What follows belongs to an exercise in optimizing a design on an open flow for small area, a short achievable clock period and few clock cycles; a production flow would make more cautious choices. RTL that was checked went through simulation tests only; none was proved equivalent to the original. Not every run is shown, and edits may drop behaviour that the tests do not exercise. For runs 1 to 7 and 10, only the layout was checked, not whether the RTL still works.

--- design/flow/config.mk ---
export PLATFORM = sky130hd
export DESIGN_NAME = mod_mult_m_23
export DESIGN_NICKNAME = mod_mult_m_23
export VERILOG_FILES = /design/flow/design.v
export SDC_FILE = /design/flow/constraint.sdc
export NUM_CORES = 4
export LEC_CHECK = 0
export CAP_MARGIN = 20
export CORE_MARGIN = 2
export CORE_UTILIZATION = 40
export SETUP_SLACK_MARGIN = 4.2
export SLEW_MARGIN = 20
export SYNTH_HIERARCHICAL = 1
--- design/flow/constraint.sdc ---
create_clock -name core_clock -period 7.5 [get_ports {clk}]
set_input_delay 1.5000 -clock core_clock [delete_from_list [all_inputs] [get_ports {clk}]]
set_output_delay 1.5000 -clock core_clock [all_outputs]
set_load 0.01 [all_outputs]
--- design/flow/design.v ---
module mod_mult_m_23 (
  input  wire        clk,
  input  wire        rst,
  input  wire        in_valid,
  input  wire [22:0] input_data0,
  input  wire [22:0] input_data1,
  output wire        out_valid,
  output reg  [22:0] output_data
);
  reg [22:0] a_r;
  reg [4:0] valid_pipe;
  reg be2;
  reg be3;
  reg be4;
  wire p5;
  wire p6;
  wire p8;
  wire p10;
  wire p12;
  wire p14;
  wire p16;
  wire p18;
  wire p20;
  wire p22;
  wire p24;
  wire p26;
  wire p28;
  wire p30;
  wire p32;
  wire p34;
  wire p36;
  wire p38;
  wire p40;
  wire p42;
  wire p44;
  wire p46;
  wire p48;
  wire p50;
  reg be53;
  reg be54;
  reg be55;
  wire p56;
  wire p57;
  wire p59;
  wire p61;
  wire p63;
  wire p65;
  wire p67;
  wire p69;
  wire p71;
  wire p73;
  wire p75;
  wire p77;
  wire p79;
  wire p81;
  wire p83;
  wire p85;
  wire p87;
  wire p89;
  wire p91;
  wire p93;
  wire p95;
  wire p97;
  wire p99;
  wire p101;
  reg be104;
  reg be105;
  reg be106;
  wire p107;
  wire p108;
  wire p110;
  wire p112;
  wire p114;
  wire p116;
  wire p118;
  wire p120;
  wire p122;
  wire p124;
  wire p126;
  wire p128;
  wire p130;
  wire p132;
  wire p134;
  wire p136;
  wire p138;
  wire p140;
  wire p142;
  wire p144;
  wire p146;
  wire p148;
  wire p150;
  wire p152;
  reg be155;
  reg be156;
  reg be157;
  wire p158;
  wire p159;
  wire p161;
  wire p163;
  wire p165;
  wire p167;
  wire p169;
  wire p171;
  wire p173;
  wire p175;
  wire p177;
  wire p179;
  wire p181;
  wire p183;
  wire p185;
  wire p187;
  wire p189;
  wire p191;
  wire p193;
  wire p195;
  wire p197;
  wire p199;
  wire p201;
  wire p203;
  reg be206;
  reg be207;
  reg be208;
  wire p209;
  wire p210;
  wire p212;
  wire p214;
  wire p216;
  wire p218;
  wire p220;
  wire p222;
  wire p224;
  wire p226;
  wire p228;
  wire p230;
  wire p232;
  wire p234;
  wire p236;
  wire p238;
  wire p240;
  wire p242;
  wire p244;
  wire p246;
  wire p248;
  wire p250;
  wire p252;
  wire p254;
  reg be257;
  reg be258;
  reg be259;
  wire p260;
  wire p261;
  wire p263;
  wire p265;
  wire p267;
  wire p269;
  wire p271;
  wire p273;
  wire p275;
  wire p277;
  wire p279;
  wire p281;
  wire p283;
  wire p285;
  wire p287;
  wire p289;
  wire p291;
  wire p293;
  wire p295;
  wire p297;
  wire p299;
  wire p301;
  wire p303;
  wire p305;
  reg be308;
  reg be309;
  reg be310;
  wire p311;
  wire p312;
  wire p314;
  wire p316;
  wire p318;
  wire p320;
  wire p322;
  wire p324;
  wire p326;
  wire p328;
  wire p330;
  wire p332;
  wire p334;
  wire p336;
  wire p338;
  wire p340;
  wire p342;
  wire p344;
  wire p346;
  wire p348;
  wire p350;
  wire p352;
  wire p354;
  wire p356;
  reg be359;
  reg be360;
  reg be361;
  wire p362;
  wire p363;
  wire p365;
  wire p367;
  wire p369;
  wire p371;
  wire p373;
  wire p375;
  wire p377;
  wire p379;
  wire p381;
  wire p383;
  wire p385;
  wire p387;
  wire p389;
  wire p391;
  wire p393;
  wire p395;
  wire p397;
  wire p399;
  wire p401;
  wire p403;
  wire p405;
  wire p407;
  reg be410;
  reg be411;
  reg be412;
  wire p413;
  wire p414;
  wire p416;
  wire p418;
  wire p420;
  wire p422;
  wire p424;
  wire p426;
  wire p428;
  wire p430;
  wire p432;
  wire p434;
  wire p436;
  wire p438;
  wire p440;
  wire p442;
  wire p444;
  wire p446;
  wire p448;
  wire p450;
  wire p452;
  wire p454;
  wire p456;
  wire p458;
  reg be461;
  reg be462;
  reg be463;
  wire p464;
  wire p465;
  wire p467;
  wire p469;
  wire p471;
  wire p473;
  wire p475;
  wire p477;
  wire p479;
  wire p481;
  wire p483;
  wire p485;
  wire p487;
  wire p489;
  wire p491;
  wire p493;
  wire p495;
  wire p497;
  wire p499;
  wire p501;
  wire p503;
  wire p505;
  wire p507;
  wire p509;
  reg be512;
  reg be513;
  reg be514;
  wire p515;
  wire p516;
  wire p518;
  wire p520;
  wire p522;
  wire p524;
  wire p526;
  wire p528;
  wire p530;
  wire p532;
  wire p534;
  wire p536;
  wire p538;
  wire p540;
  wire p542;
  wire p544;
  wire p546;
  wire p548;
  wire p550;
  wire p552;
  wire p554;
  wire p556;
  wire p558;
  wire p560;
  reg be563;
  reg be564;
  wire p565;
  wire p566;
  wire p567;
  wire p568;
  wire p569;
  wire p570;
  wire p571;
  wire p572;
  wire p573;
  wire p574;
  wire p575;
  wire p576;
  wire p577;
  wire p578;
  wire p579;
  wire p580;
  wire p581;
  wire p582;
  wire p583;
  wire p584;
  wire p585;
  wire p586;
  wire p587;
  wire p588;
  wire s589;
  wire c590;
  wire s592;
  wire c593;
  wire s595;
  wire c596;
  wire s598;
  wire c599;
  wire s601;
  wire c602;
  wire s604;
  wire c605;
  wire s607;
  wire c608;
  wire s610;
  wire c611;
  wire s613;
  wire c614;
  wire s616;
  wire c617;
  wire s619;
  wire c620;
  wire s622;
  wire c623;
  wire s625;
  wire c626;
  wire s628;
  wire c629;
  wire s631;
  wire c632;
  wire s634;
  wire c635;
  wire s637;
  wire c638;
  wire s640;
  wire c641;
  wire s643;
  wire c644;
  wire s646;
  wire c647;
  wire s649;
  wire c650;
  wire s652;
  wire c653;
  wire s655;
  wire c656;
  wire s658;
  wire c659;
  wire s661;
  wire c662;
  wire s664;
  wire c665;
  wire s667;
  wire c668;
  wire s670;
  wire c671;
  wire s673;
  wire c674;
  wire s676;
  wire c677;
  wire s679;
  wire c680;
  wire s682;
  wire c683;
  wire s685;
  wire c686;
  wire s688;
  wire c689;
  wire s691;
  wire c692;
  wire s694;
  wire c695;
  wire s697;
  wire c698;
  wire s700;
  wire c701;
  wire s703;
  wire c704;
  wire s706;
  wire c707;
  wire s709;
  wire c710;
  wire s712;
  wire c713;
  wire s715;
  wire c716;
  wire s718;
  wire c719;
  wire s721;
  wire c722;
  wire s724;
  wire c725;
  wire s727;
  wire c728;
  wire s730;
  wire c731;
  wire s733;
  wire c734;
  wire s736;
  wire c737;
  wire s739;
  wire c740;
  wire s742;
  wire c743;
  wire s745;
  wire c746;
  wire s748;
  wire c749;
  wire s751;
  wire c752;
  wire s754;
  wire c755;
  wire s757;
  wire c758;
  wire s760;
  wire c761;
  wire s763;
  wire c764;
  wire s766;
  wire c767;
  wire s769;
  wire c770;
  wire s772;
  wire c773;
  wire s775;
  wire c776;
  wire s778;
  wire c779;
  wire s781;
  wire c782;
  wire s784;
  wire c785;
  wire s787;
  wire c788;
  wire s790;
  wire c791;
  wire s793;
  wire c794;
  wire s796;
  wire c797;
  wire s799;
  wire c800;
  wire s802;
  wire c803;
  wire s805;
  wire c806;
  wire s808;
  wire c809;
  wire s811;
  wire c812;
  wire s814;
  wire c815;
  wire s817;
  wire c818;
  wire s820;
  wire c821;
  wire s823;
  wire c824;
  wire s826;
  wire c827;
  wire s829;
  wire c830;
  wire s832;
  wire c833;
  wire s835;
  wire c836;
  wire s838;
  wire c839;
  wire s841;
  wire c842;
  wire s844;
  wire c845;
  wire s847;
  wire c848;
  wire s850;
  wire c851;
  wire s853;
  wire c854;
  wire s856;
  wire c857;
  wire s859;
  wire c860;
  wire s862;
  wire c863;
  wire s865;
  wire c866;
  wire s868;
  wire c869;
  wire s871;
  wire c872;
  wire s874;
  wire c875;
  wire s877;
  wire c878;
  wire s880;
  wire c881;
  wire s883;
  wire c884;
  wire s886;
  wire c887;
  wire s889;
  wire c890;
  wire s892;
  wire c893;
  wire s895;
  wire c896;
  wire s898;
  wire c899;
  wire s901;
  wire c902;
  wire s904;
  wire c905;
  wire s907;
  wire c908;
  wire s910;
  wire c911;
  wire s913;
  wire c914;
  wire s916;
  wire c917;
  wire s919;
  wire c920;
  wire s922;
  wire c923;
  wire s925;
  wire c926;
  wire s928;
  wire c929;
  wire s931;
  wire c932;
  wire s934;
  wire c935;
  wire s937;
  wire c938;
  wire s940;
  wire c941;
  wire s943;
  wire c944;
  wire s946;
  wire c947;
  wire s949;
  wire c950;
  wire s952;
  wire c953;
  wire s955;
  wire c956;
  wire s958;
  wire c959;
  wire s961;
  wire c962;
  wire s964;
  wire c965;
  wire s967;
  wire c968;
  wire s970;
  wire c971;
  wire s973;
  wire c974;
  wire s976;
  wire c977;
  wire s979;
  wire c980;
  wire s982;
  wire c983;
  wire s985;
  wire c986;
  wire s988;
  wire c989;
  wire s991;
  wire c992;
  wire s994;
  wire c995;
  wire s997;
  wire c998;
  wire s1000;
  wire c1001;
  wire s1003;
  wire c1004;
  wire s1006;
  wire c1007;
  wire s1009;
  wire c1010;
  wire s1012;
  wire c1013;
  wire s1015;
  wire c1016;
  wire s1018;
  wire c1019;
  wire s1021;
  wire c1022;
  wire s1024;
  wire c1025;
  wire s1027;
  wire c1028;
  wire s1030;
  wire c1031;
  wire s1033;
  wire c1034;
  wire s1036;
  wire c1037;
  wire s1039;
  wire c1040;
  wire s1042;
  wire c1043;
  wire s1045;
  wire c1046;
  wire s1048;
  wire c1049;
  wire s1051;
  wire c1052;
  wire s1054;
  wire c1055;
  wire s1057;
  wire c1058;
  wire s1060;
  wire c1061;
  wire s1063;
  wire c1064;
  wire s1066;
  wire c1067;
  wire s1069;
  wire c1070;
  wire s1072;
  wire c1073;
  wire s1075;
  wire c1076;
  wire s1078;
  wire c1079;
  wire s1081;
  wire c1082;
  wire s1084;
  wire c1085;
  wire s1087;
  wire c1088;
  wire s1090;
  wire c1091;
  wire s1093;
  wire c1094;
  wire s1096;
  wire c1097;
  wire s1099;
  wire c1100;
  wire s1102;
  wire c1103;
  wire s1105;
  wire c1106;
  wire s1108;
  wire c1109;
  wire s1111;
  wire c1112;
  wire s1114;
  wire c1115;
  wire s1117;
  wire c1118;
  wire s1120;
  wire c1121;
  wire s1123;
  wire c1124;
  wire s1126;
  wire c1127;
  wire s1129;
  wire c1130;
  wire s1132;
  wire c1133;
  wire s1135;
  wire c1136;
  wire s1138;
  wire c1139;
  wire s1141;
  wire c1142;
  wire s1144;
  wire c1145;
  wire s1147;
  wire c1148;
  wire s1150;
  wire c1151;
  wire s1153;
  wire c1154;
  wire s1156;
  wire c1157;
  wire s1159;
  wire c1160;
  wire s1162;
  wire c1163;
  wire s1165;
  wire c1166;
  wire s1168;
  wire c1169;
  wire s1171;
  wire c1172;
  wire s1174;
  wire c1175;
  wire s1177;
  wire c1178;
  wire s1180;
  wire c1181;
  wire s1183;
  wire c1184;
  wire s1186;
  wire c1187;
  wire s1189;
  wire c1190;
  wire s1192;
  wire c1193;
  wire s1195;
  wire c1196;
  wire s1198;
  wire c1199;
  wire s1201;
  wire c1202;
  wire s1204;
  wire c1205;
  wire s1207;
  wire c1208;
  wire s1210;
  wire c1211;
  wire s1213;
  wire c1214;
  wire s1216;
  wire c1217;
  wire s1219;
  wire c1220;
  wire s1222;
  wire c1223;
  wire s1225;
  wire c1226;
  wire s1228;
  wire c1229;
  wire s1231;
  wire c1232;
  wire s1234;
  wire c1235;
  wire s1237;
  wire c1238;
  wire s1240;
  wire c1241;
  wire s1243;
  wire c1244;
  wire s1246;
  wire c1247;
  wire s1249;
  wire c1250;
  wire s1252;
  wire c1253;
  wire s1255;
  wire c1256;
  wire s1258;
  wire c1259;
  wire s1261;
  wire c1262;
  wire s1264;
  wire c1265;
  wire s1267;
  wire c1268;
  wire s1270;
  wire c1271;
  wire s1273;
  wire c1274;
  wire s1276;
  wire c1277;
  wire s1279;
  wire c1280;
  wire s1282;
  wire c1283;
  wire s1285;
  wire c1286;
  wire s1288;
  wire c1289;
  wire s1291;
  wire c1292;
  wire s1294;
  wire c1295;
  wire s1297;
  wire c1298;
  wire s1300;
  wire c1301;
  wire s1303;
  wire c1304;
  wire s1306;
  wire c1307;
  wire s1309;
  wire c1310;
  wire s1312;
  wire c1313;
  wire s1315;
  wire c1316;
  wire s1318;
  wire c1319;
  wire s1321;
  wire c1322;
  wire s1324;
  wire c1325;
  wire s1327;
  wire c1328;
  wire s1330;
  wire c1331;
  wire s1333;
  wire c1334;
  wire s1336;
  wire c1337;
  reg m1339;
  reg m1340;
  reg m1341;
  reg m1342;
  reg m1343;
  reg m1344;
  reg m1345;
  reg m1346;
  reg m1347;
  reg m1348;
  reg m1349;
  reg m1350;
  reg m1351;
  reg m1352;
  reg m1353;
  reg m1354;
  reg m1355;
  reg m1356;
  reg m1357;
  reg m1358;
  reg m1359;
  reg m1360;
  reg m1361;
  reg m1362;
  reg m1363;
  reg m1364;
  reg m1365;
  reg m1366;
  reg m1367;
  reg m1368;
  reg m1369;
  reg m1370;
  reg m1371;
  reg m1372;
  reg m1373;
  reg m1374;
  reg m1375;
  reg m1376;
  reg m1377;
  reg m1378;
  reg m1379;
  reg m1380;
  reg m1381;
  reg m1382;
  reg m1383;
  reg m1384;
  reg m1385;
  reg m1386;
  reg m1387;
  reg m1388;
  reg m1389;
  reg m1390;
  reg m1391;
  reg m1392;
  reg m1393;
  reg m1394;
  reg m1395;
  reg m1396;
  reg m1397;
  reg m1398;
  reg m1399;
  reg m1400;
  reg m1401;
  reg m1402;
  reg m1403;
  reg m1404;
  reg m1405;
  reg m1406;
  reg m1407;
  reg m1408;
  reg m1409;
  reg m1410;
  reg m1411;
  reg m1412;
  reg m1413;
  reg m1414;
  reg m1415;
  reg m1416;
  reg m1417;
  reg m1418;
  reg m1419;
  reg m1420;
  reg m1421;
  reg m1422;
  reg m1423;
  reg m1424;
  reg m1425;
  reg m1426;
  reg m1427;
  reg m1428;
  reg m1429;
  wire s1430;
  wire c1431;
  wire s1433;
  wire c1434;
  wire s1436;
  wire c1437;
  wire s1439;
  wire c1440;
  wire s1442;
  wire c1443;
  wire s1445;
  wire c1446;
  wire s1448;
  wire c1449;
  wire s1451;
  wire c1452;
  wire s1454;
  wire c1455;
  wire s1457;
  wire c1458;
  wire s1460;
  wire c1461;
  wire s1463;
  wire c1464;
  wire s1466;
  wire c1467;
  wire s1469;
  wire c1470;
  wire s1472;
  wire c1473;
  wire s1475;
  wire c1476;
  wire s1478;
  wire c1479;
  wire s1481;
  wire c1482;
  wire s1484;
  wire c1485;
  wire s1487;
  wire c1488;
  wire s1490;
  wire c1491;
  wire s1493;
  wire c1494;
  wire s1496;
  wire c1497;
  wire s1499;
  wire c1500;
  wire s1502;
  wire c1503;
  wire s1505;
  wire c1506;
  wire s1508;
  wire c1509;
  wire s1511;
  wire c1512;
  wire s1514;
  wire c1515;
  wire s1517;
  wire c1518;
  wire s1520;
  wire c1521;
  wire s1523;
  wire c1524;
  wire s1526;
  wire c1527;
  wire s1529;
  wire c1530;
  wire s1532;
  wire c1533;
  wire s1534;
  wire c1535;
  wire s1537;
  wire c1538;
  wire s1540;
  wire c1541;
  wire s1542;
  wire c1543;
  wire s1545;
  wire c1546;
  wire s1548;
  wire c1549;
  wire s1550;
  wire c1551;
  wire s1553;
  wire c1554;
  wire s1556;
  wire c1557;
  wire s1558;
  wire c1559;
  wire s1561;
  wire c1562;
  wire s1564;
  wire c1565;
  wire s1566;
  wire c1567;
  wire s1569;
  wire c1570;
  wire s1572;
  wire c1573;
  wire s1574;
  wire c1575;
  wire s1577;
  wire c1578;
  wire s1580;
  wire c1581;
  wire s1582;
  wire c1583;
  wire s1585;
  wire c1586;
  wire s1588;
  wire c1589;
  wire s1591;
  wire c1592;
  wire s1594;
  wire c1595;
  wire s1597;
  wire c1598;
  wire s1600;
  wire c1601;
  wire s1603;
  wire c1604;
  wire s1606;
  wire c1607;
  wire s1608;
  wire c1609;
  wire s1611;
  wire c1612;
  wire s1614;
  wire c1615;
  wire s1617;
  wire c1618;
  wire s1619;
  wire c1620;
  wire s1622;
  wire c1623;
  wire s1625;
  wire c1626;
  wire s1628;
  wire c1629;
  wire s1630;
  wire c1631;
  wire s1633;
  wire c1634;
  wire s1636;
  wire c1637;
  wire s1639;
  wire c1640;
  wire s1641;
  wire c1642;
  wire s1644;
  wire c1645;
  wire s1647;
  wire c1648;
  wire s1650;
  wire c1651;
  wire s1652;
  wire c1653;
  wire s1655;
  wire c1656;
  wire s1657;
  wire c1658;
  wire s1660;
  wire c1661;
  wire s1663;
  wire c1664;
  wire s1666;
  wire c1667;
  wire s1669;
  wire c1670;
  wire s1672;
  wire c1673;
  wire s1675;
  wire c1676;
  wire s1678;
  wire c1679;
  wire s1681;
  wire c1682;
  wire s1684;
  wire c1685;
  wire s1687;
  wire c1688;
  wire s1690;
  wire c1691;
  wire s1693;
  wire c1694;
  wire s1696;
  wire c1697;
  wire s1699;
  wire c1700;
  wire s1702;
  wire c1703;
  wire s1705;
  wire c1706;
  wire s1708;
  wire c1709;
  wire s1711;
  wire c1712;
  wire s1714;
  wire c1715;
  wire s1717;
  wire c1718;
  wire s1720;
  wire c1721;
  wire s1723;
  wire c1724;
  wire s1726;
  wire c1727;
  wire s1729;
  wire c1730;
  wire s1732;
  wire c1733;
  wire s1735;
  wire c1736;
  wire s1738;
  wire c1739;
  wire s1741;
  wire c1742;
  wire s1744;
  wire c1745;
  wire s1747;
  wire c1748;
  wire s1750;
  wire c1751;
  wire s1753;
  wire c1754;
  wire s1756;
  wire c1757;
  wire s1759;
  wire c1760;
  wire s1762;
  wire c1763;
  wire s1765;
  wire c1766;
  wire s1768;
  wire c1769;
  wire s1771;
  wire c1772;
  wire s1774;
  wire c1775;
  wire s1777;
  wire c1778;
  wire s1780;
  wire c1781;
  wire s1783;
  wire c1784;
  wire s1786;
  wire c1787;
  wire s1789;
  wire c1790;
  wire s1792;
  wire c1793;
  wire s1795;
  wire c1796;
  wire s1798;
  wire c1799;
  wire s1801;
  wire c1802;
  wire s1804;
  wire c1805;
  wire s1807;
  wire c1808;
  wire s1810;
  wire c1811;
  wire s1813;
  wire c1814;
  wire s1816;
  wire c1817;
  wire s1819;
  wire c1820;
  wire s1822;
  wire c1823;
  wire s1825;
  wire c1826;
  wire s1828;
  wire c1829;
  wire s1831;
  wire c1832;
  wire s1834;
  wire c1835;
  wire s1837;
  wire c1838;
  wire s1840;
  wire c1841;
  wire s1843;
  wire c1844;
  wire s1846;
  wire c1847;
  wire s1849;
  wire c1850;
  wire s1852;
  wire c1853;
  wire s1855;
  wire c1856;
  wire s1858;
  wire c1859;
  reg y1861;
  reg y1862;
  reg y1863;
  reg y1864;
  reg y1865;
  reg y1866;
  reg y1867;
  reg y1868;
  reg y1869;
  reg y1870;
  reg y1871;
  reg y1872;
  reg y1873;
  reg y1874;
  reg y1875;
  reg y1876;
  reg y1877;
  reg y1878;
  reg y1879;
  reg y1880;
  reg y1881;
  reg y1882;
  reg y1883;
  reg y1884;
  reg y1885;
  reg y1886;
  reg y1887;
  reg y1888;
  reg y1889;
  reg y1890;
  reg y1891;
  reg y1892;
  reg y1893;
  reg y1894;
  reg y1895;
  reg y1896;
  reg y1897;
  reg y1898;
  reg y1899;
  reg y1900;
  reg y1901;
  reg y1902;
  reg y1903;
  reg y1904;
  reg y1905;
  reg y1906;
  reg y1907;
  reg y1908;
  reg y1909;
  reg y1910;
  reg y1911;
  wire g1912;
  wire x1913;
  wire g1914;
  wire x1915;
  wire g1916;
  wire x1917;
  wire g1918;
  wire x1919;
  wire g1920;
  wire x1921;
  wire g1922;
  wire x1923;
  wire g1924;
  wire x1925;
  wire g1926;
  wire x1927;
  wire g1928;
  wire x1929;
  wire g1930;
  wire x1931;
  wire g1932;
  wire x1933;
  wire g1934;
  wire x1935;
  wire g1936;
  wire x1937;
  wire g1938;
  wire x1939;
  wire g1940;
  wire x1941;
  wire g1942;
  wire x1943;
  wire g1944;
  wire x1945;
  wire g1946;
  wire x1947;
  wire g1948;
  wire x1949;
  wire g1950;
  wire x1951;
  wire g1952;
  wire x1953;
  wire g1954;
  wire x1955;
  wire g1956;
  wire x1957;
  wire g1958;
  wire x1959;
  wire g1960;
  wire x1961;
  wire g1962;
  wire x1963;
  wire g1964;
  wire x1965;
  wire g1966;
  wire q1967;
  wire g1968;
  wire q1969;
  wire g1970;
  wire q1971;
  wire g1972;
  wire q1973;
  wire g1974;
  wire q1975;
  wire g1976;
  wire q1977;
  wire g1978;
  wire q1979;
  wire g1980;
  wire q1981;
  wire g1982;
  wire q1983;
  wire g1984;
  wire q1985;
  wire g1986;
  wire q1987;
  wire g1988;
  wire q1989;
  wire g1990;
  wire q1991;
  wire g1992;
  wire q1993;
  wire g1994;
  wire q1995;
  wire g1996;
  wire q1997;
  wire g1998;
  wire q1999;
  wire g2000;
  wire q2001;
  wire g2002;
  wire q2003;
  wire g2004;
  wire q2005;
  wire g2006;
  wire q2007;
  wire g2008;
  wire q2009;
  wire g2010;
  wire q2011;
  wire g2012;
  wire q2013;
  wire g2014;
  wire q2015;
  wire g2016;
  wire q2017;
  wire g2018;
  wire q2019;
  wire g2020;
  wire q2021;
  wire g2022;
  wire q2023;
  wire g2024;
  wire q2025;
  wire g2026;
  wire q2027;
  wire g2028;
  wire q2029;
  wire g2030;
  wire q2031;
  wire g2032;
  wire q2033;
  wire g2034;
  wire q2035;
  wire g2036;
  wire q2037;
  wire g2038;
  wire q2039;
  wire g2040;
  wire q2041;
  wire g2042;
  wire q2043;
  wire g2044;
  wire q2045;
  wire g2046;
  wire q2047;
  wire g2048;
  wire q2049;
  wire g2050;
  wire q2051;
  wire g2052;
  wire q2053;
  wire g2054;
  wire q2055;
  wire g2056;
  wire q2057;
  wire g2058;
  wire q2059;
  wire g2060;
  wire q2061;
  wire g2062;
  wire q2063;
  wire g2064;
  wire q2065;
  wire g2066;
  wire q2067;
  wire g2068;
  wire q2069;
  wire g2070;
  wire q2071;
  wire g2072;
  wire q2073;
  wire g2074;
  wire q2075;
  wire g2076;
  wire q2077;
  wire g2078;
  wire q2079;
  wire g2080;
  wire q2081;
  wire g2082;
  wire q2083;
  wire g2084;
  wire q2085;
  wire s2086;
  wire s2087;
  wire s2088;
  wire s2089;
  wire s2090;
  wire s2091;
  wire s2092;
  wire s2093;
  wire s2094;
  wire s2095;
  wire s2096;
  wire s2097;
  wire s2098;
  wire s2099;
  wire s2100;
  wire s2101;
  wire s2102;
  wire s2103;
  wire s2104;
  wire s2105;
  wire s2106;
  wire s2107;
  wire s2108;
  wire s2109;
  wire s2110;
  wire s2111;
  reg z2112;
  reg z2113;
  reg z2114;
  reg z2115;
  reg z2116;
  reg z2117;
  reg z2118;
  reg z2119;
  reg z2120;
  reg z2121;
  reg z2122;
  reg z2123;
  reg z2124;
  reg z2125;
  reg z2126;
  reg z2127;
  reg z2128;
  reg z2129;
  reg z2130;
  reg z2131;
  reg z2132;
  reg z2133;
  reg z2134;
  reg z2135;
  reg z2136;
  reg z2137;
  reg z2138;
  reg [16:0] k0, k1;
  wire g2139;
  wire x2140;
  wire g2141;
  wire x2142;
  wire g2143;
  wire x2144;
  wire g2145;
  wire x2146;
  wire g2147;
  wire x2148;
  wire g2149;
  wire x2150;
  wire g2151;
  wire x2152;
  wire g2153;
  wire x2154;
  wire g2155;
  wire x2156;
  wire g2157;
  wire x2158;
  wire g2159;
  wire x2160;
  wire g2161;
  wire x2162;
  wire g2163;
  wire x2164;
  wire g2165;
  wire x2166;
  wire g2167;
  wire x2168;
  wire g2169;
  wire x2170;
  wire g2171;
  wire x2172;
  wire g2173;
  wire x2174;
  wire g2175;
  wire x2176;
  wire g2177;
  wire x2178;
  wire g2179;
  wire x2180;
  wire g2181;
  wire x2182;
  wire g2183;
  wire x2184;
  wire g2185;
  wire q2186;
  wire g2187;
  wire q2188;
  wire g2189;
  wire q2190;
  wire g2191;
  wire q2192;
  wire g2193;
  wire q2194;
  wire g2195;
  wire q2196;
  wire g2197;
  wire q2198;
  wire g2199;
  wire q2200;
  wire g2201;
  wire q2202;
  wire g2203;
  wire q2204;
  wire g2205;
  wire q2206;
  wire g2207;
  wire q2208;
  wire g2209;
  wire q2210;
  wire g2211;
  wire q2212;
  wire g2213;
  wire q2214;
  wire g2215;
  wire q2216;
  wire g2217;
  wire q2218;
  wire g2219;
  wire q2220;
  wire g2221;
  wire q2222;
  wire g2223;
  wire q2224;
  wire g2225;
  wire q2226;
  wire g2227;
  wire q2228;
  wire g2229;
  wire q2230;
  wire g2231;
  wire q2232;
  wire g2233;
  wire q2234;
  wire g2235;
  wire q2236;
  wire g2237;
  wire q2238;
  wire g2239;
  wire q2240;
  wire g2241;
  wire q2242;
  wire g2243;
  wire q2244;
  wire g2245;
  wire q2246;
  wire g2247;
  wire q2248;
  wire g2249;
  wire q2250;
  wire g2251;
  wire q2252;
  wire g2253;
  wire q2254;
  wire g2255;
  wire q2256;
  wire g2257;
  wire q2258;
  wire g2259;
  wire q2260;
  wire g2261;
  wire q2262;
  wire g2263;
  wire q2264;
  wire g2265;
  wire q2266;
  wire g2267;
  wire q2268;
  wire g2269;
  wire q2270;
  wire g2271;
  wire q2272;
  wire g2273;
  wire q2274;
  wire g2275;
  wire q2276;
  wire g2277;
  wire q2278;
  wire g2279;
  wire q2280;
  wire s2281;
  wire s2282;
  wire s2283;
  wire s2284;
  wire s2285;
  wire s2286;
  wire s2287;
  wire s2288;
  wire s2289;
  wire s2290;
  wire s2291;
  wire s2292;
  wire s2293;
  wire s2294;
  wire s2295;
  wire s2296;
  wire s2297;
  wire s2298;
  wire s2299;
  wire s2300;
  wire s2301;
  wire s2302;
  wire g2303;
  wire x2304;
  wire g2305;
  wire x2306;
  wire g2307;
  wire x2308;
  wire g2309;
  wire x2310;
  wire g2311;
  wire x2312;
  wire g2313;
  wire x2314;
  wire g2315;
  wire x2316;
  wire g2317;
  wire x2318;
  wire g2319;
  wire x2320;
  wire g2321;
  wire x2322;
  wire g2323;
  wire x2324;
  wire g2325;
  wire x2326;
  wire g2327;
  wire x2328;
  wire g2329;
  wire x2330;
  wire g2331;
  wire x2332;
  wire g2333;
  wire x2334;
  wire g2335;
  wire x2336;
  wire g2337;
  wire x2338;
  wire g2339;
  wire x2340;
  wire g2341;
  wire x2342;
  wire g2343;
  wire x2344;
  wire g2345;
  wire x2346;
  wire g2347;
  wire x2348;
  wire g2349;
  wire q2350;
  wire g2351;
  wire q2352;
  wire g2353;
  wire q2354;
  wire g2355;
  wire q2356;
  wire g2357;
  wire q2358;
  wire g2359;
  wire q2360;
  wire g2361;
  wire q2362;
  wire g2363;
  wire q2364;
  wire g2365;
  wire q2366;
  wire g2367;
  wire q2368;
  wire g2369;
  wire q2370;
  wire g2371;
  wire q2372;
  wire g2373;
  wire q2374;
  wire g2375;
  wire q2376;
  wire g2377;
  wire q2378;
  wire g2379;
  wire q2380;
  wire g2381;
  wire q2382;
  wire g2383;
  wire q2384;
  wire g2385;
  wire q2386;
  wire g2387;
  wire q2388;
  wire g2389;
  wire q2390;
  wire g2391;
  wire q2392;
  wire g2393;
  wire q2394;
  wire g2395;
  wire q2396;
  wire g2397;
  wire q2398;
  wire g2399;
  wire q2400;
  wire g2401;
  wire q2402;
  wire g2403;
  wire q2404;
  wire g2405;
  wire q2406;
  wire g2407;
  wire q2408;
  wire g2409;
  wire q2410;
  wire g2411;
  wire q2412;
  wire g2413;
  wire q2414;
  wire g2415;
  wire q2416;
  wire g2417;
  wire q2418;
  wire g2419;
  wire q2420;
  wire g2421;
  wire q2422;
  wire g2423;
  wire q2424;
  wire g2425;
  wire q2426;
  wire g2427;
  wire q2428;
  wire g2429;
  wire q2430;
  wire g2431;
  wire q2432;
  wire g2433;
  wire q2434;
  wire g2435;
  wire q2436;
  wire g2437;
  wire q2438;
  wire g2439;
  wire q2440;
  wire g2441;
  wire q2442;
  wire g2443;
  wire q2444;
  wire s2445;
  wire s2446;
  wire s2447;
  wire s2448;
  wire s2449;
  wire s2450;
  wire s2451;
  wire s2452;
  wire s2453;
  wire s2454;
  wire s2455;
  wire s2456;
  wire s2457;
  wire s2458;
  wire s2459;
  wire s2460;
  wire s2461;
  wire s2462;
  wire s2463;
  wire s2464;
  wire s2465;
  wire s2466;
  wire [22:0] w0, w1;
  assign p5 = ((be2 & a_r[0])) ^ be4;
  mm_bpp u7 (.one(be2), .two(be3), .neg(be4), .a0(a_r[1]), .a1(a_r[0]), .p(p6));
  mm_bpp u9 (.one(be2), .two(be3), .neg(be4), .a0(a_r[2]), .a1(a_r[1]), .p(p8));
  mm_bpp u11 (.one(be2), .two(be3), .neg(be4), .a0(a_r[3]), .a1(a_r[2]), .p(p10));
  mm_bpp u13 (.one(be2), .two(be3), .neg(be4), .a0(a_r[4]), .a1(a_r[3]), .p(p12));
  mm_bpp u15 (.one(be2), .two(be3), .neg(be4), .a0(a_r[5]), .a1(a_r[4]), .p(p14));
  mm_bpp u17 (.one(be2), .two(be3), .neg(be4), .a0(a_r[6]), .a1(a_r[5]), .p(p16));
  mm_bpp u19 (.one(be2), .two(be3), .neg(be4), .a0(a_r[7]), .a1(a_r[6]), .p(p18));
  mm_bpp u21 (.one(be2), .two(be3), .neg(be4), .a0(a_r[8]), .a1(a_r[7]), .p(p20));
  mm_bpp u23 (.one(be2), .two(be3), .neg(be4), .a0(a_r[9]), .a1(a_r[8]), .p(p22));
  mm_bpp u25 (.one(be2), .two(be3), .neg(be4), .a0(a_r[10]), .a1(a_r[9]), .p(p24));
  mm_bpp u27 (.one(be2), .two(be3), .neg(be4), .a0(a_r[11]), .a1(a_r[10]), .p(p26));
  mm_bpp u29 (.one(be2), .two(be3), .neg(be4), .a0(a_r[12]), .a1(a_r[11]), .p(p28));
  mm_bpp u31 (.one(be2), .two(be3), .neg(be4), .a0(a_r[13]), .a1(a_r[12]), .p(p30));
  mm_bpp u33 (.one(be2), .two(be3), .neg(be4), .a0(a_r[14]), .a1(a_r[13]), .p(p32));
  mm_bpp u35 (.one(be2), .two(be3), .neg(be4), .a0(a_r[15]), .a1(a_r[14]), .p(p34));
  mm_bpp u37 (.one(be2), .two(be3), .neg(be4), .a0(a_r[16]), .a1(a_r[15]), .p(p36));
  mm_bpp u39 (.one(be2), .two(be3), .neg(be4), .a0(a_r[17]), .a1(a_r[16]), .p(p38));
  mm_bpp u41 (.one(be2), .two(be3), .neg(be4), .a0(a_r[18]), .a1(a_r[17]), .p(p40));
  mm_bpp u43 (.one(be2), .two(be3), .neg(be4), .a0(a_r[19]), .a1(a_r[18]), .p(p42));
  mm_bpp u45 (.one(be2), .two(be3), .neg(be4), .a0(a_r[20]), .a1(a_r[19]), .p(p44));
  mm_bpp u47 (.one(be2), .two(be3), .neg(be4), .a0(a_r[21]), .a1(a_r[20]), .p(p46));
  mm_bpp u49 (.one(be2), .two(be3), .neg(be4), .a0(a_r[22]), .a1(a_r[21]), .p(p48));
  assign p50 = ((be3 & a_r[22])) ^ be4;
  assign p56 = ((be53 & a_r[0])) ^ be55;
  mm_bpp u58 (.one(be53), .two(be54), .neg(be55), .a0(a_r[1]), .a1(a_r[0]), .p(p57));
  mm_bpp u60 (.one(be53), .two(be54), .neg(be55), .a0(a_r[2]), .a1(a_r[1]), .p(p59));
  mm_bpp u62 (.one(be53), .two(be54), .neg(be55), .a0(a_r[3]), .a1(a_r[2]), .p(p61));
  mm_bpp u64 (.one(be53), .two(be54), .neg(be55), .a0(a_r[4]), .a1(a_r[3]), .p(p63));
  mm_bpp u66 (.one(be53), .two(be54), .neg(be55), .a0(a_r[5]), .a1(a_r[4]), .p(p65));
  mm_bpp u68 (.one(be53), .two(be54), .neg(be55), .a0(a_r[6]), .a1(a_r[5]), .p(p67));
  mm_bpp u70 (.one(be53), .two(be54), .neg(be55), .a0(a_r[7]), .a1(a_r[6]), .p(p69));
  mm_bpp u72 (.one(be53), .two(be54), .neg(be55), .a0(a_r[8]), .a1(a_r[7]), .p(p71));
  mm_bpp u74 (.one(be53), .two(be54), .neg(be55), .a0(a_r[9]), .a1(a_r[8]), .p(p73));
  mm_bpp u76 (.one(be53), .two(be54), .neg(be55), .a0(a_r[10]), .a1(a_r[9]), .p(p75));
  mm_bpp u78 (.one(be53), .two(be54), .neg(be55), .a0(a_r[11]), .a1(a_r[10]), .p(p77));
  mm_bpp u80 (.one(be53), .two(be54), .neg(be55), .a0(a_r[12]), .a1(a_r[11]), .p(p79));
  mm_bpp u82 (.one(be53), .two(be54), .neg(be55), .a0(a_r[13]), .a1(a_r[12]), .p(p81));
  mm_bpp u84 (.one(be53), .two(be54), .neg(be55), .a0(a_r[14]), .a1(a_r[13]), .p(p83));
  mm_bpp u86 (.one(be53), .two(be54), .neg(be55), .a0(a_r[15]), .a1(a_r[14]), .p(p85));
  mm_bpp u88 (.one(be53), .two(be54), .neg(be55), .a0(a_r[16]), .a1(a_r[15]), .p(p87));
  mm_bpp u90 (.one(be53), .two(be54), .neg(be55), .a0(a_r[17]), .a1(a_r[16]), .p(p89));
  mm_bpp u92 (.one(be53), .two(be54), .neg(be55), .a0(a_r[18]), .a1(a_r[17]), .p(p91));
  mm_bpp u94 (.one(be53), .two(be54), .neg(be55), .a0(a_r[19]), .a1(a_r[18]), .p(p93));
  mm_bpp u96 (.one(be53), .two(be54), .neg(be55), .a0(a_r[20]), .a1(a_r[19]), .p(p95));
  mm_bpp u98 (.one(be53), .two(be54), .neg(be55), .a0(a_r[21]), .a1(a_r[20]), .p(p97));
  mm_bpp u100 (.one(be53), .two(be54), .neg(be55), .a0(a_r[22]), .a1(a_r[21]), .p(p99));
  assign p101 = ((be54 & a_r[22])) ^ be55;
  assign p107 = ((be104 & a_r[0])) ^ be106;
  mm_bpp u109 (.one(be104), .two(be105), .neg(be106), .a0(a_r[1]), .a1(a_r[0]), .p(p108));
  mm_bpp u111 (.one(be104), .two(be105), .neg(be106), .a0(a_r[2]), .a1(a_r[1]), .p(p110));
  mm_bpp u113 (.one(be104), .two(be105), .neg(be106), .a0(a_r[3]), .a1(a_r[2]), .p(p112));
  mm_bpp u115 (.one(be104), .two(be105), .neg(be106), .a0(a_r[4]), .a1(a_r[3]), .p(p114));
  mm_bpp u117 (.one(be104), .two(be105), .neg(be106), .a0(a_r[5]), .a1(a_r[4]), .p(p116));
  mm_bpp u119 (.one(be104), .two(be105), .neg(be106), .a0(a_r[6]), .a1(a_r[5]), .p(p118));
  mm_bpp u121 (.one(be104), .two(be105), .neg(be106), .a0(a_r[7]), .a1(a_r[6]), .p(p120));
  mm_bpp u123 (.one(be104), .two(be105), .neg(be106), .a0(a_r[8]), .a1(a_r[7]), .p(p122));
  mm_bpp u125 (.one(be104), .two(be105), .neg(be106), .a0(a_r[9]), .a1(a_r[8]), .p(p124));
  mm_bpp u127 (.one(be104), .two(be105), .neg(be106), .a0(a_r[10]), .a1(a_r[9]), .p(p126));
  mm_bpp u129 (.one(be104), .two(be105), .neg(be106), .a0(a_r[11]), .a1(a_r[10]), .p(p128));
  mm_bpp u131 (.one(be104), .two(be105), .neg(be106), .a0(a_r[12]), .a1(a_r[11]), .p(p130));
  mm_bpp u133 (.one(be104), .two(be105), .neg(be106), .a0(a_r[13]), .a1(a_r[12]), .p(p132));
  mm_bpp u135 (.one(be104), .two(be105), .neg(be106), .a0(a_r[14]), .a1(a_r[13]), .p(p134));
  mm_bpp u137 (.one(be104), .two(be105), .neg(be106), .a0(a_r[15]), .a1(a_r[14]), .p(p136));
  mm_bpp u139 (.one(be104), .two(be105), .neg(be106), .a0(a_r[16]), .a1(a_r[15]), .p(p138));
  mm_bpp u141 (.one(be104), .two(be105), .neg(be106), .a0(a_r[17]), .a1(a_r[16]), .p(p140));
  mm_bpp u143 (.one(be104), .two(be105), .neg(be106), .a0(a_r[18]), .a1(a_r[17]), .p(p142));
  mm_bpp u145 (.one(be104), .two(be105), .neg(be106), .a0(a_r[19]), .a1(a_r[18]), .p(p144));
  mm_bpp u147 (.one(be104), .two(be105), .neg(be106), .a0(a_r[20]), .a1(a_r[19]), .p(p146));
  mm_bpp u149 (.one(be104), .two(be105), .neg(be106), .a0(a_r[21]), .a1(a_r[20]), .p(p148));
  mm_bpp u151 (.one(be104), .two(be105), .neg(be106), .a0(a_r[22]), .a1(a_r[21]), .p(p150));
  assign p152 = ((be105 & a_r[22])) ^ be106;
  assign p158 = ((be155 & a_r[0])) ^ be157;
  mm_bpp u160 (.one(be155), .two(be156), .neg(be157), .a0(a_r[1]), .a1(a_r[0]), .p(p159));
  mm_bpp u162 (.one(be155), .two(be156), .neg(be157), .a0(a_r[2]), .a1(a_r[1]), .p(p161));
  mm_bpp u164 (.one(be155), .two(be156), .neg(be157), .a0(a_r[3]), .a1(a_r[2]), .p(p163));
  mm_bpp u166 (.one(be155), .two(be156), .neg(be157), .a0(a_r[4]), .a1(a_r[3]), .p(p165));
  mm_bpp u168 (.one(be155), .two(be156), .neg(be157), .a0(a_r[5]), .a1(a_r[4]), .p(p167));
  mm_bpp u170 (.one(be155), .two(be156), .neg(be157), .a0(a_r[6]), .a1(a_r[5]), .p(p169));
  mm_bpp u172 (.one(be155), .two(be156), .neg(be157), .a0(a_r[7]), .a1(a_r[6]), .p(p171));
  mm_bpp u174 (.one(be155), .two(be156), .neg(be157), .a0(a_r[8]), .a1(a_r[7]), .p(p173));
  mm_bpp u176 (.one(be155), .two(be156), .neg(be157), .a0(a_r[9]), .a1(a_r[8]), .p(p175));
  mm_bpp u178 (.one(be155), .two(be156), .neg(be157), .a0(a_r[10]), .a1(a_r[9]), .p(p177));
  mm_bpp u180 (.one(be155), .two(be156), .neg(be157), .a0(a_r[11]), .a1(a_r[10]), .p(p179));
  mm_bpp u182 (.one(be155), .two(be156), .neg(be157), .a0(a_r[12]), .a1(a_r[11]), .p(p181));
  mm_bpp u184 (.one(be155), .two(be156), .neg(be157), .a0(a_r[13]), .a1(a_r[12]), .p(p183));
  mm_bpp u186 (.one(be155), .two(be156), .neg(be157), .a0(a_r[14]), .a1(a_r[13]), .p(p185));
  mm_bpp u188 (.one(be155), .two(be156), .neg(be157), .a0(a_r[15]), .a1(a_r[14]), .p(p187));
  mm_bpp u190 (.one(be155), .two(be156), .neg(be157), .a0(a_r[16]), .a1(a_r[15]), .p(p189));
  mm_bpp u192 (.one(be155), .two(be156), .neg(be157), .a0(a_r[17]), .a1(a_r[16]), .p(p191));
  mm_bpp u194 (.one(be155), .two(be156), .neg(be157), .a0(a_r[18]), .a1(a_r[17]), .p(p193));
  mm_bpp u196 (.one(be155), .two(be156), .neg(be157), .a0(a_r[19]), .a1(a_r[18]), .p(p195));
  mm_bpp u198 (.one(be155), .two(be156), .neg(be157), .a0(a_r[20]), .a1(a_r[19]), .p(p197));
  mm_bpp u200 (.one(be155), .two(be156), .neg(be157), .a0(a_r[21]), .a1(a_r[20]), .p(p199));
  mm_bpp u202 (.one(be155), .two(be156), .neg(be157), .a0(a_r[22]), .a1(a_r[21]), .p(p201));
  assign p203 = ((be156 & a_r[22])) ^ be157;
  assign p209 = ((be206 & a_r[0])) ^ be208;
  mm_bpp u211 (.one(be206), .two(be207), .neg(be208), .a0(a_r[1]), .a1(a_r[0]), .p(p210));
  mm_bpp u213 (.one(be206), .two(be207), .neg(be208), .a0(a_r[2]), .a1(a_r[1]), .p(p212));
  mm_bpp u215 (.one(be206), .two(be207), .neg(be208), .a0(a_r[3]), .a1(a_r[2]), .p(p214));
  mm_bpp u217 (.one(be206), .two(be207), .neg(be208), .a0(a_r[4]), .a1(a_r[3]), .p(p216));
  mm_bpp u219 (.one(be206), .two(be207), .neg(be208), .a0(a_r[5]), .a1(a_r[4]), .p(p218));
  mm_bpp u221 (.one(be206), .two(be207), .neg(be208), .a0(a_r[6]), .a1(a_r[5]), .p(p220));
  mm_bpp u223 (.one(be206), .two(be207), .neg(be208), .a0(a_r[7]), .a1(a_r[6]), .p(p222));
  mm_bpp u225 (.one(be206), .two(be207), .neg(be208), .a0(a_r[8]), .a1(a_r[7]), .p(p224));
  mm_bpp u227 (.one(be206), .two(be207), .neg(be208), .a0(a_r[9]), .a1(a_r[8]), .p(p226));
  mm_bpp u229 (.one(be206), .two(be207), .neg(be208), .a0(a_r[10]), .a1(a_r[9]), .p(p228));
  mm_bpp u231 (.one(be206), .two(be207), .neg(be208), .a0(a_r[11]), .a1(a_r[10]), .p(p230));
  mm_bpp u233 (.one(be206), .two(be207), .neg(be208), .a0(a_r[12]), .a1(a_r[11]), .p(p232));
  mm_bpp u235 (.one(be206), .two(be207), .neg(be208), .a0(a_r[13]), .a1(a_r[12]), .p(p234));
  mm_bpp u237 (.one(be206), .two(be207), .neg(be208), .a0(a_r[14]), .a1(a_r[13]), .p(p236));
  mm_bpp u239 (.one(be206), .two(be207), .neg(be208), .a0(a_r[15]), .a1(a_r[14]), .p(p238));
  mm_bpp u241 (.one(be206), .two(be207), .neg(be208), .a0(a_r[16]), .a1(a_r[15]), .p(p240));
  mm_bpp u243 (.one(be206), .two(be207), .neg(be208), .a0(a_r[17]), .a1(a_r[16]), .p(p242));
  mm_bpp u245 (.one(be206), .two(be207), .neg(be208), .a0(a_r[18]), .a1(a_r[17]), .p(p244));
  mm_bpp u247 (.one(be206), .two(be207), .neg(be208), .a0(a_r[19]), .a1(a_r[18]), .p(p246));
  mm_bpp u249 (.one(be206), .two(be207), .neg(be208), .a0(a_r[20]), .a1(a_r[19]), .p(p248));
  mm_bpp u251 (.one(be206), .two(be207), .neg(be208), .a0(a_r[21]), .a1(a_r[20]), .p(p250));
  mm_bpp u253 (.one(be206), .two(be207), .neg(be208), .a0(a_r[22]), .a1(a_r[21]), .p(p252));
  assign p254 = ((be207 & a_r[22])) ^ be208;
  assign p260 = ((be257 & a_r[0])) ^ be259;
  mm_bpp u262 (.one(be257), .two(be258), .neg(be259), .a0(a_r[1]), .a1(a_r[0]), .p(p261));
  mm_bpp u264 (.one(be257), .two(be258), .neg(be259), .a0(a_r[2]), .a1(a_r[1]), .p(p263));
  mm_bpp u266 (.one(be257), .two(be258), .neg(be259), .a0(a_r[3]), .a1(a_r[2]), .p(p265));
  mm_bpp u268 (.one(be257), .two(be258), .neg(be259), .a0(a_r[4]), .a1(a_r[3]), .p(p267));
  mm_bpp u270 (.one(be257), .two(be258), .neg(be259), .a0(a_r[5]), .a1(a_r[4]), .p(p269));
  mm_bpp u272 (.one(be257), .two(be258), .neg(be259), .a0(a_r[6]), .a1(a_r[5]), .p(p271));
  mm_bpp u274 (.one(be257), .two(be258), .neg(be259), .a0(a_r[7]), .a1(a_r[6]), .p(p273));
  mm_bpp u276 (.one(be257), .two(be258), .neg(be259), .a0(a_r[8]), .a1(a_r[7]), .p(p275));
  mm_bpp u278 (.one(be257), .two(be258), .neg(be259), .a0(a_r[9]), .a1(a_r[8]), .p(p277));
  mm_bpp u280 (.one(be257), .two(be258), .neg(be259), .a0(a_r[10]), .a1(a_r[9]), .p(p279));
  mm_bpp u282 (.one(be257), .two(be258), .neg(be259), .a0(a_r[11]), .a1(a_r[10]), .p(p281));
  mm_bpp u284 (.one(be257), .two(be258), .neg(be259), .a0(a_r[12]), .a1(a_r[11]), .p(p283));
  mm_bpp u286 (.one(be257), .two(be258), .neg(be259), .a0(a_r[13]), .a1(a_r[12]), .p(p285));
  mm_bpp u288 (.one(be257), .two(be258), .neg(be259), .a0(a_r[14]), .a1(a_r[13]), .p(p287));
  mm_bpp u290 (.one(be257), .two(be258), .neg(be259), .a0(a_r[15]), .a1(a_r[14]), .p(p289));
  mm_bpp u292 (.one(be257), .two(be258), .neg(be259), .a0(a_r[16]), .a1(a_r[15]), .p(p291));
  mm_bpp u294 (.one(be257), .two(be258), .neg(be259), .a0(a_r[17]), .a1(a_r[16]), .p(p293));
  mm_bpp u296 (.one(be257), .two(be258), .neg(be259), .a0(a_r[18]), .a1(a_r[17]), .p(p295));
  mm_bpp u298 (.one(be257), .two(be258), .neg(be259), .a0(a_r[19]), .a1(a_r[18]), .p(p297));
  mm_bpp u300 (.one(be257), .two(be258), .neg(be259), .a0(a_r[20]), .a1(a_r[19]), .p(p299));
  mm_bpp u302 (.one(be257), .two(be258), .neg(be259), .a0(a_r[21]), .a1(a_r[20]), .p(p301));
  mm_bpp u304 (.one(be257), .two(be258), .neg(be259), .a0(a_r[22]), .a1(a_r[21]), .p(p303));
  assign p305 = ((be258 & a_r[22])) ^ be259;
  assign p311 = ((be308 & a_r[0])) ^ be310;
  mm_bpp u313 (.one(be308), .two(be309), .neg(be310), .a0(a_r[1]), .a1(a_r[0]), .p(p312));
  mm_bpp u315 (.one(be308), .two(be309), .neg(be310), .a0(a_r[2]), .a1(a_r[1]), .p(p314));
  mm_bpp u317 (.one(be308), .two(be309), .neg(be310), .a0(a_r[3]), .a1(a_r[2]), .p(p316));
  mm_bpp u319 (.one(be308), .two(be309), .neg(be310), .a0(a_r[4]), .a1(a_r[3]), .p(p318));
  mm_bpp u321 (.one(be308), .two(be309), .neg(be310), .a0(a_r[5]), .a1(a_r[4]), .p(p320));
  mm_bpp u323 (.one(be308), .two(be309), .neg(be310), .a0(a_r[6]), .a1(a_r[5]), .p(p322));
  mm_bpp u325 (.one(be308), .two(be309), .neg(be310), .a0(a_r[7]), .a1(a_r[6]), .p(p324));
  mm_bpp u327 (.one(be308), .two(be309), .neg(be310), .a0(a_r[8]), .a1(a_r[7]), .p(p326));
  mm_bpp u329 (.one(be308), .two(be309), .neg(be310), .a0(a_r[9]), .a1(a_r[8]), .p(p328));
  mm_bpp u331 (.one(be308), .two(be309), .neg(be310), .a0(a_r[10]), .a1(a_r[9]), .p(p330));
  mm_bpp u333 (.one(be308), .two(be309), .neg(be310), .a0(a_r[11]), .a1(a_r[10]), .p(p332));
  mm_bpp u335 (.one(be308), .two(be309), .neg(be310), .a0(a_r[12]), .a1(a_r[11]), .p(p334));
  mm_bpp u337 (.one(be308), .two(be309), .neg(be310), .a0(a_r[13]), .a1(a_r[12]), .p(p336));
  mm_bpp u339 (.one(be308), .two(be309), .neg(be310), .a0(a_r[14]), .a1(a_r[13]), .p(p338));
  mm_bpp u341 (.one(be308), .two(be309), .neg(be310), .a0(a_r[15]), .a1(a_r[14]), .p(p340));
  mm_bpp u343 (.one(be308), .two(be309), .neg(be310), .a0(a_r[16]), .a1(a_r[15]), .p(p342));
  mm_bpp u345 (.one(be308), .two(be309), .neg(be310), .a0(a_r[17]), .a1(a_r[16]), .p(p344));
  mm_bpp u347 (.one(be308), .two(be309), .neg(be310), .a0(a_r[18]), .a1(a_r[17]), .p(p346));
  mm_bpp u349 (.one(be308), .two(be309), .neg(be310), .a0(a_r[19]), .a1(a_r[18]), .p(p348));
  mm_bpp u351 (.one(be308), .two(be309), .neg(be310), .a0(a_r[20]), .a1(a_r[19]), .p(p350));
  mm_bpp u353 (.one(be308), .two(be309), .neg(be310), .a0(a_r[21]), .a1(a_r[20]), .p(p352));
  mm_bpp u355 (.one(be308), .two(be309), .neg(be310), .a0(a_r[22]), .a1(a_r[21]), .p(p354));
  assign p356 = ((be309 & a_r[22])) ^ be310;
  assign p362 = ((be359 & a_r[0])) ^ be361;
  mm_bpp u364 (.one(be359), .two(be360), .neg(be361), .a0(a_r[1]), .a1(a_r[0]), .p(p363));
  mm_bpp u366 (.one(be359), .two(be360), .neg(be361), .a0(a_r[2]), .a1(a_r[1]), .p(p365));
  mm_bpp u368 (.one(be359), .two(be360), .neg(be361), .a0(a_r[3]), .a1(a_r[2]), .p(p367));
  mm_bpp u370 (.one(be359), .two(be360), .neg(be361), .a0(a_r[4]), .a1(a_r[3]), .p(p369));
  mm_bpp u372 (.one(be359), .two(be360), .neg(be361), .a0(a_r[5]), .a1(a_r[4]), .p(p371));
  mm_bpp u374 (.one(be359), .two(be360), .neg(be361), .a0(a_r[6]), .a1(a_r[5]), .p(p373));
  mm_bpp u376 (.one(be359), .two(be360), .neg(be361), .a0(a_r[7]), .a1(a_r[6]), .p(p375));
  mm_bpp u378 (.one(be359), .two(be360), .neg(be361), .a0(a_r[8]), .a1(a_r[7]), .p(p377));
  mm_bpp u380 (.one(be359), .two(be360), .neg(be361), .a0(a_r[9]), .a1(a_r[8]), .p(p379));
  mm_bpp u382 (.one(be359), .two(be360), .neg(be361), .a0(a_r[10]), .a1(a_r[9]), .p(p381));
  mm_bpp u384 (.one(be359), .two(be360), .neg(be361), .a0(a_r[11]), .a1(a_r[10]), .p(p383));
  mm_bpp u386 (.one(be359), .two(be360), .neg(be361), .a0(a_r[12]), .a1(a_r[11]), .p(p385));
  mm_bpp u388 (.one(be359), .two(be360), .neg(be361), .a0(a_r[13]), .a1(a_r[12]), .p(p387));
  mm_bpp u390 (.one(be359), .two(be360), .neg(be361), .a0(a_r[14]), .a1(a_r[13]), .p(p389));
  mm_bpp u392 (.one(be359), .two(be360), .neg(be361), .a0(a_r[15]), .a1(a_r[14]), .p(p391));
  mm_bpp u394 (.one(be359), .two(be360), .neg(be361), .a0(a_r[16]), .a1(a_r[15]), .p(p393));
  mm_bpp u396 (.one(be359), .two(be360), .neg(be361), .a0(a_r[17]), .a1(a_r[16]), .p(p395));
  mm_bpp u398 (.one(be359), .two(be360), .neg(be361), .a0(a_r[18]), .a1(a_r[17]), .p(p397));
  mm_bpp u400 (.one(be359), .two(be360), .neg(be361), .a0(a_r[19]), .a1(a_r[18]), .p(p399));
  mm_bpp u402 (.one(be359), .two(be360), .neg(be361), .a0(a_r[20]), .a1(a_r[19]), .p(p401));
  mm_bpp u404 (.one(be359), .two(be360), .neg(be361), .a0(a_r[21]), .a1(a_r[20]), .p(p403));
  mm_bpp u406 (.one(be359), .two(be360), .neg(be361), .a0(a_r[22]), .a1(a_r[21]), .p(p405));
  assign p407 = ((be360 & a_r[22])) ^ be361;
  assign p413 = ((be410 & a_r[0])) ^ be412;
  mm_bpp u415 (.one(be410), .two(be411), .neg(be412), .a0(a_r[1]), .a1(a_r[0]), .p(p414));
  mm_bpp u417 (.one(be410), .two(be411), .neg(be412), .a0(a_r[2]), .a1(a_r[1]), .p(p416));
  mm_bpp u419 (.one(be410), .two(be411), .neg(be412), .a0(a_r[3]), .a1(a_r[2]), .p(p418));
  mm_bpp u421 (.one(be410), .two(be411), .neg(be412), .a0(a_r[4]), .a1(a_r[3]), .p(p420));
  mm_bpp u423 (.one(be410), .two(be411), .neg(be412), .a0(a_r[5]), .a1(a_r[4]), .p(p422));
  mm_bpp u425 (.one(be410), .two(be411), .neg(be412), .a0(a_r[6]), .a1(a_r[5]), .p(p424));
  mm_bpp u427 (.one(be410), .two(be411), .neg(be412), .a0(a_r[7]), .a1(a_r[6]), .p(p426));
  mm_bpp u429 (.one(be410), .two(be411), .neg(be412), .a0(a_r[8]), .a1(a_r[7]), .p(p428));
  mm_bpp u431 (.one(be410), .two(be411), .neg(be412), .a0(a_r[9]), .a1(a_r[8]), .p(p430));
  mm_bpp u433 (.one(be410), .two(be411), .neg(be412), .a0(a_r[10]), .a1(a_r[9]), .p(p432));
  mm_bpp u435 (.one(be410), .two(be411), .neg(be412), .a0(a_r[11]), .a1(a_r[10]), .p(p434));
  mm_bpp u437 (.one(be410), .two(be411), .neg(be412), .a0(a_r[12]), .a1(a_r[11]), .p(p436));
  mm_bpp u439 (.one(be410), .two(be411), .neg(be412), .a0(a_r[13]), .a1(a_r[12]), .p(p438));
  mm_bpp u441 (.one(be410), .two(be411), .neg(be412), .a0(a_r[14]), .a1(a_r[13]), .p(p440));
  mm_bpp u443 (.one(be410), .two(be411), .neg(be412), .a0(a_r[15]), .a1(a_r[14]), .p(p442));
  mm_bpp u445 (.one(be410), .two(be411), .neg(be412), .a0(a_r[16]), .a1(a_r[15]), .p(p444));
  mm_bpp u447 (.one(be410), .two(be411), .neg(be412), .a0(a_r[17]), .a1(a_r[16]), .p(p446));
  mm_bpp u449 (.one(be410), .two(be411), .neg(be412), .a0(a_r[18]), .a1(a_r[17]), .p(p448));
  mm_bpp u451 (.one(be410), .two(be411), .neg(be412), .a0(a_r[19]), .a1(a_r[18]), .p(p450));
  mm_bpp u453 (.one(be410), .two(be411), .neg(be412), .a0(a_r[20]), .a1(a_r[19]), .p(p452));
  mm_bpp u455 (.one(be410), .two(be411), .neg(be412), .a0(a_r[21]), .a1(a_r[20]), .p(p454));
  mm_bpp u457 (.one(be410), .two(be411), .neg(be412), .a0(a_r[22]), .a1(a_r[21]), .p(p456));
  assign p458 = ((be411 & a_r[22])) ^ be412;
  assign p464 = ((be461 & a_r[0])) ^ be463;
  mm_bpp u466 (.one(be461), .two(be462), .neg(be463), .a0(a_r[1]), .a1(a_r[0]), .p(p465));
  mm_bpp u468 (.one(be461), .two(be462), .neg(be463), .a0(a_r[2]), .a1(a_r[1]), .p(p467));
  mm_bpp u470 (.one(be461), .two(be462), .neg(be463), .a0(a_r[3]), .a1(a_r[2]), .p(p469));
  mm_bpp u472 (.one(be461), .two(be462), .neg(be463), .a0(a_r[4]), .a1(a_r[3]), .p(p471));
  mm_bpp u474 (.one(be461), .two(be462), .neg(be463), .a0(a_r[5]), .a1(a_r[4]), .p(p473));
  mm_bpp u476 (.one(be461), .two(be462), .neg(be463), .a0(a_r[6]), .a1(a_r[5]), .p(p475));
  mm_bpp u478 (.one(be461), .two(be462), .neg(be463), .a0(a_r[7]), .a1(a_r[6]), .p(p477));
  mm_bpp u480 (.one(be461), .two(be462), .neg(be463), .a0(a_r[8]), .a1(a_r[7]), .p(p479));
  mm_bpp u482 (.one(be461), .two(be462), .neg(be463), .a0(a_r[9]), .a1(a_r[8]), .p(p481));
  mm_bpp u484 (.one(be461), .two(be462), .neg(be463), .a0(a_r[10]), .a1(a_r[9]), .p(p483));
  mm_bpp u486 (.one(be461), .two(be462), .neg(be463), .a0(a_r[11]), .a1(a_r[10]), .p(p485));
  mm_bpp u488 (.one(be461), .two(be462), .neg(be463), .a0(a_r[12]), .a1(a_r[11]), .p(p487));
  mm_bpp u490 (.one(be461), .two(be462), .neg(be463), .a0(a_r[13]), .a1(a_r[12]), .p(p489));
  mm_bpp u492 (.one(be461), .two(be462), .neg(be463), .a0(a_r[14]), .a1(a_r[13]), .p(p491));
  mm_bpp u494 (.one(be461), .two(be462), .neg(be463), .a0(a_r[15]), .a1(a_r[14]), .p(p493));
  mm_bpp u496 (.one(be461), .two(be462), .neg(be463), .a0(a_r[16]), .a1(a_r[15]), .p(p495));
  mm_bpp u498 (.one(be461), .two(be462), .neg(be463), .a0(a_r[17]), .a1(a_r[16]), .p(p497));
  mm_bpp u500 (.one(be461), .two(be462), .neg(be463), .a0(a_r[18]), .a1(a_r[17]), .p(p499));
  mm_bpp u502 (.one(be461), .two(be462), .neg(be463), .a0(a_r[19]), .a1(a_r[18]), .p(p501));
  mm_bpp u504 (.one(be461), .two(be462), .neg(be463), .a0(a_r[20]), .a1(a_r[19]), .p(p503));
  mm_bpp u506 (.one(be461), .two(be462), .neg(be463), .a0(a_r[21]), .a1(a_r[20]), .p(p505));
  mm_bpp u508 (.one(be461), .two(be462), .neg(be463), .a0(a_r[22]), .a1(a_r[21]), .p(p507));
  assign p509 = ((be462 & a_r[22])) ^ be463;
  assign p515 = ((be512 & a_r[0])) ^ be514;
  mm_bpp u517 (.one(be512), .two(be513), .neg(be514), .a0(a_r[1]), .a1(a_r[0]), .p(p516));
  mm_bpp u519 (.one(be512), .two(be513), .neg(be514), .a0(a_r[2]), .a1(a_r[1]), .p(p518));
  mm_bpp u521 (.one(be512), .two(be513), .neg(be514), .a0(a_r[3]), .a1(a_r[2]), .p(p520));
  mm_bpp u523 (.one(be512), .two(be513), .neg(be514), .a0(a_r[4]), .a1(a_r[3]), .p(p522));
  mm_bpp u525 (.one(be512), .two(be513), .neg(be514), .a0(a_r[5]), .a1(a_r[4]), .p(p524));
  mm_bpp u527 (.one(be512), .two(be513), .neg(be514), .a0(a_r[6]), .a1(a_r[5]), .p(p526));
  mm_bpp u529 (.one(be512), .two(be513), .neg(be514), .a0(a_r[7]), .a1(a_r[6]), .p(p528));
  mm_bpp u531 (.one(be512), .two(be513), .neg(be514), .a0(a_r[8]), .a1(a_r[7]), .p(p530));
  mm_bpp u533 (.one(be512), .two(be513), .neg(be514), .a0(a_r[9]), .a1(a_r[8]), .p(p532));
  mm_bpp u535 (.one(be512), .two(be513), .neg(be514), .a0(a_r[10]), .a1(a_r[9]), .p(p534));
  mm_bpp u537 (.one(be512), .two(be513), .neg(be514), .a0(a_r[11]), .a1(a_r[10]), .p(p536));
  mm_bpp u539 (.one(be512), .two(be513), .neg(be514), .a0(a_r[12]), .a1(a_r[11]), .p(p538));
  mm_bpp u541 (.one(be512), .two(be513), .neg(be514), .a0(a_r[13]), .a1(a_r[12]), .p(p540));
  mm_bpp u543 (.one(be512), .two(be513), .neg(be514), .a0(a_r[14]), .a1(a_r[13]), .p(p542));
  mm_bpp u545 (.one(be512), .two(be513), .neg(be514), .a0(a_r[15]), .a1(a_r[14]), .p(p544));
  mm_bpp u547 (.one(be512), .two(be513), .neg(be514), .a0(a_r[16]), .a1(a_r[15]), .p(p546));
  mm_bpp u549 (.one(be512), .two(be513), .neg(be514), .a0(a_r[17]), .a1(a_r[16]), .p(p548));
  mm_bpp u551 (.one(be512), .two(be513), .neg(be514), .a0(a_r[18]), .a1(a_r[17]), .p(p550));
  mm_bpp u553 (.one(be512), .two(be513), .neg(be514), .a0(a_r[19]), .a1(a_r[18]), .p(p552));
  mm_bpp u555 (.one(be512), .two(be513), .neg(be514), .a0(a_r[20]), .a1(a_r[19]), .p(p554));
  mm_bpp u557 (.one(be512), .two(be513), .neg(be514), .a0(a_r[21]), .a1(a_r[20]), .p(p556));
  mm_bpp u559 (.one(be512), .two(be513), .neg(be514), .a0(a_r[22]), .a1(a_r[21]), .p(p558));
  assign p560 = ((be513 & a_r[22])) ^ be514;
  assign p565 = (be563 & a_r[0]);
  assign p566 = (be563 & a_r[1]) | (be564 & a_r[0]);
  assign p567 = (be563 & a_r[2]) | (be564 & a_r[1]);
  assign p568 = (be563 & a_r[3]) | (be564 & a_r[2]);
  assign p569 = (be563 & a_r[4]) | (be564 & a_r[3]);
  assign p570 = (be563 & a_r[5]) | (be564 & a_r[4]);
  assign p571 = (be563 & a_r[6]) | (be564 & a_r[5]);
  assign p572 = (be563 & a_r[7]) | (be564 & a_r[6]);
  assign p573 = (be563 & a_r[8]) | (be564 & a_r[7]);
  assign p574 = (be563 & a_r[9]) | (be564 & a_r[8]);
  assign p575 = (be563 & a_r[10]) | (be564 & a_r[9]);
  assign p576 = (be563 & a_r[11]) | (be564 & a_r[10]);
  assign p577 = (be563 & a_r[12]) | (be564 & a_r[11]);
  assign p578 = (be563 & a_r[13]) | (be564 & a_r[12]);
  assign p579 = (be563 & a_r[14]) | (be564 & a_r[13]);
  assign p580 = (be563 & a_r[15]) | (be564 & a_r[14]);
  assign p581 = (be563 & a_r[16]) | (be564 & a_r[15]);
  assign p582 = (be563 & a_r[17]) | (be564 & a_r[16]);
  assign p583 = (be563 & a_r[18]) | (be564 & a_r[17]);
  assign p584 = (be563 & a_r[19]) | (be564 & a_r[18]);
  assign p585 = (be563 & a_r[20]) | (be564 & a_r[19]);
  assign p586 = (be563 & a_r[21]) | (be564 & a_r[20]);
  assign p587 = (be563 & a_r[22]) | (be564 & a_r[21]);
  assign p588 = (be564 & a_r[22]);
  mm_ha u591 (.a(p36), .b(p83), .s(s589), .co(c590));
  mm_ha u594 (.a(p38), .b(p85), .s(s592), .co(c593));
  mm_fa u597 (.a(p40), .b(p87), .ci(p134), .s(s595), .co(c596));
  mm_ha u600 (.a(p181), .b(p228), .s(s598), .co(c599));
  mm_fa u603 (.a(p42), .b(p89), .ci(p136), .s(s601), .co(c602));
  mm_ha u606 (.a(p183), .b(p230), .s(s604), .co(c605));
  mm_fa u609 (.a(p44), .b(p91), .ci(p138), .s(s607), .co(c608));
  mm_fa u612 (.a(p185), .b(p232), .ci(p279), .s(s610), .co(c611));
  mm_ha u615 (.a(p326), .b(p373), .s(s613), .co(c614));
  mm_fa u618 (.a(p46), .b(p93), .ci(p140), .s(s616), .co(c617));
  mm_fa u621 (.a(p187), .b(p234), .ci(p281), .s(s619), .co(c620));
  mm_ha u624 (.a(p328), .b(p375), .s(s622), .co(c623));
  mm_fa u627 (.a(p48), .b(p95), .ci(p142), .s(s625), .co(c626));
  mm_fa u630 (.a(p189), .b(p236), .ci(p283), .s(s628), .co(c629));
  mm_fa u633 (.a(p330), .b(p377), .ci(p424), .s(s631), .co(c632));
  mm_fa u636 (.a(p50), .b(p97), .ci(p144), .s(s634), .co(c635));
  mm_fa u639 (.a(p191), .b(p238), .ci(p285), .s(s637), .co(c638));
  mm_fa u642 (.a(p332), .b(p379), .ci(p426), .s(s640), .co(c641));
  mm_fa u645 (.a(~be4), .b(p99), .ci(p146), .s(s643), .co(c644));
  mm_fa u648 (.a(p193), .b(p240), .ci(p287), .s(s646), .co(c647));
  mm_fa u651 (.a(p334), .b(p381), .ci(p428), .s(s649), .co(c650));
  mm_fa u654 (.a(p101), .b(p148), .ci(p195), .s(s652), .co(c653));
  mm_fa u657 (.a(p242), .b(p289), .ci(p336), .s(s655), .co(c656));
  mm_ha u660 (.a(p383), .b(p430), .s(s658), .co(c659));
  mm_fa u663 (.a(~be55), .b(p150), .ci(p197), .s(s661), .co(c662));
  mm_fa u666 (.a(p244), .b(p291), .ci(p338), .s(s664), .co(c665));
  mm_ha u669 (.a(p385), .b(p432), .s(s667), .co(c668));
  mm_fa u672 (.a(p152), .b(p199), .ci(p246), .s(s670), .co(c671));
  mm_fa u675 (.a(p293), .b(p340), .ci(p387), .s(s673), .co(c674));
  mm_fa u678 (.a(~be106), .b(p201), .ci(p248), .s(s676), .co(c677));
  mm_ha u681 (.a(p295), .b(p342), .s(s679), .co(c680));
  mm_fa u684 (.a(p203), .b(p250), .ci(p297), .s(s682), .co(c683));
  mm_ha u687 (.a(~be157), .b(p252), .s(s685), .co(c686));
  mm_ha u690 (.a(p24), .b(p71), .s(s688), .co(c689));
  mm_ha u693 (.a(p26), .b(p73), .s(s691), .co(c692));
  mm_fa u696 (.a(p28), .b(p75), .ci(p122), .s(s694), .co(c695));
  mm_ha u699 (.a(p169), .b(p216), .s(s697), .co(c698));
  mm_fa u702 (.a(p30), .b(p77), .ci(p124), .s(s700), .co(c701));
  mm_ha u705 (.a(p171), .b(p218), .s(s703), .co(c704));
  mm_fa u708 (.a(p32), .b(p79), .ci(p126), .s(s706), .co(c707));
  mm_fa u711 (.a(p173), .b(p220), .ci(p267), .s(s709), .co(c710));
  mm_ha u714 (.a(p314), .b(p362), .s(s712), .co(c713));
  mm_fa u717 (.a(p34), .b(p81), .ci(p128), .s(s715), .co(c716));
  mm_fa u720 (.a(p175), .b(p222), .ci(p269), .s(s718), .co(c719));
  mm_ha u723 (.a(p316), .b(p363), .s(s721), .co(c722));
  mm_fa u726 (.a(s589), .b(p130), .ci(p177), .s(s724), .co(c725));
  mm_fa u729 (.a(p224), .b(p271), .ci(p318), .s(s727), .co(c728));
  mm_fa u732 (.a(p365), .b(p413), .ci(be412), .s(s730), .co(c731));
  mm_fa u735 (.a(s592), .b(p132), .ci(p179), .s(s733), .co(c734));
  mm_fa u738 (.a(p226), .b(p273), .ci(p320), .s(s736), .co(c737));
  mm_fa u741 (.a(p367), .b(p414), .ci(c590), .s(s739), .co(c740));
  mm_fa u744 (.a(s595), .b(s598), .ci(p275), .s(s742), .co(c743));
  mm_fa u747 (.a(p322), .b(p369), .ci(p416), .s(s745), .co(c746));
  mm_fa u750 (.a(p464), .b(be463), .ci(c593), .s(s748), .co(c749));
  mm_fa u753 (.a(s601), .b(s604), .ci(p277), .s(s751), .co(c752));
  mm_fa u756 (.a(p324), .b(p371), .ci(p418), .s(s754), .co(c755));
  mm_fa u759 (.a(p465), .b(c596), .ci(c599), .s(s757), .co(c758));
  mm_fa u762 (.a(s607), .b(s610), .ci(s613), .s(s760), .co(c761));
  mm_fa u765 (.a(p420), .b(p467), .ci(p515), .s(s763), .co(c764));
  mm_fa u768 (.a(be514), .b(c602), .ci(c605), .s(s766), .co(c767));
  mm_fa u771 (.a(s616), .b(s619), .ci(s622), .s(s769), .co(c770));
  mm_fa u774 (.a(p422), .b(p469), .ci(p516), .s(s772), .co(c773));
  mm_fa u777 (.a(c608), .b(c611), .ci(c614), .s(s775), .co(c776));
  mm_fa u780 (.a(s625), .b(s628), .ci(s631), .s(s778), .co(c779));
  mm_fa u783 (.a(p471), .b(p518), .ci(p565), .s(s781), .co(c782));
  mm_fa u786 (.a(c617), .b(c620), .ci(c623), .s(s784), .co(c785));
  mm_fa u789 (.a(s634), .b(s637), .ci(s640), .s(s787), .co(c788));
  mm_fa u792 (.a(p473), .b(p520), .ci(p566), .s(s790), .co(c791));
  mm_fa u795 (.a(c626), .b(c629), .ci(c632), .s(s793), .co(c794));
  mm_fa u798 (.a(s643), .b(s646), .ci(s649), .s(s796), .co(c797));
  mm_fa u801 (.a(p475), .b(p522), .ci(p567), .s(s799), .co(c800));
  mm_fa u804 (.a(c635), .b(c638), .ci(c641), .s(s802), .co(c803));
  mm_fa u807 (.a(s652), .b(s655), .ci(s658), .s(s805), .co(c806));
  mm_fa u810 (.a(p477), .b(p524), .ci(p568), .s(s808), .co(c809));
  mm_fa u813 (.a(c644), .b(c647), .ci(c650), .s(s811), .co(c812));
  mm_fa u816 (.a(s661), .b(s664), .ci(s667), .s(s814), .co(c815));
  mm_fa u819 (.a(p479), .b(p526), .ci(p569), .s(s817), .co(c818));
  mm_fa u822 (.a(c653), .b(c656), .ci(c659), .s(s820), .co(c821));
  mm_fa u825 (.a(s670), .b(s673), .ci(p434), .s(s823), .co(c824));
  mm_fa u828 (.a(p481), .b(p528), .ci(p570), .s(s826), .co(c827));
  mm_fa u831 (.a(c662), .b(c665), .ci(c668), .s(s829), .co(c830));
  mm_fa u834 (.a(s676), .b(s679), .ci(p389), .s(s832), .co(c833));
  mm_fa u837 (.a(p436), .b(p483), .ci(p530), .s(s835), .co(c836));
  mm_fa u840 (.a(p571), .b(c671), .ci(c674), .s(s838), .co(c839));
  mm_fa u843 (.a(s682), .b(p344), .ci(p391), .s(s841), .co(c842));
  mm_fa u846 (.a(p438), .b(p485), .ci(p532), .s(s844), .co(c845));
  mm_fa u849 (.a(p572), .b(c677), .ci(c680), .s(s847), .co(c848));
  mm_fa u852 (.a(s685), .b(p299), .ci(p346), .s(s850), .co(c851));
  mm_fa u855 (.a(p393), .b(p440), .ci(p487), .s(s853), .co(c854));
  mm_fa u858 (.a(p534), .b(p573), .ci(c683), .s(s856), .co(c857));
  mm_fa u861 (.a(p254), .b(p301), .ci(p348), .s(s859), .co(c860));
  mm_fa u864 (.a(p395), .b(p442), .ci(p489), .s(s862), .co(c863));
  mm_fa u867 (.a(p536), .b(p574), .ci(c686), .s(s865), .co(c866));
  mm_fa u870 (.a(~be208), .b(p303), .ci(p350), .s(s868), .co(c869));
  mm_fa u873 (.a(p397), .b(p444), .ci(p491), .s(s871), .co(c872));
  mm_ha u876 (.a(p538), .b(p575), .s(s874), .co(c875));
  mm_fa u879 (.a(p305), .b(p352), .ci(p399), .s(s877), .co(c878));
  mm_fa u882 (.a(p446), .b(p493), .ci(p540), .s(s880), .co(c881));
  mm_fa u885 (.a(~be259), .b(p354), .ci(p401), .s(s883), .co(c884));
  mm_ha u888 (.a(p448), .b(p495), .s(s886), .co(c887));
  mm_fa u891 (.a(p356), .b(p403), .ci(p450), .s(s889), .co(c890));
  mm_ha u894 (.a(~be310), .b(p405), .s(s892), .co(c893));
  mm_ha u897 (.a(p16), .b(p63), .s(s895), .co(c896));
  mm_ha u900 (.a(p18), .b(p65), .s(s898), .co(c899));
  mm_fa u903 (.a(p20), .b(p67), .ci(p114), .s(s901), .co(c902));
  mm_ha u906 (.a(p161), .b(p209), .s(s904), .co(c905));
  mm_fa u909 (.a(p22), .b(p69), .ci(p116), .s(s907), .co(c908));
  mm_ha u912 (.a(p163), .b(p210), .s(s910), .co(c911));
  mm_fa u915 (.a(s688), .b(p118), .ci(p165), .s(s913), .co(c914));
  mm_fa u918 (.a(p212), .b(p260), .ci(be259), .s(s916), .co(c917));
  mm_fa u921 (.a(s691), .b(p120), .ci(p167), .s(s919), .co(c920));
  mm_fa u924 (.a(p214), .b(p261), .ci(c689), .s(s922), .co(c923));
  mm_fa u927 (.a(s694), .b(s697), .ci(p263), .s(s925), .co(c926));
  mm_fa u930 (.a(p311), .b(be310), .ci(c692), .s(s928), .co(c929));
  mm_fa u933 (.a(s700), .b(s703), .ci(p265), .s(s931), .co(c932));
  mm_fa u936 (.a(p312), .b(c695), .ci(c698), .s(s934), .co(c935));
  mm_fa u939 (.a(s706), .b(s709), .ci(s712), .s(s937), .co(c938));
  mm_fa u942 (.a(be361), .b(c701), .ci(c704), .s(s940), .co(c941));
  mm_fa u945 (.a(s715), .b(s718), .ci(s721), .s(s943), .co(c944));
  mm_fa u948 (.a(c707), .b(c710), .ci(c713), .s(s946), .co(c947));
  mm_fa u951 (.a(s724), .b(s727), .ci(s730), .s(s949), .co(c950));
  mm_fa u954 (.a(c716), .b(c719), .ci(c722), .s(s952), .co(c953));
  mm_fa u957 (.a(s733), .b(s736), .ci(s739), .s(s955), .co(c956));
  mm_fa u960 (.a(c725), .b(c728), .ci(c731), .s(s958), .co(c959));
  mm_fa u963 (.a(s742), .b(s745), .ci(s748), .s(s961), .co(c962));
  mm_fa u966 (.a(c734), .b(c737), .ci(c740), .s(s964), .co(c965));
  mm_fa u969 (.a(s751), .b(s754), .ci(s757), .s(s967), .co(c968));
  mm_fa u972 (.a(c743), .b(c746), .ci(c749), .s(s970), .co(c971));
  mm_fa u975 (.a(s760), .b(s763), .ci(s766), .s(s973), .co(c974));
  mm_fa u978 (.a(c752), .b(c755), .ci(c758), .s(s976), .co(c977));
  mm_fa u981 (.a(s769), .b(s772), .ci(s775), .s(s979), .co(c980));
  mm_fa u984 (.a(c761), .b(c764), .ci(c767), .s(s982), .co(c983));
  mm_fa u987 (.a(s778), .b(s781), .ci(s784), .s(s985), .co(c986));
  mm_fa u990 (.a(c770), .b(c773), .ci(c776), .s(s988), .co(c989));
  mm_fa u993 (.a(s787), .b(s790), .ci(s793), .s(s991), .co(c992));
  mm_fa u996 (.a(c779), .b(c782), .ci(c785), .s(s994), .co(c995));
  mm_fa u999 (.a(s796), .b(s799), .ci(s802), .s(s997), .co(c998));
  mm_fa u1002 (.a(c788), .b(c791), .ci(c794), .s(s1000), .co(c1001));
  mm_fa u1005 (.a(s805), .b(s808), .ci(s811), .s(s1003), .co(c1004));
  mm_fa u1008 (.a(c797), .b(c800), .ci(c803), .s(s1006), .co(c1007));
  mm_fa u1011 (.a(s814), .b(s817), .ci(s820), .s(s1009), .co(c1010));
  mm_fa u1014 (.a(c806), .b(c809), .ci(c812), .s(s1012), .co(c1013));
  mm_fa u1017 (.a(s823), .b(s826), .ci(s829), .s(s1015), .co(c1016));
  mm_fa u1020 (.a(c815), .b(c818), .ci(c821), .s(s1018), .co(c1019));
  mm_fa u1023 (.a(s832), .b(s835), .ci(s838), .s(s1021), .co(c1022));
  mm_fa u1026 (.a(c824), .b(c827), .ci(c830), .s(s1024), .co(c1025));
  mm_fa u1029 (.a(s841), .b(s844), .ci(s847), .s(s1027), .co(c1028));
  mm_fa u1032 (.a(c833), .b(c836), .ci(c839), .s(s1030), .co(c1031));
  mm_fa u1035 (.a(s850), .b(s853), .ci(s856), .s(s1033), .co(c1034));
  mm_fa u1038 (.a(c842), .b(c845), .ci(c848), .s(s1036), .co(c1037));
  mm_fa u1041 (.a(s859), .b(s862), .ci(s865), .s(s1039), .co(c1040));
  mm_fa u1044 (.a(c851), .b(c854), .ci(c857), .s(s1042), .co(c1043));
  mm_fa u1047 (.a(s868), .b(s871), .ci(s874), .s(s1045), .co(c1046));
  mm_fa u1050 (.a(c860), .b(c863), .ci(c866), .s(s1048), .co(c1049));
  mm_fa u1053 (.a(s877), .b(s880), .ci(p576), .s(s1051), .co(c1052));
  mm_fa u1056 (.a(c869), .b(c872), .ci(c875), .s(s1054), .co(c1055));
  mm_fa u1059 (.a(s883), .b(s886), .ci(p542), .s(s1057), .co(c1058));
  mm_fa u1062 (.a(p577), .b(c878), .ci(c881), .s(s1060), .co(c1061));
  mm_fa u1065 (.a(s889), .b(p497), .ci(p544), .s(s1063), .co(c1064));
  mm_fa u1068 (.a(p578), .b(c884), .ci(c887), .s(s1066), .co(c1067));
  mm_fa u1071 (.a(s892), .b(p452), .ci(p499), .s(s1069), .co(c1070));
  mm_fa u1074 (.a(p546), .b(p579), .ci(c890), .s(s1072), .co(c1073));
  mm_fa u1077 (.a(p407), .b(p454), .ci(p501), .s(s1075), .co(c1076));
  mm_fa u1080 (.a(p548), .b(p580), .ci(c893), .s(s1078), .co(c1079));
  mm_fa u1083 (.a(~be361), .b(p456), .ci(p503), .s(s1081), .co(c1082));
  mm_ha u1086 (.a(p550), .b(p581), .s(s1084), .co(c1085));
  mm_fa u1089 (.a(p458), .b(p505), .ci(p552), .s(s1087), .co(c1088));
  mm_ha u1092 (.a(~be412), .b(p507), .s(s1090), .co(c1091));
  mm_ha u1095 (.a(p12), .b(p59), .s(s1093), .co(c1094));
  mm_ha u1098 (.a(p14), .b(p61), .s(s1096), .co(c1097));
  mm_fa u1101 (.a(s895), .b(p110), .ci(p158), .s(s1099), .co(c1100));
  mm_fa u1104 (.a(s898), .b(p112), .ci(p159), .s(s1102), .co(c1103));
  mm_fa u1107 (.a(s901), .b(s904), .ci(be208), .s(s1105), .co(c1106));
  mm_fa u1110 (.a(s907), .b(s910), .ci(c902), .s(s1108), .co(c1109));
  mm_fa u1113 (.a(s913), .b(s916), .ci(c908), .s(s1111), .co(c1112));
  mm_fa u1116 (.a(s919), .b(s922), .ci(c914), .s(s1114), .co(c1115));
  mm_fa u1119 (.a(s925), .b(s928), .ci(c920), .s(s1117), .co(c1118));
  mm_fa u1122 (.a(s931), .b(s934), .ci(c926), .s(s1120), .co(c1121));
  mm_fa u1125 (.a(s937), .b(s940), .ci(c932), .s(s1123), .co(c1124));
  mm_fa u1128 (.a(s943), .b(s946), .ci(c938), .s(s1126), .co(c1127));
  mm_fa u1131 (.a(s949), .b(s952), .ci(c944), .s(s1129), .co(c1130));
  mm_fa u1134 (.a(s955), .b(s958), .ci(c950), .s(s1132), .co(c1133));
  mm_fa u1137 (.a(s961), .b(s964), .ci(c956), .s(s1135), .co(c1136));
  mm_fa u1140 (.a(s967), .b(s970), .ci(c962), .s(s1138), .co(c1139));
  mm_fa u1143 (.a(s973), .b(s976), .ci(c968), .s(s1141), .co(c1142));
  mm_fa u1146 (.a(s979), .b(s982), .ci(c974), .s(s1144), .co(c1145));
  mm_fa u1149 (.a(s985), .b(s988), .ci(c980), .s(s1147), .co(c1148));
  mm_fa u1152 (.a(s991), .b(s994), .ci(c986), .s(s1150), .co(c1151));
  mm_fa u1155 (.a(s997), .b(s1000), .ci(c992), .s(s1153), .co(c1154));
  mm_fa u1158 (.a(s1003), .b(s1006), .ci(c998), .s(s1156), .co(c1157));
  mm_fa u1161 (.a(s1009), .b(s1012), .ci(c1004), .s(s1159), .co(c1160));
  mm_fa u1164 (.a(s1015), .b(s1018), .ci(c1010), .s(s1162), .co(c1163));
  mm_fa u1167 (.a(s1021), .b(s1024), .ci(c1016), .s(s1165), .co(c1166));
  mm_fa u1170 (.a(s1027), .b(s1030), .ci(c1022), .s(s1168), .co(c1169));
  mm_fa u1173 (.a(s1033), .b(s1036), .ci(c1028), .s(s1171), .co(c1172));
  mm_fa u1176 (.a(s1039), .b(s1042), .ci(c1034), .s(s1174), .co(c1175));
  mm_fa u1179 (.a(s1045), .b(s1048), .ci(c1040), .s(s1177), .co(c1178));
  mm_fa u1182 (.a(s1051), .b(s1054), .ci(c1046), .s(s1180), .co(c1181));
  mm_fa u1185 (.a(s1057), .b(s1060), .ci(c1052), .s(s1183), .co(c1184));
  mm_fa u1188 (.a(s1063), .b(s1066), .ci(c1058), .s(s1186), .co(c1187));
  mm_fa u1191 (.a(s1069), .b(s1072), .ci(c1064), .s(s1189), .co(c1190));
  mm_fa u1194 (.a(s1075), .b(s1078), .ci(c1070), .s(s1192), .co(c1193));
  mm_fa u1197 (.a(s1081), .b(s1084), .ci(c1076), .s(s1195), .co(c1196));
  mm_fa u1200 (.a(s1087), .b(p582), .ci(c1082), .s(s1198), .co(c1199));
  mm_fa u1203 (.a(s1090), .b(p554), .ci(p583), .s(s1201), .co(c1202));
  mm_fa u1206 (.a(p509), .b(p556), .ci(p584), .s(s1204), .co(c1205));
  mm_ha u1209 (.a(~be463), .b(p558), .s(s1207), .co(c1208));
  mm_ha u1212 (.a(p8), .b(p56), .s(s1210), .co(c1211));
  mm_ha u1215 (.a(p10), .b(p57), .s(s1213), .co(c1214));
  mm_fa u1218 (.a(s1093), .b(p107), .ci(be106), .s(s1216), .co(c1217));
  mm_fa u1221 (.a(s1096), .b(p108), .ci(c1094), .s(s1219), .co(c1220));
  mm_fa u1224 (.a(s1099), .b(be157), .ci(c1097), .s(s1222), .co(c1223));
  mm_fa u1227 (.a(s1102), .b(c896), .ci(c1100), .s(s1225), .co(c1226));
  mm_fa u1230 (.a(s1105), .b(c899), .ci(c1103), .s(s1228), .co(c1229));
  mm_fa u1233 (.a(s1108), .b(c905), .ci(c1106), .s(s1231), .co(c1232));
  mm_fa u1236 (.a(s1111), .b(c911), .ci(c1109), .s(s1234), .co(c1235));
  mm_fa u1239 (.a(s1114), .b(c917), .ci(c1112), .s(s1237), .co(c1238));
  mm_fa u1242 (.a(s1117), .b(c923), .ci(c1115), .s(s1240), .co(c1241));
  mm_fa u1245 (.a(s1120), .b(c929), .ci(c1118), .s(s1243), .co(c1244));
  mm_fa u1248 (.a(s1123), .b(c935), .ci(c1121), .s(s1246), .co(c1247));
  mm_fa u1251 (.a(s1126), .b(c941), .ci(c1124), .s(s1249), .co(c1250));
  mm_fa u1254 (.a(s1129), .b(c947), .ci(c1127), .s(s1252), .co(c1253));
  mm_fa u1257 (.a(s1132), .b(c953), .ci(c1130), .s(s1255), .co(c1256));
  mm_fa u1260 (.a(s1135), .b(c959), .ci(c1133), .s(s1258), .co(c1259));
  mm_fa u1263 (.a(s1138), .b(c965), .ci(c1136), .s(s1261), .co(c1262));
  mm_fa u1266 (.a(s1141), .b(c971), .ci(c1139), .s(s1264), .co(c1265));
  mm_fa u1269 (.a(s1144), .b(c977), .ci(c1142), .s(s1267), .co(c1268));
  mm_fa u1272 (.a(s1147), .b(c983), .ci(c1145), .s(s1270), .co(c1271));
  mm_fa u1275 (.a(s1150), .b(c989), .ci(c1148), .s(s1273), .co(c1274));
  mm_fa u1278 (.a(s1153), .b(c995), .ci(c1151), .s(s1276), .co(c1277));
  mm_fa u1281 (.a(s1156), .b(c1001), .ci(c1154), .s(s1279), .co(c1280));
  mm_fa u1284 (.a(s1159), .b(c1007), .ci(c1157), .s(s1282), .co(c1283));
  mm_fa u1287 (.a(s1162), .b(c1013), .ci(c1160), .s(s1285), .co(c1286));
  mm_fa u1290 (.a(s1165), .b(c1019), .ci(c1163), .s(s1288), .co(c1289));
  mm_fa u1293 (.a(s1168), .b(c1025), .ci(c1166), .s(s1291), .co(c1292));
  mm_fa u1296 (.a(s1171), .b(c1031), .ci(c1169), .s(s1294), .co(c1295));
  mm_fa u1299 (.a(s1174), .b(c1037), .ci(c1172), .s(s1297), .co(c1298));
  mm_fa u1302 (.a(s1177), .b(c1043), .ci(c1175), .s(s1300), .co(c1301));
  mm_fa u1305 (.a(s1180), .b(c1049), .ci(c1178), .s(s1303), .co(c1304));
  mm_fa u1308 (.a(s1183), .b(c1055), .ci(c1181), .s(s1306), .co(c1307));
  mm_fa u1311 (.a(s1186), .b(c1061), .ci(c1184), .s(s1309), .co(c1310));
  mm_fa u1314 (.a(s1189), .b(c1067), .ci(c1187), .s(s1312), .co(c1313));
  mm_fa u1317 (.a(s1192), .b(c1073), .ci(c1190), .s(s1315), .co(c1316));
  mm_fa u1320 (.a(s1195), .b(c1079), .ci(c1193), .s(s1318), .co(c1319));
  mm_fa u1323 (.a(s1198), .b(c1085), .ci(c1196), .s(s1321), .co(c1322));
  mm_fa u1326 (.a(s1201), .b(c1088), .ci(c1199), .s(s1324), .co(c1325));
  mm_fa u1329 (.a(s1204), .b(c1091), .ci(c1202), .s(s1327), .co(c1328));
  mm_fa u1332 (.a(s1207), .b(p585), .ci(c1205), .s(s1330), .co(c1331));
  mm_fa u1335 (.a(p560), .b(p586), .ci(c1208), .s(s1333), .co(c1334));
  mm_ha u1338 (.a(~be514), .b(p587), .s(s1336), .co(c1337));
  mm_fa u1432 (.a(m1364), .b(m1365), .ci(m1384), .s(s1430), .co(c1431));
  mm_fa u1435 (.a(m1366), .b(m1367), .ci(m1386), .s(s1433), .co(c1434));
  mm_fa u1438 (.a(m1368), .b(m1369), .ci(m1388), .s(s1436), .co(c1437));
  mm_ha u1441 (.a(m1370), .b(m1371), .s(s1439), .co(c1440));
  mm_ha u1444 (.a(m1372), .b(m1373), .s(s1442), .co(c1443));
  mm_ha u1447 (.a(m1374), .b(m1375), .s(s1445), .co(c1446));
  mm_ha u1450 (.a(m1376), .b(m1377), .s(s1448), .co(c1449));
  mm_ha u1453 (.a(m1378), .b(m1379), .s(s1451), .co(c1452));
  mm_ha u1456 (.a(m1380), .b(m1381), .s(s1454), .co(c1455));
  mm_ha u1459 (.a(m1382), .b(m1383), .s(s1457), .co(c1458));
  mm_fa u1462 (.a(m1339), .b(m1340), .ci(~m1384), .s(s1460), .co(c1461));
  mm_fa u1465 (.a(m1341), .b(~m1386), .ci(~m1387), .s(s1463), .co(c1464));
  mm_fa u1468 (.a(m1342), .b(m1343), .ci(~m1388), .s(s1466), .co(c1467));
  mm_ha u1471 (.a(~m1389), .b(~m1408), .s(s1469), .co(c1470));
  mm_fa u1474 (.a(m1344), .b(m1345), .ci(~m1390), .s(s1472), .co(c1473));
  mm_fa u1477 (.a(m1346), .b(m1347), .ci(~m1392), .s(s1475), .co(c1476));
  mm_ha u1480 (.a(m1348), .b(m1349), .s(s1478), .co(c1479));
  mm_fa u1483 (.a(m1350), .b(m1351), .ci(~m1396), .s(s1481), .co(c1482));
  mm_ha u1486 (.a(m1352), .b(m1353), .s(s1484), .co(c1485));
  mm_fa u1489 (.a(m1354), .b(m1355), .ci(~m1400), .s(s1487), .co(c1488));
  mm_ha u1492 (.a(m1356), .b(m1357), .s(s1490), .co(c1491));
  mm_fa u1495 (.a(m1358), .b(m1359), .ci(~m1404), .s(s1493), .co(c1494));
  mm_ha u1498 (.a(m1360), .b(m1361), .s(s1496), .co(c1497));
  mm_fa u1501 (.a(m1362), .b(m1363), .ci(~m1408), .s(s1499), .co(c1500));
  mm_fa u1504 (.a(s1430), .b(m1385), .ci(m1404), .s(s1502), .co(c1503));
  mm_fa u1507 (.a(m1405), .b(~m1410), .ci(~m1411), .s(s1505), .co(c1506));
  mm_fa u1510 (.a(s1433), .b(m1387), .ci(m1406), .s(s1508), .co(c1509));
  mm_fa u1513 (.a(m1407), .b(~m1412), .ci(~m1413), .s(s1511), .co(c1512));
  mm_ha u1516 (.a(m1426), .b(m1427), .s(s1514), .co(c1515));
  mm_fa u1519 (.a(s1436), .b(m1389), .ci(m1408), .s(s1517), .co(c1518));
  mm_fa u1522 (.a(m1409), .b(~m1414), .ci(~m1415), .s(s1520), .co(c1521));
  mm_fa u1525 (.a(m1428), .b(m1429), .ci(c1434), .s(s1523), .co(c1524));
  mm_fa u1528 (.a(s1439), .b(m1390), .ci(m1391), .s(s1526), .co(c1527));
  mm_fa u1531 (.a(m1410), .b(m1411), .ci(~m1416), .s(s1529), .co(c1530));
  assign s1532 = ~(~m1417 ^ c1437);
  assign c1533 = ~m1417 | c1437;
  mm_fa u1536 (.a(s1442), .b(m1392), .ci(m1393), .s(s1534), .co(c1535));
  mm_fa u1539 (.a(m1412), .b(m1413), .ci(~m1418), .s(s1537), .co(c1538));
  assign s1540 = ~(~m1419 ^ c1440);
  assign c1541 = ~m1419 | c1440;
  mm_fa u1544 (.a(s1445), .b(m1394), .ci(m1395), .s(s1542), .co(c1543));
  mm_fa u1547 (.a(m1414), .b(m1415), .ci(~m1420), .s(s1545), .co(c1546));
  assign s1548 = ~(~m1421 ^ c1443);
  assign c1549 = ~m1421 | c1443;
  mm_fa u1552 (.a(s1448), .b(m1396), .ci(m1397), .s(s1550), .co(c1551));
  mm_fa u1555 (.a(m1416), .b(m1417), .ci(~m1422), .s(s1553), .co(c1554));
  assign s1556 = ~(~m1423 ^ c1446);
  assign c1557 = ~m1423 | c1446;
  mm_fa u1560 (.a(s1451), .b(m1398), .ci(m1399), .s(s1558), .co(c1559));
  mm_fa u1563 (.a(m1418), .b(m1419), .ci(~m1424), .s(s1561), .co(c1562));
  assign s1564 = ~(~m1425 ^ c1449);
  assign c1565 = ~m1425 | c1449;
  mm_fa u1568 (.a(s1454), .b(m1400), .ci(m1401), .s(s1566), .co(c1567));
  mm_fa u1571 (.a(m1420), .b(m1421), .ci(~m1426), .s(s1569), .co(c1570));
  assign s1572 = ~(~m1427 ^ c1452);
  assign c1573 = ~m1427 | c1452;
  mm_fa u1576 (.a(s1457), .b(m1402), .ci(m1403), .s(s1574), .co(c1575));
  mm_fa u1579 (.a(m1422), .b(m1423), .ci(~m1428), .s(s1577), .co(c1578));
  assign s1580 = ~(~m1429 ^ c1455);
  assign c1581 = ~m1429 | c1455;
  mm_fa u1584 (.a(s1460), .b(~m1385), .ci(~m1404), .s(s1582), .co(c1583));
  mm_fa u1587 (.a(s1463), .b(~m1406), .ci(~m1407), .s(s1585), .co(c1586));
  mm_ha u1590 (.a(~m1426), .b(~m1427), .s(s1588), .co(c1589));
  mm_fa u1593 (.a(s1466), .b(s1469), .ci(~m1409), .s(s1591), .co(c1592));
  mm_fa u1596 (.a(~m1428), .b(~m1429), .ci(c1464), .s(s1594), .co(c1595));
  mm_fa u1599 (.a(s1472), .b(~m1391), .ci(~m1410), .s(s1597), .co(c1598));
  mm_fa u1602 (.a(~m1411), .b(c1467), .ci(c1470), .s(s1600), .co(c1601));
  mm_fa u1605 (.a(s1475), .b(~m1393), .ci(~m1412), .s(s1603), .co(c1604));
  assign s1606 = ~(~m1413 ^ c1473);
  assign c1607 = ~m1413 | c1473;
  mm_fa u1610 (.a(s1478), .b(~m1394), .ci(~m1395), .s(s1608), .co(c1609));
  mm_fa u1613 (.a(~m1414), .b(~m1415), .ci(c1476), .s(s1611), .co(c1612));
  mm_fa u1616 (.a(s1481), .b(~m1397), .ci(~m1416), .s(s1614), .co(c1615));
  assign s1617 = ~(~m1417 ^ c1479);
  assign c1618 = ~m1417 | c1479;
  mm_fa u1621 (.a(s1484), .b(~m1398), .ci(~m1399), .s(s1619), .co(c1620));
  mm_fa u1624 (.a(~m1418), .b(~m1419), .ci(c1482), .s(s1622), .co(c1623));
  mm_fa u1627 (.a(s1487), .b(~m1401), .ci(~m1420), .s(s1625), .co(c1626));
  assign s1628 = ~(~m1421 ^ c1485);
  assign c1629 = ~m1421 | c1485;
  mm_fa u1632 (.a(s1490), .b(~m1402), .ci(~m1403), .s(s1630), .co(c1631));
  mm_fa u1635 (.a(~m1422), .b(~m1423), .ci(c1488), .s(s1633), .co(c1634));
  mm_fa u1638 (.a(s1493), .b(~m1405), .ci(~m1424), .s(s1636), .co(c1637));
  assign s1639 = ~(~m1425 ^ c1491);
  assign c1640 = ~m1425 | c1491;
  mm_fa u1643 (.a(s1496), .b(~m1406), .ci(~m1407), .s(s1641), .co(c1642));
  mm_fa u1646 (.a(~m1426), .b(~m1427), .ci(c1494), .s(s1644), .co(c1645));
  mm_fa u1649 (.a(s1499), .b(~m1409), .ci(~m1428), .s(s1647), .co(c1648));
  assign s1650 = ~(~m1429 ^ c1497);
  assign c1651 = ~m1429 | c1497;
  mm_fa u1654 (.a(s1502), .b(s1505), .ci(m1424), .s(s1652), .co(c1653));
  assign s1655 = ~(m1425 ^ c1500);
  assign c1656 = m1425 | c1500;
  mm_fa u1659 (.a(s1508), .b(s1511), .ci(s1514), .s(s1657), .co(c1658));
  mm_fa u1662 (.a(c1431), .b(c1503), .ci(c1506), .s(s1660), .co(c1661));
  mm_fa u1665 (.a(s1517), .b(s1520), .ci(s1523), .s(s1663), .co(c1664));
  mm_fa u1668 (.a(c1509), .b(c1512), .ci(c1515), .s(s1666), .co(c1667));
  mm_fa u1671 (.a(s1526), .b(s1529), .ci(s1532), .s(s1669), .co(c1670));
  mm_fa u1674 (.a(c1518), .b(c1521), .ci(c1524), .s(s1672), .co(c1673));
  mm_fa u1677 (.a(s1534), .b(s1537), .ci(s1540), .s(s1675), .co(c1676));
  mm_fa u1680 (.a(c1527), .b(c1530), .ci(c1533), .s(s1678), .co(c1679));
  mm_fa u1683 (.a(s1542), .b(s1545), .ci(s1548), .s(s1681), .co(c1682));
  mm_fa u1686 (.a(c1535), .b(c1538), .ci(c1541), .s(s1684), .co(c1685));
  mm_fa u1689 (.a(s1550), .b(s1553), .ci(s1556), .s(s1687), .co(c1688));
  mm_fa u1692 (.a(c1543), .b(c1546), .ci(c1549), .s(s1690), .co(c1691));
  mm_fa u1695 (.a(s1558), .b(s1561), .ci(s1564), .s(s1693), .co(c1694));
  mm_fa u1698 (.a(c1551), .b(c1554), .ci(c1557), .s(s1696), .co(c1697));
  mm_fa u1701 (.a(s1566), .b(s1569), .ci(s1572), .s(s1699), .co(c1700));
  mm_fa u1704 (.a(c1559), .b(c1562), .ci(c1565), .s(s1702), .co(c1703));
  mm_fa u1707 (.a(s1574), .b(s1577), .ci(s1580), .s(s1705), .co(c1706));
  mm_fa u1710 (.a(c1567), .b(c1570), .ci(c1573), .s(s1708), .co(c1709));
  mm_fa u1713 (.a(c1458), .b(c1575), .ci(c1578), .s(s1711), .co(c1712));
  mm_ha u1716 (.a(s1582), .b(~m1405), .s(s1714), .co(c1715));
  mm_fa u1719 (.a(s1585), .b(s1588), .ci(c1461), .s(s1717), .co(c1718));
  mm_fa u1722 (.a(s1591), .b(s1594), .ci(c1586), .s(s1720), .co(c1721));
  mm_fa u1725 (.a(s1597), .b(s1600), .ci(c1592), .s(s1723), .co(c1724));
  mm_fa u1728 (.a(s1603), .b(s1606), .ci(c1598), .s(s1726), .co(c1727));
  mm_fa u1731 (.a(s1608), .b(s1611), .ci(c1604), .s(s1729), .co(c1730));
  mm_fa u1734 (.a(s1614), .b(s1617), .ci(c1609), .s(s1732), .co(c1733));
  mm_fa u1737 (.a(s1619), .b(s1622), .ci(c1615), .s(s1735), .co(c1736));
  mm_fa u1740 (.a(s1625), .b(s1628), .ci(c1620), .s(s1738), .co(c1739));
  mm_fa u1743 (.a(s1630), .b(s1633), .ci(c1626), .s(s1741), .co(c1742));
  mm_fa u1746 (.a(s1636), .b(s1639), .ci(c1631), .s(s1744), .co(c1745));
  mm_fa u1749 (.a(s1641), .b(s1644), .ci(c1637), .s(s1747), .co(c1748));
  mm_fa u1752 (.a(s1647), .b(s1650), .ci(c1642), .s(s1750), .co(c1751));
  mm_fa u1755 (.a(s1652), .b(s1655), .ci(c1648), .s(s1753), .co(c1754));
  mm_fa u1758 (.a(s1657), .b(s1660), .ci(c1653), .s(s1756), .co(c1757));
  mm_fa u1761 (.a(s1663), .b(s1666), .ci(c1658), .s(s1759), .co(c1760));
  mm_fa u1764 (.a(s1669), .b(s1672), .ci(c1664), .s(s1762), .co(c1763));
  mm_fa u1767 (.a(s1675), .b(s1678), .ci(c1670), .s(s1765), .co(c1766));
  mm_fa u1770 (.a(s1681), .b(s1684), .ci(c1676), .s(s1768), .co(c1769));
  mm_fa u1773 (.a(s1687), .b(s1690), .ci(c1682), .s(s1771), .co(c1772));
  mm_fa u1776 (.a(s1693), .b(s1696), .ci(c1688), .s(s1774), .co(c1775));
  mm_fa u1779 (.a(s1699), .b(s1702), .ci(c1694), .s(s1777), .co(c1778));
  mm_fa u1782 (.a(s1705), .b(s1708), .ci(c1700), .s(s1780), .co(c1781));
  mm_fa u1785 (.a(s1711), .b(c1581), .ci(c1706), .s(s1783), .co(c1784));
  mm_ha u1788 (.a(s1714), .b(~m1424), .s(s1786), .co(c1787));
  mm_fa u1791 (.a(s1717), .b(c1583), .ci(c1715), .s(s1789), .co(c1790));
  mm_fa u1794 (.a(s1720), .b(c1589), .ci(c1718), .s(s1792), .co(c1793));
  mm_fa u1797 (.a(s1723), .b(c1595), .ci(c1721), .s(s1795), .co(c1796));
  mm_fa u1800 (.a(s1726), .b(c1601), .ci(c1724), .s(s1798), .co(c1799));
  mm_fa u1803 (.a(s1729), .b(c1607), .ci(c1727), .s(s1801), .co(c1802));
  mm_fa u1806 (.a(s1732), .b(c1612), .ci(c1730), .s(s1804), .co(c1805));
  mm_fa u1809 (.a(s1735), .b(c1618), .ci(c1733), .s(s1807), .co(c1808));
  mm_fa u1812 (.a(s1738), .b(c1623), .ci(c1736), .s(s1810), .co(c1811));
  mm_fa u1815 (.a(s1741), .b(c1629), .ci(c1739), .s(s1813), .co(c1814));
  mm_fa u1818 (.a(s1744), .b(c1634), .ci(c1742), .s(s1816), .co(c1817));
  mm_fa u1821 (.a(s1747), .b(c1640), .ci(c1745), .s(s1819), .co(c1820));
  mm_fa u1824 (.a(s1750), .b(c1645), .ci(c1748), .s(s1822), .co(c1823));
  mm_fa u1827 (.a(s1753), .b(c1651), .ci(c1751), .s(s1825), .co(c1826));
  mm_fa u1830 (.a(s1756), .b(c1656), .ci(c1754), .s(s1828), .co(c1829));
  mm_fa u1833 (.a(s1759), .b(c1661), .ci(c1757), .s(s1831), .co(c1832));
  mm_fa u1836 (.a(s1762), .b(c1667), .ci(c1760), .s(s1834), .co(c1835));
  mm_fa u1839 (.a(s1765), .b(c1673), .ci(c1763), .s(s1837), .co(c1838));
  mm_fa u1842 (.a(s1768), .b(c1679), .ci(c1766), .s(s1840), .co(c1841));
  mm_fa u1845 (.a(s1771), .b(c1685), .ci(c1769), .s(s1843), .co(c1844));
  mm_fa u1848 (.a(s1774), .b(c1691), .ci(c1772), .s(s1846), .co(c1847));
  mm_fa u1851 (.a(s1777), .b(c1697), .ci(c1775), .s(s1849), .co(c1850));
  mm_fa u1854 (.a(s1780), .b(c1703), .ci(c1778), .s(s1852), .co(c1853));
  mm_fa u1857 (.a(s1783), .b(c1709), .ci(c1781), .s(s1855), .co(c1856));
  mm_ha u1860 (.a(c1712), .b(c1784), .s(s1858), .co(c1859));
  assign g1912 = y1861 & y1862;
  assign x1913 = y1861 ^ y1862;
  assign g1914 = y1863 & y1864;
  assign x1915 = y1863 ^ y1864;
  assign g1916 = y1865 & y1866;
  assign x1917 = y1865 ^ y1866;
  assign g1918 = y1867 & y1868;
  assign x1919 = y1867 ^ y1868;
  assign g1920 = y1869 & y1870;
  assign x1921 = y1869 ^ y1870;
  assign g1922 = y1871 & y1872;
  assign x1923 = y1871 ^ y1872;
  assign g1924 = y1873 & y1874;
  assign x1925 = y1873 ^ y1874;
  assign g1926 = y1875 & y1876;
  assign x1927 = y1875 ^ y1876;
  assign g1928 = y1877 & y1878;
  assign x1929 = y1877 ^ y1878;
  assign g1930 = y1879 & y1880;
  assign x1931 = y1879 ^ y1880;
  assign g1932 = y1881 & y1882;
  assign x1933 = y1881 ^ y1882;
  assign g1934 = y1883 & y1884;
  assign x1935 = y1883 ^ y1884;
  assign g1936 = y1885 & y1886;
  assign x1937 = y1885 ^ y1886;
  assign g1938 = y1887 & y1888;
  assign x1939 = y1887 ^ y1888;
  assign g1940 = y1889 & y1890;
  assign x1941 = y1889 ^ y1890;
  assign g1942 = y1891 & y1892;
  assign x1943 = y1891 ^ y1892;
  assign g1944 = y1893 & y1894;
  assign x1945 = y1893 ^ y1894;
  assign g1946 = y1895 & y1896;
  assign x1947 = y1895 ^ y1896;
  assign g1948 = y1897 & y1898;
  assign x1949 = y1897 ^ y1898;
  assign g1950 = y1899 & y1900;
  assign x1951 = y1899 ^ y1900;
  assign g1952 = y1901 & y1902;
  assign x1953 = y1901 ^ y1902;
  assign g1954 = y1903 & y1904;
  assign x1955 = y1903 ^ y1904;
  assign g1956 = y1905 & y1906;
  assign x1957 = y1905 ^ y1906;
  assign g1958 = y1907 & y1908;
  assign x1959 = y1907 ^ y1908;
  assign g1960 = y1909 & y1910;
  assign x1961 = y1909 ^ y1910;
  assign g1962 = y1911 & 1'b0;
  assign x1963 = y1911 ^ 1'b0;
  assign g1964 = 1'b0 & 1'b0;
  assign x1965 = 1'b0 ^ 1'b0;
  assign g1966 = g1914 | (x1915 & g1912);
  assign q1967 = x1915 & x1913;
  assign g1968 = g1918 | (x1919 & g1916);
  assign q1969 = x1919 & x1917;
  assign g1970 = g1922 | (x1923 & g1920);
  assign q1971 = x1923 & x1921;
  assign g1972 = g1926 | (x1927 & g1924);
  assign q1973 = x1927 & x1925;
  assign g1974 = g1930 | (x1931 & g1928);
  assign q1975 = x1931 & x1929;
  assign g1976 = g1934 | (x1935 & g1932);
  assign q1977 = x1935 & x1933;
  assign g1978 = g1938 | (x1939 & g1936);
  assign q1979 = x1939 & x1937;
  assign g1980 = g1942 | (x1943 & g1940);
  assign q1981 = x1943 & x1941;
  assign g1982 = g1946 | (x1947 & g1944);
  assign q1983 = x1947 & x1945;
  assign g1984 = g1950 | (x1951 & g1948);
  assign q1985 = x1951 & x1949;
  assign g1986 = g1954 | (x1955 & g1952);
  assign q1987 = x1955 & x1953;
  assign g1988 = g1958 | (x1959 & g1956);
  assign q1989 = x1959 & x1957;
  assign g1990 = g1962 | (x1963 & g1960);
  assign q1991 = x1963 & x1961;
  assign g1992 = g1916 | (x1917 & g1966);
  assign q1993 = x1917 & q1967;
  assign g1994 = g1968 | (q1969 & g1966);
  assign q1995 = q1969 & q1967;
  assign g1996 = g1924 | (x1925 & g1970);
  assign q1997 = x1925 & q1971;
  assign g1998 = g1972 | (q1973 & g1970);
  assign q1999 = q1973 & q1971;
  assign g2000 = g1932 | (x1933 & g1974);
  assign q2001 = x1933 & q1975;
  assign g2002 = g1976 | (q1977 & g1974);
  assign q2003 = q1977 & q1975;
  assign g2004 = g1940 | (x1941 & g1978);
  assign q2005 = x1941 & q1979;
  assign g2006 = g1980 | (q1981 & g1978);
  assign q2007 = q1981 & q1979;
  assign g2008 = g1948 | (x1949 & g1982);
  assign q2009 = x1949 & q1983;
  assign g2010 = g1984 | (q1985 & g1982);
  assign q2011 = q1985 & q1983;
  assign g2012 = g1956 | (x1957 & g1986);
  assign q2013 = x1957 & q1987;
  assign g2014 = g1988 | (q1989 & g1986);
  assign q2015 = q1989 & q1987;
  assign g2016 = g1964 | (x1965 & g1990);
  assign q2017 = x1965 & q1991;
  assign g2018 = g1920 | (x1921 & g1994);
  assign q2019 = x1921 & q1995;
  assign g2020 = g1970 | (q1971 & g1994);
  assign q2021 = q1971 & q1995;
  assign g2022 = g1996 | (q1997 & g1994);
  assign q2023 = q1997 & q1995;
  assign g2024 = g1998 | (q1999 & g1994);
  assign q2025 = q1999 & q1995;
  assign g2026 = g1936 | (x1937 & g2002);
  assign q2027 = x1937 & q2003;
  assign g2028 = g1978 | (q1979 & g2002);
  assign q2029 = q1979 & q2003;
  assign g2030 = g2004 | (q2005 & g2002);
  assign q2031 = q2005 & q2003;
  assign g2032 = g2006 | (q2007 & g2002);
  assign q2033 = q2007 & q2003;
  assign g2034 = g1952 | (x1953 & g2010);
  assign q2035 = x1953 & q2011;
  assign g2036 = g1986 | (q1987 & g2010);
  assign q2037 = q1987 & q2011;
  assign g2038 = g2012 | (q2013 & g2010);
  assign q2039 = q2013 & q2011;
  assign g2040 = g2014 | (q2015 & g2010);
  assign q2041 = q2015 & q2011;
  assign g2042 = g1928 | (x1929 & g2024);
  assign q2043 = x1929 & q2025;
  assign g2044 = g1974 | (q1975 & g2024);
  assign q2045 = q1975 & q2025;
  assign g2046 = g2000 | (q2001 & g2024);
  assign q2047 = q2001 & q2025;
  assign g2048 = g2002 | (q2003 & g2024);
  assign q2049 = q2003 & q2025;
  assign g2050 = g2026 | (q2027 & g2024);
  assign q2051 = q2027 & q2025;
  assign g2052 = g2028 | (q2029 & g2024);
  assign q2053 = q2029 & q2025;
  assign g2054 = g2030 | (q2031 & g2024);
  assign q2055 = q2031 & q2025;
  assign g2056 = g2032 | (q2033 & g2024);
  assign q2057 = q2033 & q2025;
  assign g2058 = g1960 | (x1961 & g2040);
  assign q2059 = x1961 & q2041;
  assign g2060 = g1990 | (q1991 & g2040);
  assign q2061 = q1991 & q2041;
  assign g2062 = g2016 | (q2017 & g2040);
  assign q2063 = q2017 & q2041;
  assign g2064 = g1944 | (x1945 & g2056);
  assign q2065 = x1945 & q2057;
  assign g2066 = g1982 | (q1983 & g2056);
  assign q2067 = q1983 & q2057;
  assign g2068 = g2008 | (q2009 & g2056);
  assign q2069 = q2009 & q2057;
  assign g2070 = g2010 | (q2011 & g2056);
  assign q2071 = q2011 & q2057;
  assign g2072 = g2034 | (q2035 & g2056);
  assign q2073 = q2035 & q2057;
  assign g2074 = g2036 | (q2037 & g2056);
  assign q2075 = q2037 & q2057;
  assign g2076 = g2038 | (q2039 & g2056);
  assign q2077 = q2039 & q2057;
  assign g2078 = g2040 | (q2041 & g2056);
  assign q2079 = q2041 & q2057;
  assign g2080 = g2058 | (q2059 & g2056);
  assign q2081 = q2059 & q2057;
  assign g2082 = g2060 | (q2061 & g2056);
  assign q2083 = q2061 & q2057;
  assign g2084 = g2062 | (q2063 & g2056);
  assign q2085 = q2063 & q2057;
  assign s2086 = x1915 ^ g1912;
  assign s2087 = x1917 ^ g1966;
  assign s2088 = x1919 ^ g1992;
  assign s2089 = x1921 ^ g1994;
  assign s2090 = x1923 ^ g2018;
  assign s2091 = x1925 ^ g2020;
  assign s2092 = x1927 ^ g2022;
  assign s2093 = x1929 ^ g2024;
  assign s2094 = x1931 ^ g2042;
  assign s2095 = x1933 ^ g2044;
  assign s2096 = x1935 ^ g2046;
  assign s2097 = x1937 ^ g2048;
  assign s2098 = x1939 ^ g2050;
  assign s2099 = x1941 ^ g2052;
  assign s2100 = x1943 ^ g2054;
  assign s2101 = x1945 ^ g2056;
  assign s2102 = x1947 ^ g2064;
  assign s2103 = x1949 ^ g2066;
  assign s2104 = x1951 ^ g2068;
  assign s2105 = x1953 ^ g2070;
  assign s2106 = x1955 ^ g2072;
  assign s2107 = x1957 ^ g2074;
  assign s2108 = x1959 ^ g2076;
  assign s2109 = x1961 ^ g2078;
  assign s2110 = x1963 ^ g2080;
  assign s2111 = x1965 ^ g2082;
  always @* begin
    case ({z2138, z2137, z2136, z2135})
      4'd0: begin k0 = 17'd0; k1 = 17'd8191; end
      4'd1: begin k0 = 17'd8191; k1 = 17'd16382; end
      4'd2: begin k0 = 17'd16382; k1 = 17'd24573; end
      4'd3: begin k0 = 17'd24573; k1 = 17'd32764; end
      4'd4: begin k0 = 17'd32764; k1 = 17'd40955; end
      4'd5: begin k0 = 17'd40955; k1 = 17'd49146; end
      4'd6: begin k0 = 17'd49146; k1 = 17'd57337; end
      4'd7: begin k0 = 17'd57337; k1 = 17'd65528; end
      4'd8: begin k0 = 17'd65528; k1 = 17'd73719; end
      4'd9: begin k0 = 17'd73719; k1 = 17'd81910; end
      4'd10: begin k0 = 17'd81910; k1 = 17'd90101; end
      4'd11: begin k0 = 17'd90101; k1 = 17'd98292; end
      4'd12: begin k0 = 17'd98292; k1 = 17'd106483; end
      4'd13: begin k0 = 17'd106483; k1 = 17'd114674; end
      4'd14: begin k0 = 17'd114674; k1 = 17'd122865; end
      4'd15: begin k0 = 17'd122865; k1 = 17'd131056; end
      default: begin k0 = 17'd0; k1 = 17'd0; end
    endcase
  end
  assign g2139 = z2112 & k0[0];
  assign x2140 = z2112 ^ k0[0];
  assign g2141 = z2113 & k0[1];
  assign x2142 = z2113 ^ k0[1];
  assign g2143 = z2114 & k0[2];
  assign x2144 = z2114 ^ k0[2];
  assign g2145 = z2115 & k0[3];
  assign x2146 = z2115 ^ k0[3];
  assign g2147 = z2116 & k0[4];
  assign x2148 = z2116 ^ k0[4];
  assign g2149 = z2117 & k0[5];
  assign x2150 = z2117 ^ k0[5];
  assign g2151 = z2118 & k0[6];
  assign x2152 = z2118 ^ k0[6];
  assign g2153 = z2119 & k0[7];
  assign x2154 = z2119 ^ k0[7];
  assign g2155 = z2120 & k0[8];
  assign x2156 = z2120 ^ k0[8];
  assign g2157 = z2121 & k0[9];
  assign x2158 = z2121 ^ k0[9];
  assign g2159 = z2122 & k0[10];
  assign x2160 = z2122 ^ k0[10];
  assign g2161 = z2123 & k0[11];
  assign x2162 = z2123 ^ k0[11];
  assign g2163 = z2124 & k0[12];
  assign x2164 = z2124 ^ k0[12];
  assign g2165 = z2125 & k0[13];
  assign x2166 = z2125 ^ k0[13];
  assign g2167 = z2126 & k0[14];
  assign x2168 = z2126 ^ k0[14];
  assign g2169 = z2127 & k0[15];
  assign x2170 = z2127 ^ k0[15];
  assign g2171 = z2128 & k0[16];
  assign x2172 = z2128 ^ k0[16];
  assign g2173 = z2129 & 1'b0;
  assign x2174 = z2129 ^ 1'b0;
  assign g2175 = z2130 & 1'b0;
  assign x2176 = z2130 ^ 1'b0;
  assign g2177 = z2131 & 1'b0;
  assign x2178 = z2131 ^ 1'b0;
  assign g2179 = z2132 & 1'b0;
  assign x2180 = z2132 ^ 1'b0;
  assign g2181 = z2133 & 1'b0;
  assign x2182 = z2133 ^ 1'b0;
  assign g2183 = z2134 & 1'b0;
  assign x2184 = z2134 ^ 1'b0;
  assign g2185 = g2141 | (x2142 & g2139);
  assign q2186 = x2142 & x2140;
  assign g2187 = g2145 | (x2146 & g2143);
  assign q2188 = x2146 & x2144;
  assign g2189 = g2149 | (x2150 & g2147);
  assign q2190 = x2150 & x2148;
  assign g2191 = g2153 | (x2154 & g2151);
  assign q2192 = x2154 & x2152;
  assign g2193 = g2157 | (x2158 & g2155);
  assign q2194 = x2158 & x2156;
  assign g2195 = g2161 | (x2162 & g2159);
  assign q2196 = x2162 & x2160;
  assign g2197 = g2165 | (x2166 & g2163);
  assign q2198 = x2166 & x2164;
  assign g2199 = g2169 | (x2170 & g2167);
  assign q2200 = x2170 & x2168;
  assign g2201 = g2173 | (x2174 & g2171);
  assign q2202 = x2174 & x2172;
  assign g2203 = g2177 | (x2178 & g2175);
  assign q2204 = x2178 & x2176;
  assign g2205 = g2181 | (x2182 & g2179);
  assign q2206 = x2182 & x2180;
  assign g2207 = g2143 | (x2144 & g2185);
  assign q2208 = x2144 & q2186;
  assign g2209 = g2187 | (q2188 & g2185);
  assign q2210 = q2188 & q2186;
  assign g2211 = g2151 | (x2152 & g2189);
  assign q2212 = x2152 & q2190;
  assign g2213 = g2191 | (q2192 & g2189);
  assign q2214 = q2192 & q2190;
  assign g2215 = g2159 | (x2160 & g2193);
  assign q2216 = x2160 & q2194;
  assign g2217 = g2195 | (q2196 & g2193);
  assign q2218 = q2196 & q2194;
  assign g2219 = g2167 | (x2168 & g2197);
  assign q2220 = x2168 & q2198;
  assign g2221 = g2199 | (q2200 & g2197);
  assign q2222 = q2200 & q2198;
  assign g2223 = g2175 | (x2176 & g2201);
  assign q2224 = x2176 & q2202;
  assign g2225 = g2203 | (q2204 & g2201);
  assign q2226 = q2204 & q2202;
  assign g2227 = g2183 | (x2184 & g2205);
  assign q2228 = x2184 & q2206;
  assign g2229 = g2147 | (x2148 & g2209);
  assign q2230 = x2148 & q2210;
  assign g2231 = g2189 | (q2190 & g2209);
  assign q2232 = q2190 & q2210;
  assign g2233 = g2211 | (q2212 & g2209);
  assign q2234 = q2212 & q2210;
  assign g2235 = g2213 | (q2214 & g2209);
  assign q2236 = q2214 & q2210;
  assign g2237 = g2163 | (x2164 & g2217);
  assign q2238 = x2164 & q2218;
  assign g2239 = g2197 | (q2198 & g2217);
  assign q2240 = q2198 & q2218;
  assign g2241 = g2219 | (q2220 & g2217);
  assign q2242 = q2220 & q2218;
  assign g2243 = g2221 | (q2222 & g2217);
  assign q2244 = q2222 & q2218;
  assign g2245 = g2179 | (x2180 & g2225);
  assign q2246 = x2180 & q2226;
  assign g2247 = g2205 | (q2206 & g2225);
  assign q2248 = q2206 & q2226;
  assign g2249 = g2227 | (q2228 & g2225);
  assign q2250 = q2228 & q2226;
  assign g2251 = g2155 | (x2156 & g2235);
  assign q2252 = x2156 & q2236;
  assign g2253 = g2193 | (q2194 & g2235);
  assign q2254 = q2194 & q2236;
  assign g2255 = g2215 | (q2216 & g2235);
  assign q2256 = q2216 & q2236;
  assign g2257 = g2217 | (q2218 & g2235);
  assign q2258 = q2218 & q2236;
  assign g2259 = g2237 | (q2238 & g2235);
  assign q2260 = q2238 & q2236;
  assign g2261 = g2239 | (q2240 & g2235);
  assign q2262 = q2240 & q2236;
  assign g2263 = g2241 | (q2242 & g2235);
  assign q2264 = q2242 & q2236;
  assign g2265 = g2243 | (q2244 & g2235);
  assign q2266 = q2244 & q2236;
  assign g2267 = g2171 | (x2172 & g2265);
  assign q2268 = x2172 & q2266;
  assign g2269 = g2201 | (q2202 & g2265);
  assign q2270 = q2202 & q2266;
  assign g2271 = g2223 | (q2224 & g2265);
  assign q2272 = q2224 & q2266;
  assign g2273 = g2225 | (q2226 & g2265);
  assign q2274 = q2226 & q2266;
  assign g2275 = g2245 | (q2246 & g2265);
  assign q2276 = q2246 & q2266;
  assign g2277 = g2247 | (q2248 & g2265);
  assign q2278 = q2248 & q2266;
  assign g2279 = g2249 | (q2250 & g2265);
  assign q2280 = q2250 & q2266;
  assign s2281 = x2142 ^ g2139;
  assign s2282 = x2144 ^ g2185;
  assign s2283 = x2146 ^ g2207;
  assign s2284 = x2148 ^ g2209;
  assign s2285 = x2150 ^ g2229;
  assign s2286 = x2152 ^ g2231;
  assign s2287 = x2154 ^ g2233;
  assign s2288 = x2156 ^ g2235;
  assign s2289 = x2158 ^ g2251;
  assign s2290 = x2160 ^ g2253;
  assign s2291 = x2162 ^ g2255;
  assign s2292 = x2164 ^ g2257;
  assign s2293 = x2166 ^ g2259;
  assign s2294 = x2168 ^ g2261;
  assign s2295 = x2170 ^ g2263;
  assign s2296 = x2172 ^ g2265;
  assign s2297 = x2174 ^ g2267;
  assign s2298 = x2176 ^ g2269;
  assign s2299 = x2178 ^ g2271;
  assign s2300 = x2180 ^ g2273;
  assign s2301 = x2182 ^ g2275;
  assign s2302 = x2184 ^ g2277;
  assign g2303 = z2112 & k1[0];
  assign x2304 = z2112 ^ k1[0];
  assign g2305 = z2113 & k1[1];
  assign x2306 = z2113 ^ k1[1];
  assign g2307 = z2114 & k1[2];
  assign x2308 = z2114 ^ k1[2];
  assign g2309 = z2115 & k1[3];
  assign x2310 = z2115 ^ k1[3];
  assign g2311 = z2116 & k1[4];
  assign x2312 = z2116 ^ k1[4];
  assign g2313 = z2117 & k1[5];
  assign x2314 = z2117 ^ k1[5];
  assign g2315 = z2118 & k1[6];
  assign x2316 = z2118 ^ k1[6];
  assign g2317 = z2119 & k1[7];
  assign x2318 = z2119 ^ k1[7];
  assign g2319 = z2120 & k1[8];
  assign x2320 = z2120 ^ k1[8];
  assign g2321 = z2121 & k1[9];
  assign x2322 = z2121 ^ k1[9];
  assign g2323 = z2122 & k1[10];
  assign x2324 = z2122 ^ k1[10];
  assign g2325 = z2123 & k1[11];
  assign x2326 = z2123 ^ k1[11];
  assign g2327 = z2124 & k1[12];
  assign x2328 = z2124 ^ k1[12];
  assign g2329 = z2125 & k1[13];
  assign x2330 = z2125 ^ k1[13];
  assign g2331 = z2126 & k1[14];
  assign x2332 = z2126 ^ k1[14];
  assign g2333 = z2127 & k1[15];
  assign x2334 = z2127 ^ k1[15];
  assign g2335 = z2128 & k1[16];
  assign x2336 = z2128 ^ k1[16];
  assign g2337 = z2129 & 1'b0;
  assign x2338 = z2129 ^ 1'b0;
  assign g2339 = z2130 & 1'b0;
  assign x2340 = z2130 ^ 1'b0;
  assign g2341 = z2131 & 1'b0;
  assign x2342 = z2131 ^ 1'b0;
  assign g2343 = z2132 & 1'b0;
  assign x2344 = z2132 ^ 1'b0;
  assign g2345 = z2133 & 1'b0;
  assign x2346 = z2133 ^ 1'b0;
  assign g2347 = z2134 & 1'b0;
  assign x2348 = z2134 ^ 1'b0;
  assign g2349 = g2305 | (x2306 & g2303);
  assign q2350 = x2306 & x2304;
  assign g2351 = g2309 | (x2310 & g2307);
  assign q2352 = x2310 & x2308;
  assign g2353 = g2313 | (x2314 & g2311);
  assign q2354 = x2314 & x2312;
  assign g2355 = g2317 | (x2318 & g2315);
  assign q2356 = x2318 & x2316;
  assign g2357 = g2321 | (x2322 & g2319);
  assign q2358 = x2322 & x2320;
  assign g2359 = g2325 | (x2326 & g2323);
  assign q2360 = x2326 & x2324;
  assign g2361 = g2329 | (x2330 & g2327);
  assign q2362 = x2330 & x2328;
  assign g2363 = g2333 | (x2334 & g2331);
  assign q2364 = x2334 & x2332;
  assign g2365 = g2337 | (x2338 & g2335);
  assign q2366 = x2338 & x2336;
  assign g2367 = g2341 | (x2342 & g2339);
  assign q2368 = x2342 & x2340;
  assign g2369 = g2345 | (x2346 & g2343);
  assign q2370 = x2346 & x2344;
  assign g2371 = g2307 | (x2308 & g2349);
  assign q2372 = x2308 & q2350;
  assign g2373 = g2351 | (q2352 & g2349);
  assign q2374 = q2352 & q2350;
  assign g2375 = g2315 | (x2316 & g2353);
  assign q2376 = x2316 & q2354;
  assign g2377 = g2355 | (q2356 & g2353);
  assign q2378 = q2356 & q2354;
  assign g2379 = g2323 | (x2324 & g2357);
  assign q2380 = x2324 & q2358;
  assign g2381 = g2359 | (q2360 & g2357);
  assign q2382 = q2360 & q2358;
  assign g2383 = g2331 | (x2332 & g2361);
  assign q2384 = x2332 & q2362;
  assign g2385 = g2363 | (q2364 & g2361);
  assign q2386 = q2364 & q2362;
  assign g2387 = g2339 | (x2340 & g2365);
  assign q2388 = x2340 & q2366;
  assign g2389 = g2367 | (q2368 & g2365);
  assign q2390 = q2368 & q2366;
  assign g2391 = g2347 | (x2348 & g2369);
  assign q2392 = x2348 & q2370;
  assign g2393 = g2311 | (x2312 & g2373);
  assign q2394 = x2312 & q2374;
  assign g2395 = g2353 | (q2354 & g2373);
  assign q2396 = q2354 & q2374;
  assign g2397 = g2375 | (q2376 & g2373);
  assign q2398 = q2376 & q2374;
  assign g2399 = g2377 | (q2378 & g2373);
  assign q2400 = q2378 & q2374;
  assign g2401 = g2327 | (x2328 & g2381);
  assign q2402 = x2328 & q2382;
  assign g2403 = g2361 | (q2362 & g2381);
  assign q2404 = q2362 & q2382;
  assign g2405 = g2383 | (q2384 & g2381);
  assign q2406 = q2384 & q2382;
  assign g2407 = g2385 | (q2386 & g2381);
  assign q2408 = q2386 & q2382;
  assign g2409 = g2343 | (x2344 & g2389);
  assign q2410 = x2344 & q2390;
  assign g2411 = g2369 | (q2370 & g2389);
  assign q2412 = q2370 & q2390;
  assign g2413 = g2391 | (q2392 & g2389);
  assign q2414 = q2392 & q2390;
  assign g2415 = g2319 | (x2320 & g2399);
  assign q2416 = x2320 & q2400;
  assign g2417 = g2357 | (q2358 & g2399);
  assign q2418 = q2358 & q2400;
  assign g2419 = g2379 | (q2380 & g2399);
  assign q2420 = q2380 & q2400;
  assign g2421 = g2381 | (q2382 & g2399);
  assign q2422 = q2382 & q2400;
  assign g2423 = g2401 | (q2402 & g2399);
  assign q2424 = q2402 & q2400;
  assign g2425 = g2403 | (q2404 & g2399);
  assign q2426 = q2404 & q2400;
  assign g2427 = g2405 | (q2406 & g2399);
  assign q2428 = q2406 & q2400;
  assign g2429 = g2407 | (q2408 & g2399);
  assign q2430 = q2408 & q2400;
  assign g2431 = g2335 | (x2336 & g2429);
  assign q2432 = x2336 & q2430;
  assign g2433 = g2365 | (q2366 & g2429);
  assign q2434 = q2366 & q2430;
  assign g2435 = g2387 | (q2388 & g2429);
  assign q2436 = q2388 & q2430;
  assign g2437 = g2389 | (q2390 & g2429);
  assign q2438 = q2390 & q2430;
  assign g2439 = g2409 | (q2410 & g2429);
  assign q2440 = q2410 & q2430;
  assign g2441 = g2411 | (q2412 & g2429);
  assign q2442 = q2412 & q2430;
  assign g2443 = g2413 | (q2414 & g2429);
  assign q2444 = q2414 & q2430;
  assign s2445 = x2306 ^ g2303;
  assign s2446 = x2308 ^ g2349;
  assign s2447 = x2310 ^ g2371;
  assign s2448 = x2312 ^ g2373;
  assign s2449 = x2314 ^ g2393;
  assign s2450 = x2316 ^ g2395;
  assign s2451 = x2318 ^ g2397;
  assign s2452 = x2320 ^ g2399;
  assign s2453 = x2322 ^ g2415;
  assign s2454 = x2324 ^ g2417;
  assign s2455 = x2326 ^ g2419;
  assign s2456 = x2328 ^ g2421;
  assign s2457 = x2330 ^ g2423;
  assign s2458 = x2332 ^ g2425;
  assign s2459 = x2334 ^ g2427;
  assign s2460 = x2336 ^ g2429;
  assign s2461 = x2338 ^ g2431;
  assign s2462 = x2340 ^ g2433;
  assign s2463 = x2342 ^ g2435;
  assign s2464 = x2344 ^ g2437;
  assign s2465 = x2346 ^ g2439;
  assign s2466 = x2348 ^ g2441;
  assign w0 = {s2302, s2301, s2300, s2299, s2298, s2297, s2296, s2295, s2294, s2293, s2292, s2291, s2290, s2289, s2288, s2287, s2286, s2285, s2284, s2283, s2282, s2281, x2140};
  assign w1 = {s2466, s2465, s2464, s2463, s2462, s2461, s2460, s2459, s2458, s2457, s2456, s2455, s2454, s2453, s2452, s2451, s2450, s2449, s2448, s2447, s2446, s2445, x2304};
  always @(posedge clk) begin
    a_r <= input_data0;
    be2 <= input_data1[0];
    be3 <= input_data1[1] & ~input_data1[0];
    be4 <= input_data1[1];
    be53 <= input_data1[2] ^ input_data1[1];
    be54 <= (input_data1[3] & ~input_data1[2] & ~input_data1[1]) | (~input_data1[3] & input_data1[2] & input_data1[1]);
    be55 <= input_data1[3];
    be104 <= input_data1[4] ^ input_data1[3];
    be105 <= (input_data1[5] & ~input_data1[4] & ~input_data1[3]) | (~input_data1[5] & input_data1[4] & input_data1[3]);
    be106 <= input_data1[5];
    be155 <= input_data1[6] ^ input_data1[5];
    be156 <= (input_data1[7] & ~input_data1[6] & ~input_data1[5]) | (~input_data1[7] & input_data1[6] & input_data1[5]);
    be157 <= input_data1[7];
    be206 <= input_data1[8] ^ input_data1[7];
    be207 <= (input_data1[9] & ~input_data1[8] & ~input_data1[7]) | (~input_data1[9] & input_data1[8] & input_data1[7]);
    be208 <= input_data1[9];
    be257 <= input_data1[10] ^ input_data1[9];
    be258 <= (input_data1[11] & ~input_data1[10] & ~input_data1[9]) | (~input_data1[11] & input_data1[10] & input_data1[9]);
    be259 <= input_data1[11];
    be308 <= input_data1[12] ^ input_data1[11];
    be309 <= (input_data1[13] & ~input_data1[12] & ~input_data1[11]) | (~input_data1[13] & input_data1[12] & input_data1[11]);
    be310 <= input_data1[13];
    be359 <= input_data1[14] ^ input_data1[13];
    be360 <= (input_data1[15] & ~input_data1[14] & ~input_data1[13]) | (~input_data1[15] & input_data1[14] & input_data1[13]);
    be361 <= input_data1[15];
    be410 <= input_data1[16] ^ input_data1[15];
    be411 <= (input_data1[17] & ~input_data1[16] & ~input_data1[15]) | (~input_data1[17] & input_data1[16] & input_data1[15]);
    be412 <= input_data1[17];
    be461 <= input_data1[18] ^ input_data1[17];
    be462 <= (input_data1[19] & ~input_data1[18] & ~input_data1[17]) | (~input_data1[19] & input_data1[18] & input_data1[17]);
    be463 <= input_data1[19];
    be512 <= input_data1[20] ^ input_data1[19];
    be513 <= (input_data1[21] & ~input_data1[20] & ~input_data1[19]) | (~input_data1[21] & input_data1[20] & input_data1[19]);
    be514 <= input_data1[21];
    be563 <= input_data1[22] ^ input_data1[21];
    be564 <= input_data1[22] & input_data1[21];
    m1339 <= p5;
    m1340 <= be4;
    m1341 <= p6;
    m1342 <= s1210;
    m1343 <= be55;
    m1344 <= s1213;
    m1345 <= c1211;
    m1346 <= s1216;
    m1347 <= c1214;
    m1348 <= s1219;
    m1349 <= c1217;
    m1350 <= s1222;
    m1351 <= c1220;
    m1352 <= s1225;
    m1353 <= c1223;
    m1354 <= s1228;
    m1355 <= c1226;
    m1356 <= s1231;
    m1357 <= c1229;
    m1358 <= s1234;
    m1359 <= c1232;
    m1360 <= s1237;
    m1361 <= c1235;
    m1362 <= s1240;
    m1363 <= c1238;
    m1364 <= s1243;
    m1365 <= c1241;
    m1366 <= s1246;
    m1367 <= c1244;
    m1368 <= s1249;
    m1369 <= c1247;
    m1370 <= s1252;
    m1371 <= c1250;
    m1372 <= s1255;
    m1373 <= c1253;
    m1374 <= s1258;
    m1375 <= c1256;
    m1376 <= s1261;
    m1377 <= c1259;
    m1378 <= s1264;
    m1379 <= c1262;
    m1380 <= s1267;
    m1381 <= c1265;
    m1382 <= s1270;
    m1383 <= c1268;
    m1384 <= s1273;
    m1385 <= c1271;
    m1386 <= s1276;
    m1387 <= c1274;
    m1388 <= s1279;
    m1389 <= c1277;
    m1390 <= s1282;
    m1391 <= c1280;
    m1392 <= s1285;
    m1393 <= c1283;
    m1394 <= s1288;
    m1395 <= c1286;
    m1396 <= s1291;
    m1397 <= c1289;
    m1398 <= s1294;
    m1399 <= c1292;
    m1400 <= s1297;
    m1401 <= c1295;
    m1402 <= s1300;
    m1403 <= c1298;
    m1404 <= s1303;
    m1405 <= c1301;
    m1406 <= s1306;
    m1407 <= c1304;
    m1408 <= s1309;
    m1409 <= c1307;
    m1410 <= s1312;
    m1411 <= c1310;
    m1412 <= s1315;
    m1413 <= c1313;
    m1414 <= s1318;
    m1415 <= c1316;
    m1416 <= s1321;
    m1417 <= c1319;
    m1418 <= s1324;
    m1419 <= c1322;
    m1420 <= s1327;
    m1421 <= c1325;
    m1422 <= s1330;
    m1423 <= c1328;
    m1424 <= s1333;
    m1425 <= c1331;
    m1426 <= s1336;
    m1427 <= c1334;
    m1428 <= p588;
    m1429 <= c1337;
    y1861 <= s1786;
    y1862 <= ~m1425;
    y1863 <= s1789;
    y1864 <= c1787;
    y1865 <= s1792;
    y1866 <= c1790;
    y1867 <= s1795;
    y1868 <= c1793;
    y1869 <= s1798;
    y1870 <= c1796;
    y1871 <= s1801;
    y1872 <= c1799;
    y1873 <= s1804;
    y1874 <= c1802;
    y1875 <= s1807;
    y1876 <= c1805;
    y1877 <= s1810;
    y1878 <= c1808;
    y1879 <= s1813;
    y1880 <= c1811;
    y1881 <= s1816;
    y1882 <= c1814;
    y1883 <= s1819;
    y1884 <= c1817;
    y1885 <= s1822;
    y1886 <= c1820;
    y1887 <= s1825;
    y1888 <= c1823;
    y1889 <= s1828;
    y1890 <= c1826;
    y1891 <= s1831;
    y1892 <= c1829;
    y1893 <= s1834;
    y1894 <= c1832;
    y1895 <= s1837;
    y1896 <= c1835;
    y1897 <= s1840;
    y1898 <= c1838;
    y1899 <= s1843;
    y1900 <= c1841;
    y1901 <= s1846;
    y1902 <= c1844;
    y1903 <= s1849;
    y1904 <= c1847;
    y1905 <= s1852;
    y1906 <= c1850;
    y1907 <= s1855;
    y1908 <= c1853;
    y1909 <= s1858;
    y1910 <= c1856;
    y1911 <= c1859;
    z2112 <= x1913;
    z2113 <= s2086;
    z2114 <= s2087;
    z2115 <= s2088;
    z2116 <= s2089;
    z2117 <= s2090;
    z2118 <= s2091;
    z2119 <= s2092;
    z2120 <= s2093;
    z2121 <= s2094;
    z2122 <= s2095;
    z2123 <= s2096;
    z2124 <= s2097;
    z2125 <= s2098;
    z2126 <= s2099;
    z2127 <= s2100;
    z2128 <= s2101;
    z2129 <= s2102;
    z2130 <= s2103;
    z2131 <= s2104;
    z2132 <= s2105;
    z2133 <= s2106;
    z2134 <= s2107;
    z2135 <= s2108;
    z2136 <= s2109;
    z2137 <= s2110;
    z2138 <= s2111;
    output_data <= g2443 ? w1 : w0;
  end
  always @(posedge clk or negedge rst) begin
    if (!rst)
      valid_pipe <= 0;
    else
      valid_pipe <= {valid_pipe, in_valid};
  end
  assign out_valid = valid_pipe[4];
endmodule
module mm_fa (input wire a, input wire b, input wire ci, output wire s, output wire co);
  assign s = a ^ b ^ ci;
  assign co = (a & b) | (a & ci) | (b & ci);
endmodule
module mm_bpp (input wire one, input wire two, input wire neg, input wire a0, input wire a1, output wire p);
  assign p = ((one & a0) | (two & a1)) ^ neg;
endmodule
module mm_ha (input wire a, input wire b, output wire s, output wire co);
  assign s = a ^ b;
  assign co = a & b;
endmodule
--- design/flow/run.sh ---
#!/bin/bash
# synth_recipe.tcl (not shown) runs the flow's synth.tcl, then flattens the netlist and writes it again
# the make line also repeats each setting of config.mk as NAME=value (left out here)
make -C /OpenROAD-flow-scripts/flow DESIGN_CONFIG=/design/flow/config.mk WORK_HOME=/design/flow/orfs CLKGATE_MAP_FILE= SYNTH_SCRIPT=/design/flow/synth_recipe.tcl finish
Fig. 1: run 1, clock wires, drivers and flops
Drawn at 3 px/um.
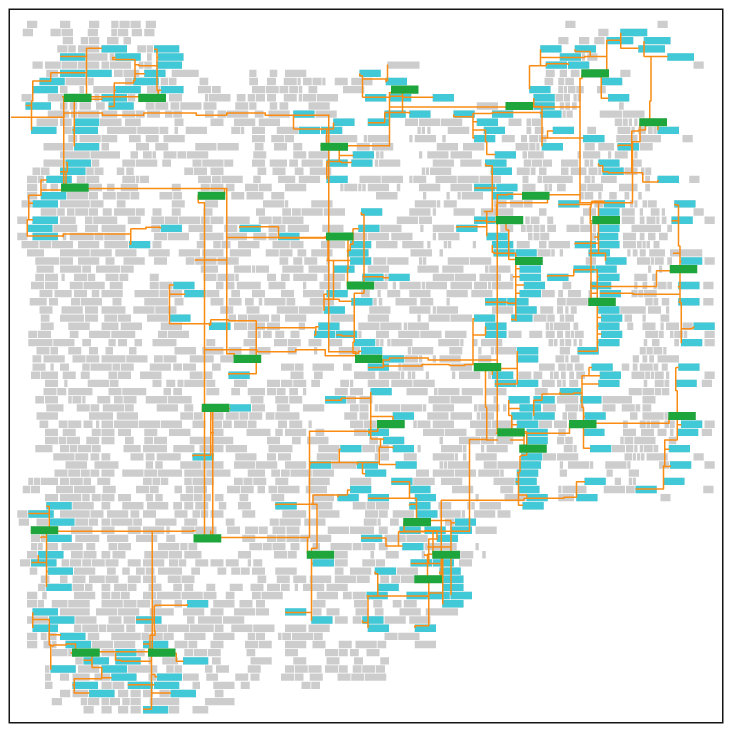
- orange: clock wires (length 3850 um)
- cyan: flip-flops (count 267)
- green: cells driving clock nets (count 34)
- routed clock nets: 35
- flops lie: all over the die

Fig. 2: run 1, placed cells, one color a class
Drawn at 2 px/um.
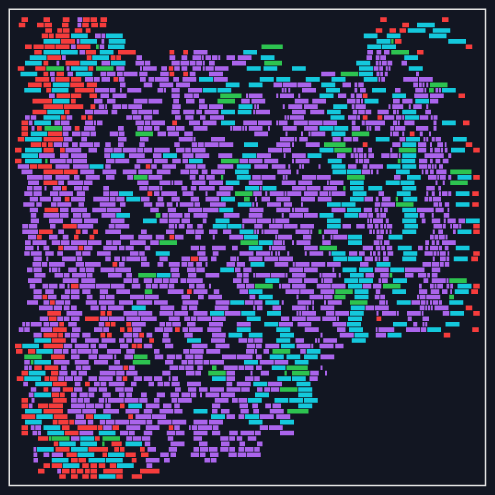
- purple: all other logic (cells 1408; share of their area 63%)
- green: clock drivers and dummy loads (cells 62; share of their area 4.5%)
- cyan: flip-flops (cells 267; share of their area 21%)
- red: other buffers and delay cells (cells 243; share of their area 11%)

Fig. 3: run 1, full-chip view from the flow's report step
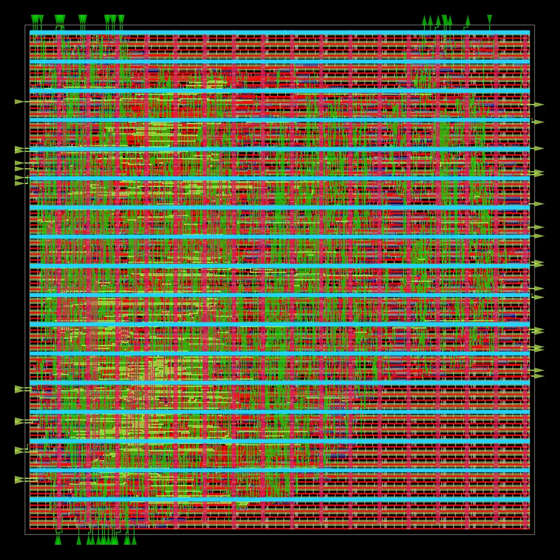
Final Cell Area: 27300 sq um
Ports: 73
die width: 237 um

==> flow_metrics.tcl, run 1 <==
set metrics [dict create \
    seq_cell_count 267 \
    hold_depth 0 \
    min_from "valid_pipe[1]" \
    antenna_cells 0 \
    area_dominant_class "multi-input combinational cells" \
    drive_gt1_share_pct 31.7 \
    period_minus_slack_ps 3530 \
    synth-compound-area-share_pct 18.0 \
    cp.required_ps 7930 \
    area_growth_pct 25.4 \
    cap_violations 0 \
    ys_async_sr_fraction_pct 1.87 \
    buf_share_pct 10.6 \
    antenna_found_initial 0 \
    fmax_mhz 283 \
    synth_flop_cell "dfxtp_1" \
    dpl.cell_count 2445 \
    reg2reg_to "m1388" \
    h-tree-depth 2 \
    nWellTaps 696 \
    gp_congestion 0.923 \
    synth_top_family_by_area "adder cells" \
    hold_buffers 0 \
    wl_met1_mm 26.1 \
    clock_path_buffers 3 \
    fin_cells 2676 \
    crit_path_end "m1388" \
    synth_xor_area_share_pct 12.7 \
    multi_input_area_sq_um 16300 \
    crit_start "a_r[11]" \
    cts_tree "done" \
    rr_worst_depth 9 \
    critical_path_depth 9 \
    layout_common_cells "fa_1, xnor2_1, a22oi_2, dfxtp_1, inv_1" \
    cts_setup_buffers 148 \
    synth-seq-cells 267 \
    synth_top_area_share_pct 32.2 \
    reg_top3 "a_r (23), output_data (23)" \
    grt_busiest_layer "met2" \
    slowest_stage "fa_2" \
    synth_fa_ha_area_share_pct 38.7 \
    grt_max_degree 27 \
    ant_nets 0 \
    top_layer "met4" \
    io_buffers 72 \
    avgSynthCellArea_sq_um 12.9 \
    ctsResizeCount 52 \
    holdWs_ps 345 \
    globalRouteMet2Util_pct 43.1 \
    max_slew_margin_pct 53.9 \
    synth_area_leaders "fa_1, dfxtp_1, a22oi_2, xnor2_1, ha_1" \
    path_clk_slew_ps 60 \
    path_delay_family "adder cells" \
    worst_r2r_startpoint "a_r[11]" \
    tns_ps 0 \
    wl_met3_mm 4.68 \
    final_net_count 2466 \
    synth-edff-count 0 \
    synthCells 1685 \
    place_ws_ps 3640 \
    setup_viol 0 \
    fp-row-count 85 \
    synth_top_area_cell "fa_1" \
    synth_top_cells_by_count "fa_1, xnor2_1, dfxtp_1" \
    start_util_pct 40.5 \
    final_common_cell "fa_1" \
    grt_pass1_wl_mm 103 \
    grt_use_total_pct 24.9 \
    setup_slack_ps 3970 \
    rrSetupSlack_ps 3970 \
    seq_area_frac_synth_pct 24.7 \
    path_cells "buf_4 -> buf_4 -> a22oi_2 -> xnor2_1 -> ha_1 -> fa_2 -> fa_2 -> fa_2 -> fa_2" \
    cts_root_buf "clkbuf_16" \
    place_area_sq_um 23600 \
    max_stage_delay_ps 590 \
    met3_usage_pct 4.34 \
    globalRouteMet1Util_pct 29.1 \
    num_vias 14750 \
    wirelength_mm 69.1 \
    n_fill_cell 4628 \
    multi_input_area_share_pct 59.7 \
    path_buf_inv 2 \
    wl_met2_mm 34.0 \
    dieArea_sq_um 56300 \
    overflow 0 \
    cts_sinks 267 \
    hold_violations 0 \
    grt_pass1_vias 16113 \
    ys_warn_count 7 \
    num-nonclk-buffers 243 \
    setup.worst_path.class "register to register" \
    viasPerCell 5.51 \
    skew_ps 32.0 \
    drc 0 \
    seq_area_share_pct 20.4 \
    hold_path_class "register to register" \
    first_pass_iters 5 \
    syn_area_sq_um 21800 \
    core_area_sq_um 53800 \
    nMultiInputCombCells 1283 \
    synthDistinctLibCells 61 \
    slew_viol_final 0 \
    clk_latency_ps 560 \
    hpwl_mm 42.7 \
    clkbuf_count 40 \
    synth-simple-area-share_pct 3.27 \
    inverters_excl_clock 125 \
    drt_iter0_drc 1159 \
    synthesis.nets 2197 \
    hold_end "valid_pipe[2]" \
    critPathArrivalTime_ps 3960 \
    synth_mux_area_share_pct 0.236 \
    tightest_slew_ps 689 \
    fin_crit_sh_pct 47.1 \
    clk_share_pct 4.37 \
    drt-wirelength-per-cell_um 25.8 \
    cp_max_fo 4 \
    cp-start-kind "register" \
    crit_top_cell "fa_2" \
    status "timing/DRC/antenna clean" \
    worstSetupEndpointType "register" \
    post-route-util_pct 50.7 \
    cts_made_buffers 34 \
    rsz0062_at_grt "yes" \
    seq_area_sq_um 5580 \
    yosysMostFrequentCell "fa_1" \
]
Fig. 4: run 1, met4 routing
Drawn at 2 px/um. Supply wires on this layer in gray.
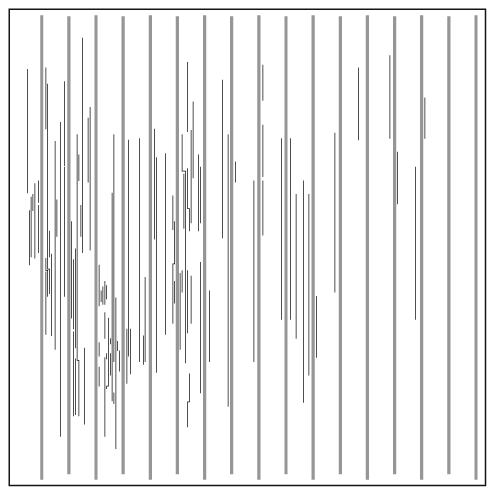

## Run 2: what changed since run 1
--- a/design/flow/config.mk
+++ b/design/flow/config.mk
@@ -8,5 +8,5 @@
 export CAP_MARGIN = 20
 export CORE_MARGIN = 2
-export CORE_UTILIZATION = 40
+export CORE_UTILIZATION = 55
 export SETUP_SLACK_MARGIN = 4.2
 export SLEW_MARGIN = 20
Fig. 5: run 2, met4 routing
Drawn at 3 px/um. Supply wires on this layer in gray.
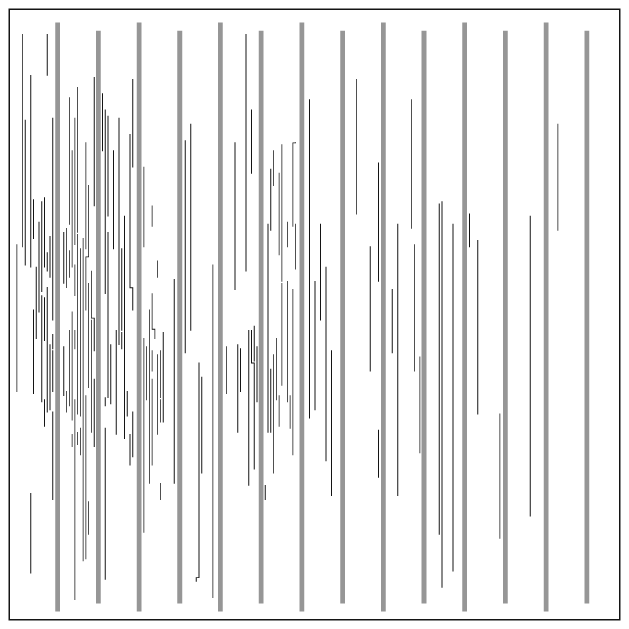
- main direction: vertical
- share of all routed wire: 6.9%
- wire length on this layer: 5020 um
- nets with wire on the layer: 88
- longest straight run: 129 um
final WL: 73.3 mm
Vias: 15414

Fig. 6: run 2, the metal 3 layer
Drawn at 2 px/um.
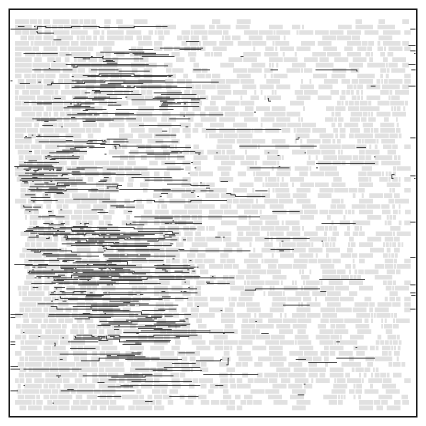
- longest straight run: 67.4 um
- nets with wire on the layer: 270

Fig. 7: run 2, clock wires, drivers and flops
Drawn at 3 px/um.
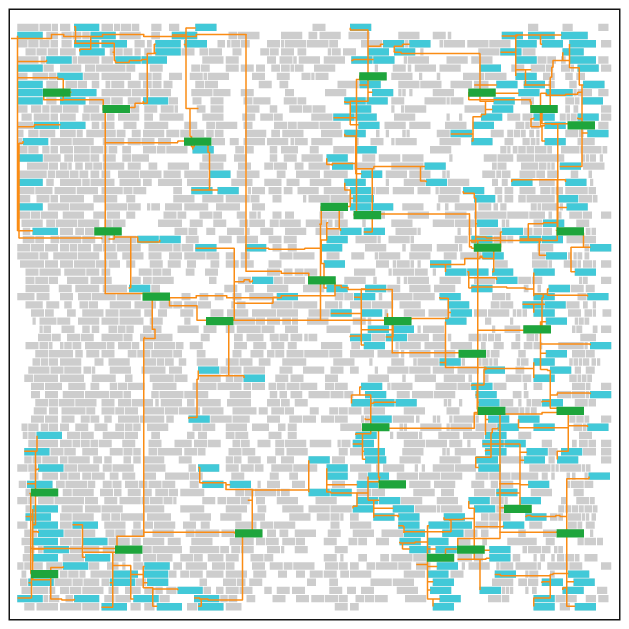
- green: cells driving clock nets (count 30)
- orange: clock wires (length 3660 um)
- cyan: flip-flops (count 267)
- routed clock nets: 31
- flops lie: all over the die

==> flow_metrics.tcl, run 2 <==
set metrics [dict create \
    synth_area_leaders "fa_1, dfxtp_1, a22oi_2, xnor2_1, ha_1" \
    worstSetupEndpointType "register" \
    avgSynthCellArea_sq_um 12.9 \
    cts_made_buffers 30 \
    synth_top_area_share_pct 32.2 \
    fmax_mhz 279 \
    setup.worst_path.class "register to register" \
    grt_pass1_vias 16484 \
    synth-simple-area-share_pct 3.27 \
    seq_area_frac_synth_pct 24.7 \
    tns_ps 0 \
    path_clk_slew_ps 70 \
    synth-compound-area-share_pct 18.0 \
    skew_ps 18.7 \
    worst_r2r_startpoint "a_r[12]" \
    nWellTaps 518 \
    clock_path_buffers 3 \
    synth_xor_area_share_pct 12.7 \
    synth_top_cells_by_count "fa_1, xnor2_1, dfxtp_1" \
    cap_violations 0 \
    antenna_found_initial 1 \
    inverters_excl_clock 125 \
    hold_end "valid_pipe[3]" \
    final_net_count 2478 \
    min_from "valid_pipe[2]" \
    synth_top_area_cell "fa_1" \
    cts_root_buf "clkbuf_16" \
    start_util_pct 56.1 \
    seq_cell_count 267 \
    ant_nets 0 \
    synthDistinctLibCells 61 \
    seq_area_share_pct 20.6 \
    fin_area_sq_um 27100 \
    cp_max_fo 5 \
    yosysMostFrequentCell "fa_1" \
    drive_gt1_share_pct 33.7 \
    buf_share_pct 10.9 \
    setup_viol 0 \
    path_cells "buf_8 -> a22oi_2 -> xnor2_1 -> fa_1 -> fa_2 -> fa_2 -> fa_2 -> fa_2" \
    die_x_um 203 \
    cts_setup_buffers 139 \
    dieArea_sq_um 41200 \
    rrSetupSlack_ps 3920 \
    multi_input_area_share_pct 60.6 \
    h-tree-depth 1 \
    path_buf_inv 1 \
    period_minus_slack_ps 3580 \
    wl_met2_mm 35.9 \
    fin_crit_sh_pct 47.8 \
    area_dominant_class "multi-input combinational cells" \
    hold_buffers 0 \
    io_buffers 72 \
    drt_iter0_drc 1346 \
    synth_top_family_by_area "adder cells" \
    num-nonclk-buffers 259 \
    globalRouteMet1Util_pct 40.2 \
    cp-start-kind "register" \
    clk_share_pct 3.84 \
    crit_path_end "m1382" \
    hpwl_mm 42.9 \
    rr_worst_depth 8 \
    ys_async_sr_fraction_pct 1.87 \
    reg_top3 "a_r (23), output_data (23)" \
    clk_latency_ps 600 \
    synth-edff-count 0 \
    drc 0 \
    crit_top_cell "fa_2" \
    overflow 0 \
    viasPerCell 6.15 \
    setup_slack_ps 3920 \
    num_io_pins 73 \
    place_area_sq_um 23300 \
    layout_common_cells "fa_1, xnor2_1, a22oi_2, dfxtp_1, inv_1" \
    hold_depth 0 \
    wl_met3_mm 6.75 \
    cts_tree "done" \
    max_stage_delay_ps 590 \
    hold_violations 0 \
    status "timing/DRC/antenna clean" \
    seq_area_sq_um 5580 \
]
Fig. 8: run 2, full-chip view from the flow's report step
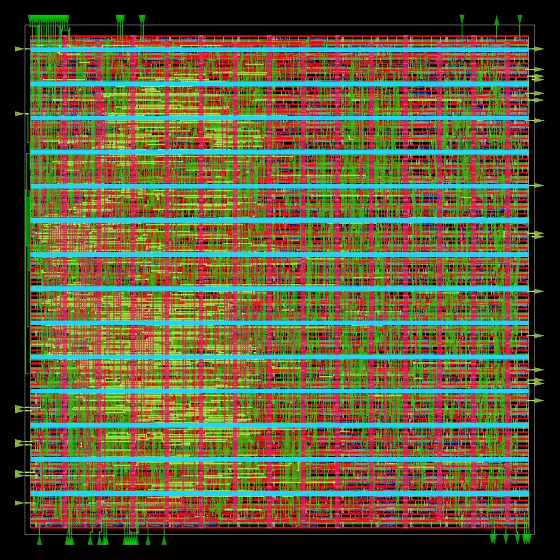

## Run 3: what changed since run 2
--- a/design/flow/config.mk
+++ b/design/flow/config.mk
@@ -8,6 +8,6 @@
 export CAP_MARGIN = 20
 export CORE_MARGIN = 2
-export CORE_UTILIZATION = 55
-export SETUP_SLACK_MARGIN = 4.2
+export CORE_UTILIZATION = 50
+export SETUP_SLACK_MARGIN = 4.6
 export SLEW_MARGIN = 20
 export SYNTH_HIERARCHICAL = 1
Fig. 9: run 3, full-chip view from the flow's report step
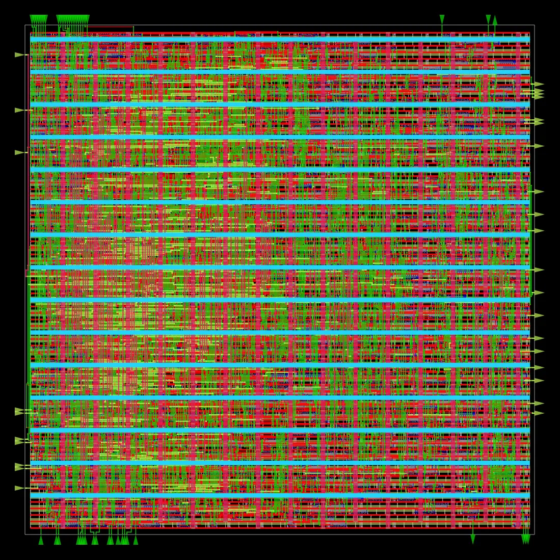
Final Cell Area: 28400 sq um
final cell utilization of the core: 65.9%

Fig. 10: run 3, clock wires, drivers and flops
Drawn at 3 px/um.
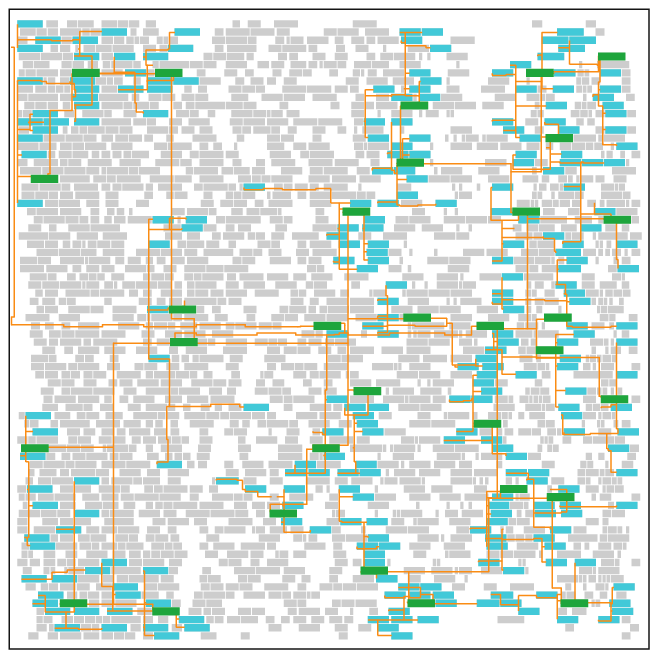
- green: cells driving clock nets (count 31)
- orange: clock wires (length 3700 um)
- cyan: flip-flops (count 267)
- flops lie: all over the die
- routed clock nets: 32
Clock Latency Late Sink: 630 ps

==> flow_metrics.tcl, run 3 <==
set metrics [dict create \
    path_buf_inv 1 \
    synth-edff-count 0 \
    synth_top_area_share_pct 32.2 \
    start_util_pct 50.6 \
    cap_violations 0 \
    crit_path_end "m1382" \
    buf_share_pct 13.5 \
    synth_area_leaders "fa_1, dfxtp_1, a22oi_2, xnor2_1, ha_1" \
    io_buffers 72 \
    cp-start-kind "register" \
    drive_gt1_share_pct 38.9 \
    crit_top_cell "fa_2" \
    clk_share_pct 3.75 \
    synth-compound-area-share_pct 18.0 \
    hold_end "valid_pipe[1]" \
    num_io_pins 73 \
    wl_met3_mm 5.65 \
    inverters_excl_clock 125 \
    yosysMostFrequentCell "fa_1" \
    die_x_um 213 \
    cts_made_buffers 31 \
    setup_viol 0 \
    nWellTaps 585 \
    period_minus_slack_ps 3590 \
    die_h_um 213 \
    area_dominant_class "multi-input combinational cells" \
    multi_input_area_share_pct 58.8 \
    synth_fa_ha_area_share_pct 38.7 \
    dieArea_sq_um 45200 \
    synthDistinctLibCells 61 \
    worst_r2r_startpoint "be308" \
    status "timing/DRC/antenna clean" \
    reg_top3 "a_r (23), output_data (23)" \
    clock_path_buffers 3 \
    cp_max_fo 4 \
    ant_nets 0 \
    seq_area_sq_um 5600 \
    antenna_found_initial 1 \
    max_stage_delay_ps 590 \
    h-tree-depth 1 \
    skew_ps 46.4 \
    cts_setup_buffers 184 \
    seq_area_share_pct 19.7 \
    worstSetupEndpointType "register" \
    critPathArrivalTime_ps 4090 \
    grt_pass1_vias 16989 \
    grt_pass1_wl_mm 110 \
    setup.worst_path.class "register to register" \
    cts_tree "done" \
    cts_root_buf "clkbuf_16" \
    fin_crit_sh_pct 47.9 \
    dpl.cell_count 2335 \
    num-nonclk-buffers 324 \
    overflow 0 \
    path_clk_slew_ps 60 \
    synth_flop_cell "dfxtp_1" \
    avgSynthCellArea_sq_um 12.9 \
    final_net_count 2545 \
    synth_mux_area_share_pct 0.236 \
    hold_depth 0 \
    seq_cell_count 267 \
    fmax_mhz 278 \
    min_from "valid_pipe[0]" \
    drt_iter0_drc 1379 \
    hold_buffers 0 \
    drc 0 \
    slowest_stage "fa_2" \
    globalRouteMet1Util_pct 39.3 \
    viasPerCell 5.86 \
    tns_ps 0 \
    cp.required_ps 7990 \
    synth-simple-area-share_pct 3.27 \
    synth_top_family_by_area "adder cells" \
    synth_top_area_cell "fa_1" \
    synth_xor_area_share_pct 12.7 \
    synth_top_cells_by_count "fa_1, xnor2_1, dfxtp_1" \
    setup_slack_ps 3910 \
    place_area_sq_um 23500 \
    hold_violations 0 \
    hpwl_mm 43.6 \
    path_cells "buf_12 -> a22oi_2 -> xnor2_1 -> fa_1 -> fa_2 -> fa_2 -> fa_2 -> fa_2" \
    rrSetupSlack_ps 3910 \
    rr_worst_depth 8 \
    layout_common_cells "fa_1, xnor2_1, a22oi_2, dfxtp_1, inv_1" \
    seq_area_frac_synth_pct 24.7 \
    ys_async_sr_fraction_pct 1.87 \
]
Fig. 11: run 3, the metal 3 layer
Drawn at 2 px/um.
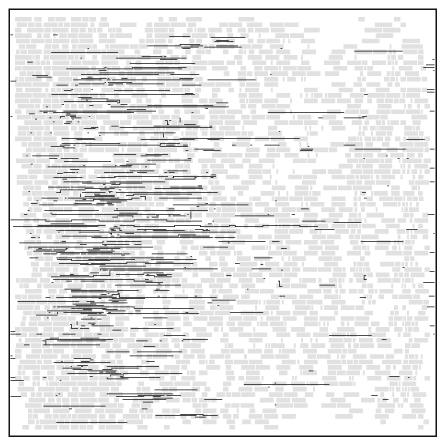
- longest straight run: 78.2 um
- wire length on this layer: 5650 um
- main direction: horizontal
final WL: 76.7 mm
met3 usage: 6.12%
Vias: 15494

Fig. 12: run 3, placed cells, one color a class
Drawn at 3 px/um.
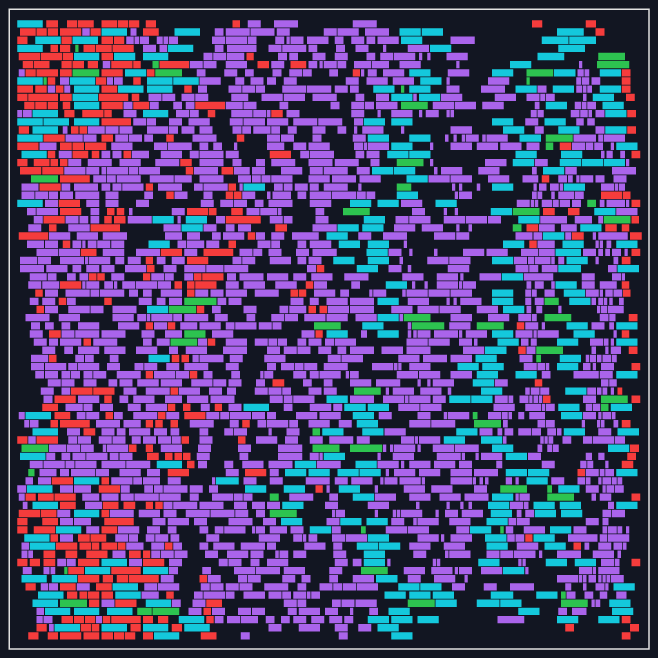

## Run 4: what changed since run 3
--- a/design/flow/config.mk
+++ b/design/flow/config.mk
@@ -9,5 +9,5 @@
 export CORE_MARGIN = 2
 export CORE_UTILIZATION = 50
-export SETUP_SLACK_MARGIN = 4.6
+export SETUP_SLACK_MARGIN = 3.8
 export SLEW_MARGIN = 20
 export SYNTH_HIERARCHICAL = 1
Fig. 13: run 4, placed cells, one color a class
Drawn at 3 px/um.
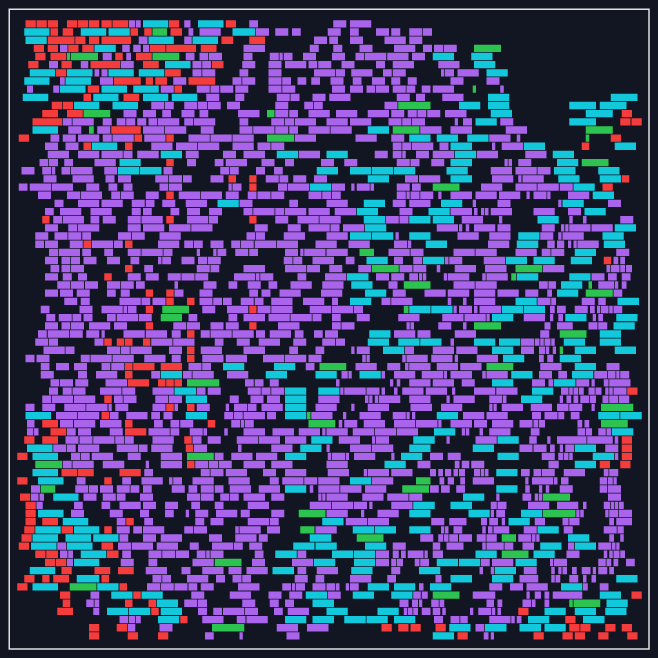
- red: other buffers and delay cells (cells 183; share of their area 7.9%)
- green: clock drivers and dummy loads (cells 54; share of their area 4.3%)
- purple: all other logic (cells 1408; share of their area 66%)
- cyan: flip-flops (cells 267; share of their area 22%)
CORE AREA: 43100 sq um
sequential cell area share: 21.5%
FP Rows: 76
Final Cell Area: 25700 sq um
final cell utilization of the core: 59.7%

Fig. 14: run 4, the metal 3 layer
Drawn at 2 px/um.
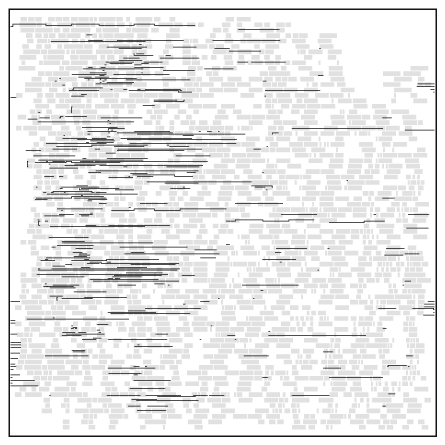
- main direction: horizontal
- share of all routed wire: 6.7%
- nets with wire on the layer: 194
met3 usage: 4.88%
final WL: 66.3 mm

==> flow_metrics.tcl, run 4 <==
set metrics [dict create \
    status "timing/DRC/antenna clean" \
    cp-start-kind "register" \
    cts_tree "done" \
    hold_violations 0 \
    viasPerCell 5.81 \
    synth_xor_area_share_pct 12.7 \
    cts_made_buffers 31 \
    grt_pass1_wl_mm 96.5 \
    hold_end "valid_pipe[3]" \
    min_from "valid_pipe[2]" \
    hold_depth 0 \
    drt_iter0_drc 1013 \
    path_clk_slew_ps 60 \
    place_area_sq_um 23300 \
    wl_met3_mm 4.45 \
    worst_r2r_startpoint "be208" \
    synth-simple-area-share_pct 3.27 \
    crit_top_cell "fa_1" \
    cp_max_fo 14 \
    drc 0 \
    tns_ps 0 \
    layout_common_cells "fa_1, xnor2_1, a22oi_2, dfxtp_1, inv_1" \
    worstSetupEndpointType "register" \
    synth_area_leaders "fa_1, dfxtp_1, a22oi_2, xnor2_1, ha_1" \
    drive_gt1_share_pct 24.3 \
    dpl.cell_count 2345 \
    cts_setup_buffers 25 \
    fmax_mhz 274 \
    nWellTaps 585 \
    ant_nets 0 \
    clock_path_buffers 3 \
    rrSetupSlack_ps 3850 \
    ys_async_sr_fraction_pct 1.87 \
    period_minus_slack_ps 3650 \
    dieArea_sq_um 45200 \
    hpwl_mm 43.8 \
    synth_top_area_share_pct 32.2 \
    inverters_excl_clock 125 \
    num_vias 14520 \
    globalRouteMet1Util_pct 37.4 \
    setup_slack_ps 3850 \
    synth_fa_ha_area_share_pct 38.7 \
    h-tree-depth 1 \
    setup_viol 0 \
    synth_top_family_by_area "adder cells" \
    fin_crit_sh_pct 48.7 \
    critPathArrivalTime_ps 4180 \
    synth-compound-area-share_pct 18.0 \
    slowest_stage "fa_1" \
    synth_top_cells_by_count "fa_1, xnor2_1, dfxtp_1" \
    reg_top3 "a_r (23), output_data (23)" \
    avgSynthCellArea_sq_um 12.9 \
    crit_path_end "m1396" \
    final_net_count 2403 \
    buf_share_pct 7.64 \
    clk_latency_ps 610 \
    cap_violations 0 \
    synth_mux_area_share_pct 0.236 \
    seq_area_sq_um 5530 \
    setup.worst_path.class "register to register" \
    area_dominant_class "multi-input combinational cells" \
]
Fig. 15: run 4, met4 routing
Drawn at 3 px/um. Supply wires on this layer in gray.
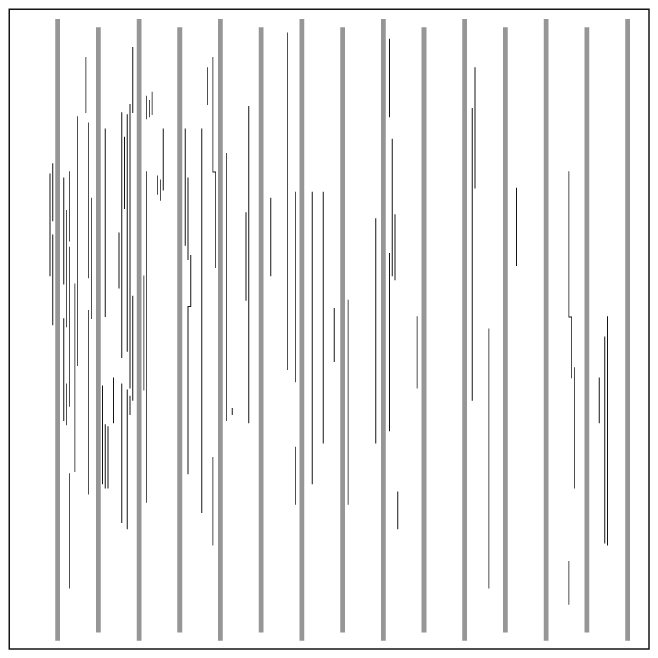
- longest straight run: 128 um
- main direction: vertical
- nets with wire on the layer: 52

Fig. 16: run 4, full-chip view from the flow's report step
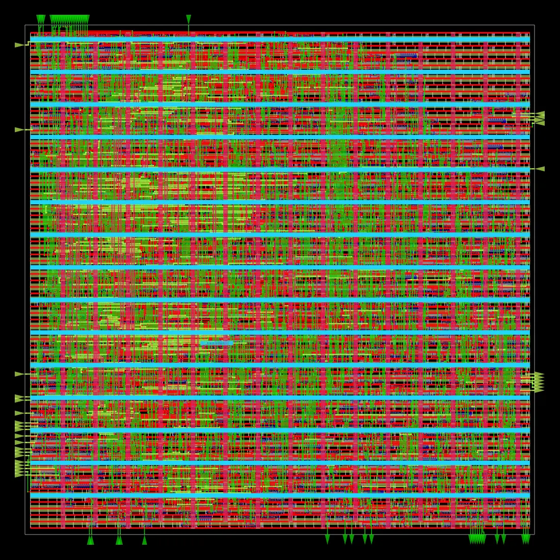

## Run 5: what changed since run 4
--- a/design/flow/config.mk
+++ b/design/flow/config.mk
@@ -9,5 +9,5 @@
 export CORE_MARGIN = 2
 export CORE_UTILIZATION = 50
-export SETUP_SLACK_MARGIN = 3.8
+export SETUP_SLACK_MARGIN = 3.4
 export SLEW_MARGIN = 20
 export SYNTH_HIERARCHICAL = 1
Fig. 17: run 5, full-chip view from the flow's report step
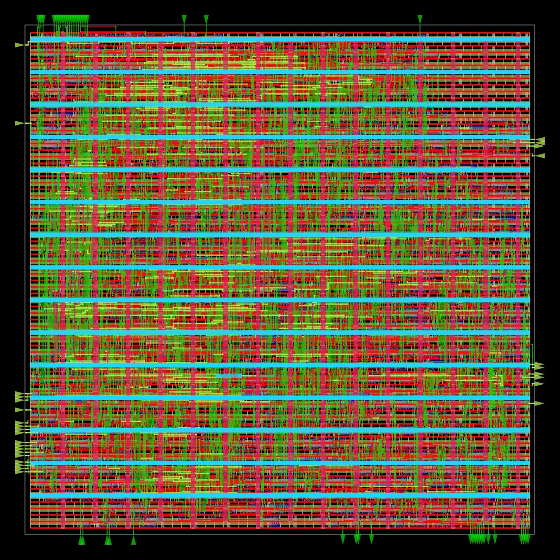
die height: 213 um
Non-Filler Instances: 2449
final WL: 61.0 mm
total die area: 45200 sq um

Fig. 18: run 5, placed cells, one color a class
Drawn at 3 px/um.
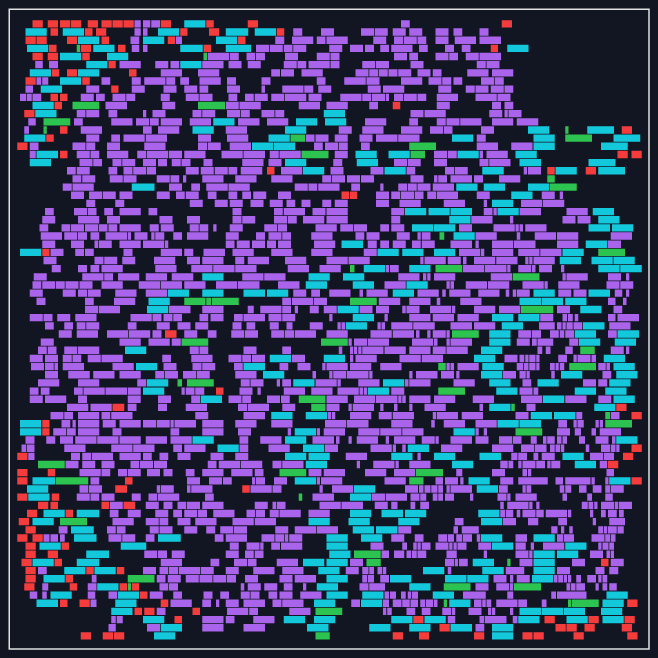
- red: other buffers and delay cells (cells 131; share of their area 4.9%)
- green: clock drivers and dummy loads (cells 58; share of their area 4.3%)
- purple: all other logic (cells 1408; share of their area 68%)
- cyan: flip-flops (cells 267; share of their area 22%)

Fig. 19: run 5, the metal 3 layer
Drawn at 2 px/um.
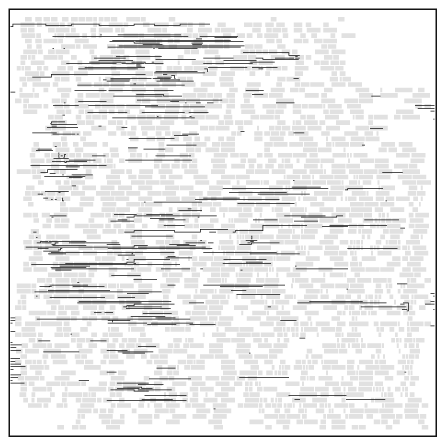
- nets with wire on the layer: 165
- main direction: horizontal
- wire length on this layer: 4580 um
- share of all routed wire: 7.5%
- longest straight run: 76.4 um

==> flow_metrics.tcl, run 5 <==
set metrics [dict create \
    grt_max_degree 27 \
    critPathArrivalTime_ps 4420 \
    grt_use_total_pct 28.0 \
    layout_common_cells "fa_1, xnor2_1, dfxtp_1, a22oi_2, inv_1" \
    seq_area_sq_um 5390 \
    clk_latency_ps 590 \
    reg_top3 "a_r (23), output_data (23)" \
    nWellTaps 585 \
    skew_ps 9.04 \
    cp.required_ps 7950 \
    cts_tree "done" \
    crit_path_end "m1384" \
    antenna_found_initial 1 \
    io_buffers 72 \
    cts_sinks 267 \
    hold_depth 0 \
    dpl.cell_count 2390 \
    tightest_slew_ps 627 \
    path_clk_slew_ps 60 \
    gp_congestion 0.898 \
    synth_flop_cell "dfxtp_1" \
    rrSetupSlack_ps 3530 \
    cap_violations 0 \
    synth-simple-area-share_pct 3.27 \
    synth_mux_area_share_pct 0.236 \
    hpwl_mm 44.1 \
    final_net_count 2351 \
    ant_nets 0 \
    setup_viol 0 \
    fmax_mhz 252 \
    setup_slack_ps 3530 \
    path_buf_inv 1 \
    crit_start "be360" \
    post-route-util_pct 57.3 \
    yosysMostFrequentCell "fa_1" \
    worst_r2r_startpoint "be360" \
    die_x_um 213 \
    viasPerCell 5.67 \
    synth_fa_ha_area_share_pct 38.7 \
    grt_pass1_wl_mm 92.9 \
    drt_iter0_drc 901 \
    synth-compound-area-share_pct 18.0 \
    hold_end "valid_pipe[4]" \
    period_minus_slack_ps 3970 \
    slowest_stage "fa_1" \
    crit_top_cell "fa_1" \
    core_area_sq_um 43100 \
    globalRouteMet1Util_pct 36.7 \
    synth-seq-cells 267 \
    synth_xor_area_share_pct 12.7 \
    worstSetupEndpointType "register" \
    synth_area_leaders "fa_1, dfxtp_1, a22oi_2, xnor2_1, ha_1" \
    grt_pass1_vias 15208 \
    cts_made_buffers 31 \
    fin_crit_sh_pct 52.9 \
    seq_cell_count 267 \
    seq_area_share_pct 21.8 \
    h-tree-depth 1 \
    top_layer "met5" \
    fin_area_sq_um 24700 \
    synth_top_area_cell "fa_1" \
    rr_worst_depth 8 \
    fp-row-count 76 \
    wl_met3_mm 4.58 \
    cp-start-kind "register" \
    first_pass_iters 5 \
    inverters_excl_clock 125 \
    synth_top_cells_by_count "fa_1, xnor2_1, dfxtp_1" \
    buf_share_pct 4.77 \
    met3_usage_pct 6.55 \
    tns_ps 0 \
    drc 0 \
    drive_gt1_share_pct 20.2 \
    setup.worst_path.class "register to register" \
    min_from "valid_pipe[3]" \
    place_area_sq_um 23600 \
    overflow 0 \
    reg2reg_to "m1384" \
    synth_top_family_by_area "adder cells" \
    drt-wirelength-per-cell_um 24.9 \
    status "timing/DRC/antenna clean" \
    num_vias 13888 \
    clock_path_buffers 3 \
    area_dominant_class "multi-input combinational cells" \
    cp_max_fo 15 \
    nMultiInputCombCells 1283 \
    synth_top_area_share_pct 32.2 \
    avgSynthCellArea_sq_um 12.9 \
    hold_buffers 0 \
    critical_path_depth 8 \
    ys_async_sr_fraction_pct 1.87 \
    cts_setup_buffers 0 \
    ys_warn_count 7 \
    hold_violations 0 \
]
Fig. 20: run 5, met4 routing
Drawn at 3 px/um. Supply wires on this layer in gray.
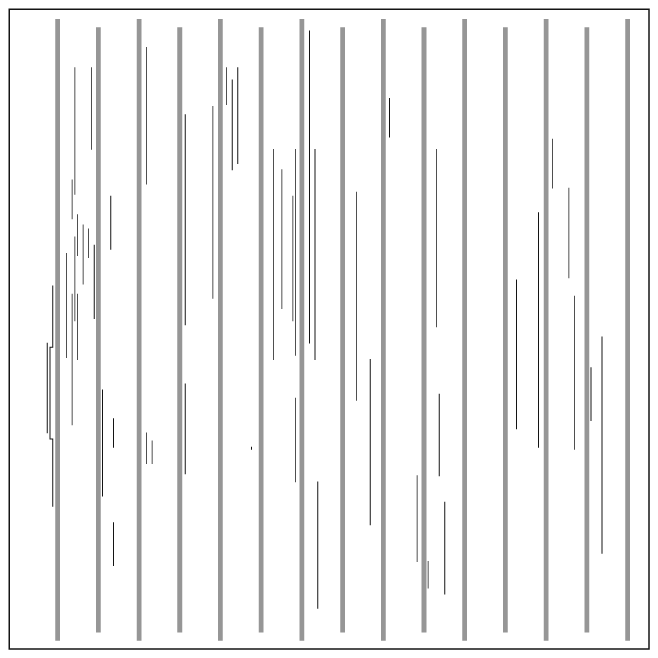

## Run 6: what changed since run 5
--- a/design/flow/config.mk
+++ b/design/flow/config.mk
@@ -9,5 +9,7 @@
 export CORE_MARGIN = 2
 export CORE_UTILIZATION = 50
-export SETUP_SLACK_MARGIN = 3.4
+export CTS_BUF_LIST = sky130_fd_sc_hd__clkbuf_8
+export CTS_CLUSTER_SIZE = 24
+export SETUP_SLACK_MARGIN = 3.8
 export SLEW_MARGIN = 20
 export SYNTH_HIERARCHICAL = 1
Fig. 21: run 6, met4 routing
Drawn at 3 px/um. Supply wires on this layer in gray.
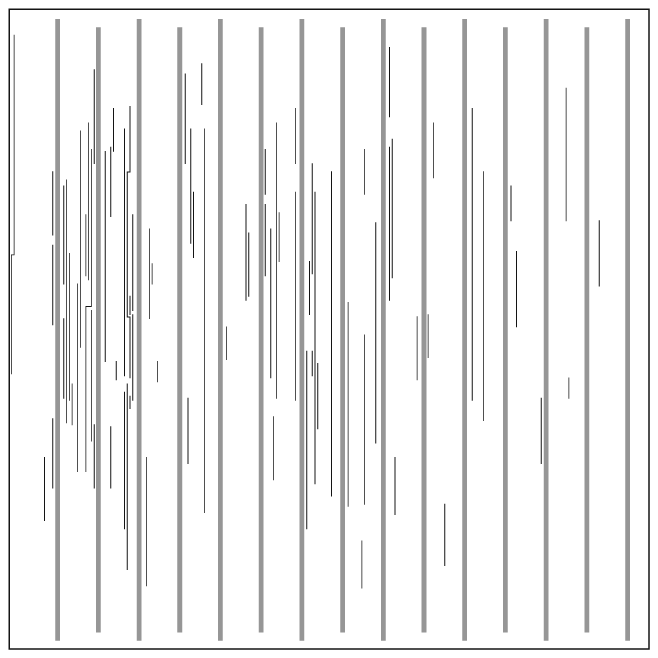
- nets with wire on the layer: 54
- main direction: vertical
- longest straight run: 128 um
- wire length on this layer: 3120 um
- share of all routed wire: 4.7%
Vias: 14553
final WL: 65.8 mm

Fig. 22: run 6, clock wires, drivers and flops
Drawn at 3 px/um.
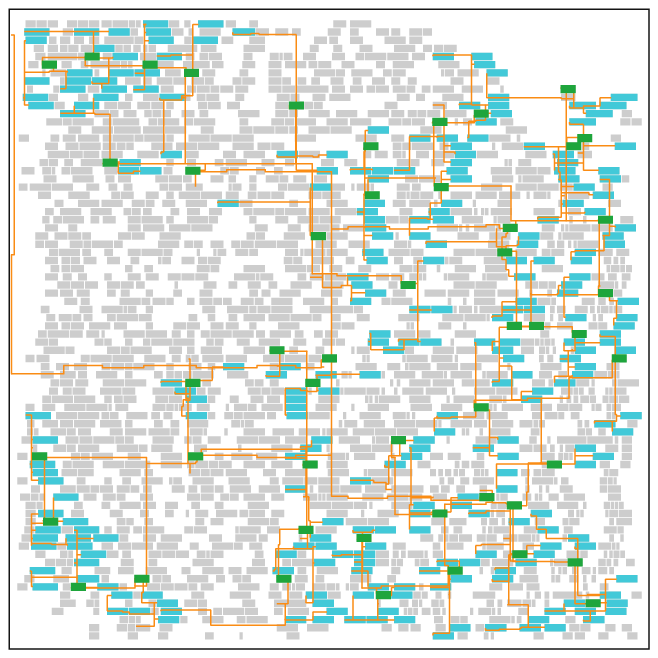
- orange: clock wires (length 4180 um)
- cyan: flip-flops (count 267)
- green: cells driving clock nets (count 49)
- routed clock nets: 50
Clock Latency Late Sink: 650 ps
Layout Skew: 27.5 ps

==> flow_metrics.tcl, run 6 <==
set metrics [dict create \
    antenna_found_initial 2 \
    synth_area_leaders "fa_1, dfxtp_1, a22oi_2, xnor2_1, ha_1" \
    critical_path_depth 8 \
    grt_pass1_wl_mm 96.5 \
    tns_ps 0 \
    drt-wirelength-per-cell_um 26.0 \
    synth_fa_ha_area_share_pct 38.7 \
    synth_top_area_cell "fa_1" \
    clkbuf_count 61 \
    grt_busiest_layer "met2" \
    num-nonclk-buffers 184 \
    seq_cell_count 267 \
    synth_top_cells_by_count "fa_1, xnor2_1, dfxtp_1" \
    synth_flop_cell "dfxtp_1" \
    cts_sinks 267 \
    fmax_mhz 274 \
    holdWs_ps 349 \
    crit_top_cell "fa_1" \
    clk_share_pct 4.15 \
    setup_slack_ps 3850 \
    path_clk_slew_ps 60 \
    clock_path_buffers 3 \
    met3_usage_pct 5.68 \
    status "timing/DRC/antenna clean" \
    synth_mux_area_share_pct 0.236 \
    max_stage_delay_ps 580 \
    ctsResizeCount 47 \
    hold_depth 0 \
    layout_common_cells "fa_1, xnor2_1, a22oi_2, dfxtp_1, inv_1" \
    rsz0062_at_grt "yes" \
    avgSynthCellArea_sq_um 12.9 \
    synth_top_family_by_area "adder cells" \
    buf_share_pct 7.69 \
    crit_start "be156" \
    path_delay_family "adder cells" \
    fin_cells 2534 \
    wl_met3_mm 4.63 \
    nMultiInputCombCells 1283 \
    nWellTaps 585 \
    h-tree-depth 2 \
    slowest_stage "fa_1" \
    synthCells 1685 \
    dieArea_sq_um 45200 \
    crit_path_end "m1381" \
    grt_max_degree 27 \
    worst_r2r_startpoint "be156" \
    worstSetupEndpointType "register" \
    min_from "valid_pipe[2]" \
    synthDistinctLibCells 61 \
    hpwl_mm 43.8 \
    inverters_excl_clock 125 \
    seq_area_frac_synth_pct 24.7 \
    ys_async_sr_fraction_pct 1.87 \
    ys_warn_count 7 \
    overflow 0 \
    die_h_um 213 \
    cts_tree "done" \
    synth_xor_area_share_pct 12.7 \
    yosysMostFrequentCell "fa_1" \
    setup_viol 0 \
    rrSetupSlack_ps 3850 \
    critPathArrivalTime_ps 4130 \
    antenna_cells 1 \
    grt_pass1_vias 15430 \
    setup.worst_path.class "register to register" \
    place_area_sq_um 23300 \
    hold_end "valid_pipe[3]" \
    num_io_pins 73 \
    dpl.cell_count 2345 \
    cp_max_fo 11 \
    drc 0 \
    final_net_count 2422 \
    hold_violations 0 \
    synth-simple-area-share_pct 3.27 \
    reg_top3 "a_r (23), output_data (23)" \
    top_layer "met5" \
    synth-seq-cells 267 \
    die_x_um 213 \
    grt_use_total_pct 29.4 \
    path_cells "buf_4 -> a22oi_2 -> xnor2_1 -> fa_1 -> fa_1 -> fa_1 -> fa_1 -> fa_1" \
    fp-row-count 76 \
    area_growth_pct 18.0 \
    viasPerCell 5.74 \
    cp.required_ps 7980 \
    cts_made_buffers 49 \
    globalRouteMet2Util_pct 49.5 \
    cts_setup_buffers 24 \
    n_fill_cell 3593 \
    cp-start-kind "register" \
    synthesis.nets 2197 \
    globalRouteMet1Util_pct 37.2 \
    rr_worst_depth 8 \
    slew_viol_final 0 \
    synth-compound-area-share_pct 18.0 \
    hold_buffers 0 \
    tightest_slew_ps 1100 \
    cap_violations 0 \
    drt_iter0_drc 929 \
    ant_nets 0 \
    reg2reg_to "m1381" \
    synth_top_area_share_pct 32.2 \
    first_pass_iters 5 \
    drive_gt1_share_pct 25.6 \
    io_buffers 72 \
    hold_path_class "register to register" \
    period_minus_slack_ps 3650 \
    path_buf_inv 1 \
    core_area_sq_um 43100 \
    fin_crit_sh_pct 48.6 \
    area_dominant_class "multi-input combinational cells" \
    gp_congestion 0.907 \
    seq_area_sq_um 5530 \
]
Fig. 23: run 6, placed cells, one color a class
Drawn at 3 px/um.
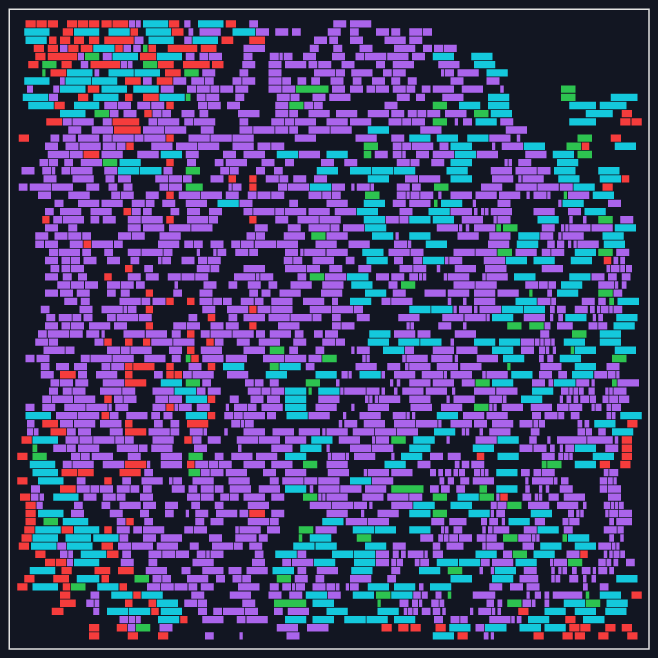
- green: clock drivers and dummy loads (cells 89; share of their area 4.3%)
- purple: all other logic (cells 1408; share of their area 66%)
- red: other buffers and delay cells (cells 184; share of their area 7.9%)
- cyan: flip-flops (cells 267; share of their area 22%)
Final Cell Area: 25700 sq um
sequential cell area share: 21.5%
final cell utilization of the core: 59.7%

Fig. 24: run 6, the metal 3 layer
Drawn at 2 px/um.
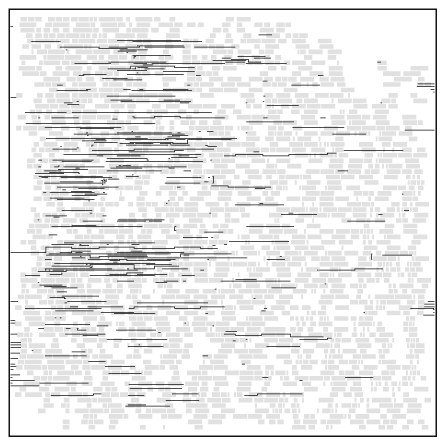

## Run 7: what changed since run 6
==> design/flow/flow/run.sh (new file) <==
#!/bin/bash
# Own flow: the standard synthesis, then every combinational cell set to its
# smallest drive strength (timing repair upsizes where the margin needs it), then
# the standard layout with port buffers of the smallest buffer cell.
set -euo pipefail
bash standard.sh synth > synth.log 2>&1
R=orfs/results/sky130hd/mod_mult_m_23/base
cp $R/1_2_yosys.v 1_2_yosys.orig.v
python3 flow/downsize.py $R/1_2_yosys.v $FLOW_HOME/platforms/sky130hd/lib/sky130_fd_sc_hd__tt_025C_1v80.lib > downsize.log 2>&1
rm -f $R/1_synth.odb $R/1_synth.sdc
bash standard.sh "BUFFER_PORTS_ARGS=-buffer_cell sky130_fd_sc_hd__buf_1" finish > layout.log 2>&1
==> design/flow/flow/downsize.py (new file) <==
#!/usr/bin/env python3
"""Set every combinational cell of the synthesized netlist to its smallest drive
strength (same function and pins); timing repair later upsizes where needed.
Flip-flops and other sequential cells are left as synthesis made them.
usage: downsize.py NETLIST LIBERTY"""
import re, sys
net, lib = sys.argv[1], sys.argv[2]
lt = open(lib).read()
cells = set(re.findall(r'cell\s*\(\s*"?(sky130_fd_sc_hd__\w+?)"?\s*\)', lt))
seq = set(m for m in cells if re.search(r'__(df|dl|sdf|edf|sdl|lpflow|clk|probe|conb|tap|fill|decap|diode)', m))
txt = open(net).read()
count = {}
def repl(m):
    base, drv = m.group(1), m.group(2)
    full = base + '_' + drv
    if full in seq or base + '_1' in seq:
        return m.group(0)
    for small in ('0', '1'):
        cand = base + '_' + small
        if cand in cells and cand != full and int(small) < int(drv):
            count[full + '->' + cand] = count.get(full + '->' + cand, 0) + 1
            return cand + m.group(3)
    return m.group(0)
txt2 = re.sub(r'\b(sky130_fd_sc_hd__[a-z0-9]+?)_(\d+)(\s+[\\\w])', repl, txt)
open(net, 'w').write(txt2)
for k, v in sorted(count.items()):
    print(v, k)
==> design/flow/standard.sh (new file) <==
#!/bin/bash
# synth_recipe.tcl (not shown) runs the flow's synth.tcl, then flattens the netlist and writes it again
# the make line also repeats each setting of config.mk as NAME=value (left out here)
make -C /OpenROAD-flow-scripts/flow DESIGN_CONFIG=/design/flow/config.mk WORK_HOME=/design/flow/orfs CLKGATE_MAP_FILE= SYNTH_SCRIPT=/design/flow/synth_recipe.tcl "${@:-finish}"
--- a/design/flow/config.mk
+++ b/design/flow/config.mk
@@ -9,6 +9,4 @@
 export CORE_MARGIN = 2
 export CORE_UTILIZATION = 50
-export CTS_BUF_LIST = sky130_fd_sc_hd__clkbuf_8
-export CTS_CLUSTER_SIZE = 24
 export SETUP_SLACK_MARGIN = 3.8
 export SLEW_MARGIN = 20
removed: design/flow/run.sh
Fig. 25: run 7, the metal 3 layer
Drawn at 2 px/um.
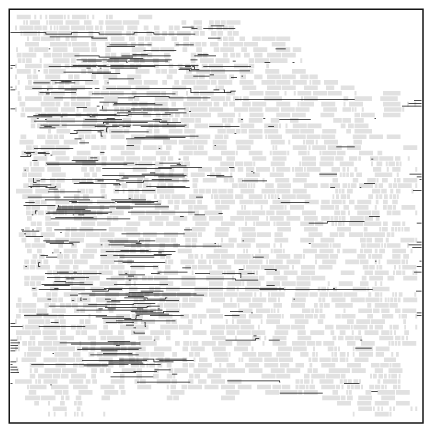
- wire length on this layer: 5030 um
- share of all routed wire: 8.3%
- main direction: horizontal

Fig. 26: run 7, clock wires, drivers and flops
Drawn at 3 px/um.
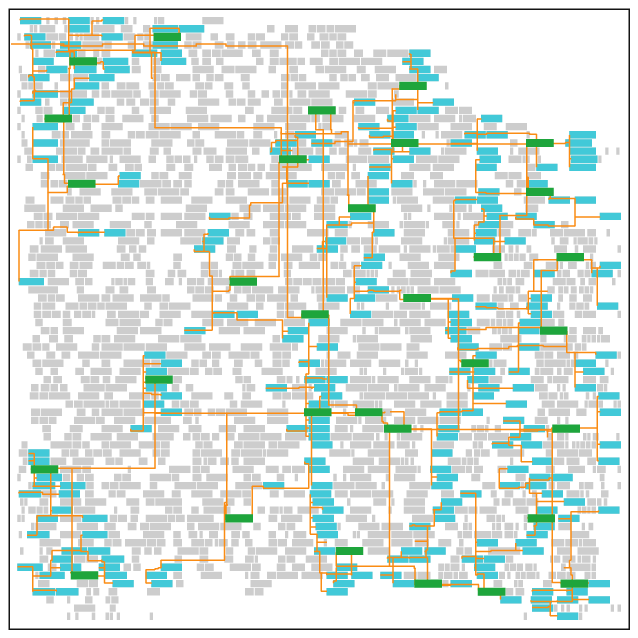
- cyan: flip-flops (count 267)
- orange: clock wires (length 3600 um)
- green: cells driving clock nets (count 31)
- routed clock nets: 32
- flops lie: all over the die

==> flow_metrics.tcl, run 7 <==
set metrics [dict create \
    tns_ps 0 \
    crit_path_end "m1378" \
    fin_cells 2390 \
    critPathArrivalTime_ps 4080 \
    globalRouteMet2Util_pct 47.5 \
    avgSynthCellArea_sq_um 12.1 \
    cts_sinks 267 \
    ctsResizeCount 60 \
    drc 0 \
    ant_nets 0 \
    max_stage_delay_ps 580 \
    num_io_pins 73 \
    drt_iter0_drc 1172 \
    cp.required_ps 7960 \
    holdWs_ps 352 \
    overflow 0 \
    status "timing/DRC/antenna clean" \
    final_net_count 2346 \
    gp_congestion 0.969 \
    hold_buffers 0 \
    cp_max_fo 23 \
    ys_warn_count 7 \
    nWellTaps 532 \
    num_vias 14170 \
    cap_violations 0 \
    rrSetupSlack_ps 3880 \
    grt_busiest_layer "met2" \
    skew_ps 27.7 \
    seq_area_share_pct 23.3 \
    hold_depth 0 \
    place_ws_ps 3210 \
    rsz0062_at_grt "yes" \
    slowest_stage "fa_1" \
    setup_slack_ps 3880 \
    final_common_cell "fa_1" \
    min_from "valid_pipe[3]" \
    fin_crit_sh_pct 48.2 \
    area_dominant_class "multi-input combinational cells" \
    rr_worst_depth 8 \
    grt_max_degree 27 \
    clk_share_pct 4.39 \
    crit_top_cell "fa_1" \
    wirelength_mm 60.3 \
    antenna_cells 0 \
    nMultiInputCombCells 1283 \
    inverters_excl_clock 125 \
    globalRouteMet1Util_pct 34.8 \
    grt_pass1_vias 14991 \
    die_x_um 206 \
    h-tree-depth 1 \
    dpl.cell_count 2314 \
    dieArea_sq_um 42500 \
    area_growth_pct 14.7 \
    path_clk_slew_ps 60 \
    cts_made_buffers 31 \
    fin_area_sq_um 23400 \
    antenna_found_initial 1 \
    wl_met2_mm 29.9 \
    crit_start "be3" \
    viasPerCell 5.93 \
    slew_viol_final 0 \
    place_area_sq_um 21600 \
    wl_met1_mm 22.8 \
    hold_end "valid_pipe[4]" \
    num-nonclk-buffers 126 \
    hold_path_class "register to register" \
    n_fill_cell 3393 \
    tightest_slew_ps 1110 \
    grt_use_total_pct 28.1 \
    met3_usage_pct 5.12 \
    clock_path_buffers 3 \
    drt-wirelength-per-cell_um 25.2 \
    wl_met3_mm 5.03 \
    path_cells "buf_8 -> a22oi_1 -> xnor2_1 -> fa_1 -> fa_1 -> fa_1 -> fa_1 -> fa_1" \
    critical_path_depth 8 \
    die_h_um 206 \
    path_buf_inv 1 \
    hpwl_mm 41.2 \
    cts_root_buf "clkbuf_16" \
    buf_share_pct 4.90 \
    multi_input_area_share_pct 62.6 \
    worst_r2r_startpoint "be3" \
    max_slew_margin_pct 25.8 \
    cp-start-kind "register" \
    worstSetupEndpointType "register" \
    reg_top3 "a_r (23), output_data (23)" \
    cts_setup_buffers 0 \
    start_util_pct 50.4 \
    synthesis.nets 2197 \
    clkbuf_count 41 \
    hold_violations 0 \
    syn_area_sq_um 20400 \
    fp-row-count 74 \
    first_pass_iters 6 \
    multi_input_area_sq_um 14700 \
    seq_cell_count 267 \
    layout_common_cells "fa_1, xnor2_1, a22oi_1, dfxtp_1, inv_1" \
    setup_viol 0 \
    fmax_mhz 276 \
    top_layer "met5" \
    cts_tree "done" \
    setup.worst_path.class "register to register" \
    seq_area_sq_um 5470 \
    clk_latency_ps 600 \
    grt_pass1_wl_mm 88.7 \
    drive_gt1_share_pct 8.29 \
    synthCells 1685 \
    reg2reg_to "m1378" \
    io_buffers 72 \
    path_delay_family "adder cells" \
    period_minus_slack_ps 3620 \
]
Fig. 27: run 7, placed cells, one color a class
Drawn at 3 px/um.
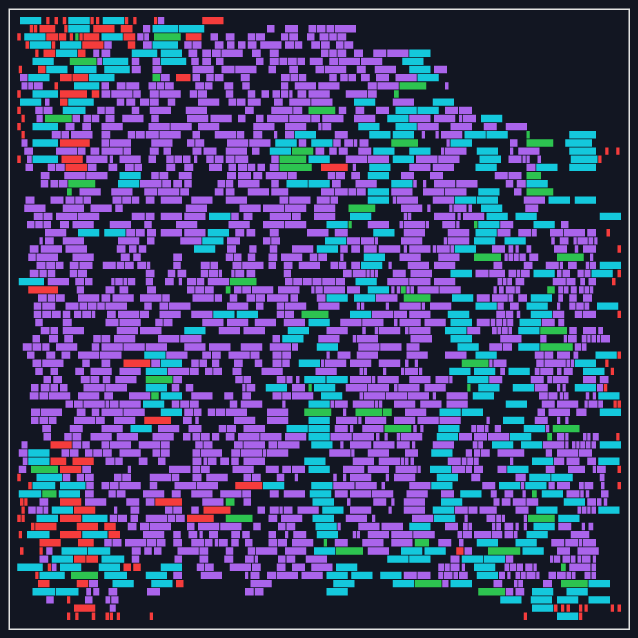
- cyan: flip-flops (cells 267; share of their area 24%)
- red: other buffers and delay cells (cells 126; share of their area 5.0%)
- purple: all other logic (cells 1408; share of their area 66%)
- green: clock drivers and dummy loads (cells 57; share of their area 4.5%)
final cell utilization of the core: 57.8%
CORE AREA: 40600 sq um

Fig. 28: run 7, met4 routing
Drawn at 3 px/um. Supply wires on this layer in gray.
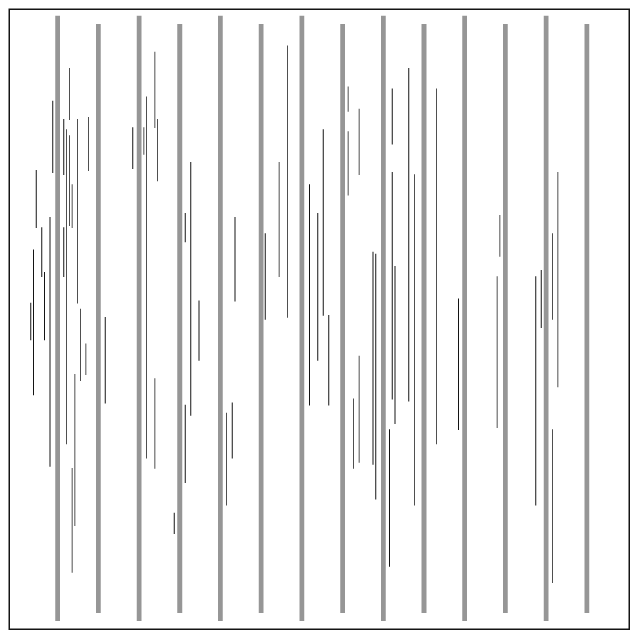

--- run 8: outline of the changes from run 7 ---
design/flow/design.v: 3306 -> 3278 lines; modules unchanged: 3
  mod_mult_m_23: edited, 3295 -> 3267 lines
--- a/design/flow/config.mk
+++ b/design/flow/config.mk
@@ -8,5 +8,5 @@
 export CAP_MARGIN = 20
 export CORE_MARGIN = 2
-export CORE_UTILIZATION = 50
+export CORE_UTILIZATION = 65
 export SETUP_SLACK_MARGIN = 3.8
 export SLEW_MARGIN = 20
Fig. 29: run 8, met4 routing
Drawn at 3 px/um. Supply wires on this layer in gray.
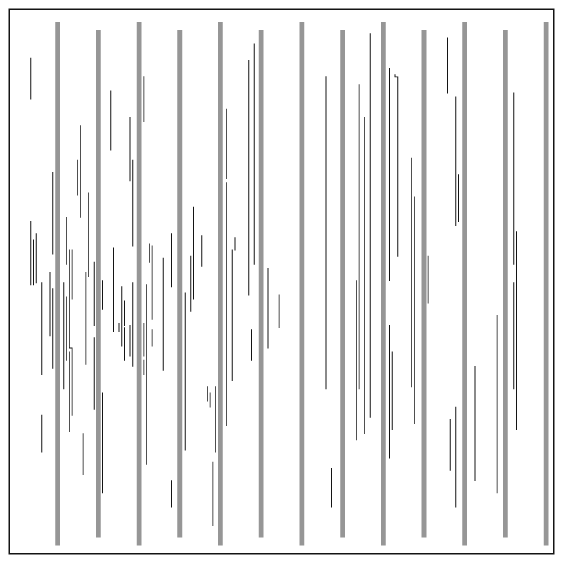
- nets with wire on the layer: 59
- share of all routed wire: 4.8%
- longest straight run: 128 um
- main direction: vertical
- wire length on this layer: 2700 um
final WL: 56.2 mm
Vias: 14160

Fig. 30: run 8, clock wires, drivers and flops
Drawn at 4 px/um.
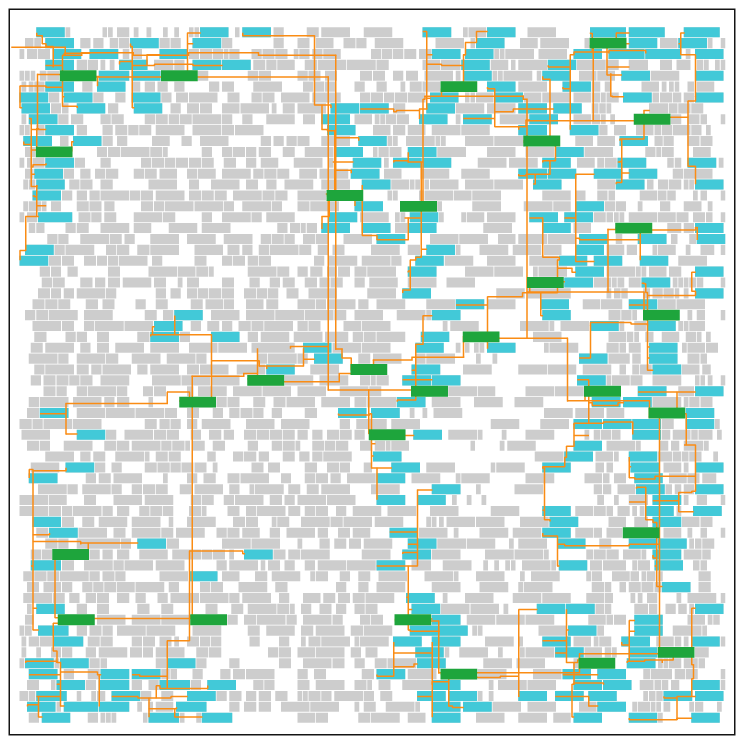
- green: cells driving clock nets (count 28)
- orange: clock wires (length 3100 um)
- cyan: flip-flops (count 267)
- routed clock nets: 29
Layout Skew: 15.5 ps

Fig. 31: run 8, placed cells, one color a class
Drawn at 3 px/um.
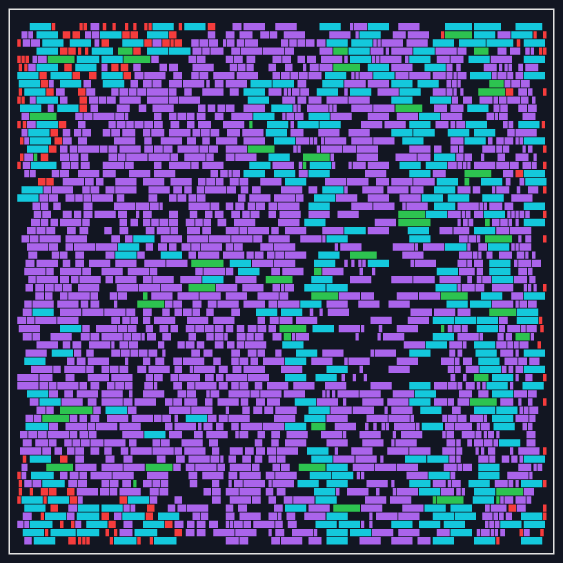
- red: other buffers and delay cells (cells 121; share of their area 2.9%)
- green: clock drivers and dummy loads (cells 50; share of their area 4.3%)
- purple: all other logic (cells 1390; share of their area 68%)
- cyan: flip-flops (cells 267; share of their area 25%)

==> flow_metrics.tcl, run 8 <==
set metrics [dict create \
    multi_input_area_sq_um 14600 \
    slew_viol_final 0 \
    area_growth_pct 10.3 \
    seq_area_share_pct 24.0 \
    hold_depth 0 \
    nWellTaps 396 \
    setup_slack_ps 3820 \
    wl_met1_mm 19.6 \
    nMultiInputCombCells 1274 \
    drc 0 \
    inverters_excl_clock 116 \
    cts_root_buf "clkbuf_16" \
    cts_sinks 267 \
    path_clk_slew_ps 70 \
    wl_met3_mm 5.51 \
    ant_nets 0 \
    core_area_sq_um 30700 \
    rsz0062_at_grt "yes" \
    drive_gt1_share_pct 6.02 \
    cts_tree "done" \
    layout_common_cells "fa_1, xnor2_1, dfxtp_1, a22oi_1, inv_1" \
    min_from "valid_pipe[2]" \
    cp.required_ps 7940 \
    wl_met2_mm 28.4 \
    status "timing/DRC/antenna clean" \
    slowest_stage "dfxtp_2" \
    globalRouteMet1Util_pct 41.8 \
    reg_top3 "a_r (23), output_data (23)" \
    drt-wirelength-per-cell_um 25.3 \
    path_cells "a22oi_1 -> xnor2_1 -> fa_1 -> fa_1 -> fa_1 -> fa_1 -> fa_1" \
    multi_input_area_share_pct 64.8 \
    avgSynthCellArea_sq_um 12.2 \
    first_pass_iters 6 \
    h-tree-depth 1 \
    gp_congestion 0.938 \
    worst_r2r_startpoint "a_r[20]" \
    final_net_count 2313 \
    critical_path_depth 7 \
    holdWs_ps 352 \
    tightest_slew_ps 670 \
    synthesis.nets 2171 \
    fp-row-count 64 \
    fin_cells 2224 \
    overflow 0 \
    die_h_um 181 \
    worstSetupEndpointType "register" \
    hold_buffers 0 \
    antenna_cells 0 \
    num-nonclk-buffers 121 \
    crit_path_end "m1386" \
    max_stage_delay_ps 700 \
    setup.worst_path.class "register to register" \
    hold_end "valid_pipe[3]" \
    rrSetupSlack_ps 3820 \
    buf_share_pct 2.84 \
    tns_ps 0 \
    clock_path_buffers 3 \
    dieArea_sq_um 32800 \
    fin_crit_sh_pct 49.0 \
    drt_iter0_drc 1216 \
    grt_max_degree 33 \
    die_x_um 181 \
    dpl.cell_count 2174 \
    clk_latency_ps 570 \
    hpwl_mm 40.0 \
    max_slew_margin_pct 55.3 \
    cp_max_fo 24 \
    period_minus_slack_ps 3680 \
    reg2reg_to "m1386" \
    met3_usage_pct 7.82 \
    rr_worst_depth 7 \
    viasPerCell 6.37 \
    start_util_pct 66.2 \
    ys_warn_count 7 \
    critPathArrivalTime_ps 4110 \
    setup_viol 0 \
    crit_top_cell "fa_1" \
    seq_area_sq_um 5390 \
    globalRouteMet2Util_pct 60.9 \
    post-route-util_pct 73.0 \
    grt_pass1_vias 15231 \
    clkbuf_count 42 \
    place_ws_ps 3480 \
    seq_cell_count 267 \
    final_common_cell "fa_1" \
    area_dominant_class "multi-input combinational cells" \
    fin_area_sq_um 22500 \
    crit_start "a_r[20]" \
    clk_share_pct 4.20 \
]
Testbench counts for the RTL of run 8, summed over its fixed seeds: cycles 24,040.
Fig. 32: run 8, the metal 3 layer
Drawn at 2 px/um.
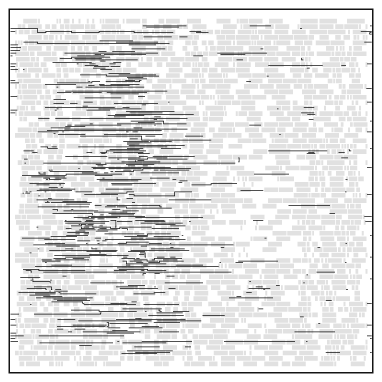

## Run 9: what changed since run 8
--- a/design/flow/config.mk
+++ b/design/flow/config.mk
@@ -8,5 +8,5 @@
 export CAP_MARGIN = 20
 export CORE_MARGIN = 2
-export CORE_UTILIZATION = 65
+export CORE_UTILIZATION = 50
 export SETUP_SLACK_MARGIN = 3.8
 export SLEW_MARGIN = 20
Fig. 33: run 9, the metal 3 layer
Drawn at 2 px/um.
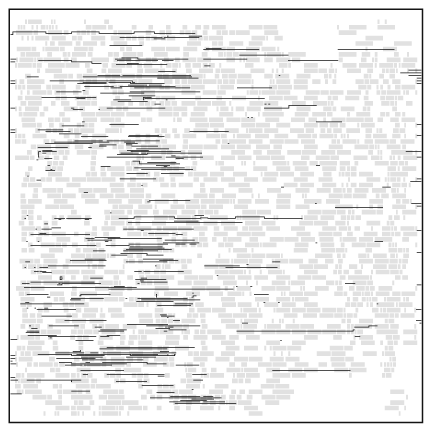
- share of all routed wire: 6.9%
- nets with wire on the layer: 156
met3 usage: 4.56%
final WL: 58.7 mm
Vias: 13825

Fig. 34: run 9, placed cells, one color a class
Drawn at 3 px/um.
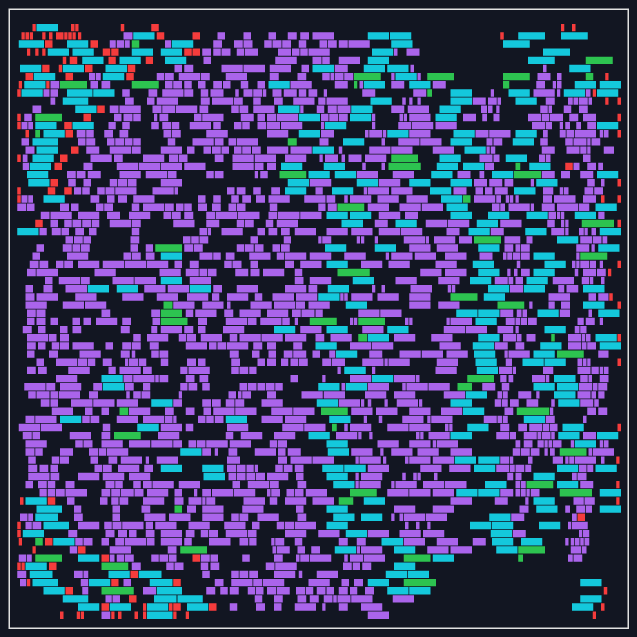
- green: clock drivers and dummy loads (cells 58; share of their area 5.2%)
- purple: all other logic (cells 1390; share of their area 68%)
- red: other buffers and delay cells (cells 118; share of their area 2.8%)
- cyan: flip-flops (cells 267; share of their area 24%)

Fig. 35: run 9, met4 routing
Drawn at 3 px/um. Supply wires on this layer in gray.
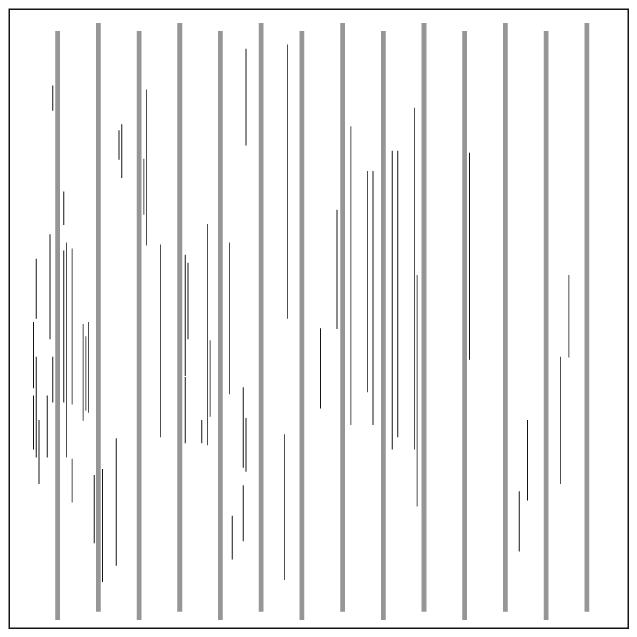
- wire length on this layer: 2120 um
- main direction: vertical

==> flow_metrics.tcl, run 9 <==
set metrics [dict create \
    status "timing/DRC/antenna clean" \
    clk_share_pct 5.02 \
    holdWs_ps 348 \
    core_area_sq_um 40000 \
    layout_common_cells "fa_1, xnor2_1, dfxtp_1, a22oi_1, inv_1" \
    gp_congestion 0.908 \
    grt_max_degree 33 \
    period_minus_slack_ps 3530 \
    die_h_um 206 \
    clk_latency_ps 600 \
    cp_max_fo 23 \
    worstSetupEndpointType "register" \
    overflow 0 \
    fmax_mhz 283 \
    syn_area_sq_um 20400 \
    inverters_excl_clock 116 \
    io_buffers 72 \
    seq_area_sq_um 5420 \
    place_area_sq_um 21600 \
    num_io_pins 73 \
    fin_area_sq_um 22800 \
    critPathArrivalTime_ps 4000 \
    wl_met3_mm 4.05 \
    start_util_pct 50.9 \
    setup_slack_ps 3970 \
    slowest_stage "dfxtp_2" \
    max_slew_margin_pct 54.7 \
    antenna_cells 0 \
    drc 0 \
    path_delay_family "adder cells" \
    reg_top3 "a_r (23), output_data (23)" \
    n_fill_cell 3349 \
    reg2reg_to "m1388" \
    area_growth_pct 12.1 \
    crit_top_cell "fa_1" \
    setup.worst_path.class "register to register" \
    post-route-util_pct 57.1 \
    max_stage_delay_ps 750 \
    fp-row-count 73 \
    rsz0062_at_grt "no" \
    cts_sinks 267 \
    fin_crit_sh_pct 47.1 \
    rr_worst_depth 7 \
    nMultiInputCombCells 1274 \
    cp.required_ps 7970 \
    antenna_found_initial 0 \
    seq_cell_count 267 \
    critical_path_depth 7 \
    wl_met1_mm 22.9 \
    globalRouteMet1Util_pct 35.9 \
    crit_path_end "m1388" \
    multi_input_area_share_pct 63.8 \
    cts_setup_buffers 0 \
    grt_pass1_wl_mm 91.2 \
    dpl.cell_count 2300 \
    drt_iter0_drc 1195 \
    avgSynthCellArea_sq_um 12.2 \
    clkbuf_count 35 \
    tns_ps 0 \
    wl_met2_mm 29.6 \
    setup_viol 0 \
    path_clk_slew_ps 70 \
    cts_root_buf "clkbuf_16" \
    drt-wirelength-per-cell_um 24.9 \
    hold_path_class "register to register" \
    hold_depth 0 \
    num-nonclk-buffers 118 \
    hold_buffers 0 \
    area_dominant_class "multi-input combinational cells" \
    path_cells "a22oi_1 -> xnor2_1 -> fa_1 -> fa_1 -> fa_1 -> fa_1 -> fa_1" \
    globalRouteMet2Util_pct 51.1 \
    skew_ps 18.7 \
    ys_warn_count 7 \
    tightest_slew_ps 674 \
    drive_gt1_share_pct 6.71 \
    slew_viol_final 0 \
    multi_input_area_sq_um 14600 \
    crit_start "be360" \
    grt_use_total_pct 28.9 \
    rrSetupSlack_ps 3970 \
    path_buf_inv 0 \
    first_pass_iters 5 \
    clock_path_buffers 3 \
    ctsResizeCount 12 \
    worst_r2r_startpoint "be360" \
    h-tree-depth 1 \
    dieArea_sq_um 42400 \
    buf_share_pct 2.70 \
    ant_nets 0 \
    die_x_um 206 \
    hpwl_mm 41.2 \
    hold_end "valid_pipe[1]" \
    synthesis.nets 2171 \
    place_ws_ps 3420 \
    cts_made_buffers 31 \
    min_from "valid_pipe[0]" \
    synthCells 1666 \
    cap_violations 0 \
    cp-start-kind "register" \
    fin_cells 2358 \
    grt_pass1_vias 15317 \
    final_common_cell "fa_1" \
    nWellTaps 525 \
    final_net_count 2313 \
    seq_area_share_pct 23.7 \
    viasPerCell 5.86 \
    cts_tree "done" \
]
Fig. 36: run 9, clock wires, drivers and flops
Drawn at 3 px/um.
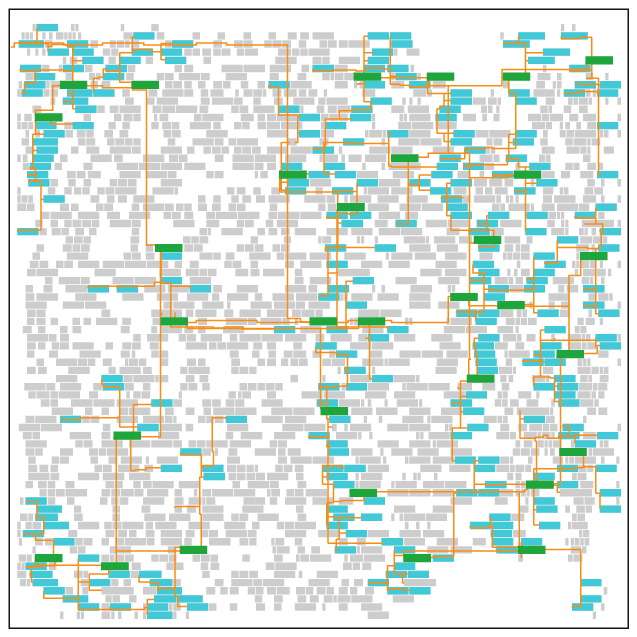

--- run 10: outline of the changes from run 9 ---
design/flow/design.v: 3278 -> 3921 lines; modules unchanged: 3
  mod_mult_m_23: edited, 3267 -> 3910 lines
--- a/design/flow/config.mk
+++ b/design/flow/config.mk
@@ -9,5 +9,5 @@
 export CORE_MARGIN = 2
 export CORE_UTILIZATION = 50
-export SETUP_SLACK_MARGIN = 3.8
+export SETUP_SLACK_MARGIN = 4.2
 export SLEW_MARGIN = 20
 export SYNTH_HIERARCHICAL = 1
Fig. 37: run 10, clock wires, drivers and flops
Drawn at 3 px/um.
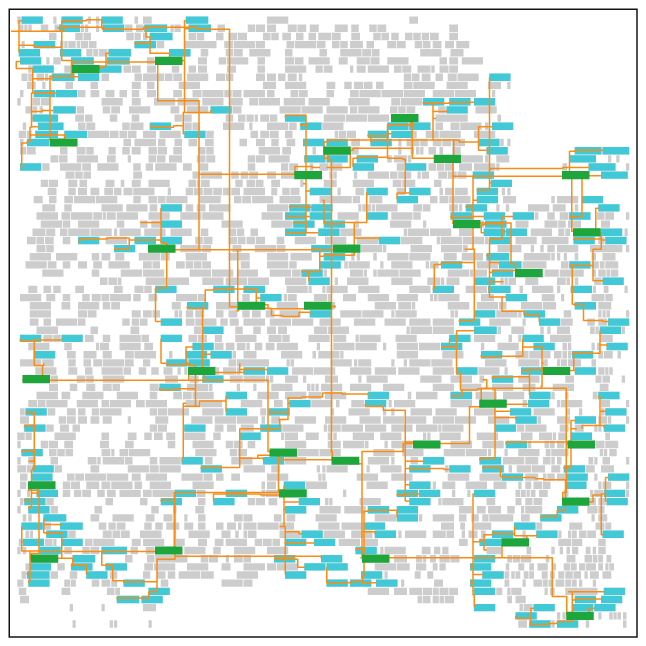
- green: cells driving clock nets (count 31)
- orange: clock wires (length 3820 um)
- cyan: flip-flops (count 270)
- routed clock nets: 32
- flops lie: all over the die
Clock Latency Late Sink: 590 ps
Layout Skew: 29.1 ps

Fig. 38: run 10, the metal 3 layer
Drawn at 2 px/um.
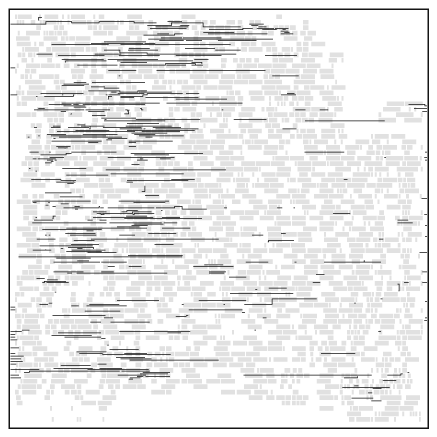
- longest straight run: 81.7 um
- share of all routed wire: 8.0%
- nets with wire on the layer: 182
- main direction: horizontal

==> flow_metrics.tcl, run 10 <==
set metrics [dict create \
    fin_crit_sh_pct 44.4 \
    grt_use_total_pct 28.0 \
    n_fill_cell 3560 \
    synthCells 1734 \
    final_common_cell "fa_1" \
    path_clk_slew_ps 60 \
    setup_viol 0 \
    crit_start "y1919" \
    dpl.cell_count 2375 \
    top_layer "met4" \
    hold_end "valid_pipe[2]" \
    hold_depth 0 \
    syn_area_sq_um 21000 \
    area_dominant_class "multi-input combinational cells" \
    path_delay_family "adder cells" \
    die_x_um 209 \
    hold_path_class "register to register" \
    slew_viol_final 0 \
    cp-start-kind "register" \
    viasPerCell 5.87 \
    met3_usage_pct 4.78 \
    rsz0062_at_grt "yes" \
    clk_share_pct 4.85 \
    gp_congestion 0.923 \
    start_util_pct 50.3 \
    crit_top_cell "fa_2" \
    wl_met1_mm 24.2 \
    cts_tree "done" \
    post-route-util_pct 56.5 \
    cts_root_buf "clkbuf_16" \
    seq_area_sq_um 5470 \
    first_pass_iters 7 \
    cap_violations 0 \
    worst_r2r_startpoint "y1919" \
    cts_setup_buffers 8 \
    max_stage_delay_ps 550 \
    core_area_sq_um 41700 \
    setup_slack_ps 4170 \
    rrSetupSlack_ps 4170 \
    buf_share_pct 2.89 \
    nWellTaps 539 \
    critPathArrivalTime_ps 3800 \
    overflow 0 \
    grt_pass1_vias 15511 \
    max_slew_margin_pct 54.0 \
    ys_warn_count 7 \
    grt_pass1_wl_mm 92.2 \
    num_vias 14346 \
    multi_input_area_sq_um 14900 \
    globalRouteMet2Util_pct 47.0 \
    cts_sinks 270 \
    place_ws_ps 3940 \
    io_buffers 72 \
    crit_path_end "v2458" \
    fin_area_sq_um 23500 \
    ant_nets 0 \
    tightest_slew_ps 690 \
    critical_path_depth 11 \
    drt_iter0_drc 1197 \
    final_net_count 2408 \
    drive_gt1_share_pct 7.83 \
    num_io_pins 73 \
    globalRouteMet1Util_pct 37.4 \
    seq_area_share_pct 23.2 \
    hold_violations 0 \
    min_from "valid_pipe[1]" \
    status "timing/DRC/antenna clean" \
    cp_max_fo 3 \
    clock_path_buffers 3 \
    antenna_cells 0 \
    nMultiInputCombCells 1276 \
    num-nonclk-buffers 126 \
    place_area_sq_um 22200 \
    holdWs_ps 353 \
    multi_input_area_share_pct 63.4 \
    setup.worst_path.class "register to register" \
    path_buf_inv 0 \
    h-tree-depth 1 \
    drt-wirelength-per-cell_um 24.6 \
    path_cells "fa_2 -> fa_1 -> ha_4 -> o211ai_1 -> a21oi_2 -> or4_4 -> a21oi_4 -> nor2b_4 -> a21o_1 -> fa_2 -> xor2_1" \
    hpwl_mm 43.3 \
    fmax_mhz 300 \
    synthesis.nets 2263 \
    rr_worst_depth 11 \
    wirelength_mm 60.0 \
    hold_buffers 0 \
    layout_common_cells "fa_1, xnor2_1, a22oi_1, dfxtp_1, inv_1" \
    antenna_found_initial 0 \
    ctsResizeCount 27 \
    drc 0 \
    clkbuf_count 38 \
    grt_max_degree 27 \
    area_growth_pct 12.3 \
    reg2reg_to "v2458" \
    wl_met3_mm 4.82 \
    period_minus_slack_ps 3330 \
    inverters_excl_clock 174 \
    seq_cell_count 270 \
    slowest_stage "fa_1" \
    grt_busiest_layer "met2" \
    cts_made_buffers 31 \
    tns_ps 0 \
    cp.required_ps 7970 \
    reg_top3 "a_r (23), output_data (23), valid_pipe (5)" \
    fp-row-count 75 \
    avgSynthCellArea_sq_um 12.1 \
    wl_met2_mm 29.4 \
    worstSetupEndpointType "register" \
]
Fig. 39: run 10, full-chip view from the flow's report step
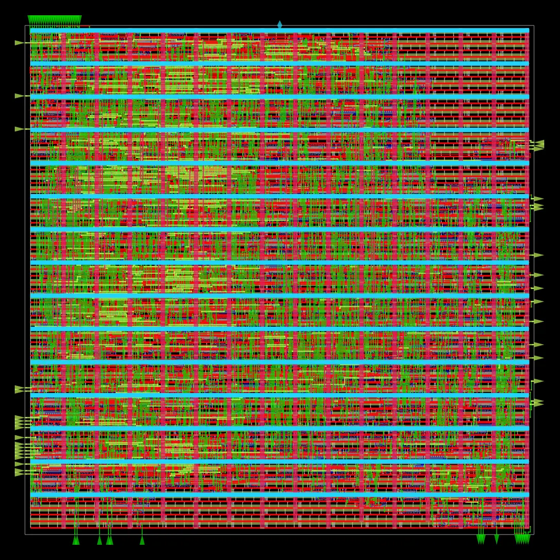
die height: 209 um
total die area: 43600 sq um
Non-Filler Instances: 2443

Fig. 40: run 10, placed cells, one color a class
Drawn at 3 px/um.
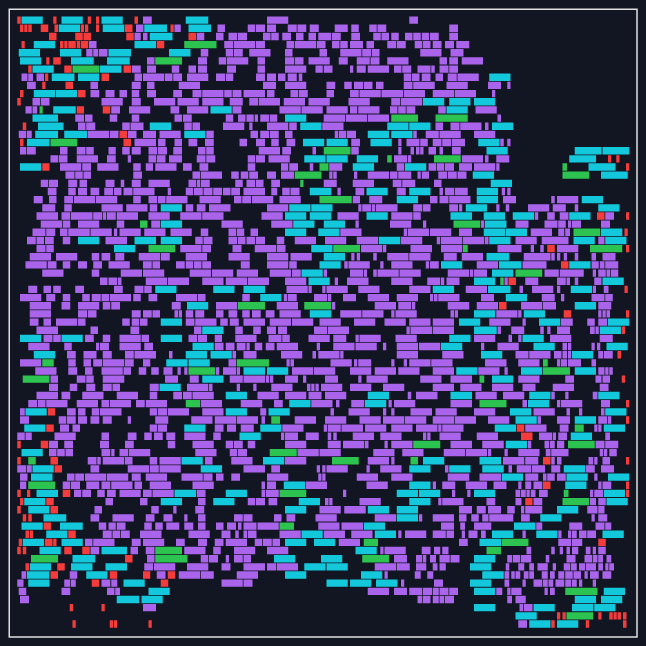

==> run 11: too many edits to list; what changed since run 10 <==
design/flow/design.v: 3921 -> 3380 lines; modules unchanged: 3
  mod_mult_m_23: edited, 3910 -> 3369 lines
--- a/design/flow/config.mk
+++ b/design/flow/config.mk
@@ -9,5 +9,5 @@
 export CORE_MARGIN = 2
 export CORE_UTILIZATION = 50
-export SETUP_SLACK_MARGIN = 4.2
+export SETUP_SLACK_MARGIN = 4.4
 export SLEW_MARGIN = 20
 export SYNTH_HIERARCHICAL = 1
Fig. 41: run 11, placed cells, one color a class
Drawn at 3 px/um.
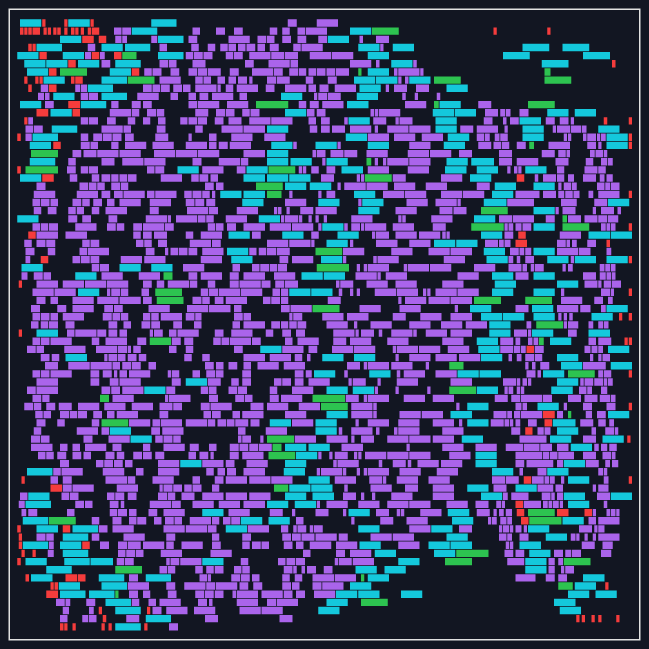
- red: other buffers and delay cells (cells 110; share of their area 2.6%)
- purple: all other logic (cells 1460; share of their area 67%)
- cyan: flip-flops (cells 284; share of their area 25%)
- green: clock drivers and dummy loads (cells 57; share of their area 4.9%)
FP Rows: 75
final cell utilization of the core: 57.0%
sequential cell area share: 24.5%

Fig. 42: run 11, met4 routing
Drawn at 3 px/um. Supply wires on this layer in gray.
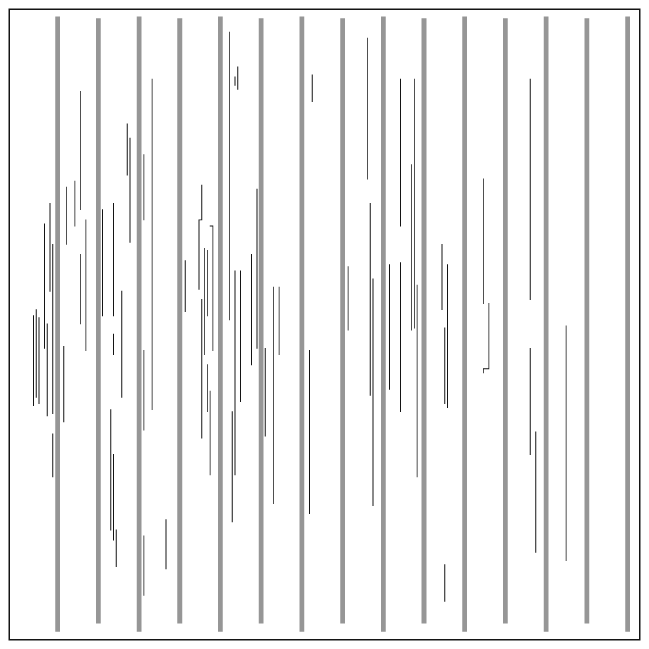
- nets with wire on the layer: 43
- main direction: vertical
- longest straight run: 110 um

Fig. 43: run 11, clock wires, drivers and flops
Drawn at 3 px/um.
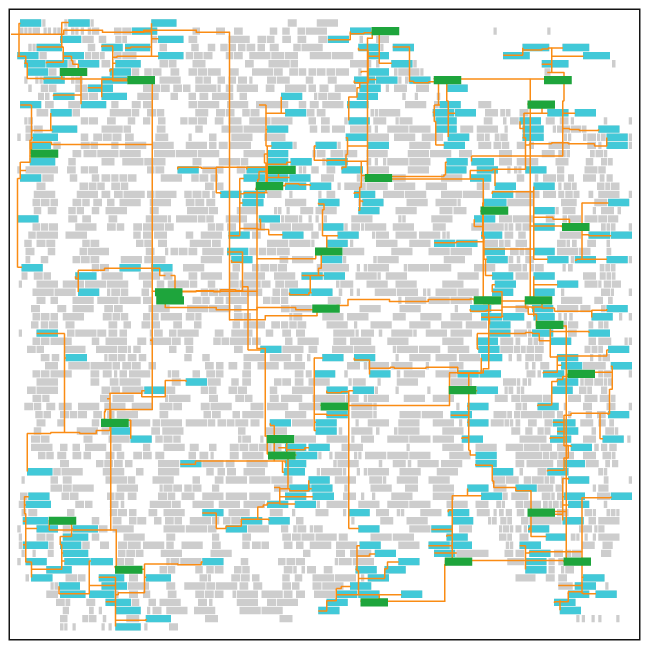
- orange: clock wires (length 3960 um)
- cyan: flip-flops (count 284)
- green: cells driving clock nets (count 31)
- flops lie: all over the die

==> flow_metrics.tcl, run 11 <==
set metrics [dict create \
    setup.worst_path.class "register to register" \
    path_cells "ha_4 -> fa_2 -> a211oi_2 -> o211ai_1 -> a21oi_2 -> buf_6 -> o22ai_4 -> a211oi_2 -> xnor2_2 -> buf_4 -> ha_4 -> or2_4 -> nor2_4 -> a21oi_2 -> a2bb2oi_2" \
    reg2reg_to "k2168" \
    num_vias 14455 \
    hold_path_class "register to register" \
    seq_area_sq_um 5840 \
    clkbuf_count 40 \
    overflow 0 \
    grt_pass1_vias 15707 \
    drc 0 \
    first_pass_iters 6 \
    drive_gt1_share_pct 8.22 \
    inverters_excl_clock 148 \
    drt-wirelength-per-cell_um 25.0 \
    slew_viol_final 0 \
    status "timing/DRC/antenna clean" \
    area_dominant_class "multi-input combinational cells" \
    cp_max_fo 4 \
    wl_met2_mm 30.3 \
    fin_cells 2450 \
    cp-start-kind "register" \
    cts_tree "done" \
    clk_latency_ps 610 \
    ant_nets 0 \
    path_delay_family "compound AO/OA/AOI/OAI gates" \
    multi_input_area_share_pct 63.1 \
    grt_max_degree 31 \
    rrSetupSlack_ps 4370 \
    tightest_slew_ps 618 \
    fin_crit_sh_pct 41.7 \
    drt_iter0_drc 1368 \
    num-nonclk-buffers 110 \
    multi_input_area_sq_um 15100 \
    rr_worst_depth 15 \
    hold_buffers 0 \
    cts_sinks 284 \
    final_common_cell "fa_1" \
    grt_busiest_layer "met2" \
    worstSetupEndpointType "register" \
    dpl.cell_count 2381 \
    fmax_mhz 320 \
    clk_share_pct 4.81 \
    ctsResizeCount 69 \
    nMultiInputCombCells 1312 \
    reg_top3 "a_r (23), output_data (23), valid_pipe (5)" \
    path_clk_slew_ps 60 \
    fin_area_sq_um 23900 \
    start_util_pct 50.5 \
    rsz0062_at_grt "yes" \
    core_area_sq_um 41900 \
    hpwl_mm 43.4 \
    max_slew_margin_pct 58.8 \
    crit_path_end "k2168" \
    setup_slack_ps 4370 \
    clock_path_buffers 3 \
    skew_ps 19.7 \
    wl_met3_mm 5.05 \
    grt_use_total_pct 28.2 \
    wl_met1_mm 23.2 \
    hold_violations 0 \
    die_h_um 210 \
    layout_common_cells "fa_1, xnor2_1, dfxtp_1, a22oi_1, inv_1" \
    io_buffers 72 \
    min_from "valid_pipe[0]" \
    top_layer "met5" \
    area_growth_pct 12.8 \
    h-tree-depth 1 \
    syn_area_sq_um 21200 \
    wirelength_mm 61.2 \
    viasPerCell 5.90 \
    hold_end "valid_pipe[1]" \
    path_buf_inv 2 \
    cts_root_buf "clkbuf_16" \
    antenna_cells 0 \
    crit_start "y1915" \
    gp_congestion 0.938 \
    nWellTaps 539 \
    tns_ps 0 \
    period_minus_slack_ps 3130 \
    globalRouteMet1Util_pct 34.9 \
    cts_setup_buffers 10 \
    cts_made_buffers 31 \
    dieArea_sq_um 44000 \
    globalRouteMet2Util_pct 48.5 \
    synthesis.nets 2278 \
    ys_warn_count 7 \
    place_area_sq_um 22300 \
]
Testbench counts for the RTL of run 11, summed over its fixed seeds: cycles 24,040.
Fig. 44: run 11, the metal 3 layer
Drawn at 2 px/um.
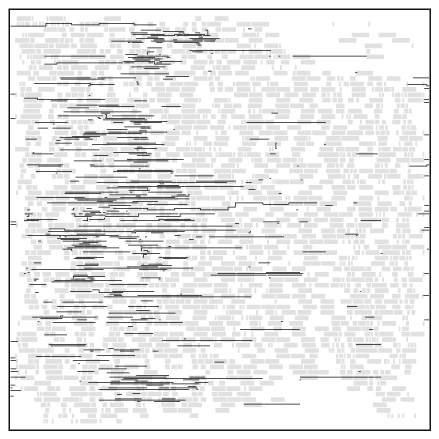

## Run 12: what changed since run 11
--- a/design/flow/config.mk
+++ b/design/flow/config.mk
@@ -9,5 +9,5 @@
 export CORE_MARGIN = 2
 export CORE_UTILIZATION = 50
-export SETUP_SLACK_MARGIN = 4.4
+export SETUP_SLACK_MARGIN = 4.6
 export SLEW_MARGIN = 20
 export SYNTH_HIERARCHICAL = 1
Fig. 45: run 12, the metal 3 layer
Drawn at 2 px/um.
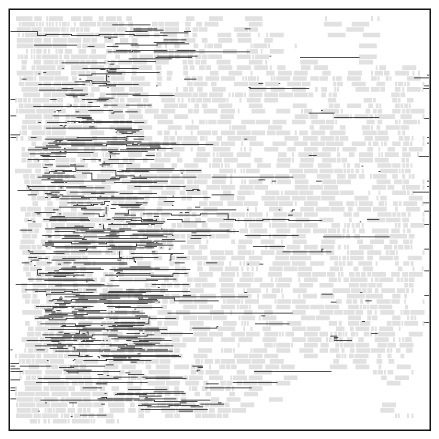
- share of all routed wire: 10%
- longest straight run: 91.5 um
- wire length on this layer: 7080 um
- nets with wire on the layer: 274
- main direction: horizontal
Vias: 15517
met3 usage: 6.54%

Fig. 46: run 12, met4 routing
Drawn at 3 px/um. Supply wires on this layer in gray.
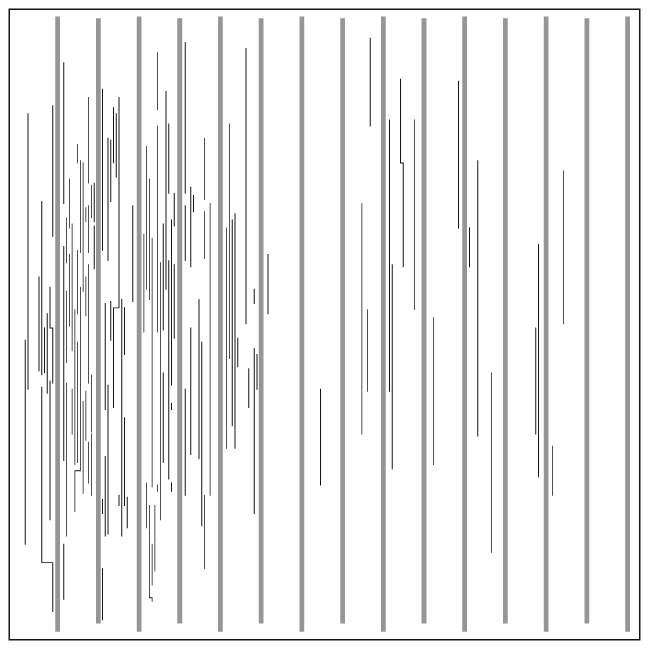
- wire length on this layer: 4530 um
- main direction: vertical
- longest straight run: 97.2 um
- share of all routed wire: 6.4%

==> flow_metrics.tcl, run 12 <==
set metrics [dict create \
    nWellTaps 539 \
    rsz0062_at_grt "yes" \
    hold_buffers 0 \
    hold_end "valid_pipe[2]" \
    globalRouteMet2Util_pct 52.7 \
    grt_max_degree 30 \
    crit_start "y1914" \
    core_area_sq_um 41900 \
    nMultiInputCombCells 1312 \
    slew_viol_final 0 \
    num-nonclk-buffers 196 \
    ys_warn_count 7 \
    multi_input_area_share_pct 59.9 \
    cts_sinks 284 \
    top_layer "met4" \
    globalRouteMet1Util_pct 37.2 \
    multi_input_area_sq_um 15300 \
    max_slew_margin_pct 62.0 \
    path_delay_family "compound AO/OA/AOI/OAI gates" \
    syn_area_sq_um 21200 \
    setup.worst_path.class "register to register" \
    h-tree-depth 2 \
    start_util_pct 50.5 \
    dpl.cell_count 2368 \
    cts_made_buffers 36 \
    cp-start-kind "register" \
    inverters_excl_clock 148 \
    drive_gt1_share_pct 16.6 \
    grt_use_total_pct 30.7 \
    layout_common_cells "fa_1, xnor2_1, dfxtp_1, a22oi_1, inv_1" \
    wl_met1_mm 25.3 \
    hpwl_mm 43.0 \
    fp-row-count 75 \
    setup_slack_ps 4360 \
    reg2reg_to "k2167" \
    ctsResizeCount 80 \
    skew_ps 24.5 \
    seq_area_sq_um 5910 \
    drt_iter0_drc 1852 \
    clock_path_buffers 3 \
    io_buffers 72 \
    area_dominant_class "multi-input combinational cells" \
    area_growth_pct 21.0 \
    wl_met2_mm 34.2 \
    worstSetupEndpointType "register" \
    cts_tree "done" \
    antenna_cells 2 \
    grt_pass1_vias 16148 \
    crit_path_end "k2167" \
    first_pass_iters 6 \
    hold_path_class "register to register" \
    tns_ps 0 \
    min_from "valid_pipe[1]" \
    rr_worst_depth 12 \
    ant_nets 0 \
    fin_area_sq_um 25600 \
    seq_area_share_pct 23.1 \
    cp_max_fo 5 \
    period_minus_slack_ps 3140 \
    hold_violations 0 \
    path_clk_slew_ps 60 \
    overflow 0 \
    rrSetupSlack_ps 4360 \
    path_cells "ha_4 -> fa_2 -> a211oi_2 -> o211ai_1 -> a21oi_2 -> o22ai_4 -> a211oi_2 -> xnor2_2 -> inv_2 -> ha_2 -> or3_4 -> mux2_4" \
    fmax_mhz 318 \
    fin_crit_sh_pct 41.9 \
    place_area_sq_um 22300 \
    path_buf_inv 1 \
    synthCells 1754 \
    viasPerCell 6.10 \
    reg_top3 "a_r (23), output_data (23), valid_pipe (5)" \
    final_common_cell "fa_1" \
    clk_latency_ps 550 \
    clkbuf_count 51 \
    drt-wirelength-per-cell_um 27.9 \
    gp_congestion 0.927 \
    clk_share_pct 4.72 \
    grt_busiest_layer "met2" \
    critPathArrivalTime_ps 3560 \
    status "timing/DRC/antenna clean" \
    synthesis.nets 2278 \
    num_io_pins 73 \
]
Fig. 47: run 12, full-chip view from the flow's report step
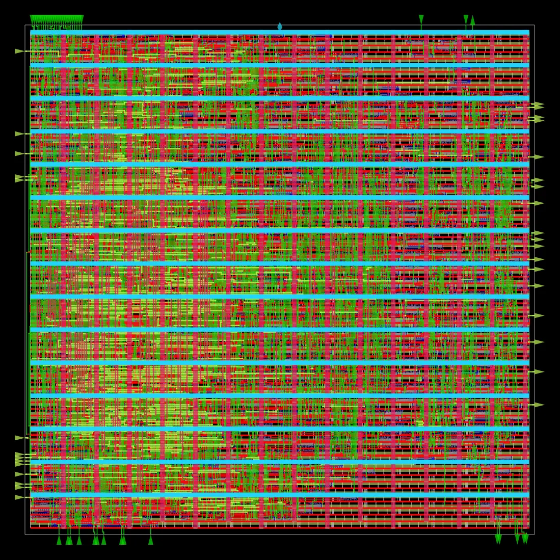
Non-Filler Instances: 2545
final WL: 71.1 mm
total die area: 44000 sq um
die height: 210 um
final cell utilization of the core: 61.2%

Fig. 48: run 12, clock wires, drivers and flops
Drawn at 3 px/um.
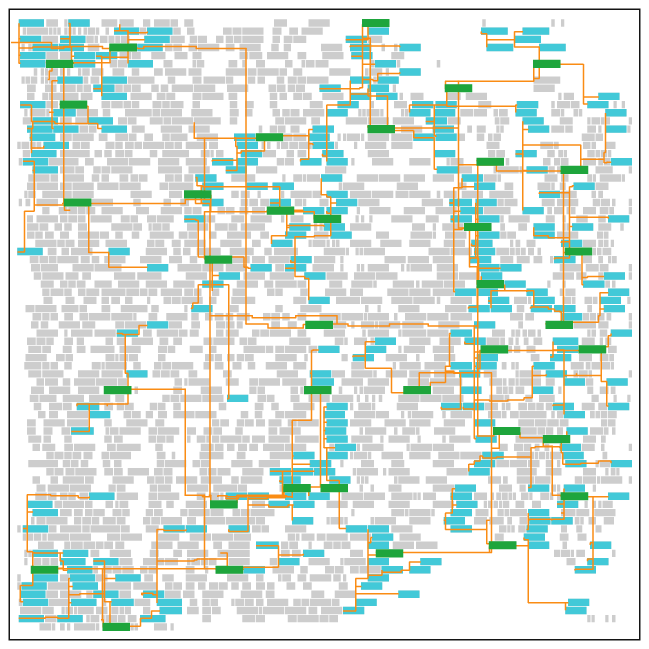

## Run 13: what changed since run 12
--- a/design/flow/config.mk
+++ b/design/flow/config.mk
@@ -9,5 +9,5 @@
 export CORE_MARGIN = 2
 export CORE_UTILIZATION = 50
-export SETUP_SLACK_MARGIN = 4.6
+export SETUP_SLACK_MARGIN = 4.2
 export SLEW_MARGIN = 20
 export SYNTH_HIERARCHICAL = 1
Fig. 49: run 13, clock wires, drivers and flops
Drawn at 3 px/um.
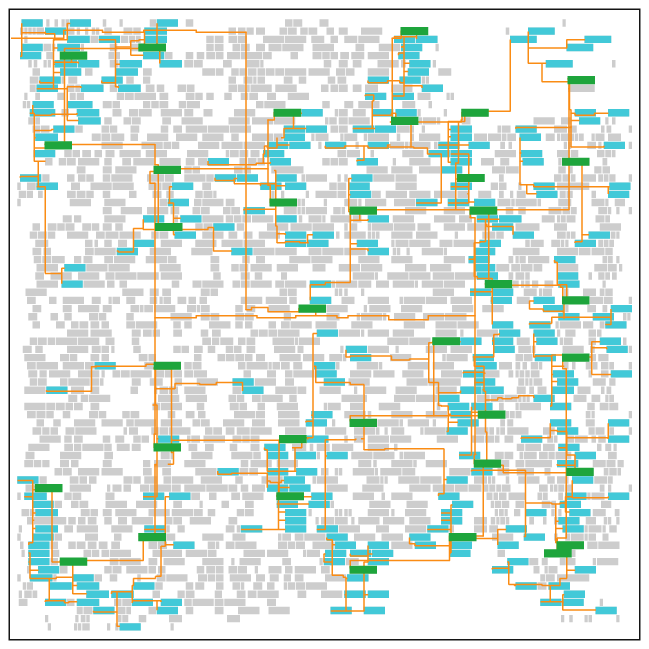
- cyan: flip-flops (count 284)
- orange: clock wires (length 3990 um)
- green: cells driving clock nets (count 35)
- routed clock nets: 36
- flops lie: all over the die
Clock Latency Late Sink: 550 ps
Layout Skew: 21.7 ps

Fig. 50: run 13, placed cells, one color a class
Drawn at 3 px/um.
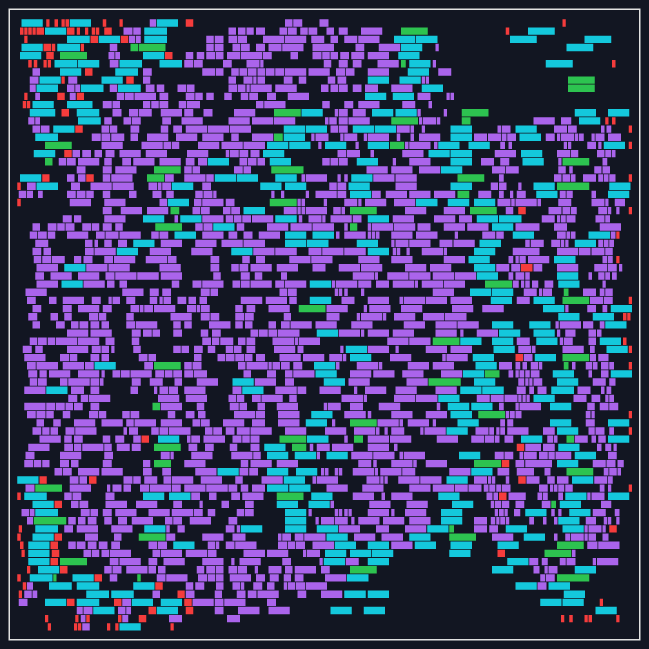
- green: clock drivers and dummy loads (cells 63; share of their area 5.4%)
- purple: all other logic (cells 1460; share of their area 67%)
- cyan: flip-flops (cells 284; share of their area 25%)
- red: other buffers and delay cells (cells 117; share of their area 2.6%)

Fig. 51: run 13, met4 routing
Drawn at 3 px/um. Supply wires on this layer in gray.
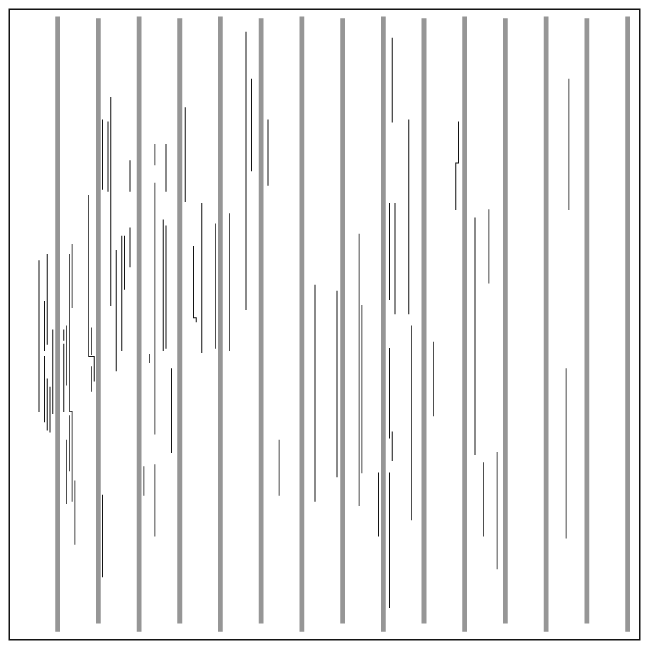
- main direction: vertical
- nets with wire on the layer: 47
- share of all routed wire: 3.7%
- longest straight run: 92.5 um
- wire length on this layer: 2280 um
Vias: 14431
final WL: 60.9 mm

==> flow_metrics.tcl, run 13 <==
set metrics [dict create \
    fin_crit_sh_pct 42.8 \
    seq_area_sq_um 5750 \
    crit_start "a_r[12]" \
    overflow 0 \
    fp-row-count 75 \
    synthCells 1754 \
    reg2reg_to "m1346" \
    grt_use_total_pct 28.5 \
    rr_worst_depth 6 \
    cts_made_buffers 35 \
    critPathArrivalTime_ps 3630 \
    worstSetupEndpointType "register" \
    first_pass_iters 6 \
    core_area_sq_um 41900 \
    globalRouteMet2Util_pct 49.3 \
    cp_max_fo 24 \
    globalRouteMet1Util_pct 35.2 \
    multi_input_area_share_pct 62.9 \
    cts_tree "done" \
    fin_area_sq_um 23800 \
    layout_common_cells "fa_1, xnor2_1, dfxtp_1, a22oi_1, inv_1" \
    setup.worst_path.class "register to register" \
    fmax_mhz 312 \
    slew_viol_final 0 \
    ctsResizeCount 32 \
    multi_input_area_sq_um 15000 \
    clkbuf_count 41 \
    nMultiInputCombCells 1312 \
    area_growth_pct 12.5 \
    dieArea_sq_um 44000 \
    cts_sinks 284 \
    final_common_cell "fa_1" \
    area_dominant_class "multi-input combinational cells" \
    status "timing/DRC/antenna clean" \
    drive_gt1_share_pct 7.85 \
    die_h_um 210 \
    reg_top3 "a_r (23), output_data (23), valid_pipe (5)" \
    inverters_excl_clock 148 \
    path_buf_inv 0 \
    start_util_pct 50.5 \
    fin_cells 2463 \
    setup_slack_ps 4290 \
    path_clk_slew_ps 60 \
    hold_path_class "register to register" \
    drt_iter0_drc 1228 \
    grt_pass1_vias 15639 \
    min_from "valid_pipe[0]" \
    io_buffers 72 \
    synthesis.nets 2278 \
    hold_violations 0 \
    rrSetupSlack_ps 4290 \
    dpl.cell_count 2392 \
    period_minus_slack_ps 3210 \
    cp-start-kind "register" \
    seq_area_share_pct 24.1 \
    path_delay_family "adder cells" \
]
Fig. 52: run 13, full-chip view from the flow's report step
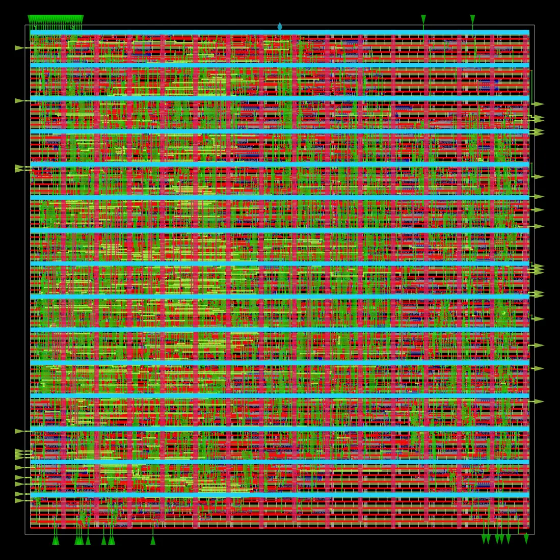

## Run 14: large edit since run 13, in outline
design/flow/design.v: 3380 -> 3309 lines; modules unchanged: 3
  mod_mult_m_23: edited, 3369 -> 3298 lines
--- a/design/flow/config.mk
+++ b/design/flow/config.mk
@@ -9,5 +9,5 @@
 export CORE_MARGIN = 2
 export CORE_UTILIZATION = 50
-export SETUP_SLACK_MARGIN = 4.2
+export SETUP_SLACK_MARGIN = 4.6
 export SLEW_MARGIN = 20
 export SYNTH_HIERARCHICAL = 1
Fig. 53: run 14, full-chip view from the flow's report step
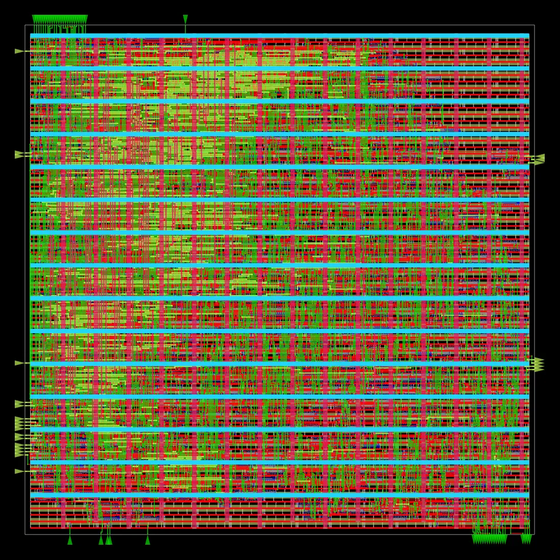
total die area: 44600 sq um
final cell utilization of the core: 61.1%
die width: 211 um
Non-Filler Instances: 2575
die height: 211 um

Fig. 54: run 14, placed cells, one color a class
Drawn at 3 px/um.
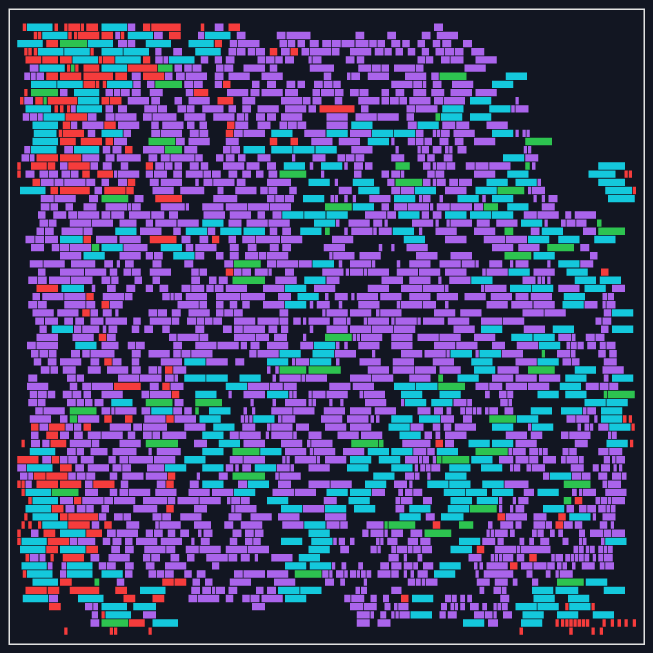
- cyan: flip-flops (cells 284; share of their area 24%)
- purple: all other logic (cells 1490; share of their area 64%)
- red: other buffers and delay cells (cells 199; share of their area 7.5%)
- green: clock drivers and dummy loads (cells 63; share of their area 4.8%)
sequential cell area share: 22.9%
CORE AREA: 42100 sq um

==> flow_metrics.tcl, run 14 <==
set metrics [dict create \
    fmax_mhz 342 \
    min_from "valid_pipe[1]" \
    final_net_count 2539 \
    critPathArrivalTime_ps 3360 \
    path_clk_slew_ps 70 \
    inverters_excl_clock 146 \
    buf_share_pct 7.32 \
    syn_area_sq_um 21500 \
    num_vias 15748 \
    multi_input_area_sq_um 15500 \
    seq_cell_count 284 \
    start_util_pct 50.9 \
    crit_start "a_r[16]" \
    globalRouteMet1Util_pct 39.5 \
    fp-row-count 75 \
    slew_viol_final 0 \
    first_pass_iters 8 \
    drt_iter0_drc 1634 \
    crit_top_cell "fa_1" \
    wl_met2_mm 34.3 \
    wirelength_mm 72.1 \
    area_dominant_class "multi-input combinational cells" \
    reg2reg_to "m1352" \
    cts_sinks 284 \
    grt_pass1_vias 16411 \
    path_delay_family "adder cells" \
    path_buf_inv 1 \
    io_buffers 72 \
    worstSetupEndpointType "register" \
    clkbuf_count 45 \
    cts_tree "done" \
    drt-wirelength-per-cell_um 28.0 \
    hold_violations 0 \
    rrSetupSlack_ps 4580 \
    h-tree-depth 2 \
    hpwl_mm 44.1 \
    slowest_stage "fa_1" \
    drive_gt1_share_pct 15.5 \
    period_minus_slack_ps 2920 \
    hold_path_class "register to register" \
    ctsResizeCount 88 \
    cts_made_buffers 35 \
    fin_area_sq_um 25700 \
    reg_top3 "a_r (23), output_data (23), valid_pipe (5)" \
    synthCells 1785 \
    setup_slack_ps 4580 \
    dpl.cell_count 2396 \
    multi_input_area_share_pct 60.4 \
    grt_pass1_wl_mm 102 \
    synthesis.nets 2314 \
    status "timing/DRC/antenna clean" \
    setup.worst_path.class "register to register" \
    overflow 0 \
    final_common_cell "fa_1" \
    hold_depth 0 \
    seq_area_sq_um 5910 \
    layout_common_cells "fa_1, xnor2_1, dfxtp_1, a22oi_1, inv_1" \
    grt_use_total_pct 31.2 \
    cp_max_fo 9 \
    nMultiInputCombCells 1344 \
    area_growth_pct 20.0 \
    globalRouteMet2Util_pct 51.0 \
    cp-start-kind "register" \
]
Testbench counts for the RTL of run 14, summed over its fixed seeds: cycles 24,040.
Fig. 55: run 14, clock wires, drivers and flops
Drawn at 3 px/um.
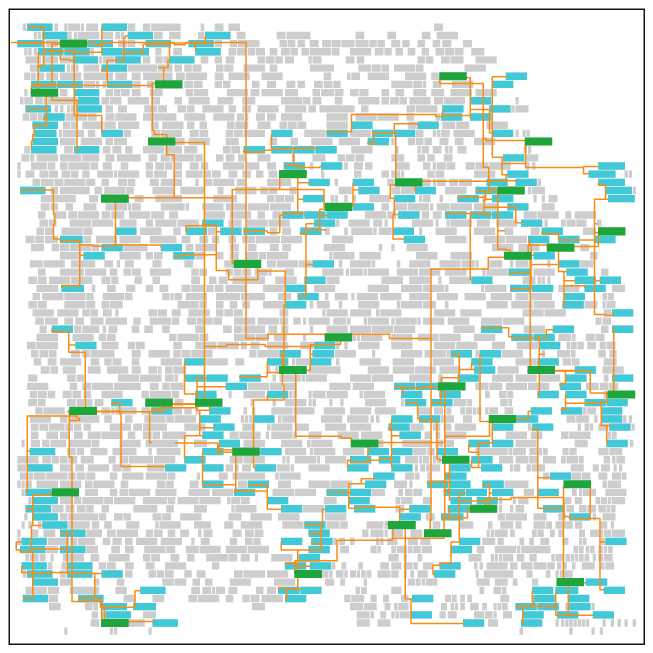
- orange: clock wires (length 4040 um)
- green: cells driving clock nets (count 35)
- cyan: flip-flops (count 284)
- routed clock nets: 36
Layout Skew: 19.9 ps
Clock Latency Late Sink: 570 ps

Fig. 56: run 14, the metal 3 layer
Drawn at 2 px/um.
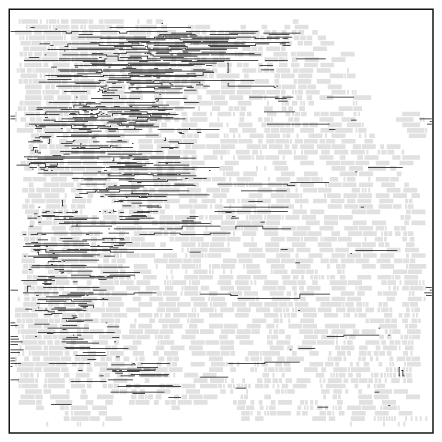

## Run 15: what changed since run 14
--- a/design/flow/config.mk
+++ b/design/flow/config.mk
@@ -9,5 +9,5 @@
 export CORE_MARGIN = 2
 export CORE_UTILIZATION = 50
-export SETUP_SLACK_MARGIN = 4.6
+export SETUP_SLACK_MARGIN = 4.2
 export SLEW_MARGIN = 20
 export SYNTH_HIERARCHICAL = 1
Fig. 57: run 15, the metal 3 layer
Drawn at 2 px/um.
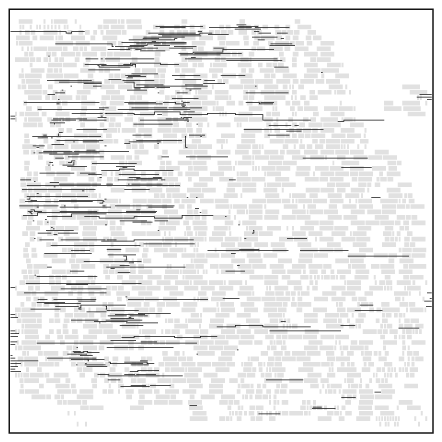
- nets with wire on the layer: 169
- wire length on this layer: 4480 um
Vias: 14762
final WL: 62.3 mm
met3 usage: 5.80%

Fig. 58: run 15, full-chip view from the flow's report step
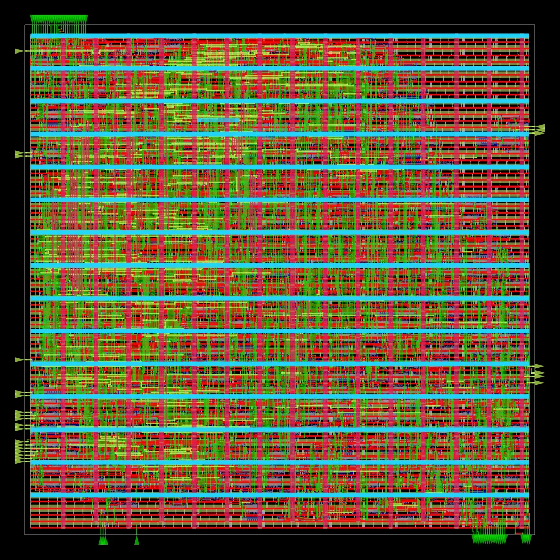
final cell utilization of the core: 56.8%
Non-Filler Instances: 2486
Final Cell Area: 23900 sq um

Fig. 59: run 15, placed cells, one color a class
Drawn at 3 px/um.
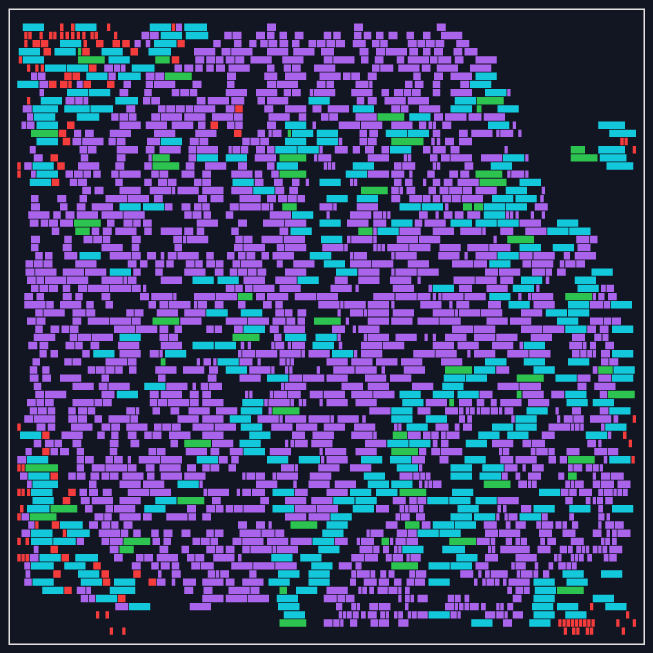
- purple: all other logic (cells 1489; share of their area 68%)
- green: clock drivers and dummy loads (cells 60; share of their area 5.1%)
- cyan: flip-flops (cells 284; share of their area 25%)
- red: other buffers and delay cells (cells 114; share of their area 2.5%)

==> flow_metrics.tcl, run 15 <==
set metrics [dict create \
    status "timing/DRC/antenna clean" \
    area_dominant_class "multi-input combinational cells" \
    cp-start-kind "register" \
    ant_nets 0 \
    cp.required_ps 7920 \
    slowest_stage "dfxtp_2" \
    dpl.cell_count 2426 \
    inverters_excl_clock 146 \
    cts_setup_buffers 0 \
    hold_violations 0 \
    start_util_pct 50.9 \
    cts_made_buffers 35 \
    multi_input_area_sq_um 15200 \
    synthesis.nets 2314 \
    wl_met1_mm 25.5 \
    hold_path_class "register to register" \
    cts_root_buf "clkbuf_16" \
    drive_gt1_share_pct 6.47 \
    h-tree-depth 2 \
    path_clk_slew_ps 60 \
    min_from "valid_pipe[3]" \
    area_growth_pct 11.6 \
    top_layer "met5" \
    dieArea_sq_um 44600 \
    drt-wirelength-per-cell_um 25.0 \
    setup.worst_path.class "register to register" \
    worstSetupEndpointType "register" \
    layout_common_cells "fa_1, xnor2_1, dfxtp_1, a22oi_1, inv_1" \
    wl_met2_mm 30.4 \
    die_h_um 211 \
    fp-row-count 75 \
    die_x_um 211 \
    hpwl_mm 44.7 \
    path_buf_inv 1 \
    reg_top3 "a_r (23), output_data (23), valid_pipe (5)" \
    final_common_cell "fa_1" \
    hold_depth 0 \
    globalRouteMet2Util_pct 47.6 \
    core_area_sq_um 42100 \
    critPathArrivalTime_ps 3570 \
    path_delay_family "adder cells" \
    holdWs_ps 352 \
    skew_ps 24.9 \
    grt_use_total_pct 28.8 \
    period_minus_slack_ps 3150 \
    drc 0 \
    grt_pass1_wl_mm 95.8 \
    cts_tree "done" \
    seq_area_sq_um 5750 \
    first_pass_iters 5 \
    overflow 0 \
    drt_iter0_drc 1103 \
    clkbuf_count 48 \
    setup_slack_ps 4350 \
    place_area_sq_um 22700 \
    ctsResizeCount 22 \
    multi_input_area_share_pct 63.5 \
    seq_area_share_pct 24.0 \
    cts_sinks 284 \
    grt_pass1_vias 16114 \
    crit_start "be156" \
    globalRouteMet1Util_pct 38.1 \
    seq_cell_count 284 \
    fmax_mhz 318 \
    viasPerCell 5.94 \
    rrSetupSlack_ps 4350 \
    clk_latency_ps 560 \
    io_buffers 72 \
    crit_top_cell "fa_1" \
    reg2reg_to "m1320" \
    slew_viol_final 0 \
    final_net_count 2453 \
    buf_share_pct 2.45 \
    nWellTaps 539 \
    cp_max_fo 13 \
    nMultiInputCombCells 1343 \
    syn_area_sq_um 21500 \
    synthCells 1785 \
]

## Gallery

Full-chip view from the flow's report step.
image #1
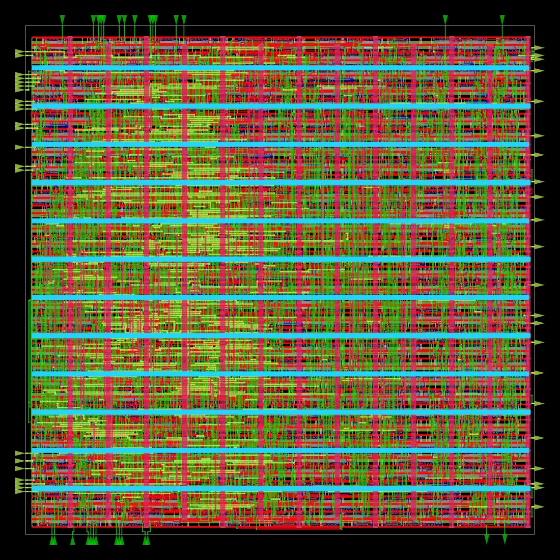
image #2
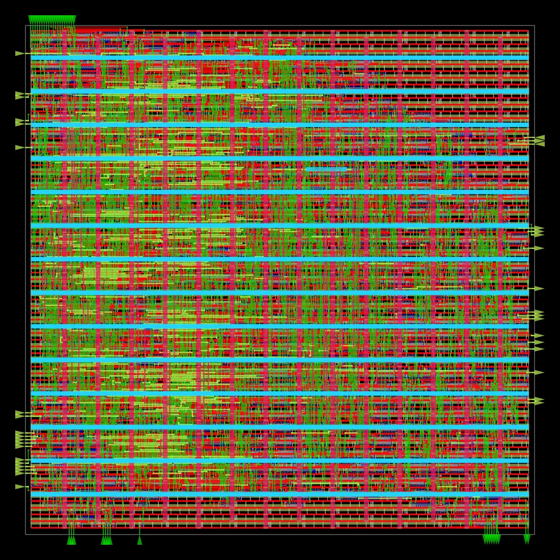
- run 7 = image #2
- run 8 = image #1
Of these, highest utilization: image #1

## separate check: timing with driven ports
The flow's constraints put no driver on any port. The routed layouts listed below were extracted and timed again, unchanged, in two steps. Step 1 assumes that a clkbuf_16 drives the clock port and a buf_2 every other input. Step 2 adds t to the input delays and takes it off the output delays; t is the mean of the earliest and latest rising clock arrival at the registers after step 1. Input paths then give back, and output paths get back, about the clock's delay inside the block. Slacks: ideal ports / drivers / drivers and shift; pairs: ideal ports / drivers.
run | t, ns | setup slack, ns | worst hold slack (ns) | latest minus earliest clock arrival (ns) | slew at the worst register clock pin (ns)
run 1 | 0.607 | 3.968 / 3.968 / 3.968 | 0.345 / 0.345 / 0.345 | 0.037 / 0.037 | 0.06 / 0.06
run 2 | 0.650 | 3.916 / 3.916 / 3.916 | 0.352 / 0.352 / 0.352 | 0.020 / 0.020 | 0.07 / 0.07
run 3 | 0.661 | 3.905 / 3.905 / 3.905 | 0.350 / 0.350 / 0.350 | 0.047 / 0.047 | 0.07 / 0.07
run 4 | 0.661 | 3.848 / 3.848 / 3.848 | 0.349 / 0.349 / 0.349 | 0.031 / 0.031 | 0.07 / 0.07
run 5 | 0.640 | 3.531 / 3.531 / 3.531 | 0.351 / 0.351 / 0.351 | 0.010 / 0.010 | 0.06 / 0.06
run 6 | 0.690 | 3.852 / 3.852 / 3.852 | 0.349 / 0.349 / 0.349 | 0.031 / 0.031 | 0.07 / 0.07
run 7 | 0.648 | 3.883 / 3.883 / 3.883 | 0.352 / 0.352 / 0.352 | 0.030 / 0.030 | 0.06 / 0.06
run 8 | 0.609 | 3.825 / 3.825 / 3.825 | 0.352 / 0.352 / 0.352 | 0.016 / 0.017 | 0.07 / 0.07
run 9 | 0.641 | 3.966 / 3.966 / 3.966 | 0.348 / 0.348 / 0.348 | 0.020 / 0.020 | 0.07 / 0.07
run 10 | 0.641 | 4.170 / 4.170 / 4.170 | 0.353 / 0.353 / 0.353 | 0.035 / 0.035 | 0.07 / 0.07
run 11 | 0.657 | 4.370 / 4.370 / 4.370 | 0.349 / 0.349 / 0.349 | 0.020 / 0.020 | 0.07 / 0.07
run 12 | 0.601 | 4.360 / 4.360 / 4.360 | 0.349 / 0.349 / 0.349 | 0.026 / 0.027 | 0.06 / 0.06
run 13 | 0.597 | 4.293 / 4.293 / 4.293 | 0.341 / 0.341 / 0.341 | 0.021 / 0.021 | 0.06 / 0.06
run 14 | 0.618 | 4.576 / 4.576 / 4.576 | 0.353 / 0.353 / 0.353 | 0.020 / 0.020 | 0.07 / 0.07
run 15 | 0.605 | 4.354 / 4.354 / 4.354 | 0.352 / 0.352 / 0.352 | 0.026 / 0.027 | 0.06 / 0.06
After both steps every run listed still meets setup and hold.
